This design comes from an exercise in tuning for small area and a short achievable clock period on the open sky130 flow, not from production work.
In this exercise RTL edits were held to simulation tests only and were not proved equivalent to the original.
Not every run is shown, and edits may drop behaviour that the tests do not exercise.

$ cat design/flow/design.v
`timescale 1 ns / 1 ns
module Integrator
          (clk,
           reset,
           In,
           Out);
  input   clk;
  input   reset;
  input   signed [21:0] In;
  output  signed [21:0] Out;
  reg  [20:0] x1;    
  reg  [20:0] x2;    
  reg  [21:0] y1;    
  reg  [21:0] y2;    
  wire [20:0] x = In[20:0];
  wire ts0, tc0;
  Integrator_fa u_fa0 (.a(1'b1), .b(x1[0]), .c(~x2[1]), .s(ts0), .co(tc0));
  wire ts1, tc1;
  Integrator_fa u_fa1 (.a(x1[1]), .b(~x2[2]), .c(tc0), .s(ts1), .co(tc1));
  wire ts2, tc2;
  Integrator_fa u_fa2 (.a(x1[2]), .b(~x2[3]), .c(tc1), .s(ts2), .co(tc2));
  wire ts3, tc3;
  Integrator_fa u_fa3 (.a(x1[3]), .b(~x2[0]), .c(~x2[4]), .s(ts3), .co(tc3));
  wire ts4, tc4;
  Integrator_fa u_fa4 (.a(ts3), .b(tc2), .c(~x[0]), .s(ts4), .co(tc4));
  wire ts5, tc5;
  Integrator_fa u_fa5 (.a(1'b1), .b(x1[0]), .c(x1[4]), .s(ts5), .co(tc5));
  wire ts6, tc6;
  Integrator_fa u_fa6 (.a(~x2[1]), .b(~x2[5]), .c(tc3), .s(ts6), .co(tc6));
  wire ts7, tc7;
  Integrator_fa u_fa7 (.a(ts5), .b(ts6), .c(~x[1]), .s(ts7), .co(tc7));
  wire ts8, tc8;
  Integrator_ha u_ha8 (.a(~x[5]), .b(tc4), .s(ts8), .co(tc8));
  wire ts9, tc9;
  Integrator_fa u_fa9 (.a(x1[1]), .b(x1[5]), .c(~x2[2]), .s(ts9), .co(tc9));
  wire ts10, tc10;
  Integrator_fa u_fa10 (.a(~x2[6]), .b(tc5), .c(ts9), .s(ts10), .co(tc10));
  wire ts11, tc11;
  Integrator_fa u_fa11 (.a(tc6), .b(ts10), .c(~x[2]), .s(ts11), .co(tc11));
  wire ts12, tc12;
  Integrator_fa u_fa12 (.a(~x[6]), .b(tc7), .c(ts11), .s(ts12), .co(tc12));
  wire ts13, tc13;
  Integrator_fa u_fa13 (.a(x1[2]), .b(x1[6]), .c(~x2[0]), .s(ts13), .co(tc13));
  wire ts14, tc14;
  Integrator_fa u_fa14 (.a(~x2[3]), .b(~x2[7]), .c(tc9), .s(ts14), .co(tc14));
  wire ts15, tc15;
  Integrator_fa u_fa15 (.a(ts13), .b(tc10), .c(ts14), .s(ts15), .co(tc15));
  wire ts16, tc16;
  Integrator_fa u_fa16 (.a(ts15), .b(~x[0]), .c(~x[3]), .s(ts16), .co(tc16));
  wire ts17, tc17;
  Integrator_fa u_fa17 (.a(~x[7]), .b(tc11), .c(ts16), .s(ts17), .co(tc17));
  wire ts18, tc18;
  Integrator_fa u_fa18 (.a(1'b1), .b(x1[0]), .c(x1[3]), .s(ts18), .co(tc18));
  wire ts19, tc19;
  Integrator_fa u_fa19 (.a(x1[7]), .b(~x2[1]), .c(~x2[4]), .s(ts19), .co(tc19));
  wire ts20, tc20;
  Integrator_fa u_fa20 (.a(~x2[8]), .b(tc13), .c(ts18), .s(ts20), .co(tc20));
  wire ts21, tc21;
  Integrator_fa u_fa21 (.a(ts19), .b(tc14), .c(ts20), .s(ts21), .co(tc21));
  wire ts22, tc22;
  Integrator_fa u_fa22 (.a(tc15), .b(ts21), .c(~x[1]), .s(ts22), .co(tc22));
  wire ts23, tc23;
  Integrator_fa u_fa23 (.a(~x[4]), .b(~x[8]), .c(tc16), .s(ts23), .co(tc23));
  wire ts24, tc24;
  Integrator_ha u_ha24 (.a(ts22), .b(tc17), .s(ts24), .co(tc24));
  wire ts25, tc25;
  Integrator_fa u_fa25 (.a(x1[1]), .b(x1[4]), .c(x1[8]), .s(ts25), .co(tc25));
  wire ts26, tc26;
  Integrator_fa u_fa26 (.a(x2[0]), .b(~x2[2]), .c(~x2[5]), .s(ts26), .co(tc26));
  wire ts27, tc27;
  Integrator_fa u_fa27 (.a(~x2[9]), .b(tc18), .c(tc19), .s(ts27), .co(tc27));
  wire ts28, tc28;
  Integrator_fa u_fa28 (.a(ts25), .b(ts26), .c(tc20), .s(ts28), .co(tc28));
  wire ts29, tc29;
  Integrator_fa u_fa29 (.a(ts27), .b(tc21), .c(ts28), .s(ts29), .co(tc29));
  wire ts30, tc30;
  Integrator_fa u_fa30 (.a(ts29), .b(x[0]), .c(~x[2]), .s(ts30), .co(tc30));
  wire ts31, tc31;
  Integrator_fa u_fa31 (.a(~x[5]), .b(~x[9]), .c(tc22), .s(ts31), .co(tc31));
  wire ts32, tc32;
  Integrator_fa u_fa32 (.a(ts30), .b(tc23), .c(ts31), .s(ts32), .co(tc32));
  wire ts33, tc33;
  Integrator_fa u_fa33 (.a(x1[0]), .b(x1[2]), .c(x1[5]), .s(ts33), .co(tc33));
  wire ts34, tc34;
  Integrator_fa u_fa34 (.a(x1[9]), .b(x2[1]), .c(~x2[10]), .s(ts34), .co(tc34));
  wire ts35, tc35;
  Integrator_fa u_fa35 (.a(~x2[3]), .b(~x2[6]), .c(tc25), .s(ts35), .co(tc35));
  wire ts36, tc36;
  Integrator_fa u_fa36 (.a(tc26), .b(ts33), .c(ts34), .s(ts36), .co(tc36));
  wire ts37, tc37;
  Integrator_fa u_fa37 (.a(tc27), .b(ts35), .c(ts36), .s(ts37), .co(tc37));
  wire ts38, tc38;
  Integrator_fa u_fa38 (.a(tc28), .b(ts37), .c(tc29), .s(ts38), .co(tc38));
  wire ts39, tc39;
  Integrator_fa u_fa39 (.a(ts38), .b(x[1]), .c(~x[10]), .s(ts39), .co(tc39));
  wire ts40, tc40;
  Integrator_fa u_fa40 (.a(~x[3]), .b(~x[6]), .c(tc30), .s(ts40), .co(tc40));
  wire ts41, tc41;
  Integrator_fa u_fa41 (.a(ts39), .b(tc31), .c(ts40), .s(ts41), .co(tc41));
  wire ts42, tc42;
  Integrator_fa u_fa42 (.a(x1[10]), .b(x1[1]), .c(x1[3]), .s(ts42), .co(tc42));
  wire ts43, tc43;
  Integrator_fa u_fa43 (.a(x1[6]), .b(x2[2]), .c(~x2[11]), .s(ts43), .co(tc43));
  wire ts44, tc44;
  Integrator_fa u_fa44 (.a(~x2[4]), .b(~x2[7]), .c(tc33), .s(ts44), .co(tc44));
  wire ts45, tc45;
  Integrator_fa u_fa45 (.a(tc34), .b(ts42), .c(ts43), .s(ts45), .co(tc45));
  wire ts46, tc46;
  Integrator_fa u_fa46 (.a(tc35), .b(tc36), .c(ts44), .s(ts46), .co(tc46));
  wire ts47, tc47;
  Integrator_fa u_fa47 (.a(ts45), .b(tc37), .c(ts46), .s(ts47), .co(tc47));
  wire ts48, tc48;
  Integrator_fa u_fa48 (.a(ts47), .b(tc38), .c(x[2]), .s(ts48), .co(tc48));
  wire ts49, tc49;
  Integrator_fa u_fa49 (.a(~x[11]), .b(~x[4]), .c(~x[7]), .s(ts49), .co(tc49));
  wire ts50, tc50;
  Integrator_fa u_fa50 (.a(tc39), .b(ts48), .c(ts49), .s(ts50), .co(tc50));
  wire ts51, tc51;
  Integrator_ha u_ha51 (.a(tc40), .b(ts50), .s(ts51), .co(tc51));
  wire ts52, tc52;
  Integrator_fa u_fa52 (.a(x1[11]), .b(x1[2]), .c(x1[4]), .s(ts52), .co(tc52));
  wire ts53, tc53;
  Integrator_fa u_fa53 (.a(x1[7]), .b(x2[3]), .c(~x2[12]), .s(ts53), .co(tc53));
  wire ts54, tc54;
  Integrator_fa u_fa54 (.a(~x2[5]), .b(~x2[8]), .c(tc42), .s(ts54), .co(tc54));
  wire ts55, tc55;
  Integrator_fa u_fa55 (.a(tc43), .b(ts52), .c(ts53), .s(ts55), .co(tc55));
  wire ts56, tc56;
  Integrator_fa u_fa56 (.a(tc44), .b(tc45), .c(ts54), .s(ts56), .co(tc56));
  wire ts57, tc57;
  Integrator_fa u_fa57 (.a(ts55), .b(tc46), .c(ts56), .s(ts57), .co(tc57));
  wire ts58, tc58;
  Integrator_fa u_fa58 (.a(tc47), .b(ts57), .c(x[3]), .s(ts58), .co(tc58));
  wire ts59, tc59;
  Integrator_fa u_fa59 (.a(~x[12]), .b(~x[5]), .c(~x[8]), .s(ts59), .co(tc59));
  wire ts60, tc60;
  Integrator_fa u_fa60 (.a(tc48), .b(tc49), .c(ts58), .s(ts60), .co(tc60));
  wire ts61, tc61;
  Integrator_fa u_fa61 (.a(ts59), .b(tc50), .c(ts60), .s(ts61), .co(tc61));
  wire ts62, tc62;
  Integrator_fa u_fa62 (.a(x1[12]), .b(x1[3]), .c(x1[5]), .s(ts62), .co(tc62));
  wire ts63, tc63;
  Integrator_fa u_fa63 (.a(x1[8]), .b(x2[4]), .c(~x2[13]), .s(ts63), .co(tc63));
  wire ts64, tc64;
  Integrator_fa u_fa64 (.a(~x2[6]), .b(~x2[9]), .c(tc52), .s(ts64), .co(tc64));
  wire ts65, tc65;
  Integrator_fa u_fa65 (.a(tc53), .b(ts62), .c(ts63), .s(ts65), .co(tc65));
  wire ts66, tc66;
  Integrator_fa u_fa66 (.a(tc54), .b(tc55), .c(ts64), .s(ts66), .co(tc66));
  wire ts67, tc67;
  Integrator_fa u_fa67 (.a(ts65), .b(tc56), .c(ts66), .s(ts67), .co(tc67));
  wire ts68, tc68;
  Integrator_fa u_fa68 (.a(tc57), .b(ts67), .c(x[4]), .s(ts68), .co(tc68));
  wire ts69, tc69;
  Integrator_fa u_fa69 (.a(~x[13]), .b(~x[6]), .c(~x[9]), .s(ts69), .co(tc69));
  wire ts70, tc70;
  Integrator_fa u_fa70 (.a(tc58), .b(tc59), .c(ts68), .s(ts70), .co(tc70));
  wire ts71, tc71;
  Integrator_fa u_fa71 (.a(ts69), .b(tc60), .c(ts70), .s(ts71), .co(tc71));
  wire ts72, tc72;
  Integrator_fa u_fa72 (.a(x1[13]), .b(x1[4]), .c(x1[6]), .s(ts72), .co(tc72));
  wire ts73, tc73;
  Integrator_fa u_fa73 (.a(x1[9]), .b(x2[5]), .c(~x2[10]), .s(ts73), .co(tc73));
  wire ts74, tc74;
  Integrator_fa u_fa74 (.a(~x2[14]), .b(~x2[7]), .c(tc62), .s(ts74), .co(tc74));
  wire ts75, tc75;
  Integrator_fa u_fa75 (.a(tc63), .b(ts72), .c(ts73), .s(ts75), .co(tc75));
  wire ts76, tc76;
  Integrator_fa u_fa76 (.a(tc64), .b(tc65), .c(ts74), .s(ts76), .co(tc76));
  wire ts77, tc77;
  Integrator_fa u_fa77 (.a(ts75), .b(tc66), .c(ts76), .s(ts77), .co(tc77));
  wire ts78, tc78;
  Integrator_fa u_fa78 (.a(tc67), .b(ts77), .c(x[5]), .s(ts78), .co(tc78));
  wire ts79, tc79;
  Integrator_fa u_fa79 (.a(~x[10]), .b(~x[14]), .c(~x[7]), .s(ts79), .co(tc79));
  wire ts80, tc80;
  Integrator_fa u_fa80 (.a(tc68), .b(tc69), .c(ts78), .s(ts80), .co(tc80));
  wire ts81, tc81;
  Integrator_fa u_fa81 (.a(ts79), .b(tc70), .c(ts80), .s(ts81), .co(tc81));
  wire ts82, tc82;
  Integrator_fa u_fa82 (.a(x1[10]), .b(x1[14]), .c(x1[5]), .s(ts82), .co(tc82));
  wire ts83, tc83;
  Integrator_fa u_fa83 (.a(x1[7]), .b(x2[6]), .c(~x2[11]), .s(ts83), .co(tc83));
  wire ts84, tc84;
  Integrator_fa u_fa84 (.a(~x2[15]), .b(~x2[8]), .c(tc72), .s(ts84), .co(tc84));
  wire ts85, tc85;
  Integrator_fa u_fa85 (.a(tc73), .b(ts82), .c(ts83), .s(ts85), .co(tc85));
  wire ts86, tc86;
  Integrator_fa u_fa86 (.a(tc74), .b(tc75), .c(ts84), .s(ts86), .co(tc86));
  wire ts87, tc87;
  Integrator_fa u_fa87 (.a(ts85), .b(tc76), .c(ts86), .s(ts87), .co(tc87));
  wire ts88, tc88;
  Integrator_fa u_fa88 (.a(tc77), .b(ts87), .c(x[6]), .s(ts88), .co(tc88));
  wire ts89, tc89;
  Integrator_fa u_fa89 (.a(~x[11]), .b(~x[15]), .c(~x[8]), .s(ts89), .co(tc89));
  wire ts90, tc90;
  Integrator_fa u_fa90 (.a(tc78), .b(tc79), .c(ts88), .s(ts90), .co(tc90));
  wire ts91, tc91;
  Integrator_fa u_fa91 (.a(ts89), .b(tc80), .c(ts90), .s(ts91), .co(tc91));
  wire ts92, tc92;
  Integrator_fa u_fa92 (.a(x1[11]), .b(x1[15]), .c(x1[6]), .s(ts92), .co(tc92));
  wire ts93, tc93;
  Integrator_fa u_fa93 (.a(x1[8]), .b(x2[7]), .c(~x2[12]), .s(ts93), .co(tc93));
  wire ts94, tc94;
  Integrator_fa u_fa94 (.a(~x2[16]), .b(~x2[9]), .c(tc82), .s(ts94), .co(tc94));
  wire ts95, tc95;
  Integrator_fa u_fa95 (.a(tc83), .b(ts92), .c(ts93), .s(ts95), .co(tc95));
  wire ts96, tc96;
  Integrator_fa u_fa96 (.a(tc84), .b(tc85), .c(ts94), .s(ts96), .co(tc96));
  wire ts97, tc97;
  Integrator_fa u_fa97 (.a(ts95), .b(tc86), .c(ts96), .s(ts97), .co(tc97));
  wire ts98, tc98;
  Integrator_fa u_fa98 (.a(tc87), .b(ts97), .c(x[7]), .s(ts98), .co(tc98));
  wire ts99, tc99;
  Integrator_fa u_fa99 (.a(~x[12]), .b(~x[16]), .c(~x[9]), .s(ts99), .co(tc99));
  wire ts100, tc100;
  Integrator_fa u_fa100 (.a(tc88), .b(tc89), .c(ts98), .s(ts100), .co(tc100));
  wire ts101, tc101;
  Integrator_fa u_fa101 (.a(ts99), .b(tc90), .c(ts100), .s(ts101), .co(tc101));
  wire ts102, tc102;
  Integrator_fa u_fa102 (.a(x1[12]), .b(x1[16]), .c(x1[7]), .s(ts102), .co(tc102));
  wire ts103, tc103;
  Integrator_fa u_fa103 (.a(x1[9]), .b(x2[8]), .c(~x2[10]), .s(ts103), .co(tc103));
  wire ts104, tc104;
  Integrator_fa u_fa104 (.a(~x2[13]), .b(~x2[17]), .c(tc92), .s(ts104), .co(tc104));
  wire ts105, tc105;
  Integrator_fa u_fa105 (.a(tc93), .b(ts102), .c(ts103), .s(ts105), .co(tc105));
  wire ts106, tc106;
  Integrator_fa u_fa106 (.a(tc94), .b(tc95), .c(ts104), .s(ts106), .co(tc106));
  wire ts107, tc107;
  Integrator_fa u_fa107 (.a(ts105), .b(tc96), .c(ts106), .s(ts107), .co(tc107));
  wire ts108, tc108;
  Integrator_fa u_fa108 (.a(tc97), .b(ts107), .c(x[8]), .s(ts108), .co(tc108));
  wire ts109, tc109;
  Integrator_fa u_fa109 (.a(~x[10]), .b(~x[13]), .c(~x[17]), .s(ts109), .co(tc109));
  wire ts110, tc110;
  Integrator_fa u_fa110 (.a(tc98), .b(tc99), .c(ts108), .s(ts110), .co(tc110));
  wire ts111, tc111;
  Integrator_fa u_fa111 (.a(ts109), .b(tc100), .c(ts110), .s(ts111), .co(tc111));
  wire ts112, tc112;
  Integrator_fa u_fa112 (.a(x1[10]), .b(x1[13]), .c(x1[17]), .s(ts112), .co(tc112));
  wire ts113, tc113;
  Integrator_fa u_fa113 (.a(x1[8]), .b(x2[9]), .c(~x2[11]), .s(ts113), .co(tc113));
  wire ts114, tc114;
  Integrator_fa u_fa114 (.a(~x2[14]), .b(~x2[18]), .c(tc102), .s(ts114), .co(tc114));
  wire ts115, tc115;
  Integrator_fa u_fa115 (.a(tc103), .b(ts112), .c(ts113), .s(ts115), .co(tc115));
  wire ts116, tc116;
  Integrator_fa u_fa116 (.a(tc104), .b(tc105), .c(ts114), .s(ts116), .co(tc116));
  wire ts117, tc117;
  Integrator_fa u_fa117 (.a(ts115), .b(tc106), .c(ts116), .s(ts117), .co(tc117));
  wire ts118, tc118;
  Integrator_fa u_fa118 (.a(tc107), .b(ts117), .c(x[9]), .s(ts118), .co(tc118));
  wire ts119, tc119;
  Integrator_fa u_fa119 (.a(~x[11]), .b(~x[14]), .c(~x[18]), .s(ts119), .co(tc119));
  wire ts120, tc120;
  Integrator_fa u_fa120 (.a(tc108), .b(tc109), .c(ts118), .s(ts120), .co(tc120));
  wire ts121, tc121;
  Integrator_fa u_fa121 (.a(ts119), .b(tc110), .c(ts120), .s(ts121), .co(tc121));
  wire ts122, tc122;
  Integrator_fa u_fa122 (.a(x1[11]), .b(x1[14]), .c(x1[18]), .s(ts122), .co(tc122));
  wire ts123, tc123;
  Integrator_fa u_fa123 (.a(x1[9]), .b(x2[10]), .c(~x2[12]), .s(ts123), .co(tc123));
  wire ts124, tc124;
  Integrator_fa u_fa124 (.a(~x2[15]), .b(~x2[19]), .c(tc112), .s(ts124), .co(tc124));
  wire ts125, tc125;
  Integrator_fa u_fa125 (.a(tc113), .b(ts122), .c(ts123), .s(ts125), .co(tc125));
  wire ts126, tc126;
  Integrator_fa u_fa126 (.a(tc114), .b(tc115), .c(ts124), .s(ts126), .co(tc126));
  wire ts127, tc127;
  Integrator_fa u_fa127 (.a(ts125), .b(tc116), .c(ts126), .s(ts127), .co(tc127));
  wire ts128, tc128;
  Integrator_fa u_fa128 (.a(tc117), .b(ts127), .c(x[10]), .s(ts128), .co(tc128));
  wire ts129, tc129;
  Integrator_fa u_fa129 (.a(~x[12]), .b(~x[15]), .c(~x[19]), .s(ts129), .co(tc129));
  wire ts130, tc130;
  Integrator_fa u_fa130 (.a(tc118), .b(tc119), .c(ts128), .s(ts130), .co(tc130));
  wire ts131, tc131;
  Integrator_fa u_fa131 (.a(ts129), .b(tc120), .c(ts130), .s(ts131), .co(tc131));
  wire ts132, tc132;
  Integrator_fa u_fa132 (.a(x1[10]), .b(x1[12]), .c(x1[15]), .s(ts132), .co(tc132));
  wire ts133, tc133;
  Integrator_fa u_fa133 (.a(x1[19]), .b(x2[11]), .c(~x2[13]), .s(ts133), .co(tc133));
  wire ts134, tc134;
  Integrator_fa u_fa134 (.a(~x2[16]), .b(~x2[20]), .c(tc122), .s(ts134), .co(tc134));
  wire ts135, tc135;
  Integrator_fa u_fa135 (.a(tc123), .b(ts132), .c(ts133), .s(ts135), .co(tc135));
  wire ts136, tc136;
  Integrator_fa u_fa136 (.a(tc124), .b(tc125), .c(ts134), .s(ts136), .co(tc136));
  wire ts137, tc137;
  Integrator_fa u_fa137 (.a(ts135), .b(tc126), .c(ts136), .s(ts137), .co(tc137));
  wire ts138, tc138;
  Integrator_fa u_fa138 (.a(tc127), .b(ts137), .c(x[11]), .s(ts138), .co(tc138));
  wire ts139, tc139;
  Integrator_fa u_fa139 (.a(~x[13]), .b(~x[16]), .c(~x[20]), .s(ts139), .co(tc139));
  wire ts140, tc140;
  Integrator_fa u_fa140 (.a(tc128), .b(tc129), .c(ts138), .s(ts140), .co(tc140));
  wire ts141, tc141;
  Integrator_fa u_fa141 (.a(ts139), .b(tc130), .c(ts140), .s(ts141), .co(tc141));
  wire [20:0] ts = {tc131, tc121, tc111, tc101, tc91, tc81, tc71, tc61, tc51, tc41, tc32, tc24, ts23, tc12, tc8, ts7, ~x[4], ~x[3], ~x[2], ~x[1], ~x[0]};
  wire [20:0] tc = {ts141, ts131, ts121, ts111, ts101, ts91, ts81, ts71, ts61, ts51, ts41, ts32, ts24, ts17, ts12, ts8, ts4, ts2, ts1, ts0, ~x2[0]};
  wire ra0_1, rb1_2;
  Integrator_fa u_ra0_1 (.a(y2[0]), .b(ts[0]), .c(tc[0]), .s(ra0_1), .co(rb1_2));
  wire ra1_3, rb2_4;
  Integrator_fa u_ra1_3 (.a(y2[1]), .b(ts[1]), .c(tc[1]), .s(ra1_3), .co(rb2_4));
  wire ra2_5, rb3_6;
  Integrator_fa u_ra2_5 (.a(y2[2]), .b(ts[2]), .c(tc[2]), .s(ra2_5), .co(rb3_6));
  wire ra3_7, rb4_8;
  Integrator_fa u_ra3_7 (.a(y2[3]), .b(ts[3]), .c(tc[3]), .s(ra3_7), .co(rb4_8));
  wire ra4_9, rb5_10;
  Integrator_fa u_ra4_9 (.a(y2[4]), .b(ts[4]), .c(tc[4]), .s(ra4_9), .co(rb5_10));
  wire ra5_11, rb6_12;
  Integrator_fa u_ra5_11 (.a(y2[5]), .b(ts[5]), .c(tc[5]), .s(ra5_11), .co(rb6_12));
  wire ra6_13, rb7_14;
  Integrator_fa u_ra6_13 (.a(y2[6]), .b(ts[6]), .c(tc[6]), .s(ra6_13), .co(rb7_14));
  wire ra7_15, rb8_16;
  Integrator_fa u_ra7_15 (.a(y2[7]), .b(ts[7]), .c(tc[7]), .s(ra7_15), .co(rb8_16));
  wire ra8_17, rb9_18;
  Integrator_fa u_ra8_17 (.a(y2[8]), .b(ts[8]), .c(tc[8]), .s(ra8_17), .co(rb9_18));
  wire ra9_19, rb10_20;
  Integrator_fa u_ra9_19 (.a(y2[9]), .b(ts[9]), .c(tc[9]), .s(ra9_19), .co(rb10_20));
  wire ra10_21, rb11_22;
  Integrator_fa u_ra10_21 (.a(y2[10]), .b(ts[10]), .c(tc[10]), .s(ra10_21), .co(rb11_22));
  wire ra11_23, rb12_24;
  Integrator_fa u_ra11_23 (.a(y2[11]), .b(ts[11]), .c(tc[11]), .s(ra11_23), .co(rb12_24));
  wire ra12_25, rb13_26;
  Integrator_fa u_ra12_25 (.a(y2[12]), .b(ts[12]), .c(tc[12]), .s(ra12_25), .co(rb13_26));
  wire ra13_27, rb14_28;
  Integrator_fa u_ra13_27 (.a(y2[13]), .b(ts[13]), .c(tc[13]), .s(ra13_27), .co(rb14_28));
  wire ra14_29, rb15_30;
  Integrator_fa u_ra14_29 (.a(y2[14]), .b(ts[14]), .c(tc[14]), .s(ra14_29), .co(rb15_30));
  wire ra15_31, rb16_32;
  Integrator_fa u_ra15_31 (.a(y2[15]), .b(ts[15]), .c(tc[15]), .s(ra15_31), .co(rb16_32));
  wire ra16_33, rb17_34;
  Integrator_fa u_ra16_33 (.a(y2[16]), .b(ts[16]), .c(tc[16]), .s(ra16_33), .co(rb17_34));
  wire ra17_35, rb18_36;
  Integrator_fa u_ra17_35 (.a(y2[17]), .b(ts[17]), .c(tc[17]), .s(ra17_35), .co(rb18_36));
  wire ra18_37, rb19_38;
  Integrator_fa u_ra18_37 (.a(y2[18]), .b(ts[18]), .c(tc[18]), .s(ra18_37), .co(rb19_38));
  wire ra19_39, rb20_40;
  Integrator_fa u_ra19_39 (.a(y2[19]), .b(ts[19]), .c(tc[19]), .s(ra19_39), .co(rb20_40));
  wire ra20_41, rb21_42;
  Integrator_fa u_ra20_41 (.a(y2[20]), .b(ts[20]), .c(tc[20]), .s(ra20_41), .co(rb21_42));
  wire mp1_43;
  Integrator_xor u_mp1_43 (.a(ra1_3), .b(rb1_2), .y(mp1_43));
  wire mg1_44;
  Integrator_nand u_mg1_44 (.a(ra1_3), .b(rb1_2), .y(mg1_44));
  wire mt1_45;
  Integrator_nor u_mt1_45 (.a(ra1_3), .b(rb1_2), .y(mt1_45));
  wire mp2_46;
  Integrator_xor u_mp2_46 (.a(ra2_5), .b(rb2_4), .y(mp2_46));
  wire mg2_47;
  Integrator_nand u_mg2_47 (.a(ra2_5), .b(rb2_4), .y(mg2_47));
  wire mt2_48;
  Integrator_nor u_mt2_48 (.a(ra2_5), .b(rb2_4), .y(mt2_48));
  wire mp3_49;
  Integrator_xor u_mp3_49 (.a(ra3_7), .b(rb3_6), .y(mp3_49));
  wire mg3_50;
  Integrator_nand u_mg3_50 (.a(ra3_7), .b(rb3_6), .y(mg3_50));
  wire mt3_51;
  Integrator_nor u_mt3_51 (.a(ra3_7), .b(rb3_6), .y(mt3_51));
  wire mp4_52;
  Integrator_xor u_mp4_52 (.a(ra4_9), .b(rb4_8), .y(mp4_52));
  wire mg4_53;
  Integrator_nand u_mg4_53 (.a(ra4_9), .b(rb4_8), .y(mg4_53));
  wire mt4_54;
  Integrator_nor u_mt4_54 (.a(ra4_9), .b(rb4_8), .y(mt4_54));
  wire mp5_55;
  Integrator_xor u_mp5_55 (.a(ra5_11), .b(rb5_10), .y(mp5_55));
  wire mg5_56;
  Integrator_nand u_mg5_56 (.a(ra5_11), .b(rb5_10), .y(mg5_56));
  wire mt5_57;
  Integrator_nor u_mt5_57 (.a(ra5_11), .b(rb5_10), .y(mt5_57));
  wire mp6_58;
  Integrator_xor u_mp6_58 (.a(ra6_13), .b(rb6_12), .y(mp6_58));
  wire mg6_59;
  Integrator_nand u_mg6_59 (.a(ra6_13), .b(rb6_12), .y(mg6_59));
  wire mt6_60;
  Integrator_nor u_mt6_60 (.a(ra6_13), .b(rb6_12), .y(mt6_60));
  wire mp7_61;
  Integrator_xor u_mp7_61 (.a(ra7_15), .b(rb7_14), .y(mp7_61));
  wire mg7_62;
  Integrator_nand u_mg7_62 (.a(ra7_15), .b(rb7_14), .y(mg7_62));
  wire mt7_63;
  Integrator_nor u_mt7_63 (.a(ra7_15), .b(rb7_14), .y(mt7_63));
  wire mp8_64;
  Integrator_xor u_mp8_64 (.a(ra8_17), .b(rb8_16), .y(mp8_64));
  wire mg8_65;
  Integrator_nand u_mg8_65 (.a(ra8_17), .b(rb8_16), .y(mg8_65));
  wire mt8_66;
  Integrator_nor u_mt8_66 (.a(ra8_17), .b(rb8_16), .y(mt8_66));
  wire mp9_67;
  Integrator_xor u_mp9_67 (.a(ra9_19), .b(rb9_18), .y(mp9_67));
  wire mg9_68;
  Integrator_nand u_mg9_68 (.a(ra9_19), .b(rb9_18), .y(mg9_68));
  wire mt9_69;
  Integrator_nor u_mt9_69 (.a(ra9_19), .b(rb9_18), .y(mt9_69));
  wire mp10_70;
  Integrator_xor u_mp10_70 (.a(ra10_21), .b(rb10_20), .y(mp10_70));
  wire mg10_71;
  Integrator_nand u_mg10_71 (.a(ra10_21), .b(rb10_20), .y(mg10_71));
  wire mt10_72;
  Integrator_nor u_mt10_72 (.a(ra10_21), .b(rb10_20), .y(mt10_72));
  wire mp11_73;
  Integrator_xor u_mp11_73 (.a(ra11_23), .b(rb11_22), .y(mp11_73));
  wire mg11_74;
  Integrator_nand u_mg11_74 (.a(ra11_23), .b(rb11_22), .y(mg11_74));
  wire mt11_75;
  Integrator_nor u_mt11_75 (.a(ra11_23), .b(rb11_22), .y(mt11_75));
  wire mp12_76;
  Integrator_xor u_mp12_76 (.a(ra12_25), .b(rb12_24), .y(mp12_76));
  wire mg12_77;
  Integrator_nand u_mg12_77 (.a(ra12_25), .b(rb12_24), .y(mg12_77));
  wire mt12_78;
  Integrator_nor u_mt12_78 (.a(ra12_25), .b(rb12_24), .y(mt12_78));
  wire mp13_79;
  Integrator_xor u_mp13_79 (.a(ra13_27), .b(rb13_26), .y(mp13_79));
  wire mg13_80;
  Integrator_nand u_mg13_80 (.a(ra13_27), .b(rb13_26), .y(mg13_80));
  wire mt13_81;
  Integrator_nor u_mt13_81 (.a(ra13_27), .b(rb13_26), .y(mt13_81));
  wire mp14_82;
  Integrator_xor u_mp14_82 (.a(ra14_29), .b(rb14_28), .y(mp14_82));
  wire mg14_83;
  Integrator_nand u_mg14_83 (.a(ra14_29), .b(rb14_28), .y(mg14_83));
  wire mt14_84;
  Integrator_nor u_mt14_84 (.a(ra14_29), .b(rb14_28), .y(mt14_84));
  wire mp15_85;
  Integrator_xor u_mp15_85 (.a(ra15_31), .b(rb15_30), .y(mp15_85));
  wire mg15_86;
  Integrator_nand u_mg15_86 (.a(ra15_31), .b(rb15_30), .y(mg15_86));
  wire mt15_87;
  Integrator_nor u_mt15_87 (.a(ra15_31), .b(rb15_30), .y(mt15_87));
  wire mp16_88;
  Integrator_xor u_mp16_88 (.a(ra16_33), .b(rb16_32), .y(mp16_88));
  wire mg16_89;
  Integrator_nand u_mg16_89 (.a(ra16_33), .b(rb16_32), .y(mg16_89));
  wire mt16_90;
  Integrator_nor u_mt16_90 (.a(ra16_33), .b(rb16_32), .y(mt16_90));
  wire mp17_91;
  Integrator_xor u_mp17_91 (.a(ra17_35), .b(rb17_34), .y(mp17_91));
  wire mg17_92;
  Integrator_nand u_mg17_92 (.a(ra17_35), .b(rb17_34), .y(mg17_92));
  wire mt17_93;
  Integrator_nor u_mt17_93 (.a(ra17_35), .b(rb17_34), .y(mt17_93));
  wire mp18_94;
  Integrator_xor u_mp18_94 (.a(ra18_37), .b(rb18_36), .y(mp18_94));
  wire mg18_95;
  Integrator_nand u_mg18_95 (.a(ra18_37), .b(rb18_36), .y(mg18_95));
  wire mt18_96;
  Integrator_nor u_mt18_96 (.a(ra18_37), .b(rb18_36), .y(mt18_96));
  wire mp19_97;
  Integrator_xor u_mp19_97 (.a(ra19_39), .b(rb19_38), .y(mp19_97));
  wire mg19_98;
  Integrator_nand u_mg19_98 (.a(ra19_39), .b(rb19_38), .y(mg19_98));
  wire mt19_99;
  Integrator_nor u_mt19_99 (.a(ra19_39), .b(rb19_38), .y(mt19_99));
  wire mp20_100;
  Integrator_xor u_mp20_100 (.a(ra20_41), .b(rb20_40), .y(mp20_100));
  wire mg20_101;
  Integrator_nand u_mg20_101 (.a(ra20_41), .b(rb20_40), .y(mg20_101));
  wire mt20_102;
  Integrator_nor u_mt20_102 (.a(ra20_41), .b(rb20_40), .y(mt20_102));
  wire mp21_103;
  Integrator_xor u_mp21_103 (.a(y2[21]), .b(rb21_42), .y(mp21_103));
  wire mg21_104;
  Integrator_nand u_mg21_104 (.a(y2[21]), .b(rb21_42), .y(mg21_104));
  wire mt21_105;
  Integrator_nor u_mt21_105 (.a(y2[21]), .b(rb21_42), .y(mt21_105));
  wire n_106;
  Integrator_inv u_n_106 (.a(mt1_45), .y(n_106));
  wire n_107;
  Integrator_inv u_n_107 (.a(mg1_44), .y(n_107));
  wire g_108;
  Integrator_aoi u_g_108 (.a(n_106), .b(1'b0), .c(n_107), .y(g_108));
  wire t_109;
  Integrator_nand u_t_109 (.a(n_106), .b(ra0_1), .y(t_109));
  wire g_110;
  Integrator_oai u_g_110 (.a(mt3_51), .b(mg2_47), .c(mg3_50), .y(g_110));
  wire t_111;
  Integrator_nor u_t_111 (.a(mt3_51), .b(mt2_48), .y(t_111));
  wire g_112;
  Integrator_oai u_g_112 (.a(mt5_57), .b(mg4_53), .c(mg5_56), .y(g_112));
  wire t_113;
  Integrator_nor u_t_113 (.a(mt5_57), .b(mt4_54), .y(t_113));
  wire g_114;
  Integrator_oai u_g_114 (.a(mt7_63), .b(mg6_59), .c(mg7_62), .y(g_114));
  wire t_115;
  Integrator_nor u_t_115 (.a(mt7_63), .b(mt6_60), .y(t_115));
  wire g_116;
  Integrator_oai u_g_116 (.a(mt9_69), .b(mg8_65), .c(mg9_68), .y(g_116));
  wire t_117;
  Integrator_nor u_t_117 (.a(mt9_69), .b(mt8_66), .y(t_117));
  wire g_118;
  Integrator_oai u_g_118 (.a(mt11_75), .b(mg10_71), .c(mg11_74), .y(g_118));
  wire t_119;
  Integrator_nor u_t_119 (.a(mt11_75), .b(mt10_72), .y(t_119));
  wire g_120;
  Integrator_oai u_g_120 (.a(mt13_81), .b(mg12_77), .c(mg13_80), .y(g_120));
  wire t_121;
  Integrator_nor u_t_121 (.a(mt13_81), .b(mt12_78), .y(t_121));
  wire g_122;
  Integrator_oai u_g_122 (.a(mt15_87), .b(mg14_83), .c(mg15_86), .y(g_122));
  wire t_123;
  Integrator_nor u_t_123 (.a(mt15_87), .b(mt14_84), .y(t_123));
  wire g_124;
  Integrator_oai u_g_124 (.a(mt17_93), .b(mg16_89), .c(mg17_92), .y(g_124));
  wire t_125;
  Integrator_nor u_t_125 (.a(mt17_93), .b(mt16_90), .y(t_125));
  wire g_126;
  Integrator_oai u_g_126 (.a(mt19_99), .b(mg18_95), .c(mg19_98), .y(g_126));
  wire t_127;
  Integrator_nor u_t_127 (.a(mt19_99), .b(mt18_96), .y(t_127));
  wire g_128;
  Integrator_oai u_g_128 (.a(mt21_105), .b(mg20_101), .c(mg21_104), .y(g_128));
  wire t_129;
  Integrator_nor u_t_129 (.a(mt21_105), .b(mt20_102), .y(t_129));
  wire g_130;
  Integrator_oai u_g_130 (.a(mt2_48), .b(g_108), .c(mg2_47), .y(g_130));
  wire n_131;
  Integrator_inv u_n_131 (.a(g_108), .y(n_131));
  wire g_132;
  Integrator_aoi u_g_132 (.a(t_111), .b(n_131), .c(g_110), .y(g_132));
  wire n_133;
  Integrator_inv u_n_133 (.a(t_109), .y(n_133));
  wire t_134;
  Integrator_nand u_t_134 (.a(t_111), .b(n_133), .y(t_134));
  wire n_135;
  Integrator_inv u_n_135 (.a(mt6_60), .y(n_135));
  wire n_136;
  Integrator_inv u_n_136 (.a(mg6_59), .y(n_136));
  wire g_137;
  Integrator_aoi u_g_137 (.a(n_135), .b(g_112), .c(n_136), .y(g_137));
  wire t_138;
  Integrator_nand u_t_138 (.a(n_135), .b(t_113), .y(t_138));
  wire g_139;
  Integrator_aoi u_g_139 (.a(t_115), .b(g_112), .c(g_114), .y(g_139));
  wire t_140;
  Integrator_nand u_t_140 (.a(t_115), .b(t_113), .y(t_140));
  wire n_141;
  Integrator_inv u_n_141 (.a(mt10_72), .y(n_141));
  wire n_142;
  Integrator_inv u_n_142 (.a(mg10_71), .y(n_142));
  wire g_143;
  Integrator_aoi u_g_143 (.a(n_141), .b(g_116), .c(n_142), .y(g_143));
  wire t_144;
  Integrator_nand u_t_144 (.a(n_141), .b(t_117), .y(t_144));
  wire g_145;
  Integrator_aoi u_g_145 (.a(t_119), .b(g_116), .c(g_118), .y(g_145));
  wire t_146;
  Integrator_nand u_t_146 (.a(t_119), .b(t_117), .y(t_146));
  wire n_147;
  Integrator_inv u_n_147 (.a(mt14_84), .y(n_147));
  wire n_148;
  Integrator_inv u_n_148 (.a(mg14_83), .y(n_148));
  wire g_149;
  Integrator_aoi u_g_149 (.a(n_147), .b(g_120), .c(n_148), .y(g_149));
  wire t_150;
  Integrator_nand u_t_150 (.a(n_147), .b(t_121), .y(t_150));
  wire g_151;
  Integrator_aoi u_g_151 (.a(t_123), .b(g_120), .c(g_122), .y(g_151));
  wire t_152;
  Integrator_nand u_t_152 (.a(t_123), .b(t_121), .y(t_152));
  wire n_153;
  Integrator_inv u_n_153 (.a(mt18_96), .y(n_153));
  wire n_154;
  Integrator_inv u_n_154 (.a(mg18_95), .y(n_154));
  wire g_155;
  Integrator_aoi u_g_155 (.a(n_153), .b(g_124), .c(n_154), .y(g_155));
  wire t_156;
  Integrator_nand u_t_156 (.a(n_153), .b(t_125), .y(t_156));
  wire g_157;
  Integrator_aoi u_g_157 (.a(t_127), .b(g_124), .c(g_126), .y(g_157));
  wire t_158;
  Integrator_nand u_t_158 (.a(t_127), .b(t_125), .y(t_158));
  wire g_159;
  Integrator_oai u_g_159 (.a(mt4_54), .b(g_132), .c(mg4_53), .y(g_159));
  wire n_160;
  Integrator_inv u_n_160 (.a(g_132), .y(n_160));
  wire g_161;
  Integrator_aoi u_g_161 (.a(t_113), .b(n_160), .c(g_112), .y(g_161));
  wire g_162;
  Integrator_oai u_g_162 (.a(t_138), .b(g_132), .c(g_137), .y(g_162));
  wire g_163;
  Integrator_oai u_g_163 (.a(t_140), .b(g_132), .c(g_139), .y(g_163));
  wire t_164;
  Integrator_nor u_t_164 (.a(t_140), .b(t_134), .y(t_164));
  wire g_165;
  Integrator_oai u_g_165 (.a(mt12_78), .b(g_145), .c(mg12_77), .y(g_165));
  wire t_166;
  Integrator_nor u_t_166 (.a(mt12_78), .b(t_146), .y(t_166));
  wire n_167;
  Integrator_inv u_n_167 (.a(g_145), .y(n_167));
  wire g_168;
  Integrator_aoi u_g_168 (.a(t_121), .b(n_167), .c(g_120), .y(g_168));
  wire n_169;
  Integrator_inv u_n_169 (.a(t_146), .y(n_169));
  wire t_170;
  Integrator_nand u_t_170 (.a(t_121), .b(n_169), .y(t_170));
  wire g_171;
  Integrator_oai u_g_171 (.a(t_150), .b(g_145), .c(g_149), .y(g_171));
  wire t_172;
  Integrator_nor u_t_172 (.a(t_150), .b(t_146), .y(t_172));
  wire g_173;
  Integrator_oai u_g_173 (.a(t_152), .b(g_145), .c(g_151), .y(g_173));
  wire t_174;
  Integrator_nor u_t_174 (.a(t_152), .b(t_146), .y(t_174));
  wire g_175;
  Integrator_oai u_g_175 (.a(mt20_102), .b(g_157), .c(mg20_101), .y(g_175));
  wire t_176;
  Integrator_nor u_t_176 (.a(mt20_102), .b(t_158), .y(t_176));
  wire n_177;
  Integrator_inv u_n_177 (.a(g_157), .y(n_177));
  wire g_178;
  Integrator_aoi u_g_178 (.a(t_129), .b(n_177), .c(g_128), .y(g_178));
  wire n_179;
  Integrator_inv u_n_179 (.a(t_158), .y(n_179));
  wire t_180;
  Integrator_nand u_t_180 (.a(t_129), .b(n_179), .y(t_180));
  wire n_181;
  Integrator_inv u_n_181 (.a(g_163), .y(n_181));
  wire g_182;
  Integrator_oai u_g_182 (.a(mt8_66), .b(n_181), .c(mg8_65), .y(g_182));
  wire g_183;
  Integrator_aoi u_g_183 (.a(t_117), .b(g_163), .c(g_116), .y(g_183));
  wire g_184;
  Integrator_oai u_g_184 (.a(t_144), .b(n_181), .c(g_143), .y(g_184));
  wire g_185;
  Integrator_aoi u_g_185 (.a(n_169), .b(g_163), .c(n_167), .y(g_185));
  wire g_186;
  Integrator_aoi u_g_186 (.a(t_166), .b(g_163), .c(g_165), .y(g_186));
  wire g_187;
  Integrator_oai u_g_187 (.a(t_170), .b(n_181), .c(g_168), .y(g_187));
  wire g_188;
  Integrator_aoi u_g_188 (.a(t_172), .b(g_163), .c(g_171), .y(g_188));
  wire g_189;
  Integrator_aoi u_g_189 (.a(t_174), .b(g_163), .c(g_173), .y(g_189));
  wire t_190;
  Integrator_nand u_t_190 (.a(t_174), .b(t_164), .y(t_190));
  wire g_191;
  Integrator_oai u_g_191 (.a(mt16_90), .b(g_189), .c(mg16_89), .y(g_191));
  wire n_192;
  Integrator_inv u_n_192 (.a(g_189), .y(n_192));
  wire g_193;
  Integrator_aoi u_g_193 (.a(t_125), .b(n_192), .c(g_124), .y(g_193));
  wire g_194;
  Integrator_oai u_g_194 (.a(t_156), .b(g_189), .c(g_155), .y(g_194));
  wire g_195;
  Integrator_aoi u_g_195 (.a(n_179), .b(n_192), .c(n_177), .y(g_195));
  wire g_196;
  Integrator_aoi u_g_196 (.a(t_176), .b(n_192), .c(g_175), .y(g_196));
  wire g_197;
  Integrator_oai u_g_197 (.a(t_180), .b(g_189), .c(g_178), .y(g_197));
  wire sum1_198;
  Integrator_xor u_sum1_198 (.a(mp1_43), .b(1'b0), .y(sum1_198));
  wire sum2_199;
  Integrator_xor u_sum2_199 (.a(mp2_46), .b(n_131), .y(sum2_199));
  wire sum3_200;
  Integrator_xor u_sum3_200 (.a(mp3_49), .b(g_130), .y(sum3_200));
  wire sum4_201;
  Integrator_xor u_sum4_201 (.a(mp4_52), .b(n_160), .y(sum4_201));
  wire sum5_202;
  Integrator_xor u_sum5_202 (.a(mp5_55), .b(g_159), .y(sum5_202));
  wire sum6_203;
  Integrator_xnor u_sum6_203 (.a(mp6_58), .b(g_161), .y(sum6_203));
  wire sum7_204;
  Integrator_xor u_sum7_204 (.a(mp7_61), .b(g_162), .y(sum7_204));
  wire sum8_205;
  Integrator_xor u_sum8_205 (.a(mp8_64), .b(g_163), .y(sum8_205));
  wire sum9_206;
  Integrator_xor u_sum9_206 (.a(mp9_67), .b(g_182), .y(sum9_206));
  wire sum10_207;
  Integrator_xnor u_sum10_207 (.a(mp10_70), .b(g_183), .y(sum10_207));
  wire sum11_208;
  Integrator_xor u_sum11_208 (.a(mp11_73), .b(g_184), .y(sum11_208));
  wire sum12_209;
  Integrator_xnor u_sum12_209 (.a(mp12_76), .b(g_185), .y(sum12_209));
  wire sum13_210;
  Integrator_xnor u_sum13_210 (.a(mp13_79), .b(g_186), .y(sum13_210));
  wire sum14_211;
  Integrator_xor u_sum14_211 (.a(mp14_82), .b(g_187), .y(sum14_211));
  wire sum15_212;
  Integrator_xnor u_sum15_212 (.a(mp15_85), .b(g_188), .y(sum15_212));
  wire sum16_213;
  Integrator_xor u_sum16_213 (.a(mp16_88), .b(n_192), .y(sum16_213));
  wire sum17_214;
  Integrator_xor u_sum17_214 (.a(mp17_91), .b(g_191), .y(sum17_214));
  wire sum18_215;
  Integrator_xnor u_sum18_215 (.a(mp18_94), .b(g_193), .y(sum18_215));
  wire sum19_216;
  Integrator_xor u_sum19_216 (.a(mp19_97), .b(g_194), .y(sum19_216));
  wire sum20_217;
  Integrator_xnor u_sum20_217 (.a(mp20_100), .b(g_195), .y(sum20_217));
  wire kt0_218;
  Integrator_nor u_kt0_218 (.a(ts[0]), .b(tc[0]), .y(kt0_218));
  wire kt1_219;
  Integrator_nor u_kt1_219 (.a(ts[1]), .b(tc[1]), .y(kt1_219));
  wire kt2_220;
  Integrator_nor u_kt2_220 (.a(ts[2]), .b(tc[2]), .y(kt2_220));
  wire kt3_221;
  Integrator_nor u_kt3_221 (.a(ts[3]), .b(tc[3]), .y(kt3_221));
  wire kt4_222;
  Integrator_nor u_kt4_222 (.a(ts[4]), .b(tc[4]), .y(kt4_222));
  wire kt5_223;
  Integrator_nor u_kt5_223 (.a(ts[5]), .b(tc[5]), .y(kt5_223));
  wire kt6_224;
  Integrator_nor u_kt6_224 (.a(ts[6]), .b(tc[6]), .y(kt6_224));
  wire kt7_225;
  Integrator_nor u_kt7_225 (.a(ts[7]), .b(tc[7]), .y(kt7_225));
  wire kt8_226;
  Integrator_nor u_kt8_226 (.a(ts[8]), .b(tc[8]), .y(kt8_226));
  wire kt9_227;
  Integrator_nor u_kt9_227 (.a(ts[9]), .b(tc[9]), .y(kt9_227));
  wire kt10_228;
  Integrator_nor u_kt10_228 (.a(ts[10]), .b(tc[10]), .y(kt10_228));
  wire kt11_229;
  Integrator_nor u_kt11_229 (.a(ts[11]), .b(tc[11]), .y(kt11_229));
  wire kt12_230;
  Integrator_nor u_kt12_230 (.a(ts[12]), .b(tc[12]), .y(kt12_230));
  wire kt13_231;
  Integrator_nor u_kt13_231 (.a(ts[13]), .b(tc[13]), .y(kt13_231));
  wire kt14_232;
  Integrator_nor u_kt14_232 (.a(ts[14]), .b(tc[14]), .y(kt14_232));
  wire kt15_233;
  Integrator_nor u_kt15_233 (.a(ts[15]), .b(tc[15]), .y(kt15_233));
  wire kt16_234;
  Integrator_nor u_kt16_234 (.a(ts[16]), .b(tc[16]), .y(kt16_234));
  wire kt17_235;
  Integrator_nor u_kt17_235 (.a(ts[17]), .b(tc[17]), .y(kt17_235));
  wire kt18_236;
  Integrator_nor u_kt18_236 (.a(ts[18]), .b(tc[18]), .y(kt18_236));
  wire kt19_237;
  Integrator_nor u_kt19_237 (.a(ts[19]), .b(tc[19]), .y(kt19_237));
  wire kg0_238;
  Integrator_nand u_kg0_238 (.a(ts[0]), .b(tc[0]), .y(kg0_238));
  wire kg1_239;
  Integrator_nand u_kg1_239 (.a(ts[1]), .b(tc[1]), .y(kg1_239));
  wire kg2_240;
  Integrator_nand u_kg2_240 (.a(ts[2]), .b(tc[2]), .y(kg2_240));
  wire kg3_241;
  Integrator_nand u_kg3_241 (.a(ts[3]), .b(tc[3]), .y(kg3_241));
  wire kg4_242;
  Integrator_nand u_kg4_242 (.a(ts[4]), .b(tc[4]), .y(kg4_242));
  wire kg5_243;
  Integrator_nand u_kg5_243 (.a(ts[5]), .b(tc[5]), .y(kg5_243));
  wire kg6_244;
  Integrator_nand u_kg6_244 (.a(ts[6]), .b(tc[6]), .y(kg6_244));
  wire kg7_245;
  Integrator_nand u_kg7_245 (.a(ts[7]), .b(tc[7]), .y(kg7_245));
  wire kg8_246;
  Integrator_nand u_kg8_246 (.a(ts[8]), .b(tc[8]), .y(kg8_246));
  wire kg9_247;
  Integrator_nand u_kg9_247 (.a(ts[9]), .b(tc[9]), .y(kg9_247));
  wire kg10_248;
  Integrator_nand u_kg10_248 (.a(ts[10]), .b(tc[10]), .y(kg10_248));
  wire kg11_249;
  Integrator_nand u_kg11_249 (.a(ts[11]), .b(tc[11]), .y(kg11_249));
  wire kg12_250;
  Integrator_nand u_kg12_250 (.a(ts[12]), .b(tc[12]), .y(kg12_250));
  wire kg13_251;
  Integrator_nand u_kg13_251 (.a(ts[13]), .b(tc[13]), .y(kg13_251));
  wire kg14_252;
  Integrator_nand u_kg14_252 (.a(ts[14]), .b(tc[14]), .y(kg14_252));
  wire kg15_253;
  Integrator_nand u_kg15_253 (.a(ts[15]), .b(tc[15]), .y(kg15_253));
  wire kg16_254;
  Integrator_nand u_kg16_254 (.a(ts[16]), .b(tc[16]), .y(kg16_254));
  wire kg17_255;
  Integrator_nand u_kg17_255 (.a(ts[17]), .b(tc[17]), .y(kg17_255));
  wire kg18_256;
  Integrator_nand u_kg18_256 (.a(ts[18]), .b(tc[18]), .y(kg18_256));
  wire kg19_257;
  Integrator_nand u_kg19_257 (.a(ts[19]), .b(tc[19]), .y(kg19_257));
  wire g_258;
  Integrator_oai u_g_258 (.a(kt1_219), .b(kg0_238), .c(kg1_239), .y(g_258));
  wire t_259;
  Integrator_nor u_t_259 (.a(kt1_219), .b(kt0_218), .y(t_259));
  wire g_260;
  Integrator_oai u_g_260 (.a(kt3_221), .b(kg2_240), .c(kg3_241), .y(g_260));
  wire t_261;
  Integrator_nor u_t_261 (.a(kt3_221), .b(kt2_220), .y(t_261));
  wire g_262;
  Integrator_oai u_g_262 (.a(kt5_223), .b(kg4_242), .c(kg5_243), .y(g_262));
  wire t_263;
  Integrator_nor u_t_263 (.a(kt5_223), .b(kt4_222), .y(t_263));
  wire g_264;
  Integrator_oai u_g_264 (.a(kt7_225), .b(kg6_244), .c(kg7_245), .y(g_264));
  wire t_265;
  Integrator_nor u_t_265 (.a(kt7_225), .b(kt6_224), .y(t_265));
  wire g_266;
  Integrator_oai u_g_266 (.a(kt9_227), .b(kg8_246), .c(kg9_247), .y(g_266));
  wire t_267;
  Integrator_nor u_t_267 (.a(kt9_227), .b(kt8_226), .y(t_267));
  wire g_268;
  Integrator_oai u_g_268 (.a(kt11_229), .b(kg10_248), .c(kg11_249), .y(g_268));
  wire t_269;
  Integrator_nor u_t_269 (.a(kt11_229), .b(kt10_228), .y(t_269));
  wire g_270;
  Integrator_oai u_g_270 (.a(kt13_231), .b(kg12_250), .c(kg13_251), .y(g_270));
  wire t_271;
  Integrator_nor u_t_271 (.a(kt13_231), .b(kt12_230), .y(t_271));
  wire g_272;
  Integrator_oai u_g_272 (.a(kt15_233), .b(kg14_252), .c(kg15_253), .y(g_272));
  wire t_273;
  Integrator_nor u_t_273 (.a(kt15_233), .b(kt14_232), .y(t_273));
  wire g_274;
  Integrator_oai u_g_274 (.a(kt17_235), .b(kg16_254), .c(kg17_255), .y(g_274));
  wire t_275;
  Integrator_nor u_t_275 (.a(kt17_235), .b(kt16_234), .y(t_275));
  wire g_276;
  Integrator_oai u_g_276 (.a(kt19_237), .b(kg18_256), .c(kg19_257), .y(g_276));
  wire t_277;
  Integrator_nor u_t_277 (.a(kt19_237), .b(kt18_236), .y(t_277));
  wire n_278;
  Integrator_inv u_n_278 (.a(g_258), .y(n_278));
  wire g_279;
  Integrator_oai u_g_279 (.a(kt2_220), .b(n_278), .c(kg2_240), .y(g_279));
  wire g_280;
  Integrator_aoi u_g_280 (.a(t_261), .b(g_258), .c(g_260), .y(g_280));
  wire t_281;
  Integrator_nand u_t_281 (.a(t_261), .b(t_259), .y(t_281));
  wire n_282;
  Integrator_inv u_n_282 (.a(kt6_224), .y(n_282));
  wire n_283;
  Integrator_inv u_n_283 (.a(kg6_244), .y(n_283));
  wire g_284;
  Integrator_aoi u_g_284 (.a(n_282), .b(g_262), .c(n_283), .y(g_284));
  wire t_285;
  Integrator_nand u_t_285 (.a(n_282), .b(t_263), .y(t_285));
  wire g_286;
  Integrator_aoi u_g_286 (.a(t_265), .b(g_262), .c(g_264), .y(g_286));
  wire t_287;
  Integrator_nand u_t_287 (.a(t_265), .b(t_263), .y(t_287));
  wire n_288;
  Integrator_inv u_n_288 (.a(kt10_228), .y(n_288));
  wire n_289;
  Integrator_inv u_n_289 (.a(kg10_248), .y(n_289));
  wire g_290;
  Integrator_aoi u_g_290 (.a(n_288), .b(g_266), .c(n_289), .y(g_290));
  wire t_291;
  Integrator_nand u_t_291 (.a(n_288), .b(t_267), .y(t_291));
  wire g_292;
  Integrator_aoi u_g_292 (.a(t_269), .b(g_266), .c(g_268), .y(g_292));
  wire t_293;
  Integrator_nand u_t_293 (.a(t_269), .b(t_267), .y(t_293));
  wire n_294;
  Integrator_inv u_n_294 (.a(kt14_232), .y(n_294));
  wire n_295;
  Integrator_inv u_n_295 (.a(kg14_252), .y(n_295));
  wire g_296;
  Integrator_aoi u_g_296 (.a(n_294), .b(g_270), .c(n_295), .y(g_296));
  wire t_297;
  Integrator_nand u_t_297 (.a(n_294), .b(t_271), .y(t_297));
  wire g_298;
  Integrator_aoi u_g_298 (.a(t_273), .b(g_270), .c(g_272), .y(g_298));
  wire t_299;
  Integrator_nand u_t_299 (.a(t_273), .b(t_271), .y(t_299));
  wire n_300;
  Integrator_inv u_n_300 (.a(kt18_236), .y(n_300));
  wire n_301;
  Integrator_inv u_n_301 (.a(kg18_256), .y(n_301));
  wire g_302;
  Integrator_aoi u_g_302 (.a(n_300), .b(g_274), .c(n_301), .y(g_302));
  wire t_303;
  Integrator_nand u_t_303 (.a(n_300), .b(t_275), .y(t_303));
  wire g_304;
  Integrator_aoi u_g_304 (.a(t_277), .b(g_274), .c(g_276), .y(g_304));
  wire t_305;
  Integrator_nand u_t_305 (.a(t_277), .b(t_275), .y(t_305));
  wire g_306;
  Integrator_oai u_g_306 (.a(kt4_222), .b(g_280), .c(kg4_242), .y(g_306));
  wire n_307;
  Integrator_inv u_n_307 (.a(g_280), .y(n_307));
  wire g_308;
  Integrator_aoi u_g_308 (.a(t_263), .b(n_307), .c(g_262), .y(g_308));
  wire g_309;
  Integrator_oai u_g_309 (.a(t_285), .b(g_280), .c(g_284), .y(g_309));
  wire g_310;
  Integrator_oai u_g_310 (.a(t_287), .b(g_280), .c(g_286), .y(g_310));
  wire t_311;
  Integrator_nor u_t_311 (.a(t_287), .b(t_281), .y(t_311));
  wire g_312;
  Integrator_oai u_g_312 (.a(kt12_230), .b(g_292), .c(kg12_250), .y(g_312));
  wire t_313;
  Integrator_nor u_t_313 (.a(kt12_230), .b(t_293), .y(t_313));
  wire n_314;
  Integrator_inv u_n_314 (.a(g_292), .y(n_314));
  wire g_315;
  Integrator_aoi u_g_315 (.a(t_271), .b(n_314), .c(g_270), .y(g_315));
  wire n_316;
  Integrator_inv u_n_316 (.a(t_293), .y(n_316));
  wire t_317;
  Integrator_nand u_t_317 (.a(t_271), .b(n_316), .y(t_317));
  wire g_318;
  Integrator_oai u_g_318 (.a(t_297), .b(g_292), .c(g_296), .y(g_318));
  wire t_319;
  Integrator_nor u_t_319 (.a(t_297), .b(t_293), .y(t_319));
  wire g_320;
  Integrator_oai u_g_320 (.a(t_299), .b(g_292), .c(g_298), .y(g_320));
  wire t_321;
  Integrator_nor u_t_321 (.a(t_299), .b(t_293), .y(t_321));
  wire n_322;
  Integrator_inv u_n_322 (.a(g_310), .y(n_322));
  wire g_323;
  Integrator_oai u_g_323 (.a(kt8_226), .b(n_322), .c(kg8_246), .y(g_323));
  wire g_324;
  Integrator_aoi u_g_324 (.a(t_267), .b(g_310), .c(g_266), .y(g_324));
  wire g_325;
  Integrator_oai u_g_325 (.a(t_291), .b(n_322), .c(g_290), .y(g_325));
  wire g_326;
  Integrator_aoi u_g_326 (.a(n_316), .b(g_310), .c(n_314), .y(g_326));
  wire g_327;
  Integrator_aoi u_g_327 (.a(t_313), .b(g_310), .c(g_312), .y(g_327));
  wire g_328;
  Integrator_oai u_g_328 (.a(t_317), .b(n_322), .c(g_315), .y(g_328));
  wire g_329;
  Integrator_aoi u_g_329 (.a(t_319), .b(g_310), .c(g_318), .y(g_329));
  wire g_330;
  Integrator_aoi u_g_330 (.a(t_321), .b(g_310), .c(g_320), .y(g_330));
  wire t_331;
  Integrator_nand u_t_331 (.a(t_321), .b(t_311), .y(t_331));
  wire g_332;
  Integrator_oai u_g_332 (.a(kt16_234), .b(g_330), .c(kg16_254), .y(g_332));
  wire n_333;
  Integrator_inv u_n_333 (.a(g_330), .y(n_333));
  wire g_334;
  Integrator_aoi u_g_334 (.a(t_275), .b(n_333), .c(g_274), .y(g_334));
  wire g_335;
  Integrator_oai u_g_335 (.a(t_303), .b(g_330), .c(g_302), .y(g_335));
  wire g_336;
  Integrator_oai u_g_336 (.a(t_305), .b(g_330), .c(g_304), .y(g_336));
  wire flip = (ts[20] ^ tc[20]) | (g_336 ^ ts[20]);
  wire pf_337;
  Integrator_xor u_pf_337 (.a(mp21_103), .b(flip), .y(pf_337));
  wire top_338;
  Integrator_xnor u_top_338 (.a(pf_337), .b(g_196), .y(top_338));
  wire [21:0] y = {top_338, sum20_217, sum19_216, sum18_215, sum17_214, sum16_213, sum15_212, sum14_211, sum13_210, sum12_209, sum11_208, sum10_207, sum9_206, sum8_205, sum7_204, sum6_203, sum5_202, sum4_201, sum3_200, sum2_199, sum1_198, ra0_1};
  always @(posedge clk or posedge reset) begin
    if (reset) begin
      x1 <= 21'd0;
      x2 <= 21'd0;
      y1 <= 22'd0;
      y2 <= 22'd0;
    end else begin
      x1 <= x;
      x2 <= x1;
      y1 <= y;
      y2 <= y1;
    end
  end
  assign Out = y;
endmodule   
module Integrator_fa (a, b, c, s, co);
  input a, b, c;
  output s, co;
  assign s = a ^ b ^ c;
  assign co = (a & b) | (a & c) | (b & c);
endmodule
module Integrator_ha (a, b, s, co);
  input a, b;
  output s, co;
  assign s = a ^ b;
  assign co = a & b;
endmodule
module Integrator_xor (a, b, y);
  input a, b;
  output y;
  assign y = a ^ b;
endmodule
module Integrator_maj (a, b, c, y);
  input a, b, c;
  output y;
  assign y = (b & c) | (a & (b | c));
endmodule
module Integrator_mux (s, a, b, y);
  input s, a, b;
  output y;
  assign y = s ? b : a;
endmodule
module Integrator_aoi (a, b, c, y);
  input a, b, c;
  output y;
  assign y = ~((a & b) | c);
endmodule
module Integrator_inv (a, y);
  input a;
  output y;
  assign y = ~a;
endmodule
module Integrator_nand (a, b, y);
  input a, b;
  output y;
  assign y = ~(a & b);
endmodule
module Integrator_nor (a, b, y);
  input a, b;
  output y;
  assign y = ~(a | b);
endmodule
module Integrator_oai (a, b, c, y);
  input a, b, c;
  output y;
  assign y = ~((a | b) & c);
endmodule
module Integrator_xnor (a, b, y);
  input a, b;
  output y;
  assign y = ~(a ^ b);
endmodule
$ cat design/flow/flow/run.sh
#!/bin/bash
# Layout flow: the standard synthesis and ORFS layout (standard.sh) with two
# changes to how the layout is made:
#  - the input and output ports get plain buffer cells (buffer_ports
#    -buffer_cell) instead of the delay cells buffer_ports picks by itself;
#  - clock tree synthesis adds no dummy loads (-dont_use_dummy_load); the
#    other CTS arguments are the ones ORFS builds from config.mk.
# Each step's full output goes to a log file here (ORFS keeps its own per-step
# logs under orfs/logs).
set -euo pipefail
export BUFFER_PORTS_ARGS="-buffer_cell sky130_fd_sc_hd__buf_2"
export CTS_ARGS="-sink_clustering_enable -repair_clock_nets -sink_clustering_size 30 -sink_clustering_max_diameter 100 -buf_list {sky130_fd_sc_hd__clkbuf_4 sky130_fd_sc_hd__clkbuf_8} -dont_use_dummy_load"
bash standard.sh synth > run_synth.log 2>&1
bash standard.sh > run_layout.log 2>&1
$ cat design/flow/standard.sh
#!/bin/bash
# synth_recipe.tcl (not shown) runs the flow's synth.tcl, then flattens the netlist and writes it again
# the make line also repeats each setting of config.mk as NAME=value (left out here)
make -C /OpenROAD-flow-scripts/flow DESIGN_CONFIG=/design/flow/config.mk WORK_HOME=/design/flow/orfs CLKGATE_MAP_FILE= SYNTH_SCRIPT=/design/flow/synth_recipe.tcl "${@:-finish}"
$ cat design/flow/config.mk
export PLATFORM = sky130hd
export DESIGN_NAME = Integrator
export DESIGN_NICKNAME = Integrator
export VERILOG_FILES = /design/flow/design.v
export SDC_FILE = /design/flow/constraint.sdc
export NUM_CORES = 4
export LEC_CHECK = 0
export CAP_MARGIN = 20
export CORE_MARGIN = 2
export CORE_UTILIZATION = 40
export CTS_BUF_LIST = sky130_fd_sc_hd__clkbuf_4 sky130_fd_sc_hd__clkbuf_8
export CTS_CLUSTER_DIAMETER = 100
export CTS_CLUSTER_SIZE = 30
export SETUP_SLACK_MARGIN = 4
export SLEW_MARGIN = 20
export SYNTH_HIERARCHICAL = 1
export SYNTH_MINIMUM_KEEP_SIZE = 0
$ cat design/flow/constraint.sdc
create_clock -name core_clock -period 14.0 [get_ports {clk}]
set_input_delay 2.8000 -clock core_clock [delete_from_list [all_inputs] [get_ports {clk}]]
set_output_delay 2.8000 -clock core_clock [all_outputs]
set_load 0.01 [all_outputs]
run_1/layer_met3.png
Cells faint in the background.
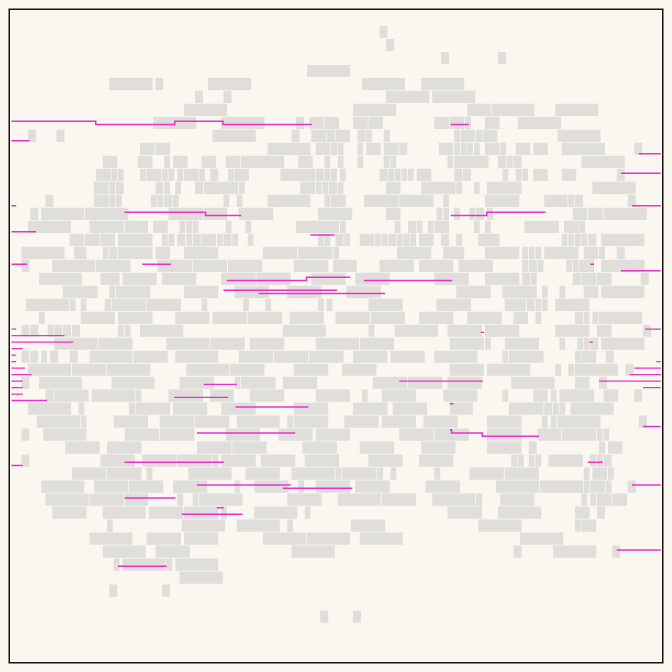
nets with wire on the layer = 44
longest straight run = 26.2 um
share of all routed wire = 4.0%
wire length on this layer = 536 um

run_1/logic_types.png
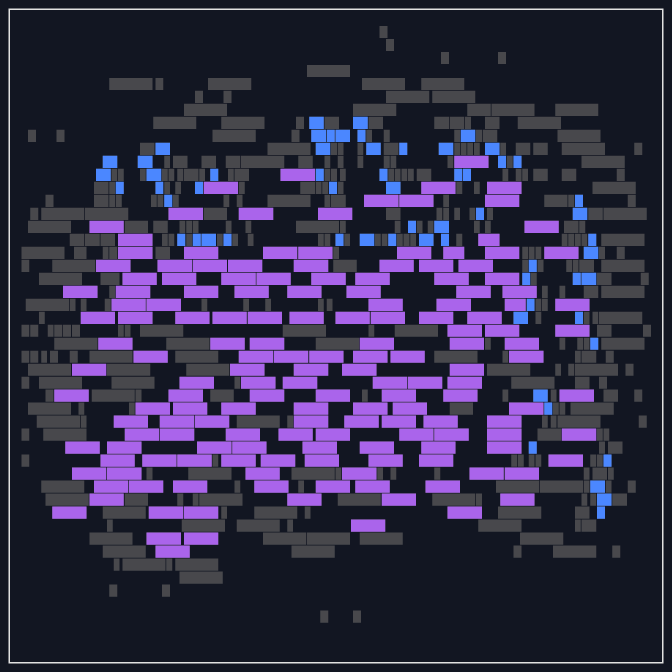
purple -> adder and majority cells  # cells 163, most used fa_1
blue -> inverting AOI/OAI gates  # cells 61, most used o21ai_1

==> results.tsv, run 1 <==
stage	metric	value	unit
timing	Final Hold Fails	0	
timing	post-route setup TNS	0	ns
timing	Setup-failing EPs final	0	
clock_network	buffer count from post-CTS setup fixing	0	
layout	diode count	0	
setup_path	crit path DAT	6.60	ns
setup_path	crit path launch type	flip-flop	
setup_path	crit-path max FO	5	
layout	Final Util	43.5	%
route	drt first pass iters	5	
timing	RSZ-0062 raised after global routing	no	
route	Wirelength per Cell	16.3	um
logic_synthesis	Post-synth EDFFs	0	
setup_path	WP data required	11.20	ns
die	die area	0.0186	mm^2
timing	clk_skew	0.0334	ns
min_path	worst hold path type	reg -> reg	
placement	pre-CTS setup slack	4.62	ns
layout	most frequent cells in the layout	fa_1 (160), dfrtp_1 (86), nor2_1 (63)	
setup_path	crit-path cells	fa_1, fa_1, fa_1, fa_1, fa_1, fa_1, fa_1, fa_1, fa_1, nor2_1, nor2_1, nand2_1, nor2_1, a21oi_2, inv_1, a21oi_2, xnor2_1, buf_2	
route	drt initial violations	132	
logic_synthesis	#FFs+latches synth	86	
timing	fmax	0.106	GHz
die	# rows	48	
timing	Tmin final	9.40	ns
status	status	finished clean	
layout	most common cell after layout, fill and taps aside	fa_1	
layout	fin area	0.00751	mm^2
die	die height	137	um
placement	PortBufs	44	
logic_synthesis	Synth area leaders	fa_1 (46%), dfrtp_1 (31%), xor2_1 (4.4%), nor2_1 (3.4%), inv_1 (3.3%)	
clock_network	clock root buffer master	clkbuf_8	
layout	fin cells	816	
logic_synthesis	post-synth top area share	45.6	%
timing	max-slew violations	0	
timing	WHS	0.347	ns
setup_path	crit path capture type	output port	
clock_network	CTS tree	yes	
logic_synthesis	Ys Warns	7	
global_routing	first-pass GRT wire length	23600	um
timing	crit share post-route	67.2	%
setup_path	slowest CP cell	dfrtp_1	
clock_network	total CTS buffers	9	
clock_network	CTS max path bufs	2	
die	Die W	137	um
setup_path	most frequent CP cell	fa_1	
logic_synthesis	Async SR Flop Fraction	100	%
clock_network	Clock Sinks	86	
logic_synthesis	Synth cell types	14	
clock_network	CTS Hold Bufs	0	
die	initial core utilization	40.8	%
logic_synthesis	Synth top cells by count	fa_1 (160), dfrtp_1 (86), nor2_1 (63)	
layout	share of cells above drive strength 1	13.9	%
layout	area grow syn2layout	6.84	%
clock_network	Clock transition at path regs	0.08	ns
clock_network	H-tree depth	3	
setup_path	worst stage delay on the critical path	0.56	ns
logic_synthesis	most frequent cell after synthesis	fa_1	
global_routing	vias in the first global route	4731	
logic_synthesis	Post-Syn Area per Cell	12.6	um^2
route	Post-DRT Antenna Nets	0	
global_routing	initial antenna violation count	0	
route	DRC viols	0	
layout	fin nets	780	
logic_synthesis	area leader, netlist	fa_1	
layout	# fillers	1627	
route	vias per inst	4.73	
placement	Placed Cells	807	
logic_synthesis	register area share after synthesis	30.6	%
setup_path	cell family with most CP delay	adder cells	
global_routing	overall routing resource usage	17.1	%
die	I/O pin cnt	46	
job	MaxCap Viol Count	0	
clock_network	post_cts resized	0	
layout	FF+latch area	0.00215	mm^2
global_routing	grt total ovfl	0	
logic_synthesis	Synth Instances	556	
placement	Placed Area	0.00738	mm^2
logic_synthesis	Top FF cell, synth	dfrtp_1	
run_1/flops_by_reg.png
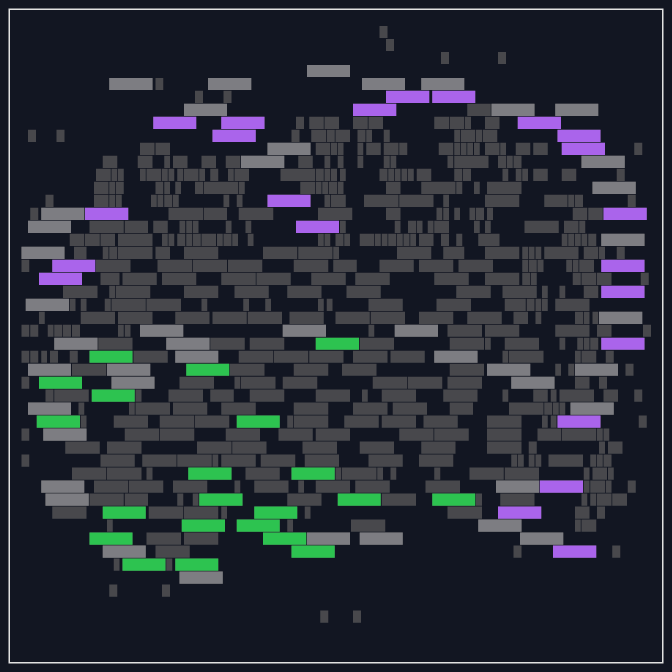
green -> `x2`  # sequential cells 21
purple -> `y2`  # sequential cells 22
not coloured = 43
sequential share of cell area: 28.7%

run_1/placement.png
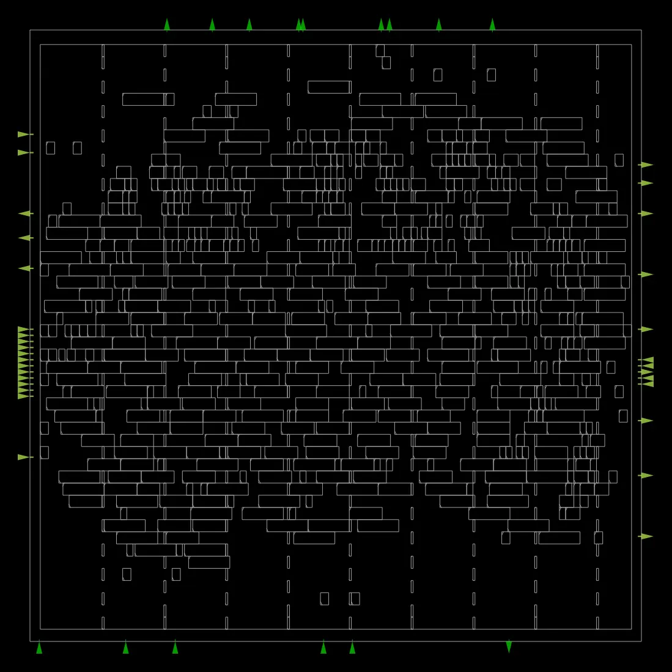
core area: 0.0172 mm^2
tap cells: 225
FF+latch count: 86

-- run 1: per-layer routing --
layer	track usage (%)	vias up	wire length [um]
met5	0	-	0
met3	3.67	22	535
met2	29.1	66	6870
met4	5.27	0	245
li1	-	1724	-
met1	22.2	2047	5680
-- run 1: Yosys stat by module, one instance, submodules excluded --
| module | cells inside | copies in the design | cell area (um^2) |
|---|---|---|---|
| Integrator | 156 | 1 | 2510 |
| Integrator_aoi | 1 | 26 | 8.76 |
| Integrator_fa | 1 | 160 | 20.0 |
| Integrator_ha | 1 | 3 | 12.5 |
| Integrator_inv | 1 | 18 | 3.75 |
| Integrator_nand | 1 | 53 | 3.75 |
| Integrator_nor | 1 | 62 | 3.75 |
| Integrator_oai | 1 | 35 | 5.00 |
| Integrator_xnor | 1 | 8 | 8.76 |
| Integrator_xor | 1 | 35 | 8.76 |
-- run 1: final timing paths --
kind	startpoint	end	slack [ns]	depth (start not counted)
worst min-delay path	y1[2]	y2[2]	0.35	0
worst min register to register	y1[2]	y2[2]	0.35	0
worst max-delay path	x1[3]	Out[21]	4.60	18
worst max register to register	x1[3]	y1[21]	7.85	17
min in group asynchronous	reset	y1[18]	2.45	2
max in group asynchronous	reset	y2[0]	10.45	3
-- run 1: final cells by class --
type | instances | area share [%]
inverter | 61 | 3.07
clock buffer | 9 | 1.65
timing repair buffer | 45 | 3.03
multi-input combinational | 390 | 59.8
sequential | 86 | 28.7
tap | 225 | 3.75
-- run 1: cell families after synthesis --
group / count (synthesis) / synth area share (%)
buffers and inverters: 83 / 5.61
AND/OR/NAND/NOR: 118 / 6.43
other: 2 / 0.107
adder cells (fa/ha/maj): 163 / 46.1
AO/OA/AOI/OAI: 61 / 5.73
flip-flops: 86 / 30.6
XOR/XNOR: 43 / 5.36
-- run 1: flip-flops by register name, summed over array words and instances, names as in the netlist --
name / flops
x2: 21
y1: 22
x1: 21
y2: 22
--- run 2 (changed files replaced; the others as in run 1) ---
==> design/flow/design.v <==
`timescale 1 ns / 1 ns
module Integrator
          (clk,
           reset,
           In,
           Out);
  input   clk;
  input   reset;
  input   signed [21:0] In;
  output  signed [21:0] Out;
  reg  [20:0] x1;    
  reg  [20:0] v;     
  reg         vc;    
  reg  [21:0] y1;    
  reg  [21:0] y2;    
  wire [20:0] x = In[20:0];
  wire ts0, tc0;
  Integrator_fa u_fa0 (.a(1'b1), .b(~v[1]), .c(~v[5]), .s(ts0), .co(tc0));
  wire ts1, tc1;
  Integrator_fa u_fa1 (.a(~v[2]), .b(~v[6]), .c(tc0), .s(ts1), .co(tc1));
  wire ts2, tc2;
  Integrator_fa u_fa2 (.a(~v[0]), .b(~v[3]), .c(~v[7]), .s(ts2), .co(tc2));
  wire ts3, tc3;
  Integrator_fa u_fa3 (.a(1'b1), .b(~v[1]), .c(~v[4]), .s(ts3), .co(tc3));
  wire ts4, tc4;
  Integrator_fa u_fa4 (.a(~v[8]), .b(tc2), .c(ts3), .s(ts4), .co(tc4));
  wire ts5, tc5;
  Integrator_fa u_fa5 (.a(v[0]), .b(~v[2]), .c(~v[5]), .s(ts5), .co(tc5));
  wire ts6, tc6;
  Integrator_fa u_fa6 (.a(~v[9]), .b(tc3), .c(ts5), .s(ts6), .co(tc6));
  wire ts7, tc7;
  Integrator_fa u_fa7 (.a(v[1]), .b(~v[10]), .c(~v[3]), .s(ts7), .co(tc7));
  wire ts8, tc8;
  Integrator_fa u_fa8 (.a(~v[6]), .b(tc5), .c(ts7), .s(ts8), .co(tc8));
  wire ts9, tc9;
  Integrator_fa u_fa9 (.a(v[2]), .b(vc), .c(x1[0]), .s(ts9), .co(tc9));
  wire ts10, tc10;
  Integrator_fa u_fa10 (.a(~v[11]), .b(~v[4]), .c(~v[7]), .s(ts10), .co(tc10));
  wire ts11, tc11;
  Integrator_fa u_fa11 (.a(tc7), .b(ts10), .c(ts9), .s(ts11), .co(tc11));
  wire ts12, tc12;
  Integrator_fa u_fa12 (.a(v[3]), .b(vc), .c(x1[1]), .s(ts12), .co(tc12));
  wire ts13, tc13;
  Integrator_fa u_fa13 (.a(~v[12]), .b(~v[5]), .c(~v[8]), .s(ts13), .co(tc13));
  wire ts14, tc14;
  Integrator_fa u_fa14 (.a(tc10), .b(tc9), .c(ts12), .s(ts14), .co(tc14));
  wire ts15, tc15;
  Integrator_fa u_fa15 (.a(ts13), .b(tc11), .c(ts14), .s(ts15), .co(tc15));
  wire ts16, tc16;
  Integrator_fa u_fa16 (.a(v[4]), .b(vc), .c(x1[2]), .s(ts16), .co(tc16));
  wire ts17, tc17;
  Integrator_fa u_fa17 (.a(~v[13]), .b(~v[6]), .c(~v[9]), .s(ts17), .co(tc17));
  wire ts18, tc18;
  Integrator_fa u_fa18 (.a(tc12), .b(tc13), .c(ts16), .s(ts18), .co(tc18));
  wire ts19, tc19;
  Integrator_fa u_fa19 (.a(ts17), .b(tc14), .c(ts18), .s(ts19), .co(tc19));
  wire ts20, tc20;
  Integrator_fa u_fa20 (.a(v[5]), .b(vc), .c(x1[3]), .s(ts20), .co(tc20));
  wire ts21, tc21;
  Integrator_fa u_fa21 (.a(~v[10]), .b(~v[14]), .c(~v[7]), .s(ts21), .co(tc21));
  wire ts22, tc22;
  Integrator_fa u_fa22 (.a(tc16), .b(tc17), .c(ts20), .s(ts22), .co(tc22));
  wire ts23, tc23;
  Integrator_fa u_fa23 (.a(ts21), .b(tc18), .c(ts22), .s(ts23), .co(tc23));
  wire ts24, tc24;
  Integrator_fa u_fa24 (.a(v[6]), .b(x1[4]), .c(~v[11]), .s(ts24), .co(tc24));
  wire ts25, tc25;
  Integrator_fa u_fa25 (.a(~v[15]), .b(~v[8]), .c(tc20), .s(ts25), .co(tc25));
  wire ts26, tc26;
  Integrator_fa u_fa26 (.a(tc21), .b(ts24), .c(tc22), .s(ts26), .co(tc26));
  wire ts27, tc27;
  Integrator_fa u_fa27 (.a(ts25), .b(tc23), .c(ts26), .s(ts27), .co(tc27));
  wire ts28, tc28;
  Integrator_fa u_fa28 (.a(v[7]), .b(vc), .c(x1[5]), .s(ts28), .co(tc28));
  wire ts29, tc29;
  Integrator_fa u_fa29 (.a(~v[12]), .b(~v[16]), .c(~v[9]), .s(ts29), .co(tc29));
  wire ts30, tc30;
  Integrator_fa u_fa30 (.a(tc24), .b(ts28), .c(ts29), .s(ts30), .co(tc30));
  wire ts31, tc31;
  Integrator_fa u_fa31 (.a(tc25), .b(ts30), .c(tc26), .s(ts31), .co(tc31));
  wire ts32, tc32;
  Integrator_fa u_fa32 (.a(v[8]), .b(vc), .c(x1[6]), .s(ts32), .co(tc32));
  wire ts33, tc33;
  Integrator_fa u_fa33 (.a(~v[10]), .b(~v[13]), .c(~v[17]), .s(ts33), .co(tc33));
  wire ts34, tc34;
  Integrator_fa u_fa34 (.a(tc28), .b(tc29), .c(ts32), .s(ts34), .co(tc34));
  wire ts35, tc35;
  Integrator_fa u_fa35 (.a(ts33), .b(tc30), .c(ts34), .s(ts35), .co(tc35));
  wire ts36, tc36;
  Integrator_fa u_fa36 (.a(v[9]), .b(x1[7]), .c(~v[11]), .s(ts36), .co(tc36));
  wire ts37, tc37;
  Integrator_fa u_fa37 (.a(~v[14]), .b(~v[18]), .c(tc32), .s(ts37), .co(tc37));
  wire ts38, tc38;
  Integrator_fa u_fa38 (.a(tc33), .b(ts36), .c(tc34), .s(ts38), .co(tc38));
  wire ts39, tc39;
  Integrator_fa u_fa39 (.a(ts37), .b(tc35), .c(ts38), .s(ts39), .co(tc39));
  wire ts40, tc40;
  Integrator_fa u_fa40 (.a(v[10]), .b(vc), .c(x1[8]), .s(ts40), .co(tc40));
  wire ts41, tc41;
  Integrator_fa u_fa41 (.a(~v[12]), .b(~v[15]), .c(~v[19]), .s(ts41), .co(tc41));
  wire ts42, tc42;
  Integrator_fa u_fa42 (.a(tc36), .b(ts40), .c(ts41), .s(ts42), .co(tc42));
  wire ts43, tc43;
  Integrator_fa u_fa43 (.a(tc37), .b(ts42), .c(tc38), .s(ts43), .co(tc43));
  wire ts44, tc44;
  Integrator_fa u_fa44 (.a(v[11]), .b(x1[9]), .c(~v[13]), .s(ts44), .co(tc44));
  wire ts45, tc45;
  Integrator_fa u_fa45 (.a(~v[16]), .b(~v[20]), .c(tc40), .s(ts45), .co(tc45));
  wire ts46, tc46;
  Integrator_fa u_fa46 (.a(tc41), .b(ts44), .c(tc42), .s(ts46), .co(tc46));
  wire ts47, tc47;
  Integrator_fa u_fa47 (.a(ts45), .b(ts46), .c(tc43), .s(ts47), .co(tc47));
  wire ts48, tc48;
  Integrator_fa u_fa48 (.a(1'b1), .b(~v[1]), .c(~x[1]), .s(ts48), .co(tc48));
  wire ts49, tc49;
  Integrator_ha u_ha49 (.a(~v[2]), .b(~x[2]), .s(ts49), .co(tc49));
  wire ts50, tc50;
  Integrator_ha u_ha50 (.a(~v[3]), .b(~x[3]), .s(ts50), .co(tc50));
  wire ts51, tc51;
  Integrator_fa u_fa51 (.a(~v[0]), .b(~v[4]), .c(~x[0]), .s(ts51), .co(tc51));
  wire ts52, tc52;
  Integrator_ha u_ha52 (.a(~x[4]), .b(tc50), .s(ts52), .co(tc52));
  wire ts53, tc53;
  Integrator_fa u_fa53 (.a(ts0), .b(~x[1]), .c(~x[5]), .s(ts53), .co(tc53));
  wire ts54, tc54;
  Integrator_ha u_ha54 (.a(tc52), .b(tc51), .s(ts54), .co(tc54));
  wire ts55, tc55;
  Integrator_fa u_fa55 (.a(ts1), .b(~x[2]), .c(~x[6]), .s(ts55), .co(tc55));
  wire ts56, tc56;
  Integrator_ha u_ha56 (.a(tc53), .b(ts55), .s(ts56), .co(tc56));
  wire ts57, tc57;
  Integrator_fa u_fa57 (.a(ts2), .b(tc1), .c(~x[0]), .s(ts57), .co(tc57));
  wire ts58, tc58;
  Integrator_fa u_fa58 (.a(~x[3]), .b(~x[7]), .c(tc55), .s(ts58), .co(tc58));
  wire ts59, tc59;
  Integrator_ha u_ha59 (.a(ts57), .b(tc56), .s(ts59), .co(tc59));
  wire ts60, tc60;
  Integrator_ha u_ha60 (.a(ts4), .b(~x[1]), .s(ts60), .co(tc60));
  wire ts61, tc61;
  Integrator_fa u_fa61 (.a(~x[4]), .b(~x[8]), .c(ts60), .s(ts61), .co(tc61));
  wire ts62, tc62;
  Integrator_fa u_fa62 (.a(tc57), .b(ts61), .c(tc58), .s(ts62), .co(tc62));
  wire ts63, tc63;
  Integrator_fa u_fa63 (.a(tc4), .b(ts6), .c(x[0]), .s(ts63), .co(tc63));
  wire ts64, tc64;
  Integrator_fa u_fa64 (.a(~x[2]), .b(~x[5]), .c(~x[9]), .s(ts64), .co(tc64));
  wire ts65, tc65;
  Integrator_fa u_fa65 (.a(tc60), .b(ts63), .c(ts64), .s(ts65), .co(tc65));
  wire ts66, tc66;
  Integrator_ha u_ha66 (.a(tc61), .b(ts65), .s(ts66), .co(tc66));
  wire ts67, tc67;
  Integrator_fa u_fa67 (.a(tc6), .b(ts8), .c(x[1]), .s(ts67), .co(tc67));
  wire ts68, tc68;
  Integrator_fa u_fa68 (.a(~x[10]), .b(~x[3]), .c(~x[6]), .s(ts68), .co(tc68));
  wire ts69, tc69;
  Integrator_fa u_fa69 (.a(tc63), .b(tc64), .c(ts67), .s(ts69), .co(tc69));
  wire ts70, tc70;
  Integrator_fa u_fa70 (.a(ts68), .b(tc65), .c(ts69), .s(ts70), .co(tc70));
  wire ts71, tc71;
  Integrator_fa u_fa71 (.a(tc8), .b(ts11), .c(x[2]), .s(ts71), .co(tc71));
  wire ts72, tc72;
  Integrator_fa u_fa72 (.a(~x[11]), .b(~x[4]), .c(~x[7]), .s(ts72), .co(tc72));
  wire ts73, tc73;
  Integrator_fa u_fa73 (.a(tc67), .b(tc68), .c(ts71), .s(ts73), .co(tc73));
  wire ts74, tc74;
  Integrator_fa u_fa74 (.a(ts72), .b(tc69), .c(ts73), .s(ts74), .co(tc74));
  wire ts75, tc75;
  Integrator_fa u_fa75 (.a(ts15), .b(x[3]), .c(~x[5]), .s(ts75), .co(tc75));
  wire ts76, tc76;
  Integrator_fa u_fa76 (.a(~x[12]), .b(~x[8]), .c(tc71), .s(ts76), .co(tc76));
  wire ts77, tc77;
  Integrator_ha u_ha77 (.a(tc72), .b(ts75), .s(ts77), .co(tc77));
  wire ts78, tc78;
  Integrator_fa u_fa78 (.a(ts77), .b(tc73), .c(ts76), .s(ts78), .co(tc78));
  wire ts79, tc79;
  Integrator_fa u_fa79 (.a(tc15), .b(ts19), .c(x[4]), .s(ts79), .co(tc79));
  wire ts80, tc80;
  Integrator_fa u_fa80 (.a(~x[13]), .b(~x[6]), .c(~x[9]), .s(ts80), .co(tc80));
  wire ts81, tc81;
  Integrator_fa u_fa81 (.a(tc75), .b(ts79), .c(ts80), .s(ts81), .co(tc81));
  wire ts82, tc82;
  Integrator_fa u_fa82 (.a(tc77), .b(tc76), .c(ts81), .s(ts82), .co(tc82));
  wire ts83, tc83;
  Integrator_fa u_fa83 (.a(tc19), .b(ts23), .c(x[5]), .s(ts83), .co(tc83));
  wire ts84, tc84;
  Integrator_fa u_fa84 (.a(~x[10]), .b(~x[14]), .c(~x[7]), .s(ts84), .co(tc84));
  wire ts85, tc85;
  Integrator_fa u_fa85 (.a(tc79), .b(tc80), .c(ts83), .s(ts85), .co(tc85));
  wire ts86, tc86;
  Integrator_fa u_fa86 (.a(ts84), .b(tc81), .c(ts85), .s(ts86), .co(tc86));
  wire ts87, tc87;
  Integrator_ha u_ha87 (.a(ts27), .b(x[6]), .s(ts87), .co(tc87));
  wire ts88, tc88;
  Integrator_fa u_fa88 (.a(~x[11]), .b(~x[15]), .c(~x[8]), .s(ts88), .co(tc88));
  wire ts89, tc89;
  Integrator_fa u_fa89 (.a(ts87), .b(tc83), .c(tc84), .s(ts89), .co(tc89));
  wire ts90, tc90;
  Integrator_fa u_fa90 (.a(ts88), .b(tc85), .c(ts89), .s(ts90), .co(tc90));
  wire ts91, tc91;
  Integrator_fa u_fa91 (.a(tc27), .b(ts31), .c(x[7]), .s(ts91), .co(tc91));
  wire ts92, tc92;
  Integrator_fa u_fa92 (.a(~x[12]), .b(~x[16]), .c(~x[9]), .s(ts92), .co(tc92));
  wire ts93, tc93;
  Integrator_fa u_fa93 (.a(tc87), .b(tc88), .c(ts91), .s(ts93), .co(tc93));
  wire ts94, tc94;
  Integrator_fa u_fa94 (.a(ts92), .b(tc89), .c(ts93), .s(ts94), .co(tc94));
  wire ts95, tc95;
  Integrator_fa u_fa95 (.a(ts35), .b(x[8]), .c(~x[10]), .s(ts95), .co(tc95));
  wire ts96, tc96;
  Integrator_fa u_fa96 (.a(tc31), .b(~x[13]), .c(~x[17]), .s(ts96), .co(tc96));
  wire ts97, tc97;
  Integrator_fa u_fa97 (.a(tc91), .b(tc92), .c(ts95), .s(ts97), .co(tc97));
  wire ts98, tc98;
  Integrator_fa u_fa98 (.a(ts96), .b(tc93), .c(ts97), .s(ts98), .co(tc98));
  wire ts99, tc99;
  Integrator_fa u_fa99 (.a(ts39), .b(x[9]), .c(~x[11]), .s(ts99), .co(tc99));
  wire ts100, tc100;
  Integrator_fa u_fa100 (.a(~x[14]), .b(~x[18]), .c(tc95), .s(ts100), .co(tc100));
  wire ts101, tc101;
  Integrator_ha u_ha101 (.a(tc96), .b(ts99), .s(ts101), .co(tc101));
  wire ts102, tc102;
  Integrator_fa u_fa102 (.a(ts101), .b(tc97), .c(ts100), .s(ts102), .co(tc102));
  wire ts103, tc103;
  Integrator_fa u_fa103 (.a(tc39), .b(ts43), .c(x[10]), .s(ts103), .co(tc103));
  wire ts104, tc104;
  Integrator_fa u_fa104 (.a(~x[12]), .b(~x[15]), .c(~x[19]), .s(ts104), .co(tc104));
  wire ts105, tc105;
  Integrator_fa u_fa105 (.a(tc99), .b(ts103), .c(ts104), .s(ts105), .co(tc105));
  wire ts106, tc106;
  Integrator_fa u_fa106 (.a(tc101), .b(tc100), .c(ts105), .s(ts106), .co(tc106));
  wire ts107, tc107;
  Integrator_fa u_fa107 (.a(x[11]), .b(~x[13]), .c(~x[16]), .s(ts107), .co(tc107));
  wire ts108, tc108;
  Integrator_fa u_fa108 (.a(~x[20]), .b(ts47), .c(tc103), .s(ts108), .co(tc108));
  wire ts109, tc109;
  Integrator_ha u_ha109 (.a(tc104), .b(ts107), .s(ts109), .co(tc109));
  wire ts110, tc110;
  Integrator_fa u_fa110 (.a(ts109), .b(tc105), .c(ts108), .s(ts110), .co(tc110));
  wire [20:0] ts = {tc106, tc102, tc98, tc94, tc90, tc86, tc82, tc78, tc74, tc70, tc66, tc62, tc59, ts58, tc54, ts53, ts51, tc49, ts49, 1'b0, ~v[0]};
  wire [20:0] tc = {ts110, ts106, ts102, ts98, ts94, ts90, ts86, ts82, ts78, ts74, ts70, ts66, ts62, ts59, ts56, ts54, ts52, ts50, tc48, ts48, ~x[0]};
  wire ra0_1, rb1_2;
  Integrator_fa u_ra0_1 (.a(y2[0]), .b(ts[0]), .c(tc[0]), .s(ra0_1), .co(rb1_2));
  wire ra1_3, rb2_4;
  Integrator_fa u_ra1_3 (.a(y2[1]), .b(ts[1]), .c(tc[1]), .s(ra1_3), .co(rb2_4));
  wire ra2_5, rb3_6;
  Integrator_fa u_ra2_5 (.a(y2[2]), .b(ts[2]), .c(tc[2]), .s(ra2_5), .co(rb3_6));
  wire ra3_7, rb4_8;
  Integrator_fa u_ra3_7 (.a(y2[3]), .b(ts[3]), .c(tc[3]), .s(ra3_7), .co(rb4_8));
  wire ra4_9, rb5_10;
  Integrator_fa u_ra4_9 (.a(y2[4]), .b(ts[4]), .c(tc[4]), .s(ra4_9), .co(rb5_10));
  wire ra5_11, rb6_12;
  Integrator_fa u_ra5_11 (.a(y2[5]), .b(ts[5]), .c(tc[5]), .s(ra5_11), .co(rb6_12));
  wire ra6_13, rb7_14;
  Integrator_fa u_ra6_13 (.a(y2[6]), .b(ts[6]), .c(tc[6]), .s(ra6_13), .co(rb7_14));
  wire ra7_15, rb8_16;
  Integrator_fa u_ra7_15 (.a(y2[7]), .b(ts[7]), .c(tc[7]), .s(ra7_15), .co(rb8_16));
  wire ra8_17, rb9_18;
  Integrator_fa u_ra8_17 (.a(y2[8]), .b(ts[8]), .c(tc[8]), .s(ra8_17), .co(rb9_18));
  wire ra9_19, rb10_20;
  Integrator_fa u_ra9_19 (.a(y2[9]), .b(ts[9]), .c(tc[9]), .s(ra9_19), .co(rb10_20));
  wire ra10_21, rb11_22;
  Integrator_fa u_ra10_21 (.a(y2[10]), .b(ts[10]), .c(tc[10]), .s(ra10_21), .co(rb11_22));
  wire ra11_23, rb12_24;
  Integrator_fa u_ra11_23 (.a(y2[11]), .b(ts[11]), .c(tc[11]), .s(ra11_23), .co(rb12_24));
  wire ra12_25, rb13_26;
  Integrator_fa u_ra12_25 (.a(y2[12]), .b(ts[12]), .c(tc[12]), .s(ra12_25), .co(rb13_26));
  wire ra13_27, rb14_28;
  Integrator_fa u_ra13_27 (.a(y2[13]), .b(ts[13]), .c(tc[13]), .s(ra13_27), .co(rb14_28));
  wire ra14_29, rb15_30;
  Integrator_fa u_ra14_29 (.a(y2[14]), .b(ts[14]), .c(tc[14]), .s(ra14_29), .co(rb15_30));
  wire ra15_31, rb16_32;
  Integrator_fa u_ra15_31 (.a(y2[15]), .b(ts[15]), .c(tc[15]), .s(ra15_31), .co(rb16_32));
  wire ra16_33, rb17_34;
  Integrator_fa u_ra16_33 (.a(y2[16]), .b(ts[16]), .c(tc[16]), .s(ra16_33), .co(rb17_34));
  wire ra17_35, rb18_36;
  Integrator_fa u_ra17_35 (.a(y2[17]), .b(ts[17]), .c(tc[17]), .s(ra17_35), .co(rb18_36));
  wire ra18_37, rb19_38;
  Integrator_fa u_ra18_37 (.a(y2[18]), .b(ts[18]), .c(tc[18]), .s(ra18_37), .co(rb19_38));
  wire ra19_39, rb20_40;
  Integrator_fa u_ra19_39 (.a(y2[19]), .b(ts[19]), .c(tc[19]), .s(ra19_39), .co(rb20_40));
  wire ra20_41, rb21_42;
  Integrator_fa u_ra20_41 (.a(y2[20]), .b(ts[20]), .c(tc[20]), .s(ra20_41), .co(rb21_42));
  wire mp1_43;
  Integrator_xor u_mp1_43 (.a(ra1_3), .b(rb1_2), .y(mp1_43));
  wire mg1_44;
  Integrator_nand u_mg1_44 (.a(ra1_3), .b(rb1_2), .y(mg1_44));
  wire mt1_45;
  Integrator_nor u_mt1_45 (.a(ra1_3), .b(rb1_2), .y(mt1_45));
  wire mp2_46;
  Integrator_xor u_mp2_46 (.a(ra2_5), .b(rb2_4), .y(mp2_46));
  wire mg2_47;
  Integrator_nand u_mg2_47 (.a(ra2_5), .b(rb2_4), .y(mg2_47));
  wire mt2_48;
  Integrator_nor u_mt2_48 (.a(ra2_5), .b(rb2_4), .y(mt2_48));
  wire mp3_49;
  Integrator_xor u_mp3_49 (.a(ra3_7), .b(rb3_6), .y(mp3_49));
  wire mg3_50;
  Integrator_nand u_mg3_50 (.a(ra3_7), .b(rb3_6), .y(mg3_50));
  wire mt3_51;
  Integrator_nor u_mt3_51 (.a(ra3_7), .b(rb3_6), .y(mt3_51));
  wire mp4_52;
  Integrator_xor u_mp4_52 (.a(ra4_9), .b(rb4_8), .y(mp4_52));
  wire mg4_53;
  Integrator_nand u_mg4_53 (.a(ra4_9), .b(rb4_8), .y(mg4_53));
  wire mt4_54;
  Integrator_nor u_mt4_54 (.a(ra4_9), .b(rb4_8), .y(mt4_54));
  wire mp5_55;
  Integrator_xor u_mp5_55 (.a(ra5_11), .b(rb5_10), .y(mp5_55));
  wire mg5_56;
  Integrator_nand u_mg5_56 (.a(ra5_11), .b(rb5_10), .y(mg5_56));
  wire mt5_57;
  Integrator_nor u_mt5_57 (.a(ra5_11), .b(rb5_10), .y(mt5_57));
  wire mp6_58;
  Integrator_xor u_mp6_58 (.a(ra6_13), .b(rb6_12), .y(mp6_58));
  wire mg6_59;
  Integrator_nand u_mg6_59 (.a(ra6_13), .b(rb6_12), .y(mg6_59));
  wire mt6_60;
  Integrator_nor u_mt6_60 (.a(ra6_13), .b(rb6_12), .y(mt6_60));
  wire mp7_61;
  Integrator_xor u_mp7_61 (.a(ra7_15), .b(rb7_14), .y(mp7_61));
  wire mg7_62;
  Integrator_nand u_mg7_62 (.a(ra7_15), .b(rb7_14), .y(mg7_62));
  wire mt7_63;
  Integrator_nor u_mt7_63 (.a(ra7_15), .b(rb7_14), .y(mt7_63));
  wire mp8_64;
  Integrator_xor u_mp8_64 (.a(ra8_17), .b(rb8_16), .y(mp8_64));
  wire mg8_65;
  Integrator_nand u_mg8_65 (.a(ra8_17), .b(rb8_16), .y(mg8_65));
  wire mt8_66;
  Integrator_nor u_mt8_66 (.a(ra8_17), .b(rb8_16), .y(mt8_66));
  wire mp9_67;
  Integrator_xor u_mp9_67 (.a(ra9_19), .b(rb9_18), .y(mp9_67));
  wire mg9_68;
  Integrator_nand u_mg9_68 (.a(ra9_19), .b(rb9_18), .y(mg9_68));
  wire mt9_69;
  Integrator_nor u_mt9_69 (.a(ra9_19), .b(rb9_18), .y(mt9_69));
  wire mp10_70;
  Integrator_xor u_mp10_70 (.a(ra10_21), .b(rb10_20), .y(mp10_70));
  wire mg10_71;
  Integrator_nand u_mg10_71 (.a(ra10_21), .b(rb10_20), .y(mg10_71));
  wire mt10_72;
  Integrator_nor u_mt10_72 (.a(ra10_21), .b(rb10_20), .y(mt10_72));
  wire mp11_73;
  Integrator_xor u_mp11_73 (.a(ra11_23), .b(rb11_22), .y(mp11_73));
  wire mg11_74;
  Integrator_nand u_mg11_74 (.a(ra11_23), .b(rb11_22), .y(mg11_74));
  wire mt11_75;
  Integrator_nor u_mt11_75 (.a(ra11_23), .b(rb11_22), .y(mt11_75));
  wire mp12_76;
  Integrator_xor u_mp12_76 (.a(ra12_25), .b(rb12_24), .y(mp12_76));
  wire mg12_77;
  Integrator_nand u_mg12_77 (.a(ra12_25), .b(rb12_24), .y(mg12_77));
  wire mt12_78;
  Integrator_nor u_mt12_78 (.a(ra12_25), .b(rb12_24), .y(mt12_78));
  wire mp13_79;
  Integrator_xor u_mp13_79 (.a(ra13_27), .b(rb13_26), .y(mp13_79));
  wire mg13_80;
  Integrator_nand u_mg13_80 (.a(ra13_27), .b(rb13_26), .y(mg13_80));
  wire mt13_81;
  Integrator_nor u_mt13_81 (.a(ra13_27), .b(rb13_26), .y(mt13_81));
  wire mp14_82;
  Integrator_xor u_mp14_82 (.a(ra14_29), .b(rb14_28), .y(mp14_82));
  wire mg14_83;
  Integrator_nand u_mg14_83 (.a(ra14_29), .b(rb14_28), .y(mg14_83));
  wire mt14_84;
  Integrator_nor u_mt14_84 (.a(ra14_29), .b(rb14_28), .y(mt14_84));
  wire mp15_85;
  Integrator_xor u_mp15_85 (.a(ra15_31), .b(rb15_30), .y(mp15_85));
  wire mg15_86;
  Integrator_nand u_mg15_86 (.a(ra15_31), .b(rb15_30), .y(mg15_86));
  wire mt15_87;
  Integrator_nor u_mt15_87 (.a(ra15_31), .b(rb15_30), .y(mt15_87));
  wire mp16_88;
  Integrator_xor u_mp16_88 (.a(ra16_33), .b(rb16_32), .y(mp16_88));
  wire mg16_89;
  Integrator_nand u_mg16_89 (.a(ra16_33), .b(rb16_32), .y(mg16_89));
  wire mt16_90;
  Integrator_nor u_mt16_90 (.a(ra16_33), .b(rb16_32), .y(mt16_90));
  wire mp17_91;
  Integrator_xor u_mp17_91 (.a(ra17_35), .b(rb17_34), .y(mp17_91));
  wire mg17_92;
  Integrator_nand u_mg17_92 (.a(ra17_35), .b(rb17_34), .y(mg17_92));
  wire mt17_93;
  Integrator_nor u_mt17_93 (.a(ra17_35), .b(rb17_34), .y(mt17_93));
  wire mp18_94;
  Integrator_xor u_mp18_94 (.a(ra18_37), .b(rb18_36), .y(mp18_94));
  wire mg18_95;
  Integrator_nand u_mg18_95 (.a(ra18_37), .b(rb18_36), .y(mg18_95));
  wire mt18_96;
  Integrator_nor u_mt18_96 (.a(ra18_37), .b(rb18_36), .y(mt18_96));
  wire mp19_97;
  Integrator_xor u_mp19_97 (.a(ra19_39), .b(rb19_38), .y(mp19_97));
  wire mg19_98;
  Integrator_nand u_mg19_98 (.a(ra19_39), .b(rb19_38), .y(mg19_98));
  wire mt19_99;
  Integrator_nor u_mt19_99 (.a(ra19_39), .b(rb19_38), .y(mt19_99));
  wire mp20_100;
  Integrator_xor u_mp20_100 (.a(ra20_41), .b(rb20_40), .y(mp20_100));
  wire mg20_101;
  Integrator_nand u_mg20_101 (.a(ra20_41), .b(rb20_40), .y(mg20_101));
  wire mt20_102;
  Integrator_nor u_mt20_102 (.a(ra20_41), .b(rb20_40), .y(mt20_102));
  wire mp21_103;
  Integrator_xor u_mp21_103 (.a(y2[21]), .b(rb21_42), .y(mp21_103));
  wire mg21_104;
  Integrator_nand u_mg21_104 (.a(y2[21]), .b(rb21_42), .y(mg21_104));
  wire mt21_105;
  Integrator_nor u_mt21_105 (.a(y2[21]), .b(rb21_42), .y(mt21_105));
  wire n_106;
  Integrator_inv u_n_106 (.a(mt1_45), .y(n_106));
  wire n_107;
  Integrator_inv u_n_107 (.a(mg1_44), .y(n_107));
  wire g_108;
  Integrator_aoi u_g_108 (.a(n_106), .b(1'b0), .c(n_107), .y(g_108));
  wire t_109;
  Integrator_nand u_t_109 (.a(n_106), .b(ra0_1), .y(t_109));
  wire g_110;
  Integrator_oai u_g_110 (.a(mt3_51), .b(mg2_47), .c(mg3_50), .y(g_110));
  wire t_111;
  Integrator_nor u_t_111 (.a(mt3_51), .b(mt2_48), .y(t_111));
  wire g_112;
  Integrator_oai u_g_112 (.a(mt5_57), .b(mg4_53), .c(mg5_56), .y(g_112));
  wire t_113;
  Integrator_nor u_t_113 (.a(mt5_57), .b(mt4_54), .y(t_113));
  wire g_114;
  Integrator_oai u_g_114 (.a(mt7_63), .b(mg6_59), .c(mg7_62), .y(g_114));
  wire t_115;
  Integrator_nor u_t_115 (.a(mt7_63), .b(mt6_60), .y(t_115));
  wire g_116;
  Integrator_oai u_g_116 (.a(mt9_69), .b(mg8_65), .c(mg9_68), .y(g_116));
  wire t_117;
  Integrator_nor u_t_117 (.a(mt9_69), .b(mt8_66), .y(t_117));
  wire g_118;
  Integrator_oai u_g_118 (.a(mt11_75), .b(mg10_71), .c(mg11_74), .y(g_118));
  wire t_119;
  Integrator_nor u_t_119 (.a(mt11_75), .b(mt10_72), .y(t_119));
  wire g_120;
  Integrator_oai u_g_120 (.a(mt13_81), .b(mg12_77), .c(mg13_80), .y(g_120));
  wire t_121;
  Integrator_nor u_t_121 (.a(mt13_81), .b(mt12_78), .y(t_121));
  wire g_122;
  Integrator_oai u_g_122 (.a(mt15_87), .b(mg14_83), .c(mg15_86), .y(g_122));
  wire t_123;
  Integrator_nor u_t_123 (.a(mt15_87), .b(mt14_84), .y(t_123));
  wire g_124;
  Integrator_oai u_g_124 (.a(mt17_93), .b(mg16_89), .c(mg17_92), .y(g_124));
  wire t_125;
  Integrator_nor u_t_125 (.a(mt17_93), .b(mt16_90), .y(t_125));
  wire g_126;
  Integrator_oai u_g_126 (.a(mt19_99), .b(mg18_95), .c(mg19_98), .y(g_126));
  wire t_127;
  Integrator_nor u_t_127 (.a(mt19_99), .b(mt18_96), .y(t_127));
  wire g_128;
  Integrator_oai u_g_128 (.a(mt21_105), .b(mg20_101), .c(mg21_104), .y(g_128));
  wire t_129;
  Integrator_nor u_t_129 (.a(mt21_105), .b(mt20_102), .y(t_129));
  wire g_130;
  Integrator_oai u_g_130 (.a(mt2_48), .b(g_108), .c(mg2_47), .y(g_130));
  wire n_131;
  Integrator_inv u_n_131 (.a(g_108), .y(n_131));
  wire g_132;
  Integrator_aoi u_g_132 (.a(t_111), .b(n_131), .c(g_110), .y(g_132));
  wire n_133;
  Integrator_inv u_n_133 (.a(t_109), .y(n_133));
  wire t_134;
  Integrator_nand u_t_134 (.a(t_111), .b(n_133), .y(t_134));
  wire n_135;
  Integrator_inv u_n_135 (.a(mt6_60), .y(n_135));
  wire n_136;
  Integrator_inv u_n_136 (.a(mg6_59), .y(n_136));
  wire g_137;
  Integrator_aoi u_g_137 (.a(n_135), .b(g_112), .c(n_136), .y(g_137));
  wire t_138;
  Integrator_nand u_t_138 (.a(n_135), .b(t_113), .y(t_138));
  wire g_139;
  Integrator_aoi u_g_139 (.a(t_115), .b(g_112), .c(g_114), .y(g_139));
  wire t_140;
  Integrator_nand u_t_140 (.a(t_115), .b(t_113), .y(t_140));
  wire n_141;
  Integrator_inv u_n_141 (.a(mt10_72), .y(n_141));
  wire n_142;
  Integrator_inv u_n_142 (.a(mg10_71), .y(n_142));
  wire g_143;
  Integrator_aoi u_g_143 (.a(n_141), .b(g_116), .c(n_142), .y(g_143));
  wire t_144;
  Integrator_nand u_t_144 (.a(n_141), .b(t_117), .y(t_144));
  wire g_145;
  Integrator_aoi u_g_145 (.a(t_119), .b(g_116), .c(g_118), .y(g_145));
  wire t_146;
  Integrator_nand u_t_146 (.a(t_119), .b(t_117), .y(t_146));
  wire n_147;
  Integrator_inv u_n_147 (.a(mt14_84), .y(n_147));
  wire n_148;
  Integrator_inv u_n_148 (.a(mg14_83), .y(n_148));
  wire g_149;
  Integrator_aoi u_g_149 (.a(n_147), .b(g_120), .c(n_148), .y(g_149));
  wire t_150;
  Integrator_nand u_t_150 (.a(n_147), .b(t_121), .y(t_150));
  wire g_151;
  Integrator_aoi u_g_151 (.a(t_123), .b(g_120), .c(g_122), .y(g_151));
  wire t_152;
  Integrator_nand u_t_152 (.a(t_123), .b(t_121), .y(t_152));
  wire n_153;
  Integrator_inv u_n_153 (.a(mt18_96), .y(n_153));
  wire n_154;
  Integrator_inv u_n_154 (.a(mg18_95), .y(n_154));
  wire g_155;
  Integrator_aoi u_g_155 (.a(n_153), .b(g_124), .c(n_154), .y(g_155));
  wire t_156;
  Integrator_nand u_t_156 (.a(n_153), .b(t_125), .y(t_156));
  wire g_157;
  Integrator_aoi u_g_157 (.a(t_127), .b(g_124), .c(g_126), .y(g_157));
  wire t_158;
  Integrator_nand u_t_158 (.a(t_127), .b(t_125), .y(t_158));
  wire g_159;
  Integrator_oai u_g_159 (.a(mt4_54), .b(g_132), .c(mg4_53), .y(g_159));
  wire n_160;
  Integrator_inv u_n_160 (.a(g_132), .y(n_160));
  wire g_161;
  Integrator_aoi u_g_161 (.a(t_113), .b(n_160), .c(g_112), .y(g_161));
  wire g_162;
  Integrator_oai u_g_162 (.a(t_138), .b(g_132), .c(g_137), .y(g_162));
  wire g_163;
  Integrator_oai u_g_163 (.a(t_140), .b(g_132), .c(g_139), .y(g_163));
  wire t_164;
  Integrator_nor u_t_164 (.a(t_140), .b(t_134), .y(t_164));
  wire g_165;
  Integrator_oai u_g_165 (.a(mt12_78), .b(g_145), .c(mg12_77), .y(g_165));
  wire t_166;
  Integrator_nor u_t_166 (.a(mt12_78), .b(t_146), .y(t_166));
  wire n_167;
  Integrator_inv u_n_167 (.a(g_145), .y(n_167));
  wire g_168;
  Integrator_aoi u_g_168 (.a(t_121), .b(n_167), .c(g_120), .y(g_168));
  wire n_169;
  Integrator_inv u_n_169 (.a(t_146), .y(n_169));
  wire t_170;
  Integrator_nand u_t_170 (.a(t_121), .b(n_169), .y(t_170));
  wire g_171;
  Integrator_oai u_g_171 (.a(t_150), .b(g_145), .c(g_149), .y(g_171));
  wire t_172;
  Integrator_nor u_t_172 (.a(t_150), .b(t_146), .y(t_172));
  wire g_173;
  Integrator_oai u_g_173 (.a(t_152), .b(g_145), .c(g_151), .y(g_173));
  wire t_174;
  Integrator_nor u_t_174 (.a(t_152), .b(t_146), .y(t_174));
  wire g_175;
  Integrator_oai u_g_175 (.a(mt20_102), .b(g_157), .c(mg20_101), .y(g_175));
  wire t_176;
  Integrator_nor u_t_176 (.a(mt20_102), .b(t_158), .y(t_176));
  wire n_177;
  Integrator_inv u_n_177 (.a(g_157), .y(n_177));
  wire g_178;
  Integrator_aoi u_g_178 (.a(t_129), .b(n_177), .c(g_128), .y(g_178));
  wire n_179;
  Integrator_inv u_n_179 (.a(t_158), .y(n_179));
  wire t_180;
  Integrator_nand u_t_180 (.a(t_129), .b(n_179), .y(t_180));
  wire n_181;
  Integrator_inv u_n_181 (.a(g_163), .y(n_181));
  wire g_182;
  Integrator_oai u_g_182 (.a(mt8_66), .b(n_181), .c(mg8_65), .y(g_182));
  wire g_183;
  Integrator_aoi u_g_183 (.a(t_117), .b(g_163), .c(g_116), .y(g_183));
  wire g_184;
  Integrator_oai u_g_184 (.a(t_144), .b(n_181), .c(g_143), .y(g_184));
  wire g_185;
  Integrator_aoi u_g_185 (.a(n_169), .b(g_163), .c(n_167), .y(g_185));
  wire g_186;
  Integrator_aoi u_g_186 (.a(t_166), .b(g_163), .c(g_165), .y(g_186));
  wire g_187;
  Integrator_oai u_g_187 (.a(t_170), .b(n_181), .c(g_168), .y(g_187));
  wire g_188;
  Integrator_aoi u_g_188 (.a(t_172), .b(g_163), .c(g_171), .y(g_188));
  wire g_189;
  Integrator_aoi u_g_189 (.a(t_174), .b(g_163), .c(g_173), .y(g_189));
  wire t_190;
  Integrator_nand u_t_190 (.a(t_174), .b(t_164), .y(t_190));
  wire g_191;
  Integrator_oai u_g_191 (.a(mt16_90), .b(g_189), .c(mg16_89), .y(g_191));
  wire n_192;
  Integrator_inv u_n_192 (.a(g_189), .y(n_192));
  wire g_193;
  Integrator_aoi u_g_193 (.a(t_125), .b(n_192), .c(g_124), .y(g_193));
  wire g_194;
  Integrator_oai u_g_194 (.a(t_156), .b(g_189), .c(g_155), .y(g_194));
  wire g_195;
  Integrator_aoi u_g_195 (.a(n_179), .b(n_192), .c(n_177), .y(g_195));
  wire g_196;
  Integrator_aoi u_g_196 (.a(t_176), .b(n_192), .c(g_175), .y(g_196));
  wire g_197;
  Integrator_oai u_g_197 (.a(t_180), .b(g_189), .c(g_178), .y(g_197));
  wire sum1_198;
  Integrator_xor u_sum1_198 (.a(mp1_43), .b(1'b0), .y(sum1_198));
  wire sum2_199;
  Integrator_xor u_sum2_199 (.a(mp2_46), .b(n_131), .y(sum2_199));
  wire sum3_200;
  Integrator_xor u_sum3_200 (.a(mp3_49), .b(g_130), .y(sum3_200));
  wire sum4_201;
  Integrator_xor u_sum4_201 (.a(mp4_52), .b(n_160), .y(sum4_201));
  wire sum5_202;
  Integrator_xor u_sum5_202 (.a(mp5_55), .b(g_159), .y(sum5_202));
  wire sum6_203;
  Integrator_xnor u_sum6_203 (.a(mp6_58), .b(g_161), .y(sum6_203));
  wire sum7_204;
  Integrator_xor u_sum7_204 (.a(mp7_61), .b(g_162), .y(sum7_204));
  wire sum8_205;
  Integrator_xor u_sum8_205 (.a(mp8_64), .b(g_163), .y(sum8_205));
  wire sum9_206;
  Integrator_xor u_sum9_206 (.a(mp9_67), .b(g_182), .y(sum9_206));
  wire sum10_207;
  Integrator_xnor u_sum10_207 (.a(mp10_70), .b(g_183), .y(sum10_207));
  wire sum11_208;
  Integrator_xor u_sum11_208 (.a(mp11_73), .b(g_184), .y(sum11_208));
  wire sum12_209;
  Integrator_xnor u_sum12_209 (.a(mp12_76), .b(g_185), .y(sum12_209));
  wire sum13_210;
  Integrator_xnor u_sum13_210 (.a(mp13_79), .b(g_186), .y(sum13_210));
  wire sum14_211;
  Integrator_xor u_sum14_211 (.a(mp14_82), .b(g_187), .y(sum14_211));
  wire sum15_212;
  Integrator_xnor u_sum15_212 (.a(mp15_85), .b(g_188), .y(sum15_212));
  wire sum16_213;
  Integrator_xor u_sum16_213 (.a(mp16_88), .b(n_192), .y(sum16_213));
  wire sum17_214;
  Integrator_xor u_sum17_214 (.a(mp17_91), .b(g_191), .y(sum17_214));
  wire sum18_215;
  Integrator_xnor u_sum18_215 (.a(mp18_94), .b(g_193), .y(sum18_215));
  wire sum19_216;
  Integrator_xor u_sum19_216 (.a(mp19_97), .b(g_194), .y(sum19_216));
  wire sum20_217;
  Integrator_xnor u_sum20_217 (.a(mp20_100), .b(g_195), .y(sum20_217));
  wire kt0_218;
  Integrator_nor u_kt0_218 (.a(ts[0]), .b(tc[0]), .y(kt0_218));
  wire kt1_219;
  Integrator_nor u_kt1_219 (.a(ts[1]), .b(tc[1]), .y(kt1_219));
  wire kt2_220;
  Integrator_nor u_kt2_220 (.a(ts[2]), .b(tc[2]), .y(kt2_220));
  wire kt3_221;
  Integrator_nor u_kt3_221 (.a(ts[3]), .b(tc[3]), .y(kt3_221));
  wire kt4_222;
  Integrator_nor u_kt4_222 (.a(ts[4]), .b(tc[4]), .y(kt4_222));
  wire kt5_223;
  Integrator_nor u_kt5_223 (.a(ts[5]), .b(tc[5]), .y(kt5_223));
  wire kt6_224;
  Integrator_nor u_kt6_224 (.a(ts[6]), .b(tc[6]), .y(kt6_224));
  wire kt7_225;
  Integrator_nor u_kt7_225 (.a(ts[7]), .b(tc[7]), .y(kt7_225));
  wire kt8_226;
  Integrator_nor u_kt8_226 (.a(ts[8]), .b(tc[8]), .y(kt8_226));
  wire kt9_227;
  Integrator_nor u_kt9_227 (.a(ts[9]), .b(tc[9]), .y(kt9_227));
  wire kt10_228;
  Integrator_nor u_kt10_228 (.a(ts[10]), .b(tc[10]), .y(kt10_228));
  wire kt11_229;
  Integrator_nor u_kt11_229 (.a(ts[11]), .b(tc[11]), .y(kt11_229));
  wire kt12_230;
  Integrator_nor u_kt12_230 (.a(ts[12]), .b(tc[12]), .y(kt12_230));
  wire kt13_231;
  Integrator_nor u_kt13_231 (.a(ts[13]), .b(tc[13]), .y(kt13_231));
  wire kt14_232;
  Integrator_nor u_kt14_232 (.a(ts[14]), .b(tc[14]), .y(kt14_232));
  wire kt15_233;
  Integrator_nor u_kt15_233 (.a(ts[15]), .b(tc[15]), .y(kt15_233));
  wire kt16_234;
  Integrator_nor u_kt16_234 (.a(ts[16]), .b(tc[16]), .y(kt16_234));
  wire kt17_235;
  Integrator_nor u_kt17_235 (.a(ts[17]), .b(tc[17]), .y(kt17_235));
  wire kt18_236;
  Integrator_nor u_kt18_236 (.a(ts[18]), .b(tc[18]), .y(kt18_236));
  wire kt19_237;
  Integrator_nor u_kt19_237 (.a(ts[19]), .b(tc[19]), .y(kt19_237));
  wire kg0_238;
  Integrator_nand u_kg0_238 (.a(ts[0]), .b(tc[0]), .y(kg0_238));
  wire kg1_239;
  Integrator_nand u_kg1_239 (.a(ts[1]), .b(tc[1]), .y(kg1_239));
  wire kg2_240;
  Integrator_nand u_kg2_240 (.a(ts[2]), .b(tc[2]), .y(kg2_240));
  wire kg3_241;
  Integrator_nand u_kg3_241 (.a(ts[3]), .b(tc[3]), .y(kg3_241));
  wire kg4_242;
  Integrator_nand u_kg4_242 (.a(ts[4]), .b(tc[4]), .y(kg4_242));
  wire kg5_243;
  Integrator_nand u_kg5_243 (.a(ts[5]), .b(tc[5]), .y(kg5_243));
  wire kg6_244;
  Integrator_nand u_kg6_244 (.a(ts[6]), .b(tc[6]), .y(kg6_244));
  wire kg7_245;
  Integrator_nand u_kg7_245 (.a(ts[7]), .b(tc[7]), .y(kg7_245));
  wire kg8_246;
  Integrator_nand u_kg8_246 (.a(ts[8]), .b(tc[8]), .y(kg8_246));
  wire kg9_247;
  Integrator_nand u_kg9_247 (.a(ts[9]), .b(tc[9]), .y(kg9_247));
  wire kg10_248;
  Integrator_nand u_kg10_248 (.a(ts[10]), .b(tc[10]), .y(kg10_248));
  wire kg11_249;
  Integrator_nand u_kg11_249 (.a(ts[11]), .b(tc[11]), .y(kg11_249));
  wire kg12_250;
  Integrator_nand u_kg12_250 (.a(ts[12]), .b(tc[12]), .y(kg12_250));
  wire kg13_251;
  Integrator_nand u_kg13_251 (.a(ts[13]), .b(tc[13]), .y(kg13_251));
  wire kg14_252;
  Integrator_nand u_kg14_252 (.a(ts[14]), .b(tc[14]), .y(kg14_252));
  wire kg15_253;
  Integrator_nand u_kg15_253 (.a(ts[15]), .b(tc[15]), .y(kg15_253));
  wire kg16_254;
  Integrator_nand u_kg16_254 (.a(ts[16]), .b(tc[16]), .y(kg16_254));
  wire kg17_255;
  Integrator_nand u_kg17_255 (.a(ts[17]), .b(tc[17]), .y(kg17_255));
  wire kg18_256;
  Integrator_nand u_kg18_256 (.a(ts[18]), .b(tc[18]), .y(kg18_256));
  wire kg19_257;
  Integrator_nand u_kg19_257 (.a(ts[19]), .b(tc[19]), .y(kg19_257));
  wire g_258;
  Integrator_oai u_g_258 (.a(kt1_219), .b(kg0_238), .c(kg1_239), .y(g_258));
  wire t_259;
  Integrator_nor u_t_259 (.a(kt1_219), .b(kt0_218), .y(t_259));
  wire g_260;
  Integrator_oai u_g_260 (.a(kt3_221), .b(kg2_240), .c(kg3_241), .y(g_260));
  wire t_261;
  Integrator_nor u_t_261 (.a(kt3_221), .b(kt2_220), .y(t_261));
  wire g_262;
  Integrator_oai u_g_262 (.a(kt5_223), .b(kg4_242), .c(kg5_243), .y(g_262));
  wire t_263;
  Integrator_nor u_t_263 (.a(kt5_223), .b(kt4_222), .y(t_263));
  wire g_264;
  Integrator_oai u_g_264 (.a(kt7_225), .b(kg6_244), .c(kg7_245), .y(g_264));
  wire t_265;
  Integrator_nor u_t_265 (.a(kt7_225), .b(kt6_224), .y(t_265));
  wire g_266;
  Integrator_oai u_g_266 (.a(kt9_227), .b(kg8_246), .c(kg9_247), .y(g_266));
  wire t_267;
  Integrator_nor u_t_267 (.a(kt9_227), .b(kt8_226), .y(t_267));
  wire g_268;
  Integrator_oai u_g_268 (.a(kt11_229), .b(kg10_248), .c(kg11_249), .y(g_268));
  wire t_269;
  Integrator_nor u_t_269 (.a(kt11_229), .b(kt10_228), .y(t_269));
  wire g_270;
  Integrator_oai u_g_270 (.a(kt13_231), .b(kg12_250), .c(kg13_251), .y(g_270));
  wire t_271;
  Integrator_nor u_t_271 (.a(kt13_231), .b(kt12_230), .y(t_271));
  wire g_272;
  Integrator_oai u_g_272 (.a(kt15_233), .b(kg14_252), .c(kg15_253), .y(g_272));
  wire t_273;
  Integrator_nor u_t_273 (.a(kt15_233), .b(kt14_232), .y(t_273));
  wire g_274;
  Integrator_oai u_g_274 (.a(kt17_235), .b(kg16_254), .c(kg17_255), .y(g_274));
  wire t_275;
  Integrator_nor u_t_275 (.a(kt17_235), .b(kt16_234), .y(t_275));
  wire g_276;
  Integrator_oai u_g_276 (.a(kt19_237), .b(kg18_256), .c(kg19_257), .y(g_276));
  wire t_277;
  Integrator_nor u_t_277 (.a(kt19_237), .b(kt18_236), .y(t_277));
  wire g_278;
  Integrator_aoi u_g_278 (.a(t_261), .b(g_258), .c(g_260), .y(g_278));
  wire t_279;
  Integrator_nand u_t_279 (.a(t_261), .b(t_259), .y(t_279));
  wire g_280;
  Integrator_aoi u_g_280 (.a(t_265), .b(g_262), .c(g_264), .y(g_280));
  wire t_281;
  Integrator_nand u_t_281 (.a(t_265), .b(t_263), .y(t_281));
  wire g_282;
  Integrator_aoi u_g_282 (.a(t_269), .b(g_266), .c(g_268), .y(g_282));
  wire t_283;
  Integrator_nand u_t_283 (.a(t_269), .b(t_267), .y(t_283));
  wire g_284;
  Integrator_aoi u_g_284 (.a(t_273), .b(g_270), .c(g_272), .y(g_284));
  wire t_285;
  Integrator_nand u_t_285 (.a(t_273), .b(t_271), .y(t_285));
  wire g_286;
  Integrator_aoi u_g_286 (.a(t_277), .b(g_274), .c(g_276), .y(g_286));
  wire t_287;
  Integrator_nand u_t_287 (.a(t_277), .b(t_275), .y(t_287));
  wire g_288;
  Integrator_oai u_g_288 (.a(t_281), .b(g_278), .c(g_280), .y(g_288));
  wire t_289;
  Integrator_nor u_t_289 (.a(t_281), .b(t_279), .y(t_289));
  wire g_290;
  Integrator_oai u_g_290 (.a(t_285), .b(g_282), .c(g_284), .y(g_290));
  wire t_291;
  Integrator_nor u_t_291 (.a(t_285), .b(t_283), .y(t_291));
  wire g_292;
  Integrator_aoi u_g_292 (.a(t_291), .b(g_288), .c(g_290), .y(g_292));
  wire t_293;
  Integrator_nand u_t_293 (.a(t_291), .b(t_289), .y(t_293));
  wire n_294;
  Integrator_inv u_n_294 (.a(t_283), .y(n_294));
  wire n_295;
  Integrator_inv u_n_295 (.a(g_282), .y(n_295));
  wire g_296;
  Integrator_aoi u_g_296 (.a(n_294), .b(g_288), .c(n_295), .y(g_296));
  wire t_297;
  Integrator_nand u_t_297 (.a(n_294), .b(t_289), .y(t_297));
  wire g_298;
  Integrator_oai u_g_298 (.a(t_287), .b(g_292), .c(g_286), .y(g_298));
  wire n_299;
  Integrator_inv u_n_299 (.a(g_278), .y(n_299));
  wire g_300;
  Integrator_aoi u_g_300 (.a(t_263), .b(n_299), .c(g_262), .y(g_300));
  wire n_301;
  Integrator_inv u_n_301 (.a(t_279), .y(n_301));
  wire t_302;
  Integrator_nand u_t_302 (.a(t_263), .b(n_301), .y(t_302));
  wire g_303;
  Integrator_aoi u_g_303 (.a(t_267), .b(g_288), .c(g_266), .y(g_303));
  wire t_304;
  Integrator_nand u_t_304 (.a(t_267), .b(t_289), .y(t_304));
  wire n_305;
  Integrator_inv u_n_305 (.a(g_296), .y(n_305));
  wire g_306;
  Integrator_aoi u_g_306 (.a(t_271), .b(n_305), .c(g_270), .y(g_306));
  wire n_307;
  Integrator_inv u_n_307 (.a(t_297), .y(n_307));
  wire t_308;
  Integrator_nand u_t_308 (.a(t_271), .b(n_307), .y(t_308));
  wire n_309;
  Integrator_inv u_n_309 (.a(g_292), .y(n_309));
  wire g_310;
  Integrator_aoi u_g_310 (.a(t_275), .b(n_309), .c(g_274), .y(g_310));
  wire n_311;
  Integrator_inv u_n_311 (.a(t_293), .y(n_311));
  wire t_312;
  Integrator_nand u_t_312 (.a(t_275), .b(n_311), .y(t_312));
  wire n_313;
  Integrator_inv u_n_313 (.a(g_258), .y(n_313));
  wire g_314;
  Integrator_oai u_g_314 (.a(kt2_220), .b(n_313), .c(kg2_240), .y(g_314));
  wire g_315;
  Integrator_oai u_g_315 (.a(kt4_222), .b(g_278), .c(kg4_242), .y(g_315));
  wire g_316;
  Integrator_oai u_g_316 (.a(kt6_224), .b(g_300), .c(kg6_244), .y(g_316));
  wire n_317;
  Integrator_inv u_n_317 (.a(g_288), .y(n_317));
  wire g_318;
  Integrator_oai u_g_318 (.a(kt8_226), .b(n_317), .c(kg8_246), .y(g_318));
  wire g_319;
  Integrator_oai u_g_319 (.a(kt10_228), .b(g_303), .c(kg10_248), .y(g_319));
  wire g_320;
  Integrator_oai u_g_320 (.a(kt12_230), .b(g_296), .c(kg12_250), .y(g_320));
  wire g_321;
  Integrator_oai u_g_321 (.a(kt14_232), .b(g_306), .c(kg14_252), .y(g_321));
  wire g_322;
  Integrator_oai u_g_322 (.a(kt16_234), .b(g_292), .c(kg16_254), .y(g_322));
  wire g_323;
  Integrator_oai u_g_323 (.a(kt18_236), .b(g_310), .c(kg18_256), .y(g_323));
  wire flip = (ts[20] ^ tc[20]) | (g_298 ^ ts[20]);
  wire pf_324;
  Integrator_xor u_pf_324 (.a(mp21_103), .b(flip), .y(pf_324));
  wire top_325;
  Integrator_xnor u_top_325 (.a(pf_324), .b(g_196), .y(top_325));
  wire [21:0] y = {top_325, sum20_217, sum19_216, sum18_215, sum17_214, sum16_213, sum15_212, sum14_211, sum13_210, sum12_209, sum11_208, sum10_207, sum9_206, sum8_205, sum7_204, sum6_203, sum5_202, sum4_201, sum3_200, sum2_199, sum1_198, ra0_1};
  wire [20:0] v_next;
  assign v_next[0] = x1[0];
  wire vk1;
  assign v_next[1] = x1[1] ^ x[0];
  assign vk1 = x1[1] | ~x[0];
  wire vk2;
  Integrator_fa u_vl2 (.a(x1[2]), .b(~x[1]), .c(vk1), .s(v_next[2]), .co(vk2));
  wire vk3;
  Integrator_fa u_vl3 (.a(x1[3]), .b(~x[2]), .c(vk2), .s(v_next[3]), .co(vk3));
  wire vk4;
  Integrator_fa u_vl4 (.a(x1[4]), .b(~x[3]), .c(vk3), .s(v_next[4]), .co(vk4));
  wire vk5;
  Integrator_fa u_vl5 (.a(x1[5]), .b(~x[4]), .c(vk4), .s(v_next[5]), .co(vk5));
  wire vk6;
  Integrator_fa u_vl6 (.a(x1[6]), .b(~x[5]), .c(vk5), .s(v_next[6]), .co(vk6));
  wire vk7;
  Integrator_fa u_vl7 (.a(x1[7]), .b(~x[6]), .c(vk6), .s(v_next[7]), .co(vk7));
  wire vk8;
  Integrator_fa u_vl8 (.a(x1[8]), .b(~x[7]), .c(vk7), .s(v_next[8]), .co(vk8));
  wire vk9;
  Integrator_fa u_vl9 (.a(x1[9]), .b(~x[8]), .c(vk8), .s(v_next[9]), .co(vk9));
  wire vk10;
  Integrator_fa u_vl10 (.a(x1[10]), .b(~x[9]), .c(vk9), .s(v_next[10]), .co(vk10));
  wire vc_next = vk10;
  wire vh11;
  Integrator_ha u_vh11 (.a(x1[11]), .b(~x[10]), .s(v_next[11]), .co(vh11));
  wire vh12;
  Integrator_fa u_vh12 (.a(x1[12]), .b(~x[11]), .c(vh11), .s(v_next[12]), .co(vh12));
  wire vh13;
  Integrator_fa u_vh13 (.a(x1[13]), .b(~x[12]), .c(vh12), .s(v_next[13]), .co(vh13));
  wire vh14;
  Integrator_fa u_vh14 (.a(x1[14]), .b(~x[13]), .c(vh13), .s(v_next[14]), .co(vh14));
  wire vh15;
  Integrator_fa u_vh15 (.a(x1[15]), .b(~x[14]), .c(vh14), .s(v_next[15]), .co(vh15));
  wire vh16;
  Integrator_fa u_vh16 (.a(x1[16]), .b(~x[15]), .c(vh15), .s(v_next[16]), .co(vh16));
  wire vh17;
  Integrator_fa u_vh17 (.a(x1[17]), .b(~x[16]), .c(vh16), .s(v_next[17]), .co(vh17));
  wire vh18;
  Integrator_fa u_vh18 (.a(x1[18]), .b(~x[17]), .c(vh17), .s(v_next[18]), .co(vh18));
  wire vh19;
  Integrator_fa u_vh19 (.a(x1[19]), .b(~x[18]), .c(vh18), .s(v_next[19]), .co(vh19));
  assign v_next[20] = x1[20] ^ ~x[19] ^ vh19;
  always @(posedge clk or posedge reset) begin
    if (reset) begin
      x1 <= 21'd0;
      v  <= 21'd0;
      vc <= 1'b0;
      y1 <= 22'd0;
      y2 <= 22'd0;
    end else begin
      x1 <= x;
      v  <= v_next;
      vc <= vc_next;
      y1 <= y;
      y2 <= y1;
    end
  end
  assign Out = y;
endmodule   
module Integrator_fa (a, b, c, s, co);
  input a, b, c;
  output s, co;
  assign s = a ^ b ^ c;
  assign co = (a & b) | (a & c) | (b & c);
endmodule
module Integrator_ha (a, b, s, co);
  input a, b;
  output s, co;
  assign s = a ^ b;
  assign co = a & b;
endmodule
module Integrator_xor (a, b, y);
  input a, b;
  output y;
  assign y = a ^ b;
endmodule
module Integrator_maj (a, b, c, y);
  input a, b, c;
  output y;
  assign y = (b & c) | (a & (b | c));
endmodule
module Integrator_mux (s, a, b, y);
  input s, a, b;
  output y;
  assign y = s ? b : a;
endmodule
module Integrator_aoi (a, b, c, y);
  input a, b, c;
  output y;
  assign y = ~((a & b) | c);
endmodule
module Integrator_inv (a, y);
  input a;
  output y;
  assign y = ~a;
endmodule
module Integrator_nand (a, b, y);
  input a, b;
  output y;
  assign y = ~(a & b);
endmodule
module Integrator_nor (a, b, y);
  input a, b;
  output y;
  assign y = ~(a | b);
endmodule
module Integrator_oai (a, b, c, y);
  input a, b, c;
  output y;
  assign y = ~((a | b) & c);
endmodule
module Integrator_xnor (a, b, y);
  input a, b;
  output y;
  assign y = ~(a ^ b);
endmodule
==> design/flow/config.mk <==
export PLATFORM = sky130hd
export DESIGN_NAME = Integrator
export DESIGN_NICKNAME = Integrator
export VERILOG_FILES = /design/flow/design.v
export SDC_FILE = /design/flow/constraint.sdc
export NUM_CORES = 4
export LEC_CHECK = 0
export CAP_MARGIN = 20
export CORE_MARGIN = 2
export CORE_UTILIZATION = 40
export CTS_BUF_LIST = sky130_fd_sc_hd__clkbuf_4 sky130_fd_sc_hd__clkbuf_8
export CTS_CLUSTER_DIAMETER = 100
export CTS_CLUSTER_SIZE = 30
export SETUP_SLACK_MARGIN = 5
export SLEW_MARGIN = 20
export SYNTH_HIERARCHICAL = 1
export SYNTH_MINIMUM_KEEP_SIZE = 0
==> run 2 against run 1 <==
Highest routed layer unchanged. Hold slack better by 0.0067 ns. Largest cell class unchanged. Clock-buffer cell count unchanged. Final cell count up 4.4%. Clock skew is 0.013 ns lower. Area after synthesis down 3.9%. Worst setup slack better by 0.25 ns. Core utilization is 3.9 points higher. Die area decreased by 3.8%. Still clean. Synthesized cell count down 1.1%. Critical path depth fell by 2.
==> results.tsv, run 2 <==
stage	metric	value	unit	change
status	status	finished clean		unchanged
placement	Placed Area	0.00711	mm^2	was 0.00738 mm^2
layout	Largest regs	y1 x22, y2 x22		unchanged
timing	post-route setup TNS	0	ns	unchanged
layout	invs w/o clock	64		was 61
layout	fin area	0.00784	mm^2	was 0.00751 mm^2
setup_path	cell family with most CP delay	adder cells		unchanged
die	core area	0.0165	mm^2	was 0.0172 mm^2
setup_path	crit-path max FO	4		was 5
route	Post-DRT Antenna Nets	0		unchanged
layout	area grow syn2layout	16.0	%	was 6.84%
global_routing	grt total ovfl	0		unchanged
setup_path	WP data required	11.20	ns	about the same
min_path	worst hold stages	0		unchanged
job	MaxCap Viol Count	0		unchanged
route	Wirelength per Cell	15.6	um	was 16.3 um
clock_network	Clock Sinks	87		was 86
min_path	end of the worst hold path	y2[16]		was y2[2]
logic_synthesis	Top FF cell, synth	dfrtp_1		unchanged
setup_path	CP Launch Point	In[9]		was x1[3]
global_routing	initial antenna violation count	0		unchanged
layout	most common cell after layout, fill and taps aside	fa_1		unchanged
logic_synthesis	xor/xnor share of the synthesized area	5.84	%	was 5.36%
clock_network	CTS max path bufs	2		unchanged
route	drt first pass iters	4		was 5
setup_path	crit-path cells	buf_8, clkinvlp_4, buf_6, fa_2, fa_2, fa_2, fa_2, nor2_2, nor2_2, a21oi_2, o21ai_1, a21oi_2, inv_2, a21oi_4, xnor2_2, buf_2		was fa_1, fa_1, fa_1, fa_1, fa_1, fa_1, fa_1, fa_1, fa_1, nor2_1, nor2_1, nand2_1, nor2_1, a21oi_2, inv_1, a21oi_2, xnor2_1, buf_2
min_path	hold_sp	y1[16]		was y1[2]
min_path	worst hold path type	reg -> reg		unchanged
global_routing	overall routing resource usage	16.7	%	was 17.1%
die	tap cells	220		was 225
logic_synthesis	post-synthesis mux area share	0	%	unchanged
logic_synthesis	Synth area leaders	fa_1 (41%), dfrtp_1 (32%), xor2_1 (4.5%), inv_1 (3.6%), nor2_1 (3.5%)		was fa_1 (46%), dfrtp_1 (31%), xor2_1 (4.4%), nor2_1 (3.4%), inv_1 (3.3%)
clock_network	post_cts resized	42		was 0
clock_network	Clock transition at path regs	0.07	ns	was 0.08 ns
setup_path	RR Endpoint	y1[16]		was y1[21]
setup_path	most frequent CP cell	fa_2		was fa_1
logic_synthesis	most frequent cell after synthesis	fa_1		unchanged
layout	Largest cell class	multi-input gates		unchanged
timing	Tmin final	9.15	ns	was 9.40 ns
global_routing	vias in the first global route	4458		was 4731
layout	share of cells above drive strength 1	28.3	%	was 13.9%
layout	Plain + repair buffers	89		was 45
clock_network	H-tree depth	3		unchanged
route	vias per inst	4.56		was 4.73
clock_network	clock root buffer master	clkbuf_8		unchanged
setup_path	crit path launch type	input port		was flip-flop
logic_synthesis	Synth cell types	14		unchanged
timing	Final Hold Fails	0		unchanged
layout	multi-input combinational area share	55.8	%	was 59.8%
logic_synthesis	Ys Warns	7		unchanged
logic_synthesis	Post-synth EDFFs	0		unchanged
layout	# fillers	1487		was 1627
clock_network	CTS Hold Bufs	0		unchanged
logic_synthesis	Post-Synth Simple-Gate Area	6.62	%	was 6.43%
timing	RSZ-0062 raised after global routing	yes		was no
setup_path	crit path DAT	6.35	ns	was 6.60 ns
layout	fin nets	809		was 780
logic_synthesis	Synth top cells by count	fa_1 (137), dfrtp_1 (87), inv_1 (64)		was fa_1 (160), dfrtp_1 (86), nor2_1 (63)
clock_network	CTS tree	yes		unchanged
logic_synthesis	Post-Syn Area per Cell	12.3	um^2	was 12.6 um^2
timing	crit share post-route	65.4	%	was 67.2%
timing	max-slew violations	0		unchanged
route	DRC viols	0		unchanged
logic_synthesis	Async SR Flop Fraction	100	%	unchanged
setup_path	flop2flop setup slack	8.28	ns	was 7.85 ns
timing	Setup-failing EPs final	0		unchanged
clock_network	buffer count from post-CTS setup fixing	24		was 0
die	# rows	47		was 48
setup_path	slowest CP cell	fa_2		was dfrtp_1
die	die area	0.0179	mm^2	was 0.0186 mm^2
clock_network	total CTS buffers	9		unchanged
logic_synthesis	Synth Instances	550		was 556
logic_synthesis	post-synthesis adder-cell area fraction	43.2	%	was 46.1%
timing	fmax	0.109	GHz	was 0.106 GHz
run 2: changes by cell type after synthesis, sizes merged:
cell / previous run / this run
ha: 3 / 14
fa: 160 / 137
inv: 61 / 64
dfrtp: 86 / 87
xnor2: 8 / 10
run 2: kinds of logic after synthesis:
logic type | count (synthesis)
adder cells (fa/ha/maj) | 151
AND/OR/NAND/NOR | 118
flip-flops | 87
buffers and inverters | 86
AO/OA/AOI/OAI | 61
XOR/XNOR | 45
other | 2
run 2: per-stage QoR:
| step | utilization, % | hold WS [ns] | setup WS, ns | instances |
|---|---|---|---|---|
| 6_report | 47.4 | 0.354 | 4.85 | 852 |
| 5_1_grt | 47.4 | 0.357 | 4.66 | 852 |
| 4_1_cts | 45.8 | 0.356 | 4.81 | 832 |
| 3_5_place_dp | 43.0 | 0.336 | 4.49 | 799 |
| 3_3_place_gp | 43.0 | 0.333 | 4.67 | 799 |
| 2_1_floorplan | - | 0.331 | 5.17 | 556 |
run 2: per-module statistics from Yosys (local to each module, per instance), a selection:
| module | times used | cells | flip-flops and latches | cell area (um^2) |
|---|---|---|---|---|
| Integrator | 1 | 163 | 87 | 2570 |
| Integrator_fa | 137 | 1 | 0 | 20.0 |
| Integrator_xor | 35 | 1 | 0 | 8.76 |
| Integrator_oai | 35 | 1 | 0 | 5.00 |
| Integrator_inv | 18 | 1 | 0 | 3.75 |
| Integrator_nor | 62 | 1 | 0 | 3.75 |
run 2: how the worst max path moves through the flow:
stage	depth (start not counted)	slack [ns]	end
after CTS	15	4.81	Out[21]
after global routing	16	4.66	Out[18]
after floorplan	14	5.17	Out[18]
after detailed placement	15	4.49	Out[21]
after global placement	15	4.67	Out[20]
final	16	4.85	Out[21]
run 2: per-layer routing:
metal / global-route usage, % / vias up / part of all wire, %
met5: 0 / - / 0
met1: 21.6 / 2002 / 42
met3: 3.63 / 13 / 3.4
met4: 4.14 / 0 / 1.3
met2: 28.9 / 60 / 53
li1: - / 1811 / -
run_2/io_placement.png
Pins as bars across the die edge, other pins in grey.
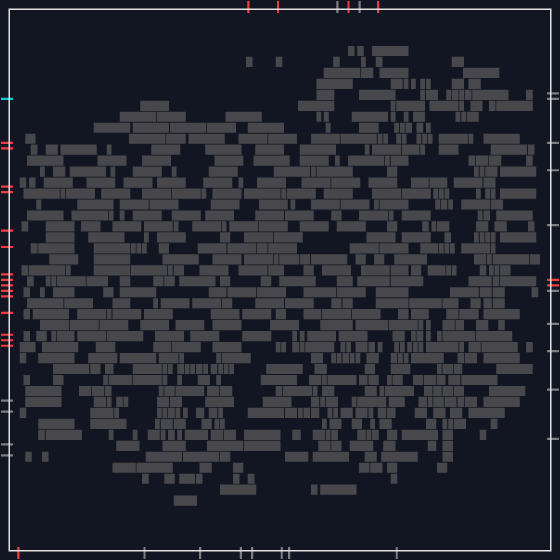
cyan -> `clk`  # pins 1, direction input, edge west
red -> `In`  # pins 22, direction input, edge 15 west, 4 north, 2 east, 1 south
all pins by edge = 20 west, 12 east, 8 south, 6 north
die height: 134 um
Die W: 134 um
PortBufs: 44

run_2/layer_met3.png
Cells faint in the background.
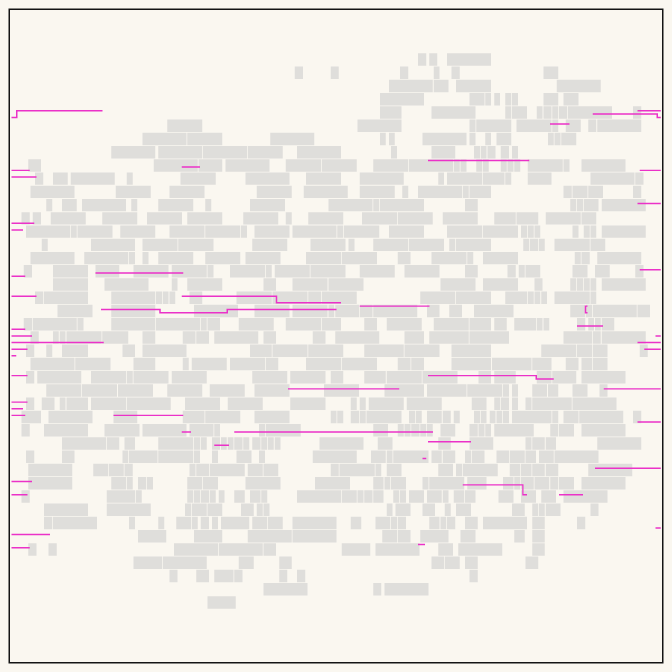
wire length on this layer = 455 um
main direction = horizontal

run_2/flops_by_reg.png
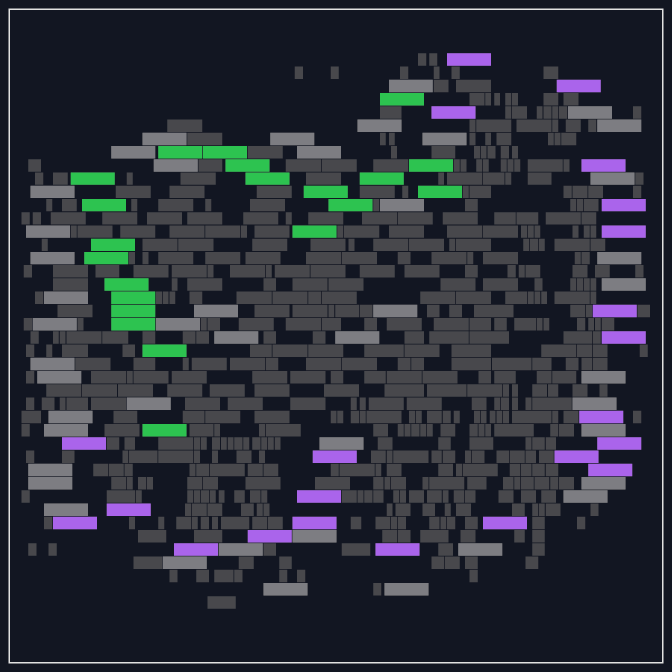
purple -> `y2`  # sequential cells 22, where widely spread
green -> `v`  # sequential cells 21
not coloured = 44
sequential share of cell area: 27.8%
FF+latch area: 0.00218 mm^2

==> run 3: changes to the inputs <==
--- a/design/flow/config.mk
+++ b/design/flow/config.mk
@@ -11,7 +11,7 @@
 export CTS_BUF_LIST = sky130_fd_sc_hd__clkbuf_4 sky130_fd_sc_hd__clkbuf_8
 export CTS_CLUSTER_DIAMETER = 100
 export CTS_CLUSTER_SIZE = 30
-export SETUP_SLACK_MARGIN = 5
+export SETUP_SLACK_MARGIN = 4.8
 export SLEW_MARGIN = 20
 export SYNTH_HIERARCHICAL = 1
 export SYNTH_MINIMUM_KEEP_SIZE = 0
run_3/layer_met3.png
Cells faint in the background.
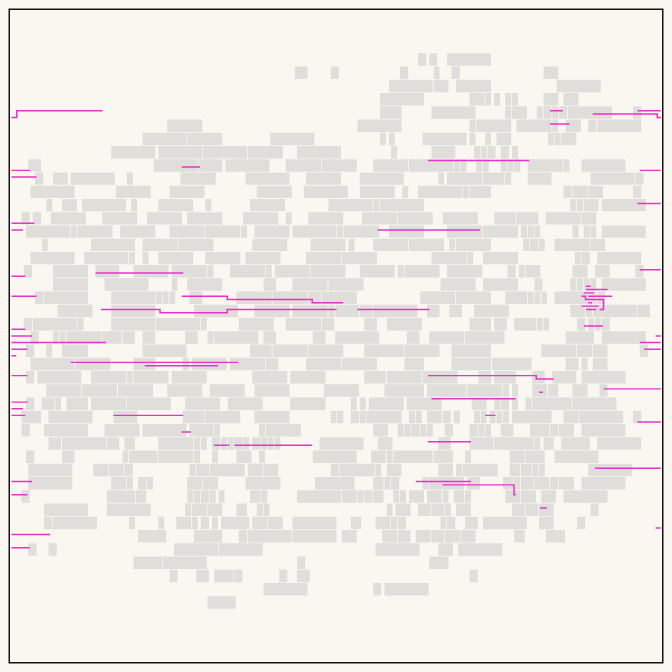
wire length on this layer = 529 um
main direction = horizontal
longest straight run = 34.0 um
nets with wire on the layer = 53
share of all routed wire = 4.0%

run_3/placement.png
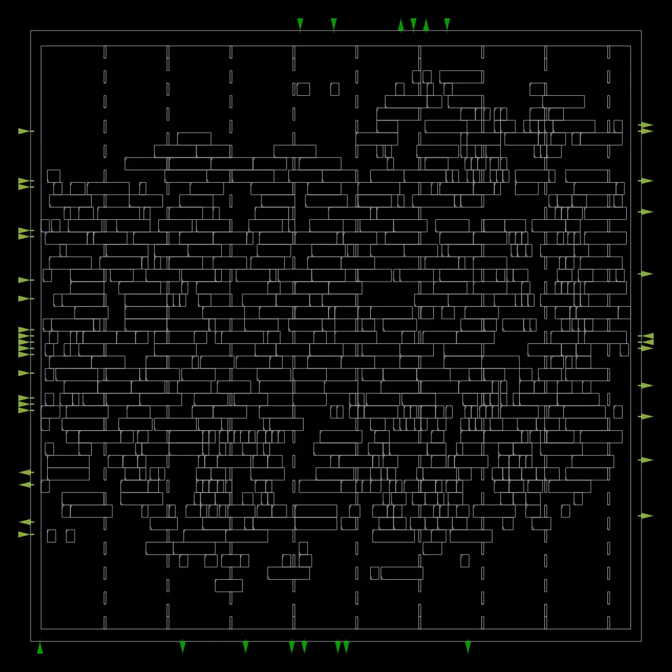
fin cells: 839
# rows: 47
# fillers: 1493
core area: 0.0165 mm^2

run_3/logic_types.png
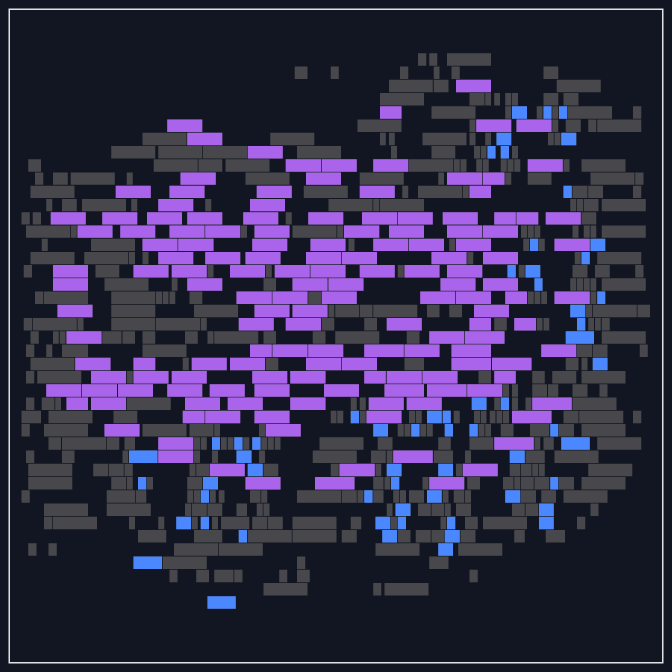
blue -> inverting AOI/OAI gates  # cells 61, most used o21ai_1
purple -> adder and majority cells  # cells 151, most used fa_1
multi-input combinational area share: 56.7%
most common cell after layout, fill and taps aside: fa_1

==> run 3 against run 2 <==
Still clean. Design area down 1.5%. Critical path depth unchanged. Sequential cell count is the same. Critical path type unchanged. Largest cell class unchanged.
==> results.tsv, run 3 <==
stage	metric	value	unit	change
logic_synthesis	Async SR Flop Fraction	100	%	unchanged
setup_path	crit path launch type	input port		unchanged
route	DRC viols	0		unchanged
die	I/O pin cnt	46		unchanged
layout	fin area	0.00772	mm^2	was 0.00784 mm^2
route	vias per inst	4.62		was 4.56
setup_path	crit path DAT	6.36	ns	was 6.35 ns
layout	Largest regs	y1 x22, y2 x22		unchanged
layout	area grow syn2layout	14.3	%	was 16.0%
clock_network	H-tree depth	3		unchanged
timing	Setup-failing EPs final	0		unchanged
clock_network	total CTS buffers	9		unchanged
timing	WHS	0.352	ns	was 0.354 ns
layout	diode count	0		unchanged
global_routing	initial antenna violation count	0		unchanged
setup_path	crit-path cells	buf_6, clkinvlp_4, buf_4, fa_2, fa_2, ha_1, fa_2, nor2_4, o21ai_4, a21oi_2, o21ai_1, a21oi_2, inv_2, a21oi_4, xnor2_2, buf_2		was buf_8, clkinvlp_4, buf_6, fa_2, fa_2, fa_2, fa_2, nor2_2, nor2_2, a21oi_2, o21ai_1, a21oi_2, inv_2, a21oi_4, xnor2_2, buf_2
setup_path	crit path capture type	output port		unchanged
die	die height	134	um	unchanged
layout	fin nets	796		was 809
timing	fmax	0.109	GHz	about the same
global_routing	overall routing resource usage	16.5	%	was 16.7%
global_routing	grt total ovfl	0		unchanged
placement	Placed Cells	799		unchanged
die	die area	0.0179	mm^2	unchanged
clock_network	CTS max path bufs	2		unchanged
route	Post-DRT Antenna Nets	0		unchanged
global_routing	first-pass GRT wire length	22200	um	was 22600 um
logic_synthesis	post-synth top area share	40.6	%	unchanged
layout	FF+latch area	0.00218	mm^2	unchanged
logic_synthesis	Ys Warns	7		unchanged
setup_path	slowest CP cell	fa_2		unchanged
timing	Tmin final	9.16	ns	was 9.15 ns
layout	most frequent cells in the layout	fa_1 (125), dfrtp_1 (87), inv_1 (55)		was fa_1 (125), dfrtp_1 (87), inv_1 (52)
clock_network	clock root buffer master	clkbuf_8		unchanged
timing	Final Hold Fails	0		unchanged
status	status	finished clean		unchanged
## run 3: changes by cell type in the layout (fill, tap and decap cells not counted), moves of 2 or more
cell | previous run | this run
clkinvlp_4 | 9 | 7
o21ai_2 | 7 | 3
buf_4 | 43 | 32
o21ai_1 | 27 | 30
xnor2_2 | 5 | 3
xnor2_1 | 5 | 7
nor2_2 | 13 | 10
nor2_4 | 1 | 5
inv_1 | 52 | 55
## run 3: cells by family after synthesis
logic type | share of synthesized area [%]
buffers and inverters | 6.00
adder cells (fa/ha/maj) | 43.2
flip-flops | 32.2
AND/OR/NAND/NOR | 6.62
other | 0.111
XOR/XNOR | 5.84
AO/OA/AOI/OAI | 5.97
## run 3: repair_timing
action / 4_1_cts / 5_1_grt
endpoints found under the setup margin: 9 / 11
gates resized for setup: 28 / 42
buffers inserted: 20 / 11
pin swaps: 20 / 16
## run 3: routing by layer
layer	vias to the layer above	part of all wire [%]	GRT usage [%]
met3	15	4.0	3.63
li1	1782	-	-
met4	0	1.4	4.14
met2	83	53	28.3
met1	1998	42	21.3
met5	-	0	0
## run 3: Yosys stat by module, one instance, submodules excluded, a selection
module / cell area [um^2] / cells / copies in the design
Integrator_xnor: 8.76 / 1 / 8
Integrator_aoi: 8.76 / 1 / 26
Integrator: 2570 / 163 / 1
Integrator_inv: 3.75 / 1 / 18
Integrator_nand: 3.75 / 1 / 53
Integrator_oai: 5.00 / 1 / 35
Integrator_ha: 12.5 / 1 / 13
Integrator_nor: 3.75 / 1 / 62
## run 3: stage by stage
stage                     utilization [%]  setup WS [ns]
after global placement               43.0           4.67
after detailed placement             43.0           4.49
final                                46.7           4.84
after CTS                            45.3           4.80
after global routing                 46.7           4.67
after floorplan                         -           5.17
## run 3: layout make-up
type,instances,area share [%]
clock buffer,9,1.60
inverter,64,3.47
multi-input combinational,383,56.7
sequential,87,28.2
tap,220,3.57
timing repair buffer,76,6.45
## run 3: final timing paths
kind                       slack [ns]      end  startpoint  depth (start not counted)
max                              4.84  Out[21]       In[9]                         16
min                              0.35   y2[16]      y1[16]                          0
max in group asynchronous       10.47     v[6]       reset                          3
min in group asynchronous        2.47   y2[18]       reset                          2
max reg2reg                      8.40   y1[16]          vc                         16
min reg2reg                      0.35   y2[16]      y1[16]                          0
run_3/io_placement.png
Pins as bars across the die edge, other pins in grey.
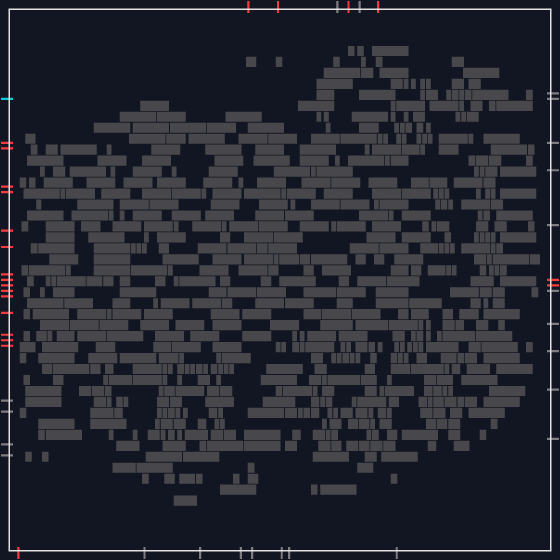

==> run 4: changes to the inputs <==
--- a/design/flow/config.mk
+++ b/design/flow/config.mk
@@ -11,7 +11,7 @@
 export CTS_BUF_LIST = sky130_fd_sc_hd__clkbuf_4 sky130_fd_sc_hd__clkbuf_8
 export CTS_CLUSTER_DIAMETER = 100
 export CTS_CLUSTER_SIZE = 30
-export SETUP_SLACK_MARGIN = 4.8
+export SETUP_SLACK_MARGIN = 4
 export SLEW_MARGIN = 20
 export SYNTH_HIERARCHICAL = 1
 export SYNTH_MINIMUM_KEEP_SIZE = 0
run_4/io_placement.png
Pins as bars across the die edge, other pins in grey.
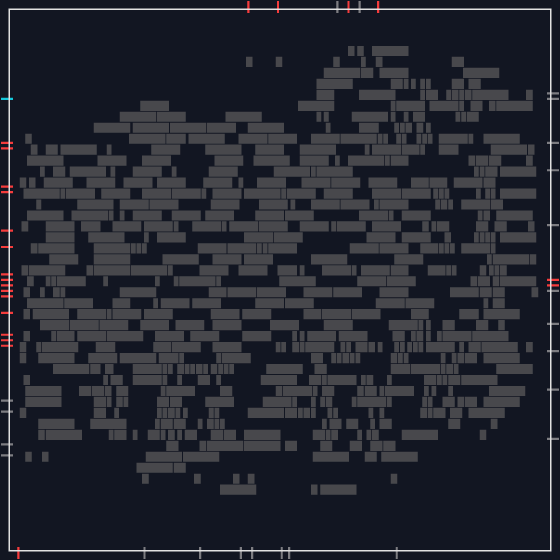
cyan -> `clk`  # pins 1, direction input, edge west
red -> `In`  # pins 22, direction input, edge 15 west, 4 north, 2 east, 1 south

run_4/placement.png
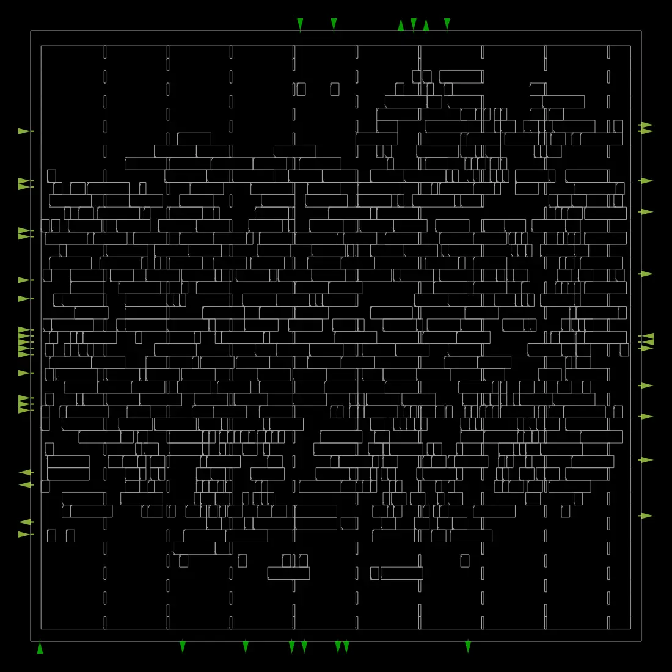
# fillers: 1537
fin cells: 808
Final Util: 43.8%
sequential share of cell area: 30.1%
FF+latch count: 87

==> run 4 against run 3 <==
Clock skew down 0.00065 ns. Maximum frequency shrank 3.3%. Clock-buffer cell count unchanged. Sequential share of layout area is 1.9 points higher. Core utilization down 2.9 points. Register-to-register slack worse by 0.06 ns. Sequential cell count did not move. Design area shrank 6.3%. Via count is 5.1% lower. Critical path type unchanged. Critical endpoint is now Out[20].
==> results.tsv, run 4 <==
stage	metric	value	unit	change
clock_network	Clock transition at path regs	0.07	ns	about the same
timing	post-route worst setup slack	4.53	ns	was 4.84 ns
timing	post-route setup TNS	0	ns	unchanged
logic_synthesis	Synth area leaders	fa_1 (41%), dfrtp_1 (32%), xor2_1 (4.5%), inv_1 (3.6%), nor2_1 (3.5%)		unchanged
die	# rows	47		unchanged
layout	share of cells above drive strength 1	13.8	%	was 25.7%
timing	WHS	0.352	ns	about the same
setup_path	crit-path max FO	7		was 4
route	DRC viols	0		unchanged
status	status	finished clean		unchanged
logic_synthesis	Synth cell types	14		unchanged
logic_synthesis	Ys Warns	7		unchanged
route	vias per inst	4.55		was 4.62
setup_path	r2r startpoint	vc		unchanged
timing	crit share post-route	67.7	%	was 65.4%
timing	clk_skew	0.0231	ns	was 0.0237 ns
clock_network	CTS Hold Bufs	0		unchanged
global_routing	overall routing resource usage	16.0	%	was 16.5%
placement	PortBufs	44		unchanged
layout	fin nets	765		was 796
layout	most frequent cells in the layout	fa_1 (137), dfrtp_1 (87), inv_1 (63), nor2_1 (63), nand2_1 (53)		was fa_1 (125), dfrtp_1 (87), inv_1 (55)
logic_synthesis	Synth top cells by count	fa_1 (137), dfrtp_1 (87), inv_1 (64)		unchanged
die	die height	134	um	unchanged
min_path	worst hold path type	reg -> reg		unchanged
logic_synthesis	largest family of logic cells by synthesized area	adder cells		unchanged
clock_network	Clock Sinks	87		unchanged
placement	Placed Cells	799		unchanged
logic_synthesis	post-synthesis compound-gate area fraction	5.97	%	unchanged
die	I/O pin cnt	46		unchanged
logic_synthesis	post-synth top area share	40.6	%	unchanged
route	drt initial violations	168		was 139
timing	RSZ-0062 raised after global routing	no		was yes
layout	diode count	0		unchanged
logic_synthesis	most frequent cell after synthesis	fa_1		unchanged
setup_path	WP data required	11.20	ns	about the same
route	drt first pass iters	4		unchanged
clock_network	post_cts resized	0		was 28
logic_synthesis	Synth Instances	550		unchanged
clock_network	clock root buffer master	clkbuf_8		unchanged
clock_network	H-tree depth	3		unchanged
die	initial core utilization	40.9	%	unchanged
logic_synthesis	Post-Syn Area per Cell	12.3	um^2	unchanged
logic_synthesis	post-synthesis adder-cell area fraction	43.2	%	unchanged
clock_network	CTS max path bufs	2		unchanged
die	core area	0.0165	mm^2	unchanged
logic_synthesis	area leader, netlist	fa_1		unchanged
global_routing	grt total ovfl	0		unchanged
logic_synthesis	#FFs+latches synth	87		unchanged
placement	Placed Area	0.00711	mm^2	unchanged
timing	max-slew violations	0		unchanged
logic_synthesis	xor/xnor share of the synthesized area	5.84	%	unchanged
setup_path	worst reg2reg path depth	14		was 16
clock_network	buffer count from post-CTS setup fixing	0		was 20
job	MaxCap Viol Count	0		unchanged
layout	fin area	0.00724	mm^2	was 0.00772 mm^2
setup_path	crit path launch type	input port		unchanged
logic_synthesis	Post-synth EDFFs	0		unchanged
layout	Largest regs	y1 x22, y2 x22		unchanged
setup_path	CP Launch Point	In[6]		was In[9]
logic_synthesis	Async SR Flop Fraction	100	%	unchanged
run_4/flops_by_reg.png
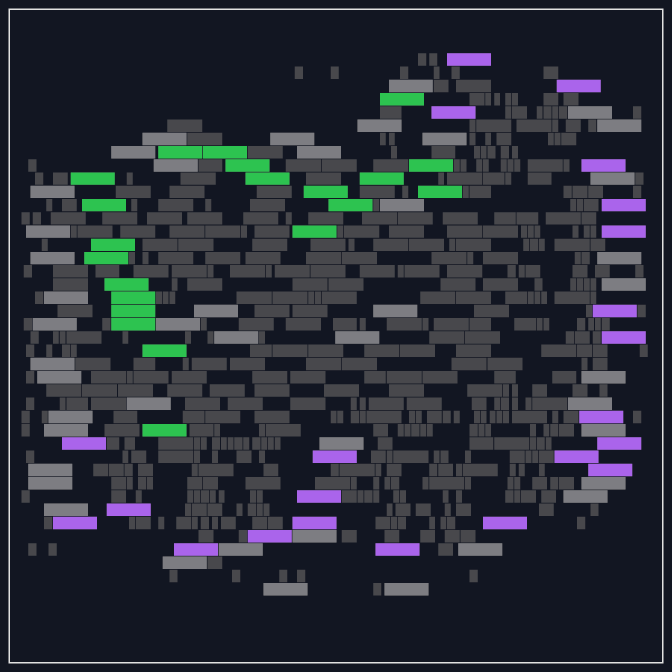
purple -> `y2`  # sequential cells 22, where widely spread
green -> `v`  # sequential cells 21
not coloured = 44

==> run 4: changes by cell type in the layout (fill, tap and decap cells not counted), moves of 6 or more <==
cell / change
buf_4: -31
nor2_1: +15
fa_1: +12
fa_2: -12
nor2_2: -10
inv_1: +8
clkinvlp_4: -7
buf_2: +6
==> run 4: layout make-up <==
type | instances | area, um^2
fillers | 1537 | 9290
multi-input cells | 383 | 4190
flip-flops and latches | 87 | 2180
well taps | 220 | 275
inverters | 64 | 241
repair buffers | 45 | 228
clock buffers | 9 | 124
==> run 4: how the worst min path moves through the flow <==
stage	from	end	slack, ns
6_report	y1[16]	y2[16]	0.35
5_1_grt	y1[16]	y2[16]	0.36
4_1_cts	y1[16]	y2[16]	0.36
3_5_place_dp	y1[11]	y2[11]	0.34
3_3_place_gp	y1[0]	y2[0]	0.33
2_1_floorplan	y1[0]	y2[0]	0.33
==> run 4: critical path, stage by stage <==
cell	delay [ns]
buf_2	0.13
inv_1	0.27
fa_1	0.48
ha_1	0.19
ha_1	0.32
fa_1	0.56
nor2_1	0.08
nor2_1	0.18
nand2_1	0.09
o21ai_1	0.66
a21oi_2	0.18
inv_1	0.24
a21oi_2	0.09
xnor2_1	0.24
buf_2	0.17
==> run 4: kinds of logic after synthesis <==
logic type               Yosys count
AO/OA/AOI/OAI                     61
flip-flops                        87
AND/OR/NAND/NOR                  118
buffers and inverters             86
other                              2
adder cells (fa/ha/maj)          151
XOR/XNOR                          45
==> run 4: metrics by stage <==
step	utilization, %
floorplan	-
global route	43.8
finish	43.8
CTS	43.8
detailed placement	43.0
global placement	43.0
==> run 4: layer usage <==
| metal | vias to the layer above | wire, um | GRT usage [%] |
|---|---|---|---|
| met1 | 1898 | 5470 | 21.0 |
| met4 | 0 | 157 | 4.26 |
| met2 | 47 | 6440 | 27.3 |
| met3 | 11 | 397 | 3.48 |
| met5 | - | 0 | 0 |
| li1 | 1723 | - | - |
run_4/layer_met3.png
Cells faint in the background.
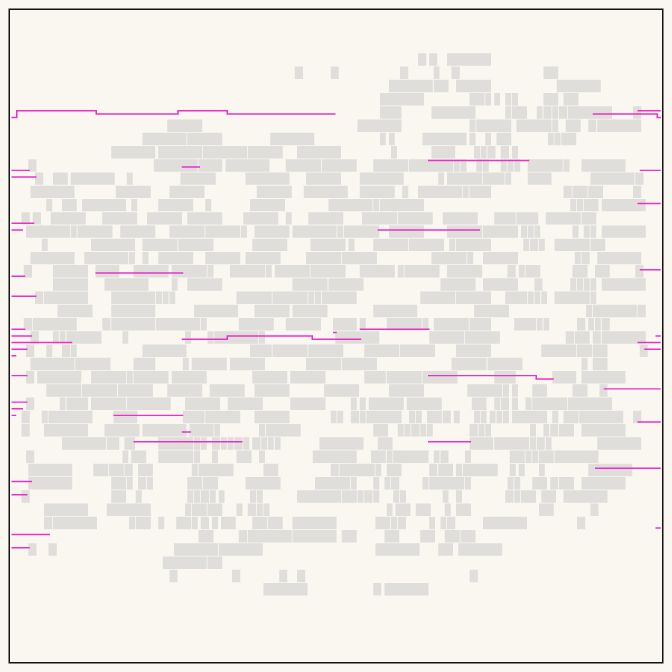

==> run 5: changes to the inputs <==
--- a/design/flow/design.v
+++ b/design/flow/design.v
@@ -556,298 +556,306 @@
   Integrator_inv u_n_179 (.a(t_158), .y(n_179));
   wire t_180;
   Integrator_nand u_t_180 (.a(t_129), .b(n_179), .y(t_180));
-  wire n_181;
-  Integrator_inv u_n_181 (.a(g_163), .y(n_181));
-  wire g_182;
-  Integrator_oai u_g_182 (.a(mt8_66), .b(n_181), .c(mg8_65), .y(g_182));
+  wire g_181;
+  Integrator_oai u_g_181 (.a(t_140), .b(g_132), .c(g_139), .y(g_181));
+  wire n_182;
+  Integrator_inv u_n_182 (.a(g_163), .y(n_182));
   wire g_183;
-  Integrator_aoi u_g_183 (.a(t_117), .b(g_163), .c(g_116), .y(g_183));
+  Integrator_oai u_g_183 (.a(mt8_66), .b(n_182), .c(mg8_65), .y(g_183));
   wire g_184;
-  Integrator_oai u_g_184 (.a(t_144), .b(n_181), .c(g_143), .y(g_184));
+  Integrator_aoi u_g_184 (.a(t_117), .b(g_163), .c(g_116), .y(g_184));
   wire g_185;
-  Integrator_aoi u_g_185 (.a(n_169), .b(g_163), .c(n_167), .y(g_185));
+  Integrator_oai u_g_185 (.a(t_144), .b(n_182), .c(g_143), .y(g_185));
   wire g_186;
-  Integrator_aoi u_g_186 (.a(t_166), .b(g_163), .c(g_165), .y(g_186));
+  Integrator_aoi u_g_186 (.a(n_169), .b(g_163), .c(n_167), .y(g_186));
   wire g_187;
-  Integrator_oai u_g_187 (.a(t_170), .b(n_181), .c(g_168), .y(g_187));
-  wire g_188;
-  Integrator_aoi u_g_188 (.a(t_172), .b(g_163), .c(g_171), .y(g_188));
+  Integrator_aoi u_g_187 (.a(t_166), .b(g_181), .c(g_165), .y(g_187));
+  wire n_188;
+  Integrator_inv u_n_188 (.a(g_181), .y(n_188));
   wire g_189;
-  Integrator_aoi u_g_189 (.a(t_174), .b(g_163), .c(g_173), .y(g_189));
-  wire t_190;
-  Integrator_nand u_t_190 (.a(t_174), .b(t_164), .y(t_190));
+  Integrator_oai u_g_189 (.a(t_170), .b(n_188), .c(g_168), .y(g_189));
+  wire g_190;
+  Integrator_aoi u_g_190 (.a(t_172), .b(g_181), .c(g_171), .y(g_190));
   wire g_191;
-  Integrator_oai u_g_191 (.a(mt16_90), .b(g_189), .c(mg16_89), .y(g_191));
-  wire n_192;
-  Integrator_inv u_n_192 (.a(g_189), .y(n_192));
+  Integrator_aoi u_g_191 (.a(t_174), .b(g_181), .c(g_173), .y(g_191));
+  wire t_192;
+  Integrator_nand u_t_192 (.a(t_174), .b(t_164), .y(t_192));
   wire g_193;
-  Integrator_aoi u_g_193 (.a(t_125), .b(n_192), .c(g_124), .y(g_193));
+  Integrator_aoi u_g_193 (.a(t_174), .b(g_181), .c(g_173), .y(g_193));
   wire g_194;
-  Integrator_oai u_g_194 (.a(t_156), .b(g_189), .c(g_155), .y(g_194));
-  wire g_195;
-  Integrator_aoi u_g_195 (.a(n_179), .b(n_192), .c(n_177), .y(g_195));
+  Integrator_oai u_g_194 (.a(mt16_90), .b(g_191), .c(mg16_89), .y(g_194));
+  wire n_195;
+  Integrator_inv u_n_195 (.a(g_191), .y(n_195));
   wire g_196;
-  Integrator_aoi u_g_196 (.a(t_176), .b(n_192), .c(g_175), .y(g_196));
+  Integrator_aoi u_g_196 (.a(t_125), .b(n_195), .c(g_124), .y(g_196));
   wire g_197;
-  Integrator_oai u_g_197 (.a(t_180), .b(g_189), .c(g_178), .y(g_197));
-  wire sum1_198;
-  Integrator_xor u_sum1_198 (.a(mp1_43), .b(1'b0), .y(sum1_198));
-  wire sum2_199;
-  Integrator_xor u_sum2_199 (.a(mp2_46), .b(n_131), .y(sum2_199));
-  wire sum3_200;
-  Integrator_xor u_sum3_200 (.a(mp3_49), .b(g_130), .y(sum3_200));
-  wire sum4_201;
-  Integrator_xor u_sum4_201 (.a(mp4_52), .b(n_160), .y(sum4_201));
-  wire sum5_202;
-  Integrator_xor u_sum5_202 (.a(mp5_55), .b(g_159), .y(sum5_202));
-  wire sum6_203;
-  Integrator_xnor u_sum6_203 (.a(mp6_58), .b(g_161), .y(sum6_203));
-  wire sum7_204;
-  Integrator_xor u_sum7_204 (.a(mp7_61), .b(g_162), .y(sum7_204));
-  wire sum8_205;
-  Integrator_xor u_sum8_205 (.a(mp8_64), .b(g_163), .y(sum8_205));
-  wire sum9_206;
-  Integrator_xor u_sum9_206 (.a(mp9_67), .b(g_182), .y(sum9_206));
-  wire sum10_207;
-  Integrator_xnor u_sum10_207 (.a(mp10_70), .b(g_183), .y(sum10_207));
-  wire sum11_208;
-  Integrator_xor u_sum11_208 (.a(mp11_73), .b(g_184), .y(sum11_208));
-  wire sum12_209;
-  Integrator_xnor u_sum12_209 (.a(mp12_76), .b(g_185), .y(sum12_209));
-  wire sum13_210;
-  Integrator_xnor u_sum13_210 (.a(mp13_79), .b(g_186), .y(sum13_210));
-  wire sum14_211;
-  Integrator_xor u_sum14_211 (.a(mp14_82), .b(g_187), .y(sum14_211));
-  wire sum15_212;
-  Integrator_xnor u_sum15_212 (.a(mp15_85), .b(g_188), .y(sum15_212));
-  wire sum16_213;
-  Integrator_xor u_sum16_213 (.a(mp16_88), .b(n_192), .y(sum16_213));
-  wire sum17_214;
-  Integrator_xor u_sum17_214 (.a(mp17_91), .b(g_191), .y(sum17_214));
-  wire sum18_215;
-  Integrator_xnor u_sum18_215 (.a(mp18_94), .b(g_193), .y(sum18_215));
-  wire sum19_216;
-  Integrator_xor u_sum19_216 (.a(mp19_97), .b(g_194), .y(sum19_216));
-  wire sum20_217;
-  Integrator_xnor u_sum20_217 (.a(mp20_100), .b(g_195), .y(sum20_217));
-  wire kt0_218;
-  Integrator_nor u_kt0_218 (.a(ts[0]), .b(tc[0]), .y(kt0_218));
-  wire kt1_219;
-  Integrator_nor u_kt1_219 (.a(ts[1]), .b(tc[1]), .y(kt1_219));
-  wire kt2_220;
-  Integrator_nor u_kt2_220 (.a(ts[2]), .b(tc[2]), .y(kt2_220));
-  wire kt3_221;
-  Integrator_nor u_kt3_221 (.a(ts[3]), .b(tc[3]), .y(kt3_221));
-  wire kt4_222;
-  Integrator_nor u_kt4_222 (.a(ts[4]), .b(tc[4]), .y(kt4_222));
-  wire kt5_223;
-  Integrator_nor u_kt5_223 (.a(ts[5]), .b(tc[5]), .y(kt5_223));
-  wire kt6_224;
-  Integrator_nor u_kt6_224 (.a(ts[6]), .b(tc[6]), .y(kt6_224));
-  wire kt7_225;
-  Integrator_nor u_kt7_225 (.a(ts[7]), .b(tc[7]), .y(kt7_225));
-  wire kt8_226;
-  Integrator_nor u_kt8_226 (.a(ts[8]), .b(tc[8]), .y(kt8_226));
-  wire kt9_227;
-  Integrator_nor u_kt9_227 (.a(ts[9]), .b(tc[9]), .y(kt9_227));
-  wire kt10_228;
-  Integrator_nor u_kt10_228 (.a(ts[10]), .b(tc[10]), .y(kt10_228));
-  wire kt11_229;
-  Integrator_nor u_kt11_229 (.a(ts[11]), .b(tc[11]), .y(kt11_229));
-  wire kt12_230;
-  Integrator_nor u_kt12_230 (.a(ts[12]), .b(tc[12]), .y(kt12_230));
-  wire kt13_231;
-  Integrator_nor u_kt13_231 (.a(ts[13]), .b(tc[13]), .y(kt13_231));
-  wire kt14_232;
-  Integrator_nor u_kt14_232 (.a(ts[14]), .b(tc[14]), .y(kt14_232));
-  wire kt15_233;
-  Integrator_nor u_kt15_233 (.a(ts[15]), .b(tc[15]), .y(kt15_233));
-  wire kt16_234;
-  Integrator_nor u_kt16_234 (.a(ts[16]), .b(tc[16]), .y(kt16_234));
-  wire kt17_235;
-  Integrator_nor u_kt17_235 (.a(ts[17]), .b(tc[17]), .y(kt17_235));
-  wire kt18_236;
-  Integrator_nor u_kt18_236 (.a(ts[18]), .b(tc[18]), .y(kt18_236));
-  wire kt19_237;
-  Integrator_nor u_kt19_237 (.a(ts[19]), .b(tc[19]), .y(kt19_237));
-  wire kg0_238;
-  Integrator_nand u_kg0_238 (.a(ts[0]), .b(tc[0]), .y(kg0_238));
-  wire kg1_239;
-  Integrator_nand u_kg1_239 (.a(ts[1]), .b(tc[1]), .y(kg1_239));
-  wire kg2_240;
-  Integrator_nand u_kg2_240 (.a(ts[2]), .b(tc[2]), .y(kg2_240));
-  wire kg3_241;
-  Integrator_nand u_kg3_241 (.a(ts[3]), .b(tc[3]), .y(kg3_241));
-  wire kg4_242;
-  Integrator_nand u_kg4_242 (.a(ts[4]), .b(tc[4]), .y(kg4_242));
-  wire kg5_243;
-  Integrator_nand u_kg5_243 (.a(ts[5]), .b(tc[5]), .y(kg5_243));
-  wire kg6_244;
-  Integrator_nand u_kg6_244 (.a(ts[6]), .b(tc[6]), .y(kg6_244));
-  wire kg7_245;
-  Integrator_nand u_kg7_245 (.a(ts[7]), .b(tc[7]), .y(kg7_245));
-  wire kg8_246;
-  Integrator_nand u_kg8_246 (.a(ts[8]), .b(tc[8]), .y(kg8_246));
-  wire kg9_247;
-  Integrator_nand u_kg9_247 (.a(ts[9]), .b(tc[9]), .y(kg9_247));
-  wire kg10_248;
-  Integrator_nand u_kg10_248 (.a(ts[10]), .b(tc[10]), .y(kg10_248));
-  wire kg11_249;
-  Integrator_nand u_kg11_249 (.a(ts[11]), .b(tc[11]), .y(kg11_249));
-  wire kg12_250;
-  Integrator_nand u_kg12_250 (.a(ts[12]), .b(tc[12]), .y(kg12_250));
-  wire kg13_251;
-  Integrator_nand u_kg13_251 (.a(ts[13]), .b(tc[13]), .y(kg13_251));
-  wire kg14_252;
-  Integrator_nand u_kg14_252 (.a(ts[14]), .b(tc[14]), .y(kg14_252));
-  wire kg15_253;
-  Integrator_nand u_kg15_253 (.a(ts[15]), .b(tc[15]), .y(kg15_253));
-  wire kg16_254;
-  Integrator_nand u_kg16_254 (.a(ts[16]), .b(tc[16]), .y(kg16_254));
-  wire kg17_255;
-  Integrator_nand u_kg17_255 (.a(ts[17]), .b(tc[17]), .y(kg17_255));
-  wire kg18_256;
-  Integrator_nand u_kg18_256 (.a(ts[18]), .b(tc[18]), .y(kg18_256));
-  wire kg19_257;
-  Integrator_nand u_kg19_257 (.a(ts[19]), .b(tc[19]), .y(kg19_257));
-  wire g_258;
-  Integrator_oai u_g_258 (.a(kt1_219), .b(kg0_238), .c(kg1_239), .y(g_258));
-  wire t_259;
-  Integrator_nor u_t_259 (.a(kt1_219), .b(kt0_218), .y(t_259));
-  wire g_260;
-  Integrator_oai u_g_260 (.a(kt3_221), .b(kg2_240), .c(kg3_241), .y(g_260));
-  wire t_261;
-  Integrator_nor u_t_261 (.a(kt3_221), .b(kt2_220), .y(t_261));
+  Integrator_oai u_g_197 (.a(t_156), .b(g_191), .c(g_155), .y(g_197));
+  wire g_198;
+  Integrator_oai u_g_198 (.a(t_158), .b(g_193), .c(g_157), .y(g_198));
+  wire n_199;
+  Integrator_inv u_n_199 (.a(g_193), .y(n_199));
+  wire g_200;
+  Integrator_aoi u_g_200 (.a(t_176), .b(n_199), .c(g_175), .y(g_200));
+  wire g_201;
+  Integrator_oai u_g_201 (.a(t_180), .b(g_193), .c(g_178), .y(g_201));
+  wire sum1_202;
+  Integrator_xor u_sum1_202 (.a(mp1_43), .b(1'b0), .y(sum1_202));
+  wire sum2_203;
+  Integrator_xor u_sum2_203 (.a(mp2_46), .b(n_131), .y(sum2_203));
+  wire sum3_204;
+  Integrator_xor u_sum3_204 (.a(mp3_49), .b(g_130), .y(sum3_204));
+  wire sum4_205;
+  Integrator_xor u_sum4_205 (.a(mp4_52), .b(n_160), .y(sum4_205));
+  wire sum5_206;
+  Integrator_xor u_sum5_206 (.a(mp5_55), .b(g_159), .y(sum5_206));
+  wire sum6_207;
+  Integrator_xnor u_sum6_207 (.a(mp6_58), .b(g_161), .y(sum6_207));
+  wire sum7_208;
+  Integrator_xor u_sum7_208 (.a(mp7_61), .b(g_162), .y(sum7_208));
+  wire sum8_209;
+  Integrator_xor u_sum8_209 (.a(mp8_64), .b(g_163), .y(sum8_209));
+  wire sum9_210;
+  Integrator_xor u_sum9_210 (.a(mp9_67), .b(g_183), .y(sum9_210));
+  wire sum10_211;
+  Integrator_xnor u_sum10_211 (.a(mp10_70), .b(g_184), .y(sum10_211));
+  wire sum11_212;
+  Integrator_xor u_sum11_212 (.a(mp11_73), .b(g_185), .y(sum11_212));
+  wire sum12_213;
+  Integrator_xnor u_sum12_213 (.a(mp12_76), .b(g_186), .y(sum12_213));
+  wire sum13_214;
+  Integrator_xnor u_sum13_214 (.a(mp13_79), .b(g_187), .y(sum13_214));
+  wire sum14_215;
+  Integrator_xor u_sum14_215 (.a(mp14_82), .b(g_189), .y(sum14_215));
+  wire sum15_216;
+  Integrator_xnor u_sum15_216 (.a(mp15_85), .b(g_190), .y(sum15_216));
+  wire sum16_217;
+  Integrator_xor u_sum16_217 (.a(mp16_88), .b(n_195), .y(sum16_217));
+  wire sum17_218;
+  Integrator_xor u_sum17_218 (.a(mp17_91), .b(g_194), .y(sum17_218));
+  wire sum18_219;
+  Integrator_xnor u_sum18_219 (.a(mp18_94), .b(g_196), .y(sum18_219));
+  wire sum19_220;
+  Integrator_xor u_sum19_220 (.a(mp19_97), .b(g_197), .y(sum19_220));
+  wire sum20_221;
+  Integrator_xor u_sum20_221 (.a(mp20_100), .b(g_198), .y(sum20_221));
+  wire kt0_222;
+  Integrator_nor u_kt0_222 (.a(ts[0]), .b(tc[0]), .y(kt0_222));
+  wire kt1_223;
+  Integrator_nor u_kt1_223 (.a(ts[1]), .b(tc[1]), .y(kt1_223));
+  wire kt2_224;
+  Integrator_nor u_kt2_224 (.a(ts[2]), .b(tc[2]), .y(kt2_224));
+  wire kt3_225;
+  Integrator_nor u_kt3_225 (.a(ts[3]), .b(tc[3]), .y(kt3_225));
+  wire kt4_226;
+  Integrator_nor u_kt4_226 (.a(ts[4]), .b(tc[4]), .y(kt4_226));
+  wire kt5_227;
+  Integrator_nor u_kt5_227 (.a(ts[5]), .b(tc[5]), .y(kt5_227));
+  wire kt6_228;
+  Integrator_nor u_kt6_228 (.a(ts[6]), .b(tc[6]), .y(kt6_228));
+  wire kt7_229;
+  Integrator_nor u_kt7_229 (.a(ts[7]), .b(tc[7]), .y(kt7_229));
+  wire kt8_230;
+  Integrator_nor u_kt8_230 (.a(ts[8]), .b(tc[8]), .y(kt8_230));
+  wire kt9_231;
+  Integrator_nor u_kt9_231 (.a(ts[9]), .b(tc[9]), .y(kt9_231));
+  wire kt10_232;
+  Integrator_nor u_kt10_232 (.a(ts[10]), .b(tc[10]), .y(kt10_232));
+  wire kt11_233;
+  Integrator_nor u_kt11_233 (.a(ts[11]), .b(tc[11]), .y(kt11_233));
+  wire kt12_234;
+  Integrator_nor u_kt12_234 (.a(ts[12]), .b(tc[12]), .y(kt12_234));
+  wire kt13_235;
+  Integrator_nor u_kt13_235 (.a(ts[13]), .b(tc[13]), .y(kt13_235));
+  wire kt14_236;
+  Integrator_nor u_kt14_236 (.a(ts[14]), .b(tc[14]), .y(kt14_236));
+  wire kt15_237;
+  Integrator_nor u_kt15_237 (.a(ts[15]), .b(tc[15]), .y(kt15_237));
+  wire kt16_238;
+  Integrator_nor u_kt16_238 (.a(ts[16]), .b(tc[16]), .y(kt16_238));
+  wire kt17_239;
+  Integrator_nor u_kt17_239 (.a(ts[17]), .b(tc[17]), .y(kt17_239));
+  wire kt18_240;
+  Integrator_nor u_kt18_240 (.a(ts[18]), .b(tc[18]), .y(kt18_240));
+  wire kt19_241;
+  Integrator_nor u_kt19_241 (.a(ts[19]), .b(tc[19]), .y(kt19_241));
+  wire kg0_242;
+  Integrator_nand u_kg0_242 (.a(ts[0]), .b(tc[0]), .y(kg0_242));
+  wire kg1_243;
+  Integrator_nand u_kg1_243 (.a(ts[1]), .b(tc[1]), .y(kg1_243));
+  wire kg2_244;
+  Integrator_nand u_kg2_244 (.a(ts[2]), .b(tc[2]), .y(kg2_244));
+  wire kg3_245;
+  Integrator_nand u_kg3_245 (.a(ts[3]), .b(tc[3]), .y(kg3_245));
+  wire kg4_246;
+  Integrator_nand u_kg4_246 (.a(ts[4]), .b(tc[4]), .y(kg4_246));
+  wire kg5_247;
+  Integrator_nand u_kg5_247 (.a(ts[5]), .b(tc[5]), .y(kg5_247));
+  wire kg6_248;
+  Integrator_nand u_kg6_248 (.a(ts[6]), .b(tc[6]), .y(kg6_248));
+  wire kg7_249;
+  Integrator_nand u_kg7_249 (.a(ts[7]), .b(tc[7]), .y(kg7_249));
+  wire kg8_250;
+  Integrator_nand u_kg8_250 (.a(ts[8]), .b(tc[8]), .y(kg8_250));
+  wire kg9_251;
+  Integrator_nand u_kg9_251 (.a(ts[9]), .b(tc[9]), .y(kg9_251));
+  wire kg10_252;
+  Integrator_nand u_kg10_252 (.a(ts[10]), .b(tc[10]), .y(kg10_252));
+  wire kg11_253;
+  Integrator_nand u_kg11_253 (.a(ts[11]), .b(tc[11]), .y(kg11_253));
+  wire kg12_254;
+  Integrator_nand u_kg12_254 (.a(ts[12]), .b(tc[12]), .y(kg12_254));
+  wire kg13_255;
+  Integrator_nand u_kg13_255 (.a(ts[13]), .b(tc[13]), .y(kg13_255));
+  wire kg14_256;
+  Integrator_nand u_kg14_256 (.a(ts[14]), .b(tc[14]), .y(kg14_256));
+  wire kg15_257;
+  Integrator_nand u_kg15_257 (.a(ts[15]), .b(tc[15]), .y(kg15_257));
+  wire kg16_258;
+  Integrator_nand u_kg16_258 (.a(ts[16]), .b(tc[16]), .y(kg16_258));
+  wire kg17_259;
+  Integrator_nand u_kg17_259 (.a(ts[17]), .b(tc[17]), .y(kg17_259));
+  wire kg18_260;
+  Integrator_nand u_kg18_260 (.a(ts[18]), .b(tc[18]), .y(kg18_260));
+  wire kg19_261;
+  Integrator_nand u_kg19_261 (.a(ts[19]), .b(tc[19]), .y(kg19_261));
   wire g_262;
-  Integrator_oai u_g_262 (.a(kt5_223), .b(kg4_242), .c(kg5_243), .y(g_262));
+  Integrator_oai u_g_262 (.a(kt1_223), .b(kg0_242), .c(kg1_243), .y(g_262));
   wire t_263;
-  Integrator_nor u_t_263 (.a(kt5_223), .b(kt4_222), .y(t_263));
+  Integrator_nor u_t_263 (.a(kt1_223), .b(kt0_222), .y(t_263));
   wire g_264;
-  Integrator_oai u_g_264 (.a(kt7_225), .b(kg6_244), .c(kg7_245), .y(g_264));
+  Integrator_oai u_g_264 (.a(kt3_225), .b(kg2_244), .c(kg3_245), .y(g_264));
   wire t_265;
-  Integrator_nor u_t_265 (.a(kt7_225), .b(kt6_224), .y(t_265));
+  Integrator_nor u_t_265 (.a(kt3_225), .b(kt2_224), .y(t_265));
   wire g_266;
-  Integrator_oai u_g_266 (.a(kt9_227), .b(kg8_246), .c(kg9_247), .y(g_266));
+  Integrator_oai u_g_266 (.a(kt5_227), .b(kg4_246), .c(kg5_247), .y(g_266));
   wire t_267;
-  Integrator_nor u_t_267 (.a(kt9_227), .b(kt8_226), .y(t_267));
+  Integrator_nor u_t_267 (.a(kt5_227), .b(kt4_226), .y(t_267));
   wire g_268;
-  Integrator_oai u_g_268 (.a(kt11_229), .b(kg10_248), .c(kg11_249), .y(g_268));
+  Integrator_oai u_g_268 (.a(kt7_229), .b(kg6_248), .c(kg7_249), .y(g_268));
   wire t_269;
-  Integrator_nor u_t_269 (.a(kt11_229), .b(kt10_228), .y(t_269));
+  Integrator_nor u_t_269 (.a(kt7_229), .b(kt6_228), .y(t_269));
   wire g_270;
-  Integrator_oai u_g_270 (.a(kt13_231), .b(kg12_250), .c(kg13_251), .y(g_270));
+  Integrator_oai u_g_270 (.a(kt9_231), .b(kg8_250), .c(kg9_251), .y(g_270));
   wire t_271;
-  Integrator_nor u_t_271 (.a(kt13_231), .b(kt12_230), .y(t_271));
+  Integrator_nor u_t_271 (.a(kt9_231), .b(kt8_230), .y(t_271));
   wire g_272;
-  Integrator_oai u_g_272 (.a(kt15_233), .b(kg14_252), .c(kg15_253), .y(g_272));
+  Integrator_oai u_g_272 (.a(kt11_233), .b(kg10_252), .c(kg11_253), .y(g_272));
   wire t_273;
-  Integrator_nor u_t_273 (.a(kt15_233), .b(kt14_232), .y(t_273));
+  Integrator_nor u_t_273 (.a(kt11_233), .b(kt10_232), .y(t_273));
   wire g_274;
-  Integrator_oai u_g_274 (.a(kt17_235), .b(kg16_254), .c(kg17_255), .y(g_274));
+  Integrator_oai u_g_274 (.a(kt13_235), .b(kg12_254), .c(kg13_255), .y(g_274));
   wire t_275;
-  Integrator_nor u_t_275 (.a(kt17_235), .b(kt16_234), .y(t_275));
+  Integrator_nor u_t_275 (.a(kt13_235), .b(kt12_234), .y(t_275));
   wire g_276;
-  Integrator_oai u_g_276 (.a(kt19_237), .b(kg18_256), .c(kg19_257), .y(g_276));
+  Integrator_oai u_g_276 (.a(kt15_237), .b(kg14_256), .c(kg15_257), .y(g_276));
   wire t_277;
-  Integrator_nor u_t_277 (.a(kt19_237), .b(kt18_236), .y(t_277));
+  Integrator_nor u_t_277 (.a(kt15_237), .b(kt14_236), .y(t_277));
   wire g_278;
-  Integrator_aoi u_g_278 (.a(t_261), .b(g_258), .c(g_260), .y(g_278));
+  Integrator_oai u_g_278 (.a(kt17_239), .b(kg16_258), .c(kg17_259), .y(g_278));
   wire t_279;
-  Integrator_nand u_t_279 (.a(t_261), .b(t_259), .y(t_279));
+  Integrator_nor u_t_279 (.a(kt17_239), .b(kt16_238), .y(t_279));
   wire g_280;
-  Integrator_aoi u_g_280 (.a(t_265), .b(g_262), .c(g_264), .y(g_280));
+  Integrator_oai u_g_280 (.a(kt19_241), .b(kg18_260), .c(kg19_261), .y(g_280));
   wire t_281;
-  Integrator_nand u_t_281 (.a(t_265), .b(t_263), .y(t_281));
+  Integrator_nor u_t_281 (.a(kt19_241), .b(kt18_240), .y(t_281));
   wire g_282;
-  Integrator_aoi u_g_282 (.a(t_269), .b(g_266), .c(g_268), .y(g_282));
+  Integrator_aoi u_g_282 (.a(t_265), .b(g_262), .c(g_264), .y(g_282));
   wire t_283;
-  Integrator_nand u_t_283 (.a(t_269), .b(t_267), .y(t_283));
+  Integrator_nand u_t_283 (.a(t_265), .b(t_263), .y(t_283));
   wire g_284;
-  Integrator_aoi u_g_284 (.a(t_273), .b(g_270), .c(g_272), .y(g_284));
+  Integrator_aoi u_g_284 (.a(t_269), .b(g_266), .c(g_268), .y(g_284));
   wire t_285;
-  Integrator_nand u_t_285 (.a(t_273), .b(t_271), .y(t_285));
+  Integrator_nand u_t_285 (.a(t_269), .b(t_267), .y(t_285));
   wire g_286;
-  Integrator_aoi u_g_286 (.a(t_277), .b(g_274), .c(g_276), .y(g_286));
+  Integrator_aoi u_g_286 (.a(t_273), .b(g_270), .c(g_272), .y(g_286));
   wire t_287;
-  Integrator_nand u_t_287 (.a(t_277), .b(t_275), .y(t_287));
+  Integrator_nand u_t_287 (.a(t_273), .b(t_271), .y(t_287));
   wire g_288;
-  Integrator_oai u_g_288 (.a(t_281), .b(g_278), .c(g_280), .y(g_288));
+  Integrator_aoi u_g_288 (.a(t_277), .b(g_274), .c(g_276), .y(g_288));
   wire t_289;
-  Integrator_nor u_t_289 (.a(t_281), .b(t_279), .y(t_289));
+  Integrator_nand u_t_289 (.a(t_277), .b(t_275), .y(t_289));
   wire g_290;
-  Integrator_oai u_g_290 (.a(t_285), .b(g_282), .c(g_284), .y(g_290));
+  Integrator_aoi u_g_290 (.a(t_281), .b(g_278), .c(g_280), .y(g_290));
   wire t_291;
-  Integrator_nor u_t_291 (.a(t_285), .b(t_283), .y(t_291));
+  Integrator_nand u_t_291 (.a(t_281), .b(t_279), .y(t_291));
   wire g_292;
-  Integrator_aoi u_g_292 (.a(t_291), .b(g_288), .c(g_290), .y(g_292));
+  Integrator_oai u_g_292 (.a(t_285), .b(g_282), .c(g_284), .y(g_292));
   wire t_293;
-  Integrator_nand u_t_293 (.a(t_291), .b(t_289), .y(t_293));
-  wire n_294;
-  Integrator_inv u_n_294 (.a(t_283), .y(n_294));
-  wire n_295;
-  Integrator_inv u_n_295 (.a(g_282), .y(n_295));
+  Integrator_nor u_t_293 (.a(t_285), .b(t_283), .y(t_293));
+  wire g_294;
+  Integrator_oai u_g_294 (.a(t_289), .b(g_286), .c(g_288), .y(g_294));
+  wire t_295;
+  Integrator_nor u_t_295 (.a(t_289), .b(t_287), .y(t_295));
   wire g_296;
-  Integrator_aoi u_g_296 (.a(n_294), .b(g_288), .c(n_295), .y(g_296));
+  Integrator_aoi u_g_296 (.a(t_295), .b(g_292), .c(g_294), .y(g_296));
   wire t_297;
-  Integrator_nand u_t_297 (.a(n_294), .b(t_289), .y(t_297));
-  wire g_298;
-  Integrator_oai u_g_298 (.a(t_287), .b(g_292), .c(g_286), .y(g_298));
+  Integrator_nand u_t_297 (.a(t_295), .b(t_293), .y(t_297));
+  wire n_298;
+  Integrator_inv u_n_298 (.a(t_287), .y(n_298));
   wire n_299;
-  Integrator_inv u_n_299 (.a(g_278), .y(n_299));
+  Integrator_inv u_n_299 (.a(g_286), .y(n_299));
   wire g_300;
-  Integrator_aoi u_g_300 (.a(t_263), .b(n_299), .c(g_262), .y(g_300));
-  wire n_301;
-  Integrator_inv u_n_301 (.a(t_279), .y(n_301));
-  wire t_302;
-  Integrator_nand u_t_302 (.a(t_263), .b(n_301), .y(t_302));
-  wire g_303;
-  Integrator_aoi u_g_303 (.a(t_267), .b(g_288), .c(g_266), .y(g_303));
-  wire t_304;
-  Integrator_nand u_t_304 (.a(t_267), .b(t_289), .y(t_304));
+  Integrator_aoi u_g_300 (.a(n_298), .b(g_292), .c(n_299), .y(g_300));
+  wire t_301;
+  Integrator_nand u_t_301 (.a(n_298), .b(t_293), .y(t_301));
+  wire g_302;
+  Integrator_oai u_g_302 (.a(t_291), .b(g_296), .c(g_290), .y(g_302));
+  wire n_303;
+  Integrator_inv u_n_303 (.a(g_282), .y(n_303));
+  wire g_304;
+  Integrator_aoi u_g_304 (.a(t_267), .b(n_303), .c(g_266), .y(g_304));
   wire n_305;
-  Integrator_inv u_n_305 (.a(g_296), .y(n_305));
-  wire g_306;
-  Integrator_aoi u_g_306 (.a(t_271), .b(n_305), .c(g_270), .y(g_306));
-  wire n_307;
-  Integrator_inv u_n_307 (.a(t_297), .y(n_307));
+  Integrator_inv u_n_305 (.a(t_283), .y(n_305));
+  wire t_306;
+  Integrator_nand u_t_306 (.a(t_267), .b(n_305), .y(t_306));
+  wire g_307;
+  Integrator_aoi u_g_307 (.a(t_271), .b(g_292), .c(g_270), .y(g_307));
   wire t_308;
-  Integrator_nand u_t_308 (.a(t_271), .b(n_307), .y(t_308));
+  Integrator_nand u_t_308 (.a(t_271), .b(t_293), .y(t_308));
   wire n_309;
-  Integrator_inv u_n_309 (.a(g_292), .y(n_309));
+  Integrator_inv u_n_309 (.a(g_300), .y(n_309));
   wire g_310;
   Integrator_aoi u_g_310 (.a(t_275), .b(n_309), .c(g_274), .y(g_310));
   wire n_311;
-  Integrator_inv u_n_311 (.a(t_293), .y(n_311));
+  Integrator_inv u_n_311 (.a(t_301), .y(n_311));
   wire t_312;
   Integrator_nand u_t_312 (.a(t_275), .b(n_311), .y(t_312));
   wire n_313;
-  Integrator_inv u_n_313 (.a(g_258), .y(n_313));
+  Integrator_inv u_n_313 (.a(g_296), .y(n_313));
   wire g_314;
-  Integrator_oai u_g_314 (.a(kt2_220), .b(n_313), .c(kg2_240), .y(g_314));
-  wire g_315;
-  Integrator_oai u_g_315 (.a(kt4_222), .b(g_278), .c(kg4_242), .y(g_315));
-  wire g_316;
-  Integrator_oai u_g_316 (.a(kt6_224), .b(g_300), .c(kg6_244), .y(g_316));
+  Integrator_aoi u_g_314 (.a(t_279), .b(n_313), .c(g_278), .y(g_314));
+  wire n_315;
+  Integrator_inv u_n_315 (.a(t_297), .y(n_315));
+  wire t_316;
+  Integrator_nand u_t_316 (.a(t_279), .b(n_315), .y(t_316));
   wire n_317;
-  Integrator_inv u_n_317 (.a(g_288), .y(n_317));
+  Integrator_inv u_n_317 (.a(g_262), .y(n_317));
   wire g_318;
-  Integrator_oai u_g_318 (.a(kt8_226), .b(n_317), .c(kg8_246), .y(g_318));
+  Integrator_oai u_g_318 (.a(kt2_224), .b(n_317), .c(kg2_244), .y(g_318));
   wire g_319;
-  Integrator_oai u_g_319 (.a(kt10_228), .b(g_303), .c(kg10_248), .y(g_319));
+  Integrator_oai u_g_319 (.a(kt4_226), .b(g_282), .c(kg4_246), .y(g_319));
   wire g_320;
-  Integrator_oai u_g_320 (.a(kt12_230), .b(g_296), .c(kg12_250), .y(g_320));
-  wire g_321;
-  Integrator_oai u_g_321 (.a(kt14_232), .b(g_306), .c(kg14_252), .y(g_321));
+  Integrator_oai u_g_320 (.a(kt6_228), .b(g_304), .c(kg6_248), .y(g_320));
+  wire n_321;
+  Integrator_inv u_n_321 (.a(g_292), .y(n_321));
   wire g_322;
-  Integrator_oai u_g_322 (.a(kt16_234), .b(g_292), .c(kg16_254), .y(g_322));
+  Integrator_oai u_g_322 (.a(kt8_230), .b(n_321), .c(kg8_250), .y(g_322));
   wire g_323;
-  Integrator_oai u_g_323 (.a(kt18_236), .b(g_310), .c(kg18_256), .y(g_323));
-  wire flip = (ts[20] ^ tc[20]) | (g_298 ^ ts[20]);
-  wire pf_324;
-  Integrator_xor u_pf_324 (.a(mp21_103), .b(flip), .y(pf_324));
-  wire top_325;
-  Integrator_xnor u_top_325 (.a(pf_324), .b(g_196), .y(top_325));
-  wire [21:0] y = {top_325, sum20_217, sum19_216, sum18_215, sum17_214, sum16_213, sum15_212, sum14_211, sum13_210, sum12_209, sum11_208, sum10_207, sum9_206, sum8_205, sum7_204, sum6_203, sum5_202, sum4_201, sum3_200, sum2_199, sum1_198, ra0_1};
+  Integrator_oai u_g_323 (.a(kt10_232), .b(g_307), .c(kg10_252), .y(g_323));
+  wire g_324;
+  Integrator_oai u_g_324 (.a(kt12_234), .b(g_300), .c(kg12_254), .y(g_324));
+  wire g_325;
+  Integrator_oai u_g_325 (.a(kt14_236), .b(g_310), .c(kg14_256), .y(g_325));
+  wire g_326;
+  Integrator_oai u_g_326 (.a(kt16_238), .b(g_296), .c(kg16_258), .y(g_326));
+  wire g_327;
+  Integrator_oai u_g_327 (.a(kt18_240), .b(g_314), .c(kg18_260), .y(g_327));
+  wire flip = (ts[20] ^ tc[20]) | (g_302 ^ ts[20]);
+  wire pf_328;
+  Integrator_xor u_pf_328 (.a(mp21_103), .b(flip), .y(pf_328));
+  wire top_329;
+  Integrator_xnor u_top_329 (.a(pf_328), .b(g_200), .y(top_329));
+  wire [21:0] y = {top_329, sum20_221, sum19_220, sum18_219, sum17_218, sum16_217, sum15_216, sum14_215, sum13_214, sum12_213, sum11_212, sum10_211, sum9_210, sum8_209, sum7_208, sum6_207, sum5_206, sum4_205, sum3_204, sum2_203, sum1_202, ra0_1};
   wire [20:0] v_next;
   assign v_next[0] = x1[0];
   wire vk1;
--- a/design/flow/config.mk
+++ b/design/flow/config.mk
@@ -7,10 +7,11 @@
 export LEC_CHECK = 0
 export CAP_MARGIN = 20
 export CORE_MARGIN = 2
-export CORE_UTILIZATION = 40
+export CORE_UTILIZATION = 55
 export CTS_BUF_LIST = sky130_fd_sc_hd__clkbuf_4 sky130_fd_sc_hd__clkbuf_8
 export CTS_CLUSTER_DIAMETER = 100
 export CTS_CLUSTER_SIZE = 30
+export PLACE_DENSITY = 0.8
 export SETUP_SLACK_MARGIN = 4
 export SLEW_MARGIN = 20
 export SYNTH_HIERARCHICAL = 1
run_5/layer_met3.png
Cells faint in the background.
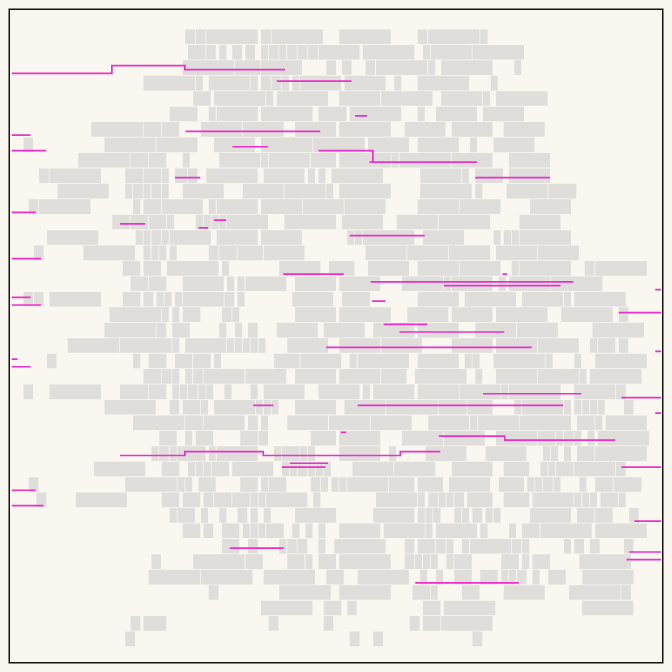
share of all routed wire = 4.4%
wire length on this layer = 554 um

run_5/logic_types.png
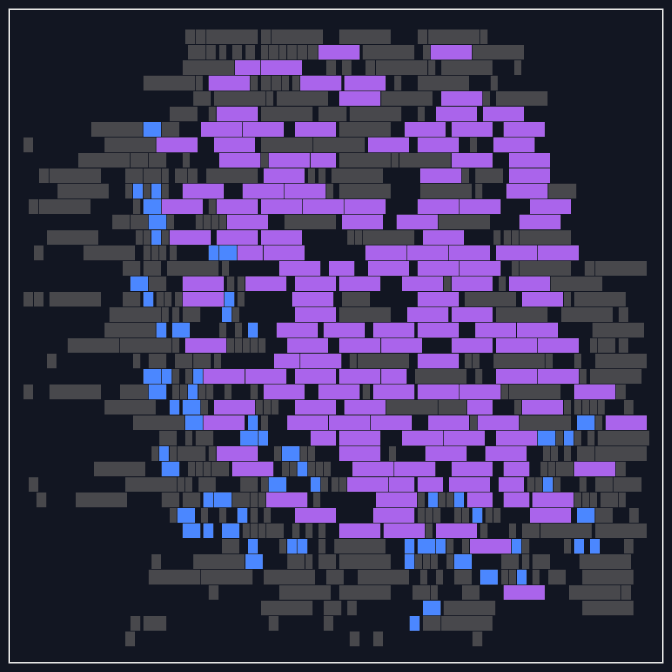
purple -> adder and majority cells  # cells 151, most used fa_1
blue -> inverting AOI/OAI gates  # cells 63, most used o21ai_1

run_5/placement.png
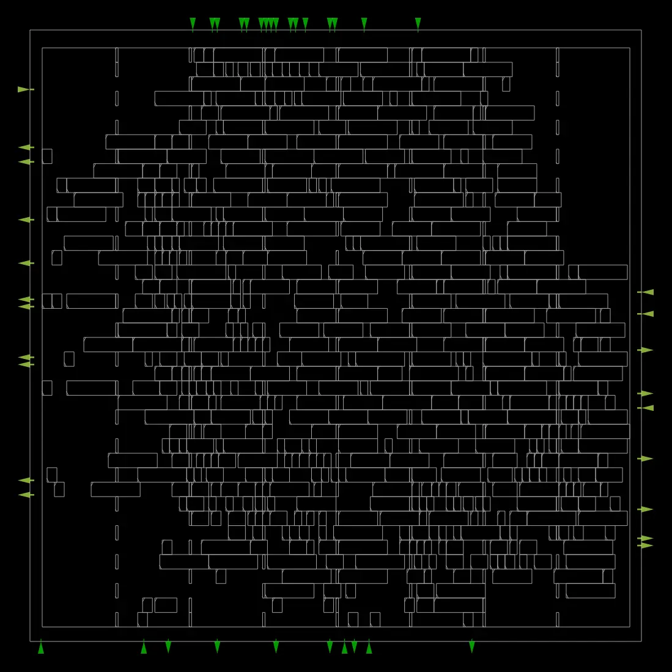
# rows: 40
fin cells: 737
# fillers: 933
Final Util: 59.6%
tap cells: 147

==> run 5 against run 4 <==
Final cell count fell by 8.8%. Sequential share of layout area rose by 0.33 points. Clock-buffer cell count did not move. Area after synthesis rose by 0.15%. Clock skew rose by 0.00087 ns. Non-clock buffer count did not move. Register-to-register slack got worse by 0.05 ns.
==> results.tsv, run 5 <==
stage	metric	value	unit	change
route	met1 WL	5330	um	was 5470 um
timing	post-route setup TNS	0	ns	unchanged
logic_synthesis	Synth cell types	14		unchanged
route	Wirelength per Cell	17.1	um	was 15.4 um
clock_network	Clock Sinks	87		unchanged
layout	fin nets	767		was 765
route	DRC viols	0		unchanged
layout	share of cells above drive strength 1	13.7	%	was 13.8%
logic_synthesis	Synth top cells by count	fa_1 (137), dfrtp_1 (87), inv_1 (64)		unchanged
global_routing	vias in the first global route	4398		was 4279
global_routing	grt total ovfl	0		unchanged
logic_synthesis	Post-Syn Area per Cell	12.2	um^2	was 12.3 um^2
clock_network	clock root buffer master	clkbuf_8		unchanged
logic_synthesis	Synth area leaders	fa_1 (41%), dfrtp_1 (32%), xor2_1 (4.7%), inv_1 (3.6%), nor2_1 (3.5%)		was fa_1 (41%), dfrtp_1 (32%), xor2_1 (4.5%), inv_1 (3.6%), nor2_1 (3.5%)
setup_path	r2r startpoint	vc		unchanged
route	Post-DRT Antenna Nets	0		unchanged
layout	area grow syn2layout	5.88	%	was 7.19%
clock_network	CTS Hold Bufs	0		unchanged
status	status	finished clean		unchanged
min_path	end of the worst hold path	y2[11]		was y2[16]
logic_synthesis	Top FF cell, synth	dfrtp_1		unchanged
setup_path	crit path DAT	6.65	ns	was 6.67 ns
die	core area	0.0120	mm^2	was 0.0165 mm^2
layout	fin area	0.00716	mm^2	was 0.00724 mm^2
layout	most common cell after layout, fill and taps aside	fa_1		unchanged
min_path	worst hold path type	reg -> reg		unchanged
die	Die W	115	um	was 134 um
route	vias per inst	5.21		was 4.55
setup_path	RR Endpoint	y1[21]		unchanged
setup_path	WP data required	11.20	ns	about the same
clock_network	Clock transition at path regs	0.07	ns	about the same
setup_path	flop2flop setup slack	8.29	ns	was 8.34 ns
setup_path	CP Launch Point	In[6]		unchanged
logic_synthesis	Ys Warns	7		unchanged
global_routing	first-pass GRT wire length	21800	um	was 21600 um
route	Top Metal Used	met4		unchanged
setup_path	worst stage delay on the critical path	0.58	ns	was 0.66 ns
timing	Final Hold Fails	0		unchanged
route	met3 WL	554	um	was 397 um
min_path	hold_sp	y1[11]		was y1[16]
logic_synthesis	area leader, netlist	fa_1		unchanged
timing	fmax	0.106	GHz	about the same
clock_network	total CTS buffers	9		unchanged
timing	max-slew violations	0		unchanged
global_routing	initial antenna violation count	0		unchanged
logic_synthesis	#FFs+latches synth	87		unchanged
route	met2 wire length	6600	um	was 6440 um
layout	most frequent cells in the layout	fa_1 (137), dfrtp_1 (87), inv_1 (63), nor2_1 (63), nand2_1 (53)		unchanged
setup_path	crit-path max FO	4		was 7
die	initial core utilization	56.3	%	was 40.9%
layout	diode count	0		unchanged
logic_synthesis	Synth Instances	552		was 550
placement	Placed Area	0.00703	mm^2	was 0.00711 mm^2
setup_path	most frequent CP cell	fa_1		
setup_path	crit path capture type	output port		unchanged
setup_path	crit path launch type	input port		unchanged
logic_synthesis	register area share after synthesis	32.2	%	about the same
job	MaxCap Viol Count	0		unchanged
run 5: kinds of logic (layout without fill, tap and decap cells):
| kind of cell | Yosys count | count (layout) | synth area share [%] |
|---|---|---|---|
| compound gates | 63 | 63 | 6.11 |
| other cells | 2 | 8 | 0.111 |
| xor+xnor | 45 | 45 | 5.83 |
| buf+inv | 86 | 118 | 6.00 |
| simple gates | 118 | 118 | 6.61 |
| fa+ha+maj | 151 | 151 | 43.2 |
| flops | 87 | 87 | 32.2 |
run 5: layout make-up:
class | count | area [um^2] | share of cell area, %
Clock buffer | 9 | 124 | 1.73
Inverter | 64 | 241 | 3.37
Multi-Input combinational cell | 385 | 4200 | 58.7
Sequential cell | 87 | 2180 | 30.4
Tap cell | 147 | 184 | 2.57
Timing Repair Buffer | 45 | 231 | 3.23
run 5: critical path: cells and delay by family:
kind	cells	cell delay [ns]
adders and majority gates	4	2.09
and+or+nand+nor	4	0.66
xor gates and xnor gates	1	0.25
AOI/OAI and AO/OA	2	0.31
buffers and inverters	3	0.54
run 5: Yosys stat by module, one instance, submodules excluded:
module / cells inside / times used / flops+latches
Integrator_fa: 1 / 137 / 0
Integrator_ha: 1 / 13 / 0
Integrator_inv: 1 / 18 / 0
Integrator_nand: 1 / 53 / 0
Integrator_nor: 1 / 62 / 0
Integrator: 163 / 1 / 87
Integrator_xor: 1 / 36 / 0
Integrator_xnor: 1 / 7 / 0
Integrator_oai: 1 / 37 / 0
Integrator_aoi: 1 / 26 / 0
run 5: stage by stage:
stage / cells / hold WS, ns
2_1_floorplan: 558 / 0.331
3_3_place_gp: 728 / 0.332
3_5_place_dp: 728 / 0.335
4_1_cts: 737 / 0.353
5_1_grt: 737 / 0.360
6_report: 737 / 0.351
run 5: metal layers:
| metal | global-route usage (%) | vias to the layer above |
|---|---|---|
| met4 | 4.74 | 0 |
| met2 | 36.5 | 76 |
| li1 | - | 1719 |
| met1 | 30.4 | 2037 |
| met3 | 5.85 | 8 |
| met5 | 0 | - |
==> run 6: changes to the inputs <==
--- a/design/flow/config.mk
+++ b/design/flow/config.mk
@@ -7,11 +7,11 @@
 export LEC_CHECK = 0
 export CAP_MARGIN = 20
 export CORE_MARGIN = 2
-export CORE_UTILIZATION = 55
+export CORE_UTILIZATION = 40
 export CTS_BUF_LIST = sky130_fd_sc_hd__clkbuf_4 sky130_fd_sc_hd__clkbuf_8
 export CTS_CLUSTER_DIAMETER = 100
 export CTS_CLUSTER_SIZE = 30
-export PLACE_DENSITY = 0.8
+export PLACE_DENSITY = 0.93
 export SETUP_SLACK_MARGIN = 4
 export SLEW_MARGIN = 20
 export SYNTH_HIERARCHICAL = 1
run_6/io_placement.png
Pins as bars across the die edge, other pins in grey.
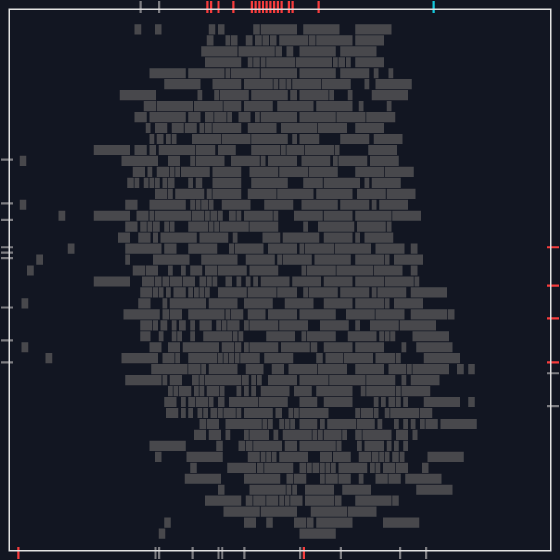
red -> `In`  # pins 22, direction input, edge 16 north, 4 east, 2 south
cyan -> `clk`  # pins 1, direction input, edge north
all pins by edge = 19 north, 12 south, 9 west, 6 east
die height: 134 um
Die W: 134 um

run_6/placement.png
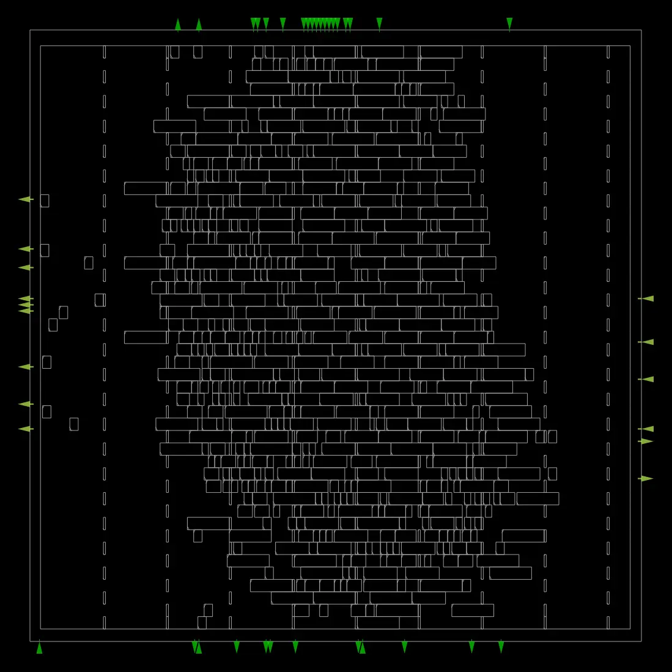
sequential share of cell area: 30.0%
Final Util: 43.9%

==> run 6 against run 5 <==
Routed wire length grew 10%. Clock-buffer cell count is the same. Highest routed layer unchanged.
==> results.tsv, run 6 <==
stage	metric	value	unit	change
logic_synthesis	most frequent cell after synthesis	fa_1		unchanged
timing	crit share post-route	67.4	%	was 67.5%
layout	multi-input combinational cell area	0.00420	mm^2	unchanged
global_routing	overall routing resource usage	17.3	%	was 22.2%
setup_path	CP Depth	15		was 14
setup_path	RR Endpoint	y1[18]		was y1[21]
timing	Tmin final	9.44	ns	was 9.45 ns
clock_network	post_cts resized	0		unchanged
layout	most frequent cells in the layout	fa_1 (137), dfrtp_1 (87), inv_1 (63), nor2_1 (63), nand2_1 (53)		unchanged
layout	most common cell after layout, fill and taps aside	fa_1		unchanged
timing	clk_skew	0.0240	ns	about the same
route	Post-DRT Antenna Nets	0		unchanged
die	core area	0.0165	mm^2	was 0.0120 mm^2
route	vias per inst	4.80		was 5.21
clock_network	buffer count from post-CTS setup fixing	0		unchanged
logic_synthesis	Post-synth EDFFs	0		unchanged
setup_path	Bufs and invs on worst path	4		was 3
clock_network	Clock Sinks	87		unchanged
die	initial core utilization	40.9	%	was 56.3%
global_routing	first-pass GRT wire length	23500	um	was 21800 um
timing	RSZ-0062 raised after global routing	no		unchanged
setup_path	worst stage delay on the critical path	0.59	ns	was 0.58 ns
layout	# fillers	1442		was 933
route	drt first pass iters	4		unchanged
layout	Largest regs	y1 x22, y2 x22		unchanged
placement	pre-CTS setup slack	4.60	ns	was 4.59 ns
setup_path	crit-path cells	buf_2, inv_1, fa_1, fa_1, fa_1, fa_1, nor2_1, nor2_1, nand2_1, nor2_1, a21oi_2, inv_1, a21oi_2, xnor2_1, buf_2		was buf_2, inv_1, fa_1, fa_1, fa_1, fa_1, nor2_1, nor2_1, nand2_1, nor2_1, a21oi_2, o21ai_1, xor2_1, buf_2
status	status	finished clean		unchanged
timing	fmax	0.106	GHz	about the same
global_routing	initial antenna violation count	1		was 0
logic_synthesis	Synth Instances	552		unchanged
timing	Final Hold Fails	0		unchanged
global_routing	vias in the first global route	4565		was 4398
logic_synthesis	post-synthesis adder-cell area fraction	43.2	%	unchanged
logic_synthesis	Post-Syn Area per Cell	12.2	um^2	unchanged
setup_path	WP data required	11.20	ns	about the same
logic_synthesis	Top FF cell, synth	dfrtp_1		unchanged
layout	FF+latch area	0.00218	mm^2	unchanged
die	die area	0.0180	mm^2	was 0.0132 mm^2
setup_path	crit path launch type	input port		unchanged
timing	post-route setup TNS	0	ns	unchanged
logic_synthesis	area leader, netlist	fa_1		unchanged
die	I/O pin cnt	46		unchanged
clock_network	CTS Hold Bufs	0		unchanged
layout	share of cells above drive strength 1	13.7	%	unchanged
clock_network	H-tree depth	3		unchanged
route	drt initial violations	243		was 208
route	Wirelength per Cell	17.1	um	about the same
setup_path	worst reg2reg path depth	16		was 14
logic_synthesis	xor/xnor share of the synthesized area	5.83	%	unchanged
setup_path	CP Launch Point	In[6]		unchanged
min_path	hold_sp	y1[4]		was y1[11]
logic_synthesis	post-synth top area share	40.6	%	unchanged
timing	post-route worst setup slack	4.56	ns	was 4.55 ns
job	MaxCap Viol Count	0		unchanged
placement	PortBufs	44		unchanged
logic_synthesis	Synth cell types	14		unchanged
setup_path	r2r startpoint	vc		unchanged
timing	max-slew violations	0		unchanged
logic_synthesis	#FFs+latches synth	87		unchanged
global_routing	grt total ovfl	0		unchanged
setup_path	cell family with most CP delay	adder cells		unchanged
run_6/logic_types.png
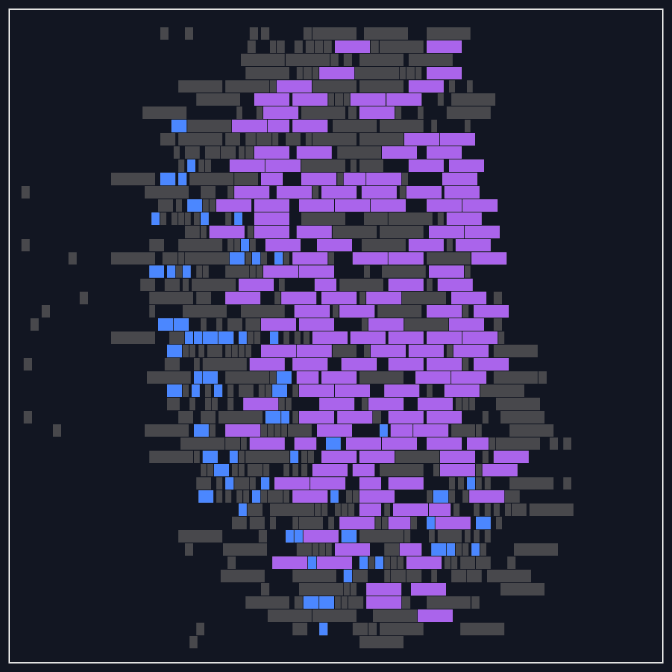
purple -> adder and majority cells  # cells 151, most used fa_1
blue -> inverting AOI/OAI gates  # cells 63, most used o21ai_1

==> run 6: Yosys stat by module, one instance, submodules excluded <==
module | flops+latches | cells | cell area (um^2) | copies in the design
Integrator_aoi | 0 | 1 | 8.76 | 26
Integrator_oai | 0 | 1 | 5.00 | 37
Integrator_nand | 0 | 1 | 3.75 | 53
Integrator_inv | 0 | 1 | 3.75 | 18
Integrator_fa | 0 | 1 | 20.0 | 137
Integrator_xor | 0 | 1 | 8.76 | 36
Integrator_xnor | 0 | 1 | 8.76 | 7
Integrator_ha | 0 | 1 | 12.5 | 13
Integrator | 87 | 163 | 2570 | 1
Integrator_nor | 0 | 1 | 3.75 | 62
==> run 6: cell type report <==
type,count,area share (%)
Tap cell,220,3.80
Antenna cell,1,0.0345
Timing Repair Buffer,45,3.14
Multi-Input combinational cell,385,58.0
Clock buffer,9,1.71
Sequential cell,87,30.0
Inverter,64,3.33
==> run 6: worst register-to-register path, stage by stage, from the launching register on <==
cell and delay (ns):
dfrtp_1 0.67, fa_1 0.53, fa_1 0.46, fa_1 0.42
fa_1 0.49, ha_1 0.33, fa_1 0.57, fa_1 0.49
fa_1 0.57, nor2_1 0.07, nor2_1 0.17, nand2_1 0.10
nor2_1 0.22, a21oi_2 0.12, inv_1 0.13, a21oi_2 0.07
xnor2_1 0.27
==> run 6: through the flow <==
| stage | area (um^2) | std cells | hold slack [ns] |
|---|---|---|---|
| finish | 7250 | 811 | 0.349 |
| global route | 7250 | 811 | 0.352 |
| detailed placement | 7120 | 801 | 0.336 |
| global placement | 7120 | 801 | 0.332 |
| floorplan | 6780 | 558 | 0.331 |
| CTS | 7250 | 810 | 0.353 |
==> run 6: worst min-delay path by stage <==
stage | depth (start not counted) | to | slack (ns)
after global routing | 0 | y2[4] | 0.35
after CTS | 0 | y2[11] | 0.35
after floorplan | 0 | y2[0] | 0.33
after detailed placement | 0 | y2[11] | 0.34
final | 0 | y2[4] | 0.35
after global placement | 0 | y2[10] | 0.33
==> run 6: routing by layer <==
metal  vias to the layer above  part of all wire, %  track usage [%]
li1                       1724                    -                -
met1                      2036                   40             21.3
met2                       101                   54             30.6
met3                        32                  2.8             2.83
met4                         0                  3.3             6.84
met5                         -                    0                0
==> run 7: changes to the inputs <==
--- a/design/flow/config.mk
+++ b/design/flow/config.mk
@@ -11,7 +11,6 @@
 export CTS_BUF_LIST = sky130_fd_sc_hd__clkbuf_4 sky130_fd_sc_hd__clkbuf_8
 export CTS_CLUSTER_DIAMETER = 100
 export CTS_CLUSTER_SIZE = 30
-export PLACE_DENSITY = 0.93
 export SETUP_SLACK_MARGIN = 4
 export SLEW_MARGIN = 20
 export SYNTH_HIERARCHICAL = 1
run_7/placement.png
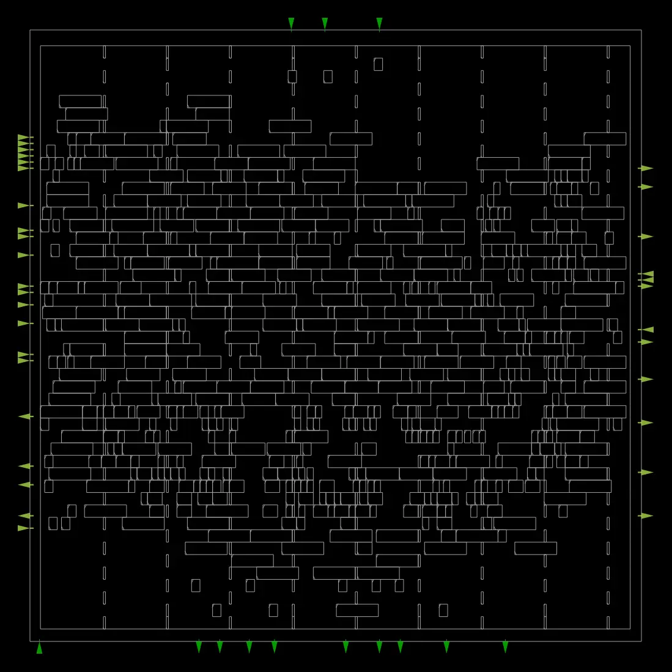
tap cells: 220
fin cells: 810
Final Util: 43.9%
sequential share of cell area: 30.0%
# fillers: 1534

run_7/layer_met3.png
Cells faint in the background.
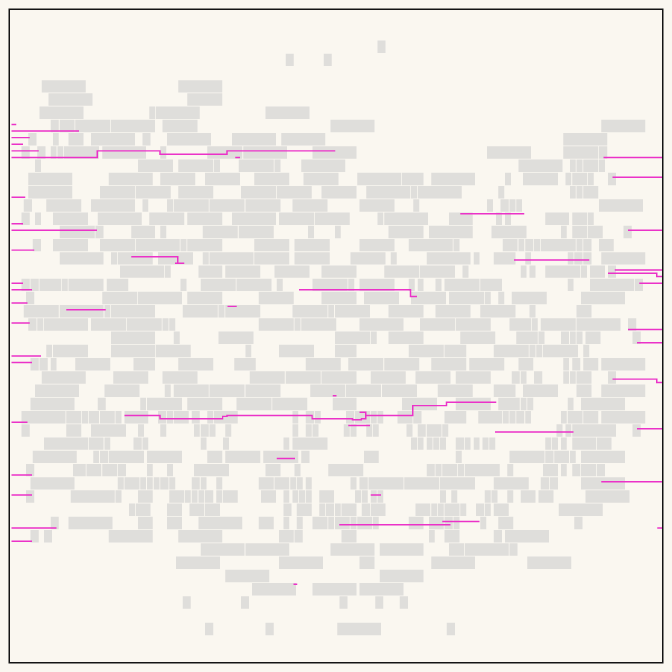
wire length on this layer = 474 um
longest straight run = 22.8 um

==> run 7 against run 6 <==
Still clean on timing, DRC and antenna. Maximum frequency increased by 0.62%. Clock-buffer cell count unchanged. Non-clock buffer count stayed put. First-iteration DRC count down 52%. Worst setup slack gained 0.058 ns. Routed wire length down 12%. Clock skew grew 0.013 ns. Area after synthesis unchanged. Largest cell class unchanged. Highest routed layer unchanged.
==> results.tsv, run 7 <==
stage	metric	value	unit	change
logic_synthesis	Synth Instances	552		unchanged
layout	area grow syn2layout	7.18	%	was 7.22%
clock_network	CTS tree	yes		unchanged
timing	Setup-failing EPs final	0		unchanged
layout	fin area	0.00725	mm^2	about the same
global_routing	pin count of the biggest net entering global routing	49		was 56
route	drt initial violations	116		was 243
logic_synthesis	register area share after synthesis	32.2	%	unchanged
route	met2 wire length	6280	um	was 7420 um
route	drt total wl	12200	um	was 13800 um
clock_network	clock root buffer master	clkbuf_8		unchanged
setup_path	Crit Path Class	in -> out		unchanged
logic_synthesis	Post-Syn Area per Cell	12.2	um^2	unchanged
die	# rows	47		unchanged
logic_synthesis	Synth area leaders	fa_1 (41%), dfrtp_1 (32%), xor2_1 (4.7%), inv_1 (3.6%), nor2_1 (3.5%)		unchanged
route	met1 WL	5300	um	was 5580 um
layout	share of cells above drive strength 1	13.7	%	unchanged
timing	max-slew violations	0		unchanged
logic_synthesis	most frequent cell after synthesis	fa_1		unchanged
logic_synthesis	area leader, netlist	fa_1		unchanged
layout	fin nets	767		unchanged
clock_network	Clock transition at path regs	0.06	ns	was 0.08 ns
job	MaxCap Viol Count	0		unchanged
layout	Largest regs	y1 x22, y2 x22		unchanged
status	status	finished clean		unchanged
placement	PortBufs	44		unchanged
route	vias per inst	4.62		was 4.80
global_routing	first-pass GRT wire length	21800	um	was 23500 um
route	DRC viols	0		unchanged
logic_synthesis	Top FF cell, synth	dfrtp_1		unchanged
die	initial core utilization	40.9	%	unchanged
global_routing	overall routing resource usage	15.9	%	was 17.3%
route	met3 WL	474	um	was 382 um
logic_synthesis	post-synth top area share	40.6	%	unchanged
min_path	worst hold path type	reg -> reg		unchanged
timing	post-route setup TNS	0	ns	unchanged
timing	WHS	0.347	ns	was 0.349 ns
die	die height	134	um	unchanged
setup_path	WP data required	11.20	ns	about the same
timing	Tightest Pin Transition	0.701	ns	was 0.707 ns
route	Top Metal Used	met4		unchanged
logic_synthesis	Synth cell types	14		unchanged
placement	GPL Wtd Cong	0.868		was 0.874
clock_network	buffer count from post-CTS setup fixing	0		unchanged
clock_network	Clock Latency Late Sink	0.38	ns	was 0.37 ns
route	detailed-route via count	3739		was 3893
timing	Slew headroom	53.0	%	was 52.9%
timing	Tmin final	9.38	ns	was 9.44 ns
clock_network	CTS Hold Bufs	0		unchanged
placement	hpwl dp	10800	um	was 11600 um
placement	Placed Area	0.00712	mm^2	unchanged
logic_synthesis	Async SR Flop Fraction	100	%	unchanged
logic_synthesis	Ys Warns	7		unchanged
layout	most common cell after layout, fill and taps aside	fa_1		unchanged
die	core area	0.0165	mm^2	unchanged
timing	clk_skew	0.0366	ns	was 0.0240 ns
clock_network	total CTS buffers	9		unchanged
layout	most frequent cells in the layout	fa_1 (137), dfrtp_1 (87), inv_1 (63), nor2_1 (63), nand2_1 (53)		unchanged
setup_path	crit path DAT	6.58	ns	was 6.64 ns
logic_synthesis	#FFs+latches synth	87		unchanged
setup_path	crit path launch type	input port		unchanged
route	Post-DRT Antenna Nets	0		unchanged
logic_synthesis	synthesized area	0.00676	mm^2	unchanged
clock_network	post_cts resized	0		unchanged
setup_path	crit path capture type	output port		unchanged
timing	crit share post-route	67.0	%	was 67.4%
die	I/O pin cnt	46		unchanged
clock_network	H-tree depth	3		unchanged
timing	RSZ-0062 raised after global routing	no		unchanged
clock_network	Clock Sinks	87		unchanged
global_routing	vias in the first global route	4331		was 4565
clock_network	CTS max path bufs	2		unchanged
logic_synthesis	Post-synth EDFFs	0		unchanged
layout	diode count	0		was 1
timing	fmax	0.107	GHz	was 0.106 GHz
die	die area	0.0180	mm^2	unchanged
global_routing	grt total ovfl	0		unchanged
route	drt first pass iters	4		unchanged
route	Wirelength per Cell	15.1	um	was 17.1 um
logic_synthesis	Synth top cells by count	fa_1 (137), dfrtp_1 (87), inv_1 (64)		unchanged
setup_path	crit-path max FO	4		unchanged
die	Die W	134	um	unchanged
global_routing	initial antenna violation count	0		was 1
timing	Final Hold Fails	0		unchanged
run_7/io_placement.png
Pins as bars across the die edge, other pins in grey.
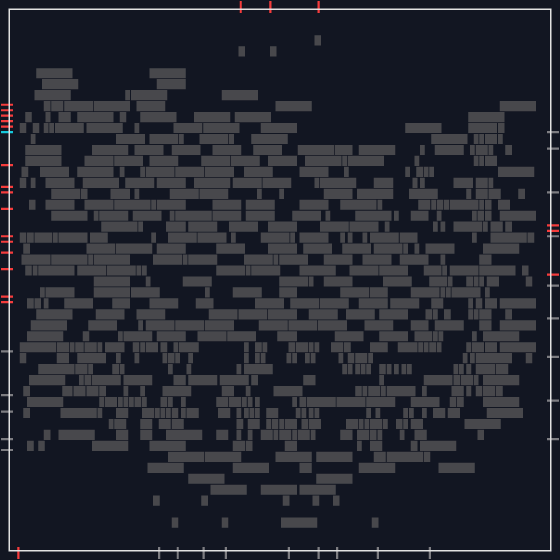
cyan -> `clk`  # pins 1, direction input, edge west
red -> `In`  # pins 22, direction input, edge 15 west, 3 east, 3 north, 1 south
all pins by edge = 21 west, 12 east, 10 south, 3 north

run 7: cell counts after synthesis:
Identical to the previous run, type by type.
run 7: final timing paths:
path / to / from / slack [ns] / depth (start not counted)
min: y2[1] / y1[1] / 0.35 / 0
max: Out[19] / In[9] / 4.62 / 14
max in group asynchronous: x1[0] / reset / 10.46 / 3
min reg2reg: y2[1] / y1[1] / 0.35 / 0
max reg2reg: y1[19] / vc / 8.39 / 15
min in group asynchronous: y1[18] / reset / 2.50 / 2
run 7: layout make-up:
| cell class | instances | area (um^2) | share of cell area (%) |
|---|---|---|---|
| Inverter | 64 | 241 | 3.33 |
| Clock buffer | 9 | 124 | 1.71 |
| Sequential cell | 87 | 2180 | 30.0 |
| Tap cell | 220 | 275 | 3.80 |
| Multi-Input combinational cell | 385 | 4200 | 58.0 |
| Timing Repair Buffer | 45 | 228 | 3.14 |
run 7: layer usage:
layer	up-vias	track usage, %
met2	60	26.6
met4	0	4.21
met5	-	0
met3	11	3.51
met1	1948	21.1
li1	1720	-
run 7: critical path, stage by stage:
cell     delay, ns
buf_2         0.13
inv_1         0.25
fa_1          0.49
fa_1          0.51
fa_1          0.47
fa_1          0.57
nor2_1        0.07
nor2_1        0.25
nand2_1       0.12
nor2_1        0.20
a21oi_2       0.11
o21ai_1       0.21
xor2_1        0.23
buf_2         0.17
run 7: through the flow:
step / instances / setup WS (ns)
floorplan: 558 / 5.17
global placement: 801 / 4.66
detailed placement: 801 / 4.63
CTS: 810 / 4.62
global route: 810 / 4.35
finish: 810 / 4.62
run 7: cell families after synthesis:
logic type               count (synthesis)  synth area share (%)
flip-flops                              87                  32.2
AO/OA/AOI/OAI                           63                  6.11
adder cells (fa/ha/maj)                151                  43.2
AND/OR/NAND/NOR                        118                  6.61
XOR/XNOR                                45                  5.83
other                                    2                 0.111
buffers and inverters                   86                  6.00
run_7/logic_types.png
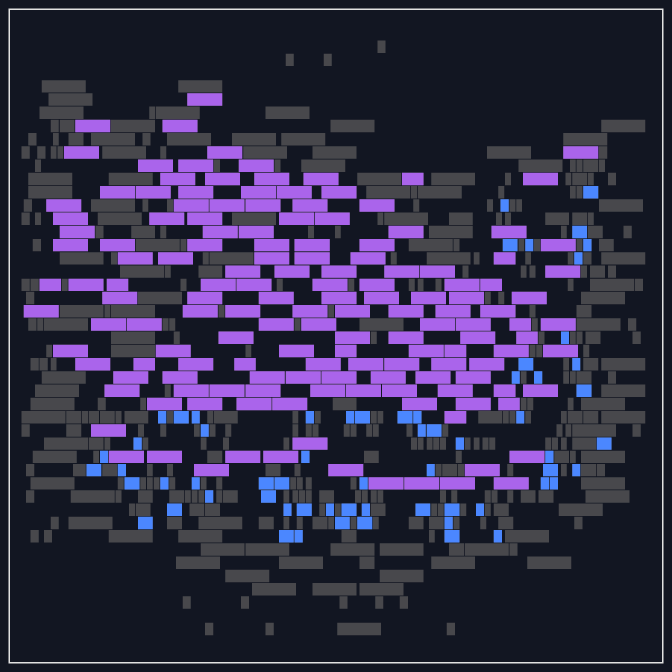

==> run 8: changes to the inputs <==
--- a/design/flow/config.mk
+++ b/design/flow/config.mk
@@ -11,6 +11,7 @@
 export CTS_BUF_LIST = sky130_fd_sc_hd__clkbuf_4 sky130_fd_sc_hd__clkbuf_8
 export CTS_CLUSTER_DIAMETER = 100
 export CTS_CLUSTER_SIZE = 30
+export PLACE_DENSITY = 0.85
 export SETUP_SLACK_MARGIN = 4
 export SLEW_MARGIN = 20
 export SYNTH_HIERARCHICAL = 1
run_8/logic_types.png
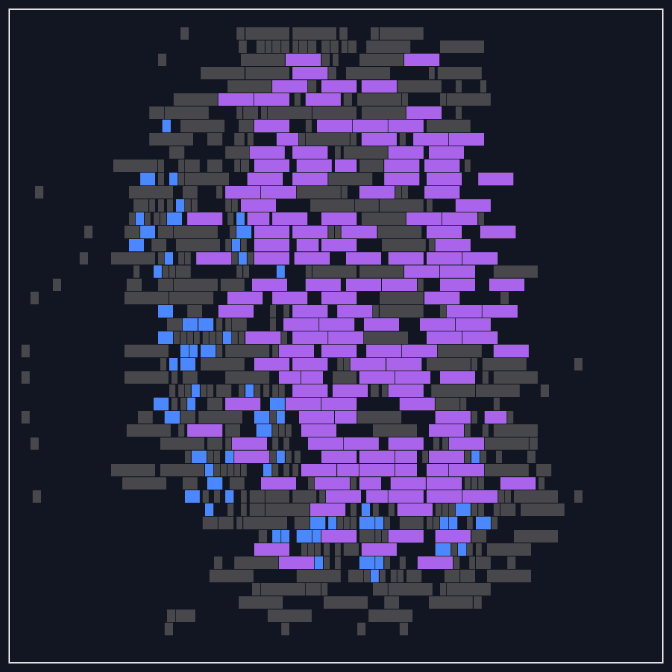
purple -> adder and majority cells  # cells 151, most used fa_1
blue -> inverting AOI/OAI gates  # cells 63, most used o21ai_1

run_8/flops_by_reg.png
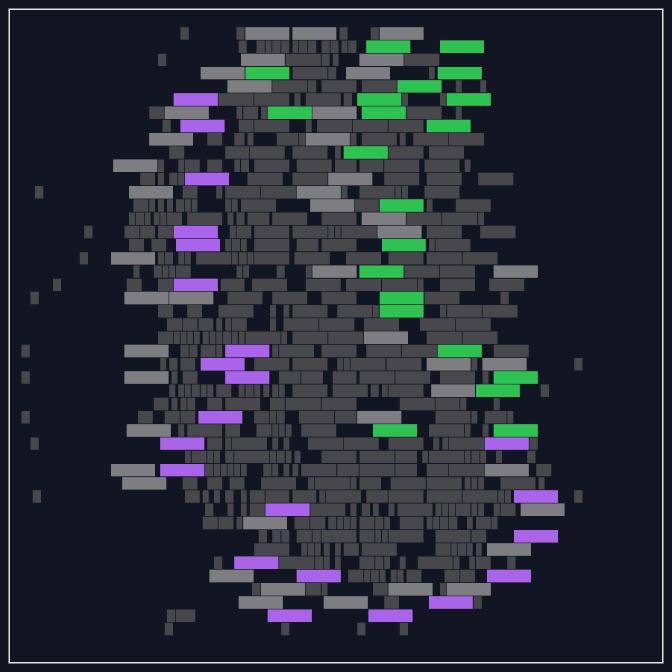
green -> `v`  # sequential cells 21
purple -> `y2`  # sequential cells 22
not coloured = 44

==> run 8 against run 7 <==
Still clean on timing, DRC and antenna. Die area stayed put. Synthesized cell count unchanged. Via count increased by 2.7%. Design area hardly changed. Hold slack worse by 0.0046 ns. Routed wire length rose by 5.4%. Maximum frequency rose by 0.21%. Core utilization about the same. Sequential cell count did not move. Critical path type unchanged. Highest routed layer unchanged.
==> results.tsv, run 8 <==
stage	metric	value	unit	change
status	status	finished clean		unchanged
setup_path	worst stage delay on the critical path	0.59	ns	was 0.57 ns
logic_synthesis	post-synthesis adder-cell area fraction	43.2	%	unchanged
die	die height	134	um	unchanged
global_routing	initial antenna violation count	1		was 0
logic_synthesis	most frequent cell after synthesis	fa_1		unchanged
route	DRC viols	0		unchanged
layout	most common cell after layout, fill and taps aside	fa_1		unchanged
timing	Tightest Pin Transition	0.810	ns	was 0.701 ns
timing	Slew headroom	46.0	%	was 53.0%
clock_network	Clock transition at path regs	0.08	ns	was 0.06 ns
layout	# fillers	1434		was 1534
clock_network	CTS tree	yes		unchanged
setup_path	WP data required	11.20	ns	about the same
layout	Largest regs	y1 x22, y2 x22		unchanged
logic_synthesis	register area share after synthesis	32.2	%	unchanged
logic_synthesis	synthesized area	0.00676	mm^2	unchanged
global_routing	grt total ovfl	0		unchanged
logic_synthesis	largest family of logic cells by synthesized area	adder cells		unchanged
timing	Tmin final	9.36	ns	was 9.38 ns
min_path	worst hold stages	0		unchanged
die	I/O pin cnt	46		unchanged
timing	WHS	0.342	ns	was 0.347 ns
layout	share of cells above drive strength 1	13.7	%	unchanged
die	core area	0.0165	mm^2	unchanged
logic_synthesis	Synth area leaders	fa_1 (41%), dfrtp_1 (32%), xor2_1 (4.7%), inv_1 (3.6%), nor2_1 (3.5%)		unchanged
layout	most frequent cells in the layout	fa_1 (137), dfrtp_1 (87), inv_1 (63), nor2_1 (63), nand2_1 (53)		unchanged
global_routing	overall routing resource usage	16.5	%	was 15.9%
logic_synthesis	Post-Synth Simple-Gate Area	6.61	%	unchanged
layout	fin area	0.00725	mm^2	about the same
global_routing	first-pass GRT wire length	22500	um	was 21800 um
setup_path	crit path launch type	input port		unchanged
layout	FF+latch area	0.00218	mm^2	unchanged
die	die area	0.0180	mm^2	unchanged
global_routing	vias in the first global route	4426		was 4331
logic_synthesis	post-synth top area share	40.6	%	unchanged
route	Post-DRT Antenna Nets	0		unchanged
logic_synthesis	Async SR Flop Fraction	100	%	unchanged
setup_path	crit path DAT	6.56	ns	was 6.58 ns
timing	fmax	0.107	GHz	about the same
placement	Placed Area	0.00712	mm^2	unchanged
setup_path	CP Depth	15		was 14
setup_path	Bufs and invs on worst path	4		was 3
job	MaxCap Viol Count	0		unchanged
placement	GPL Wtd Cong	0.855		was 0.868
setup_path	crit-path max FO	4		unchanged
route	drt first pass iters	4		unchanged
clock_network	Clock Sinks	87		unchanged
logic_synthesis	Synth top cells by count	fa_1 (137), dfrtp_1 (87), inv_1 (64)		unchanged
timing	Final Hold Fails	0		unchanged
clock_network	clock root buffer master	clkbuf_8		unchanged
timing	max-slew violations	0		unchanged
clock_network	post_cts resized	0		unchanged
die	Die W	134	um	unchanged
setup_path	crit path capture type	output port		unchanged
setup_path	slowest CP cell	fa_1		unchanged
placement	hpwl dp	10900	um	was 10800 um
logic_synthesis	Synth cell types	14		unchanged
logic_synthesis	Ys Warns	7		unchanged
logic_synthesis	Post-synth EDFFs	0		unchanged
min_path	worst hold path type	reg -> reg		unchanged
clock_network	Clock Latency Late Sink	0.37	ns	was 0.38 ns
logic_synthesis	xor/xnor share of the synthesized area	5.83	%	unchanged
setup_path	most frequent CP cell	fa_1		unchanged
clock_network	CTS max path bufs	2		unchanged
setup_path	cell family with most CP delay	adder cells		unchanged
logic_synthesis	post-synthesis mux area share	0	%	unchanged
run_8/layer_met3.png
Cells faint in the background.
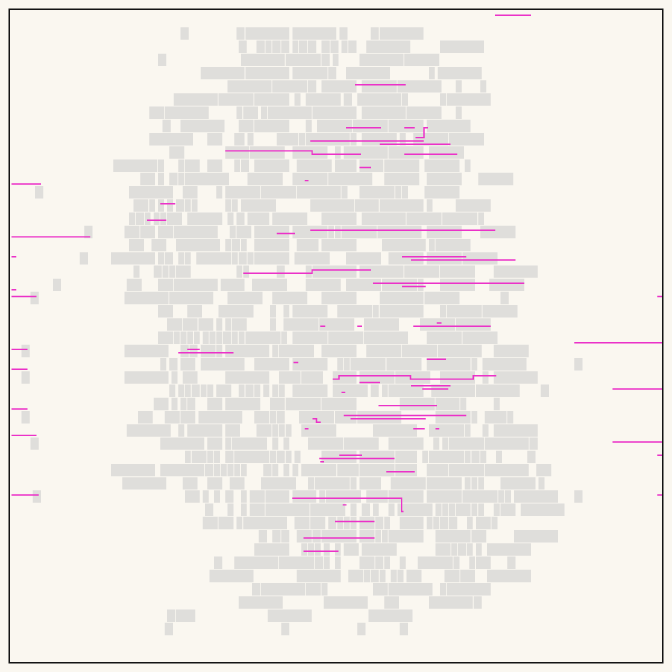
share of all routed wire = 4.4%
wire length on this layer = 563 um
longest straight run = 37.7 um
nets with wire on the layer = 50
main direction = horizontal
met3 Usage GRT: 3.44%
drt total wl: 12900 um

==> run 8: cell counts after synthesis <==
No cell type changed its count.
==> run 8: worst reg2reg max path, delay by kind of cell, from the launching register on <==
family	cells	cell delay, ns
flops	1	0.64
compound gates	3	0.51
xor+xnor	1	0.21
fa+ha+maj	8	3.87
simple gates	3	0.32
==> run 8: layer usage <==
| layer | track usage [%] | part of all wire (%) | vias up |
|---|---|---|---|
| li1 | - | - | 1730 |
| met1 | 21.5 | 41 | 1993 |
| met2 | 27.2 | 52 | 96 |
| met3 | 3.44 | 4.4 | 22 |
| met4 | 6.43 | 2.5 | 0 |
| met5 | 0 | 0 | - |
==> run 8: path summary, 6_finish.rpt <==
| path | endpoint | slack [ns] |
|---|---|---|
| setup / recovery | Out[18] | 4.64 |
| hold / removal | y2[19] | 0.34 |
| setup reg to reg | y1[17] | 8.35 |
| hold reg to reg | y2[19] | 0.34 |
| max in group asynchronous | y2[14] | 10.78 |
| min in group asynchronous | y1[9] | 2.63 |
==> run 8: final cells by class <==
class	count	share of cell area [%]
multi-input cells	385	57.9
flip-flops and latches	87	30.0
well taps	220	3.80
inverters	64	3.33
repair buffers	45	3.19
clock buffers	9	1.71
diodes	1	0.0345
==> run 8: kinds of logic after synthesis <==
logic type,count (synthesis)
fa+ha+maj,151
simple gates,118
flops,87
buf+inv,86
compound gates,63
xor+xnor,45
other cells,2
==> run 8: through the flow <==
step | utilization [%] | worst slack, ns | instances
finish | 43.9 | 4.64 | 811
CTS | 43.9 | 4.59 | 810
global route | 43.9 | 4.33 | 811
detailed placement | 43.1 | 4.63 | 801
global placement | 43.1 | 4.70 | 801
floorplan | - | 5.17 | 558
==> run 8: per-module statistics from Yosys, one instance, submodules excluded, a selection <==
module,flip-flops and latches,area [um^2],copies in the design,cells
Integrator_aoi,0,8.76,26,1
Integrator_ha,0,12.5,13,1
Integrator_fa,0,20.0,137,1
Integrator_oai,0,5.00,37,1
Integrator_nand,0,3.75,53,1
Integrator_nor,0,3.75,62,1
==> run 9: changes to the inputs <==
--- a/design/flow/config.mk
+++ b/design/flow/config.mk
@@ -12,7 +12,7 @@
 export CTS_CLUSTER_DIAMETER = 100
 export CTS_CLUSTER_SIZE = 30
 export PLACE_DENSITY = 0.85
-export SETUP_SLACK_MARGIN = 4
+export SETUP_SLACK_MARGIN = 4.6
 export SLEW_MARGIN = 20
 export SYNTH_HIERARCHICAL = 1
 export SYNTH_MINIMUM_KEEP_SIZE = 0
==> run 9 against run 8 <==
Area after synthesis is the same. Hold slack is essentially flat. Critical path depth shrank 1. Die area is the same. Register-to-register slack lost 0.12 ns. Critical path type unchanged. Still clean on timing, DRC and antenna. Non-clock buffer count grew 10. Global-route usage is essentially flat.
==> results.tsv, run 9 <==
stage	metric	value	unit	change
die	core area	0.0165	mm^2	unchanged
setup_path	cell family with most CP delay	adder cells		unchanged
timing	fmax	0.108	GHz	was 0.107 GHz
logic_synthesis	Synth Instances	552		unchanged
global_routing	grt total ovfl	0		unchanged
route	Wirelength per Cell	16.2	um	was 15.9 um
global_routing	pin count of the biggest net entering global routing	88		unchanged
clock_network	Clock transition at path regs	0.08	ns	about the same
min_path	end of the worst hold path	y2[19]		unchanged
logic_synthesis	register area share after synthesis	32.2	%	unchanged
placement	hpwl dp	10900	um	unchanged
global_routing	first-pass GRT wire length	22500	um	about the same
clock_network	Clock Latency Late Sink	0.37	ns	about the same
setup_path	most frequent CP cell	fa_1		unchanged
timing	Final Hold Fails	0		unchanged
setup_path	crit path launch type	input port		unchanged
layout	Largest regs	y1 x22, y2 x22		unchanged
status	status	finished clean		unchanged
timing	Tmin final	9.25	ns	was 9.36 ns
layout	most common cell after layout, fill and taps aside	fa_1		unchanged
layout	# fillers	1405		was 1434
die	# rows	47		unchanged
layout	fin nets	777		was 767
logic_synthesis	Ys Warns	7		unchanged
min_path	hold_sp	y1[19]		unchanged
clock_network	CTS max path bufs	2		unchanged
timing	max-slew violations	0		unchanged
logic_synthesis	post-synth top area share	40.6	%	unchanged
die	Die W	134	um	unchanged
clock_network	H-tree depth	3		unchanged
die	die height	134	um	unchanged
route	drt first pass iters	4		unchanged
setup_path	Crit Path Class	in -> out		unchanged
clock_network	CTS tree	yes		unchanged
timing	post-route setup TNS	0	ns	unchanged
route	Post-DRT Antenna Nets	0		unchanged
clock_network	clock root buffer master	clkbuf_8		unchanged
global_routing	initial antenna violation count	1		unchanged
logic_synthesis	Synth area leaders	fa_1 (41%), dfrtp_1 (32%), xor2_1 (4.7%), inv_1 (3.6%), nor2_1 (3.5%)		unchanged
logic_synthesis	#FFs+latches synth	87		unchanged
logic_synthesis	synthesized area	0.00676	mm^2	unchanged
setup_path	WP data required	11.20	ns	about the same
setup_path	crit path capture type	output port		unchanged
logic_synthesis	Synth cell types	14		unchanged
route	DRC viols	0		unchanged
logic_synthesis	Synth top cells by count	fa_1 (137), dfrtp_1 (87), inv_1 (64)		unchanged
timing	WHS	0.343	ns	was 0.342 ns
setup_path	worst stage delay on the critical path	0.58	ns	was 0.59 ns
die	die area	0.0180	mm^2	unchanged
layout	most frequent cells in the layout	fa_1 (132), dfrtp_1 (87), inv_1 (59)		was fa_1 (137), dfrtp_1 (87), inv_1 (63), nor2_1 (63), nand2_1 (53)
setup_path	crit-path cells	buf_2, clkinvlp_4, fa_1, fa_1, fa_1, fa_1, nand2_1, o21ai_2, a21oi_4, o21ai_2, a21oi_2, o21ai_1, xor2_1, buf_2		was buf_2, inv_1, fa_1, fa_1, fa_1, fa_1, nor2_1, nor2_1, nand2_1, o21ai_1, a21oi_2, inv_1, a21oi_2, xnor2_1, buf_2
global_routing	overall routing resource usage	16.4	%	was 16.5%
global_routing	vias in the first global route	4417		was 4426
die	I/O pin cnt	46		unchanged
job	MaxCap Viol Count	0		unchanged
setup_path	slowest CP cell	fa_1		unchanged
setup_path	crit-path max FO	4		unchanged
die	initial core utilization	40.9	%	unchanged
==> run 9: cell counts after synthesis <==
Identical to the previous run, type by type.
==> run 9: how the worst max path moves through the flow <==
| stage | to | cells past startpoint | slack, ns | startpoint |
|---|---|---|---|---|
| floorplan | Out[18] | 14 | 5.17 | In[13] |
| global placement | Out[18] | 15 | 4.70 | In[6] |
| detailed placement | Out[20] | 14 | 4.63 | In[13] |
| CTS | Out[18] | 15 | 4.64 | In[13] |
| global route | Out[18] | 15 | 4.57 | In[3] |
| finish | Out[20] | 14 | 4.75 | In[2] |
==> run 9: routing by layer <==
layer	global-route usage (%)	up-vias	wire length [um]
li1	-	1750	-
met1	21.6	2053	5360
met2	27.1	104	6980
met3	3.44	19	609
met4	6.43	0	359
met5	0	-	0
==> run 9: final cells by class <==
cell class / count / area, um^2 / share of cell area, %
Sequential cell: 87 / 2180 / 29.3
Multi-Input combinational cell: 385 / 4280 / 57.7
Timing Repair Buffer: 55 / 307 / 4.13
Tap cell: 220 / 275 / 3.71
Inverter: 64 / 256 / 3.45
Clock buffer: 9 / 124 / 1.67
Antenna cell: 1 / 2.50 / 0.0337
==> run 9: cells by family (layout without fill, tap and decap cells) <==
family                   after synthesis  in the layout  synth area share, %
buffers and inverters                 86            128                 6.00
flip-flops                            87             87                 32.2
adder cells (fa/ha/maj)              151            151                 43.2
XOR/XNOR                              45             45                 5.83
AO/OA/AOI/OAI                         63             63                 6.11
AND/OR/NAND/NOR                      118            118                 6.61
other                                  2              9                0.111
==> run 9: modules after synthesis, one instance, submodules excluded, excerpt <==
module	times used	cells inside
Integrator	1	163
Integrator_inv	18	1
Integrator_xnor	7	1
Integrator_nor	62	1
Integrator_ha	13	1
Integrator_fa	137	1
Integrator_xor	36	1
Integrator_oai	37	1
Integrator_aoi	26	1
==> run 9: metrics by stage <==
stage	area (um^2)	setup WS (ns)	util, %
after global routing	7430	4.57	44.9
final	7430	4.75	44.9
after floorplan	6780	5.17	-
after detailed placement	7120	4.63	43.1
after global placement	7120	4.70	43.1
after CTS	7260	4.64	43.9
==> run 9: repair_timing <==
item,CTS,global route
hold buffers,0,0
buffers inserted,0,10
gates resized for setup,3,24
pin swaps,0,7
setup endpoints to repair,1,6
run_9/placement.png
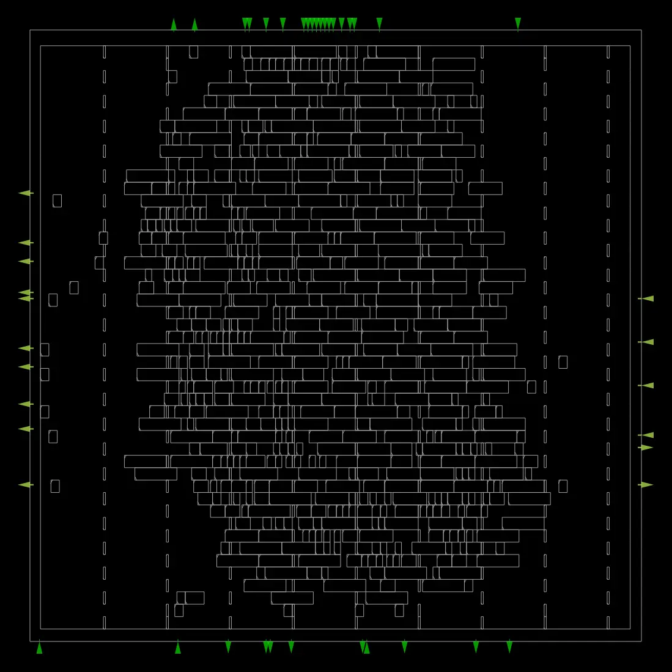
fin cells: 821
Final Util: 44.9%

run_9/layer_met3.png
Cells faint in the background.
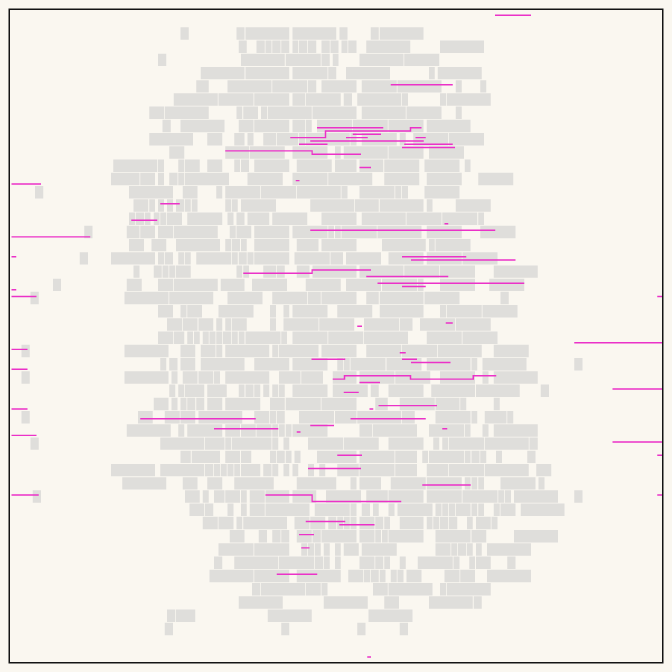
wire length on this layer = 610 um
main direction = horizontal
share of all routed wire = 4.6%
nets with wire on the layer = 55
detailed-route via count: 3926
drt total wl: 13300 um

run_9/flops_by_reg.png
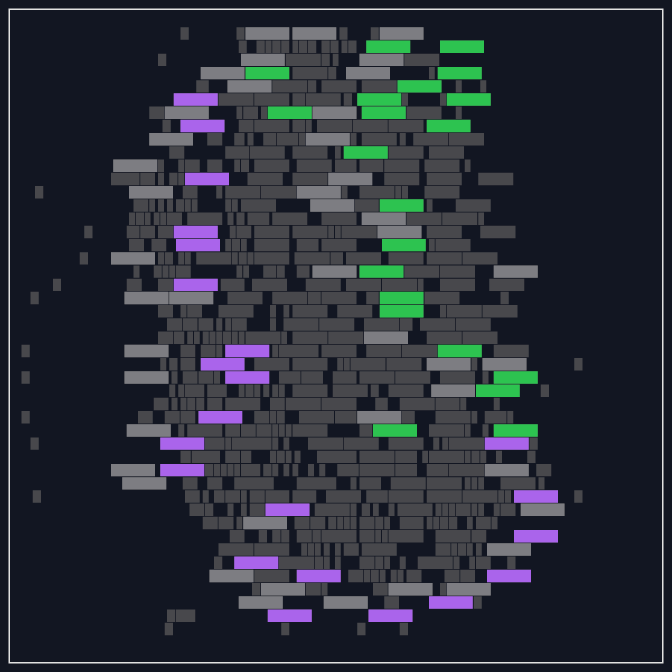
purple -> `y2`  # sequential cells 22
green -> `v`  # sequential cells 21
sequential share of cell area: 29.3%

==> run 10: changes to the inputs <==
--- a/design/flow/flow/run.sh
+++ b/design/flow/flow/run.sh
@@ -9,6 +9,6 @@
 # logs under orfs/logs).
 set -euo pipefail
 export BUFFER_PORTS_ARGS="-buffer_cell sky130_fd_sc_hd__buf_2"
-export CTS_ARGS="-sink_clustering_enable -repair_clock_nets -sink_clustering_size 30 -sink_clustering_max_diameter 100 -buf_list {sky130_fd_sc_hd__clkbuf_4 sky130_fd_sc_hd__clkbuf_8} -dont_use_dummy_load"
+export CTS_ARGS="-sink_clustering_enable -repair_clock_nets -sink_clustering_size 40 -sink_clustering_max_diameter 150 -buf_list {sky130_fd_sc_hd__clkbuf_4 sky130_fd_sc_hd__clkbuf_8} -dont_use_dummy_load"
 bash standard.sh synth > run_synth.log 2>&1
 bash standard.sh > run_layout.log 2>&1
--- a/design/flow/config.mk
+++ b/design/flow/config.mk
@@ -9,10 +9,10 @@
 export CORE_MARGIN = 2
 export CORE_UTILIZATION = 40
 export CTS_BUF_LIST = sky130_fd_sc_hd__clkbuf_4 sky130_fd_sc_hd__clkbuf_8
-export CTS_CLUSTER_DIAMETER = 100
-export CTS_CLUSTER_SIZE = 30
+export CTS_CLUSTER_DIAMETER = 150
+export CTS_CLUSTER_SIZE = 40
 export PLACE_DENSITY = 0.85
-export SETUP_SLACK_MARGIN = 4.6
+export SETUP_SLACK_MARGIN = 4
 export SLEW_MARGIN = 20
 export SYNTH_HIERARCHICAL = 1
 export SYNTH_MINIMUM_KEEP_SIZE = 0
==> run 10 against run 9 <==
Clock-buffer cell count did not move. Sequential share of layout area rose by 0.70 points. Register-to-register slack improved by 0.12 ns.
==> results.tsv, run 10 <==
stage	metric	value	unit	change
die	die area	0.0180	mm^2	unchanged
route	Top Metal Used	met4		unchanged
clock_network	Clock Sinks	87		unchanged
layout	most common cell after layout, fill and taps aside	fa_1		unchanged
global_routing	met1 Usage GRT	21.5	%	was 21.6%
logic_synthesis	largest family of logic cells by synthesized area	adder cells		unchanged
route	met3 WL	562	um	was 609 um
timing	Setup-failing EPs final	0		unchanged
logic_synthesis	Ys Warns	7		unchanged
logic_synthesis	Async SR Flop Fraction	100	%	unchanged
route	drt first pass iters	4		unchanged
die	I/O pin cnt	46		unchanged
global_routing	overall routing resource usage	16.5	%	was 16.4%
logic_synthesis	post-synthesis adder-cell area fraction	43.2	%	unchanged
die	initial core utilization	40.9	%	unchanged
logic_synthesis	register area share after synthesis	32.2	%	unchanged
status	status	finished clean		unchanged
setup_path	Crit Path Class	in -> out		unchanged
route	Wirelength per Cell	15.9	um	was 16.2 um
route	met1 WL	5340	um	was 5360 um
timing	Slew headroom	46.0	%	was 46.4%
layout	share of cells above drive strength 1	13.7	%	was 18.8%
clock_network	post_cts resized	0		was 3
layout	most frequent cells in the layout	fa_1 (137), dfrtp_1 (87), inv_1 (63), nor2_1 (63), nand2_1 (53)		was fa_1 (132), dfrtp_1 (87), inv_1 (59)
die	core area	0.0165	mm^2	unchanged
route	DRC viols	0		unchanged
global_routing	first-pass GRT wire length	22500	um	about the same
logic_synthesis	Post-Synth Simple-Gate Area	6.61	%	unchanged
setup_path	crit path launch type	input port		unchanged
layout	fin nets	767		was 777
global_routing	initial antenna violation count	1		unchanged
global_routing	met3 Usage GRT	3.44	%	unchanged
placement	Placed Area	0.00712	mm^2	unchanged
setup_path	crit path capture type	output port		unchanged
layout	area grow syn2layout	7.27	%	was 9.83%
placement	PortBufs	44		unchanged
route	drt total wl	12900	um	was 13300 um
timing	max-slew violations	0		unchanged
clock_network	CTS tree	yes		unchanged
die	Die W	134	um	unchanged
route	detailed-route via count	3841		was 3926
logic_synthesis	most frequent cell after synthesis	fa_1		unchanged
timing	Tmin final	9.36	ns	was 9.25 ns
global_routing	busiest grt layer	met2		unchanged
logic_synthesis	area leader, netlist	fa_1		unchanged
clock_network	clock root buffer master	clkbuf_8		unchanged
placement	pre-CTS setup slack	4.63	ns	unchanged
placement	hpwl dp	10900	um	unchanged
layout	Largest regs	y1 x22, y2 x22		unchanged
route	drt initial violations	225		was 223
clock_network	H-tree depth	3		unchanged
clock_network	CTS max path bufs	2		unchanged
placement	GPL Wtd Cong	0.855		unchanged
clock_network	total CTS buffers	9		unchanged
global_routing	pin count of the biggest net entering global routing	88		unchanged
global_routing	vias in the first global route	4426		was 4417
logic_synthesis	Synth Instances	552		unchanged
min_path	worst hold path type	reg -> reg		unchanged
setup_path	crit-path max FO	4		unchanged
timing	crit share post-route	66.9	%	was 66.0%
logic_synthesis	post-synth top area share	40.6	%	unchanged
logic_synthesis	post-synthesis mux area share	0	%	unchanged
layout	fin area	0.00725	mm^2	was 0.00743 mm^2
global_routing	GR Util met2	27.2	%	was 27.1%
timing	RSZ-0062 raised after global routing	no		was yes
timing	clk_skew	0.0237	ns	about the same
route	met2 wire length	6670	um	was 6980 um
clock_network	CTS Hold Bufs	0		unchanged
layout	Final Util	43.9	%	was 44.9%
job	MaxCap Viol Count	0		unchanged
timing	Tightest Pin Transition	0.810	ns	was 0.804 ns
route	vias per inst	4.74		was 4.78
timing	post-route setup TNS	0	ns	unchanged
timing	post-route worst setup slack	4.64	ns	was 4.75 ns
clock_network	buffer count from post-CTS setup fixing	0		unchanged
-- run 10: logic make-up (layout without fill, tap and decap cells) --
kind of cell               after synthesis  count (layout)
buffers and inverters                   86             118
adders and majority gates              151             151
AOI/OAI and AO/OA                       63              63
other                                    2               9
xor gates and xnor gates                45              45
and+or+nand+nor                        118             118
DFF                                     87              87
-- run 10: final timing paths --
path	startpoint	endpoint	slack [ns]	cells past startpoint
max in group asynchronous	reset	y2[14]	10.78	3
min in group asynchronous	reset	y1[9]	2.63	3
setup / recovery	In[13]	Out[18]	4.64	15
setup reg to reg	vc	y1[17]	8.35	15
hold / removal	y1[19]	y2[19]	0.34	0
hold reg to reg	y1[19]	y2[19]	0.34	0
-- run 10: modules after synthesis (local to each module, per instance), a selection --
| module | copies in the design | flops+latches | cell area, um^2 | cells inside |
|---|---|---|---|---|
| Integrator | 1 | 87 | 2570 | 163 |
| Integrator_xnor | 7 | 0 | 8.76 | 1 |
| Integrator_nor | 62 | 0 | 3.75 | 1 |
| Integrator_oai | 37 | 0 | 5.00 | 1 |
| Integrator_xor | 36 | 0 | 8.76 | 1 |
| Integrator_aoi | 26 | 0 | 8.76 | 1 |
-- run 10: area by class of cell --
cell class / instances / area [um^2] / area share [%]
Antenna cell: 1 / 2.50 / 0.0345
Multi-Input combinational cell: 385 / 4200 / 57.9
Sequential cell: 87 / 2180 / 30.0
Tap cell: 220 / 275 / 3.80
Clock buffer: 9 / 124 / 1.71
Inverter: 64 / 241 / 3.33
Timing Repair Buffer: 45 / 231 / 3.19
-- run 10: worst max-delay path: stages --
cell,delay [ns]
buf_2,0.11
inv_1,0.26
fa_1,0.47
fa_1,0.52
fa_1,0.49
fa_1,0.59
nor2_1,0.07
nor2_1,0.25
nand2_1,0.11
o21ai_1,0.24
a21oi_2,0.08
inv_1,0.13
a21oi_2,0.06
xnor2_1,0.22
buf_2,0.17
run_10/placement.png
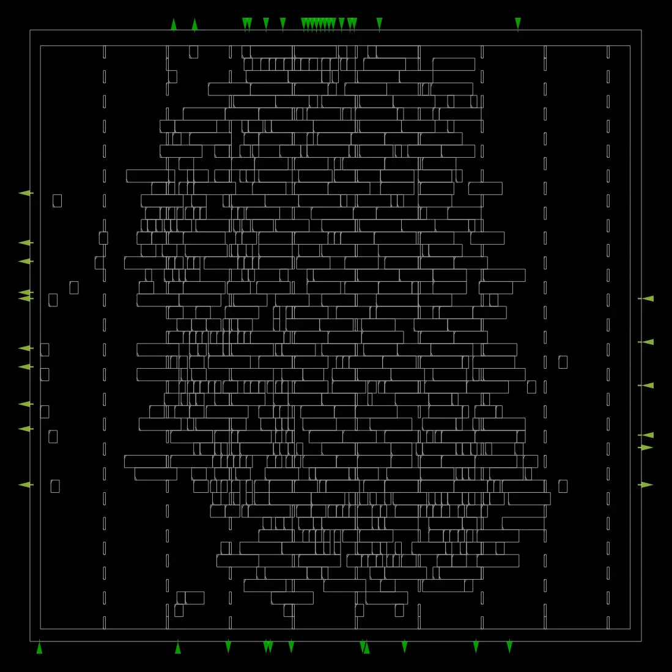
fin cells: 811
# rows: 47
# fillers: 1434

run_10/io_placement.png
Pins as bars across the die edge, other pins in grey.
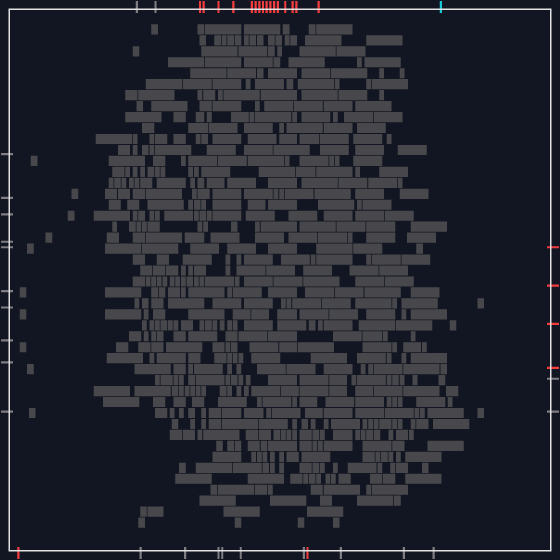
red -> `In`  # pins 22, direction input, edge 16 north, 4 east, 2 south
cyan -> `clk`  # pins 1, direction input, edge north

==> run 11: changes to the inputs <==
==> design/flow/flow/run.sh (replaced) <==
#!/bin/bash
# Layout flow: the standard synthesis and ORFS layout (standard.sh) with
# these changes to how the layout is made:
#  - the input and output ports get plain buffer cells (buffer_ports
#    -buffer_cell) instead of the delay cells buffer_ports picks by itself;
#  - clock tree synthesis adds no dummy loads (-dont_use_dummy_load); the
#    other CTS arguments are the ones ORFS builds from config.mk;
#  - after synthesis, the a21oi_2 gates are set to a21oi_1 (downsize.tcl).
# Each step's full output goes to a log file here (ORFS keeps its own per-step
# logs under orfs/logs).
set -euo pipefail
export BUFFER_PORTS_ARGS="-buffer_cell sky130_fd_sc_hd__buf_2"
export CTS_ARGS="-sink_clustering_enable -repair_clock_nets -sink_clustering_size 30 -sink_clustering_max_diameter 100 -buf_list {sky130_fd_sc_hd__clkbuf_4 sky130_fd_sc_hd__clkbuf_8} -dont_use_dummy_load"
bash standard.sh synth > run_synth.log 2>&1
RESULTS="$PWD/orfs/results/$FLOW_PLATFORM/Integrator/base"
# the liberty files the flow uses, so that replace_cell knows the cells
LIBS=$(make -s -C "$FLOW_HOME" DESIGN_CONFIG="$PWD/config.mk" WORK_HOME="$PWD/orfs" print-LIB_FILES 2>/dev/null | sed -n 's/^LIB_FILES: *//p')
[ -n "$LIBS" ] || LIBS="$FLOW_HOME/platforms/$FLOW_PLATFORM/lib/sky130_fd_sc_hd__tt_025C_1v80.lib"
{ for l in $LIBS; do echo "read_liberty $l"; done; cat flow/downsize.tcl; } > downsize_run.tcl
RESULTS="$RESULTS" openroad -no_init -exit downsize_run.tcl > run_downsize.log 2>&1
bash standard.sh > run_layout.log 2>&1
==> design/flow/flow/downsize.tcl (new file) <==
# Put the prefix adder's and-or-invert gates back at their smallest drive
# strength (synthesis maps that one gate module to the x2 size); the
# resizer may size any of them up again where timing needs it.
read_db $::env(RESULTS)/1_synth.odb
set n 0
foreach inst [get_cells -hierarchical *] {
  set ref [get_property $inst ref_name]
  if {$ref eq "sky130_fd_sc_hd__a21oi_2"} {
    replace_cell $inst [get_lib_cells */sky130_fd_sc_hd__a21oi_1]
    incr n
  }
}
puts "downsized $n cells"
write_db $::env(RESULTS)/1_synth.odb
--- a/design/flow/config.mk
+++ b/design/flow/config.mk
@@ -9,8 +9,8 @@
 export CORE_MARGIN = 2
 export CORE_UTILIZATION = 40
 export CTS_BUF_LIST = sky130_fd_sc_hd__clkbuf_4 sky130_fd_sc_hd__clkbuf_8
-export CTS_CLUSTER_DIAMETER = 150
-export CTS_CLUSTER_SIZE = 40
+export CTS_CLUSTER_DIAMETER = 100
+export CTS_CLUSTER_SIZE = 30
 export PLACE_DENSITY = 0.85
 export SETUP_SLACK_MARGIN = 4
 export SLEW_MARGIN = 20
run_11/logic_types.png
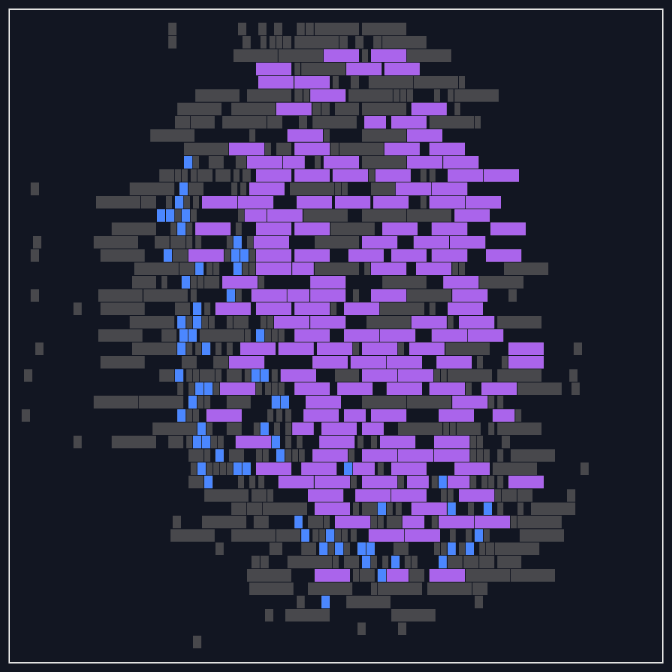
blue -> inverting AOI/OAI gates  # cells 63, most used o21ai_1
purple -> adder and majority cells  # cells 151, most used fa_1

run_11/flops_by_reg.png
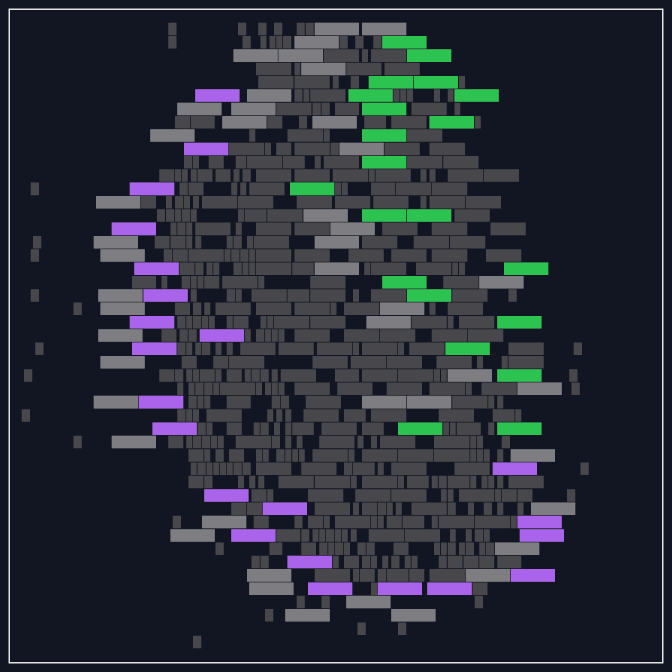
green -> `v`  # sequential cells 21
purple -> `y2`  # sequential cells 22
not coloured = 44
Final Util: 43.6%
sequential share of cell area: 30.5%

==> run 11 against run 10 <==
Clock skew up 0.013 ns. Area after synthesis shrank 1.4%. Maximum frequency fell by 2.0%. Worst setup slack worse by 0.19 ns. Global-route usage increased by 0.065 points. Final cell count is 0.12% lower. Clock-buffer cell count unchanged. Routed wire length decreased by 0.12%.
==> results.tsv, run 11 <==
stage	metric	value	unit	change
status	status	finished clean		unchanged
clock_network	CTS max path bufs	2		unchanged
route	met2 wire length	6650	um	was 6670 um
layout	diode count	0		was 1
clock_network	Clock Sinks	87		unchanged
layout	Largest regs	y1 x22, y2 x22		unchanged
placement	Placed Area	0.00703	mm^2	was 0.00712 mm^2
logic_synthesis	Post-Syn Area per Cell	12.1	um^2	was 12.2 um^2
die	initial core utilization	40.6	%	was 40.9%
setup_path	crit path capture type	output port		unchanged
route	Wirelength per Cell	15.9	um	about the same
logic_synthesis	Ys Warns	7		unchanged
timing	clk_skew	0.0364	ns	was 0.0237 ns
setup_path	crit path launch type	input port		unchanged
timing	fmax	0.105	GHz	was 0.107 GHz
layout	most common cell after layout, fill and taps aside	fa_1		unchanged
route	Post-DRT Antenna Nets	0		unchanged
route	met1 WL	5240	um	was 5340 um
min_path	worst hold stages	0		unchanged
global_routing	grt total ovfl	0		unchanged
setup_path	crit-path max FO	4		unchanged
die	# rows	47		unchanged
min_path	worst hold path type	reg -> reg		unchanged
setup_path	crit path DAT	6.75	ns	was 6.56 ns
clock_network	H-tree depth	3		unchanged
die	core area	0.0164	mm^2	was 0.0165 mm^2
route	detailed-route via count	3817		was 3841
global_routing	first-pass GRT wire length	22000	um	was 22500 um
timing	Tightest Pin Transition	0.657	ns	was 0.810 ns
route	drt first pass iters	4		unchanged
layout	fin area	0.00715	mm^2	was 0.00725 mm^2
clock_network	total CTS buffers	9		unchanged
clock_network	CTS tree	yes		unchanged
timing	post-route setup TNS	0	ns	unchanged
timing	Final Hold Fails	0		unchanged
placement	GPL Wtd Cong	0.870		was 0.855
route	Top Metal Used	met4		unchanged
job	MaxCap Viol Count	0		unchanged
run_11/layer_met3.png
Cells faint in the background.
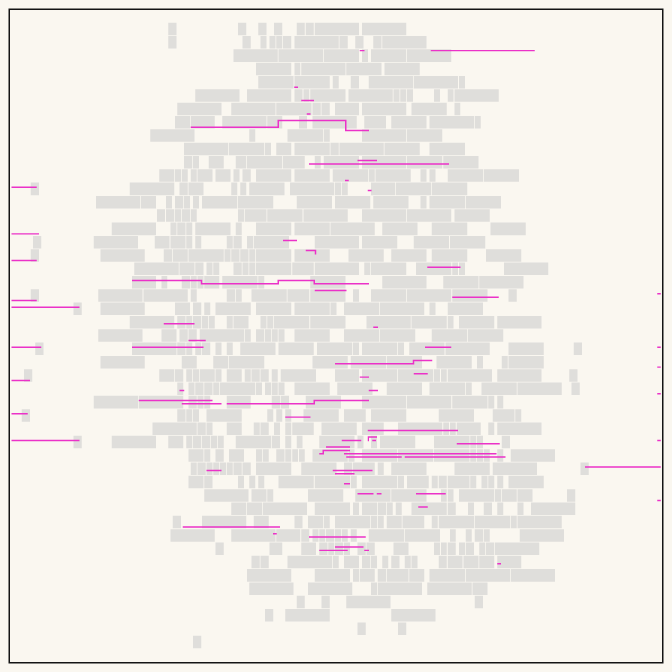
longest straight run = 30.8 um
main direction = horizontal

==> run 11: final cells by class <==
class	instances	area [um^2]	area share, %
Clock buffer	9	124	1.73
Inverter	64	241	3.38
Timing Repair Buffer	45	228	3.19
Sequential cell	87	2180	30.5
Tap cell	220	275	3.85
Multi-Input combinational cell	385	4100	57.4
==> run 11: layer usage <==
metal,track usage [%],vias up
li1,-,1724
met1,20.6,1964
met2,27.4,95
met3,3.91,34
met4,7.65,0
met5,0,-
==> run 11: worst paths after layout <==
check / from / slack, ns / to
min in group asynchronous: reset / 2.48 / y1[7]
setup / recovery: In[2] / 4.45 / Out[18]
hold / removal: y1[9] / 0.34 / y2[9]
hold reg to reg: y1[9] / 0.34 / y2[9]
setup reg to reg: vc / 8.28 / y1[18]
max in group asynchronous: reset / 10.45 / x1[8]
==> run 11: metrics by stage <==
step / worst slack, ns / hold WS [ns] / cells
global route: 4.19 / 0.353 / 810
CTS: 4.48 / 0.344 / 810
detailed placement: 4.52 / 0.335 / 801
floorplan: 5.14 / 0.331 / 558
finish: 4.45 / 0.341 / 810
global placement: 4.58 / 0.332 / 801
==> run 11: worst max-delay path, stage by stage <==
cell and delay (ns):
buf_2 0.12, inv_1 0.24, fa_1 0.47, fa_1 0.42, fa_1 0.60, fa_1 0.50, nor2_1 0.16, nor2_1 0.08
a21oi_1 0.33, o21ai_1 0.15, a21oi_1 0.25, inv_1 0.12, a21oi_1 0.17, xnor2_1 0.17, buf_2 0.17

-- static timing again, ports no longer ideal --
How much do the figures lean on ideal ports? The routed layouts below were timed once more, with nothing changed but the port constraints.
Step 1 assumes that a clkbuf_16 drives the clock port and a buf_2 every other input.
Step 2, shift: input delay + t, output delay - t, t = (earliest + latest rising clock arrival at the registers) / 2. This alone moves slack from input paths to output paths.
Slacks: no drivers / after step 1 / after step 2; pairs: no drivers / after step 1.
| run | t (ns) | setup WS [ns] | slew at the worst register clock pin (ns) | worst data-port slew with drivers (ns) | cell pins on the clock port's net |
|---|---|---|---|---|---|
| run 1 | 0.405 | 4.597 / 4.563 / 4.630 | 0.10 / 0.10 | 0.03 | 1 |
| run 2 | 0.403 | 4.847 / 4.786 / 4.786 | 0.09 / 0.09 | 0.06 | 1 |
| run 3 | 0.402 | 4.840 / 4.791 / 4.791 | 0.09 / 0.09 | 0.05 | 1 |
| run 4 | 0.402 | 4.527 / 4.504 / 4.504 | 0.09 / 0.09 | 0.04 | 1 |
| run 5 | 0.401 | 4.548 / 4.529 / 4.529 | 0.09 / 0.09 | 0.03 | 1 |
| run 6 | 0.390 | 4.558 / 4.530 / 4.530 | 0.10 / 0.10 | 0.07 | 1 |
| run 7 | 0.402 | 4.616 / 4.598 / 4.598 | 0.10 / 0.10 | 0.04 | 1 |
| run 8 | 0.394 | 4.636 / 4.610 / 4.610 | 0.09 / 0.09 | 0.06 | 1 |
| run 9 | 0.395 | 4.754 / 4.686 / 4.686 | 0.09 / 0.09 | 0.06 | 1 |
| run 10 | 0.394 | 4.636 / 4.610 / 4.610 | 0.09 / 0.09 | 0.06 | 1 |
| run 11 | 0.413 | 4.450 / 4.424 / 4.424 | 0.10 / 0.10 | 0.04 | 1 |
After both steps setup and hold are still met in every run listed. For run 9, which loses most, drivers alone change the setup slack by -0.068 ns; drivers and shift together by -0.068 ns.
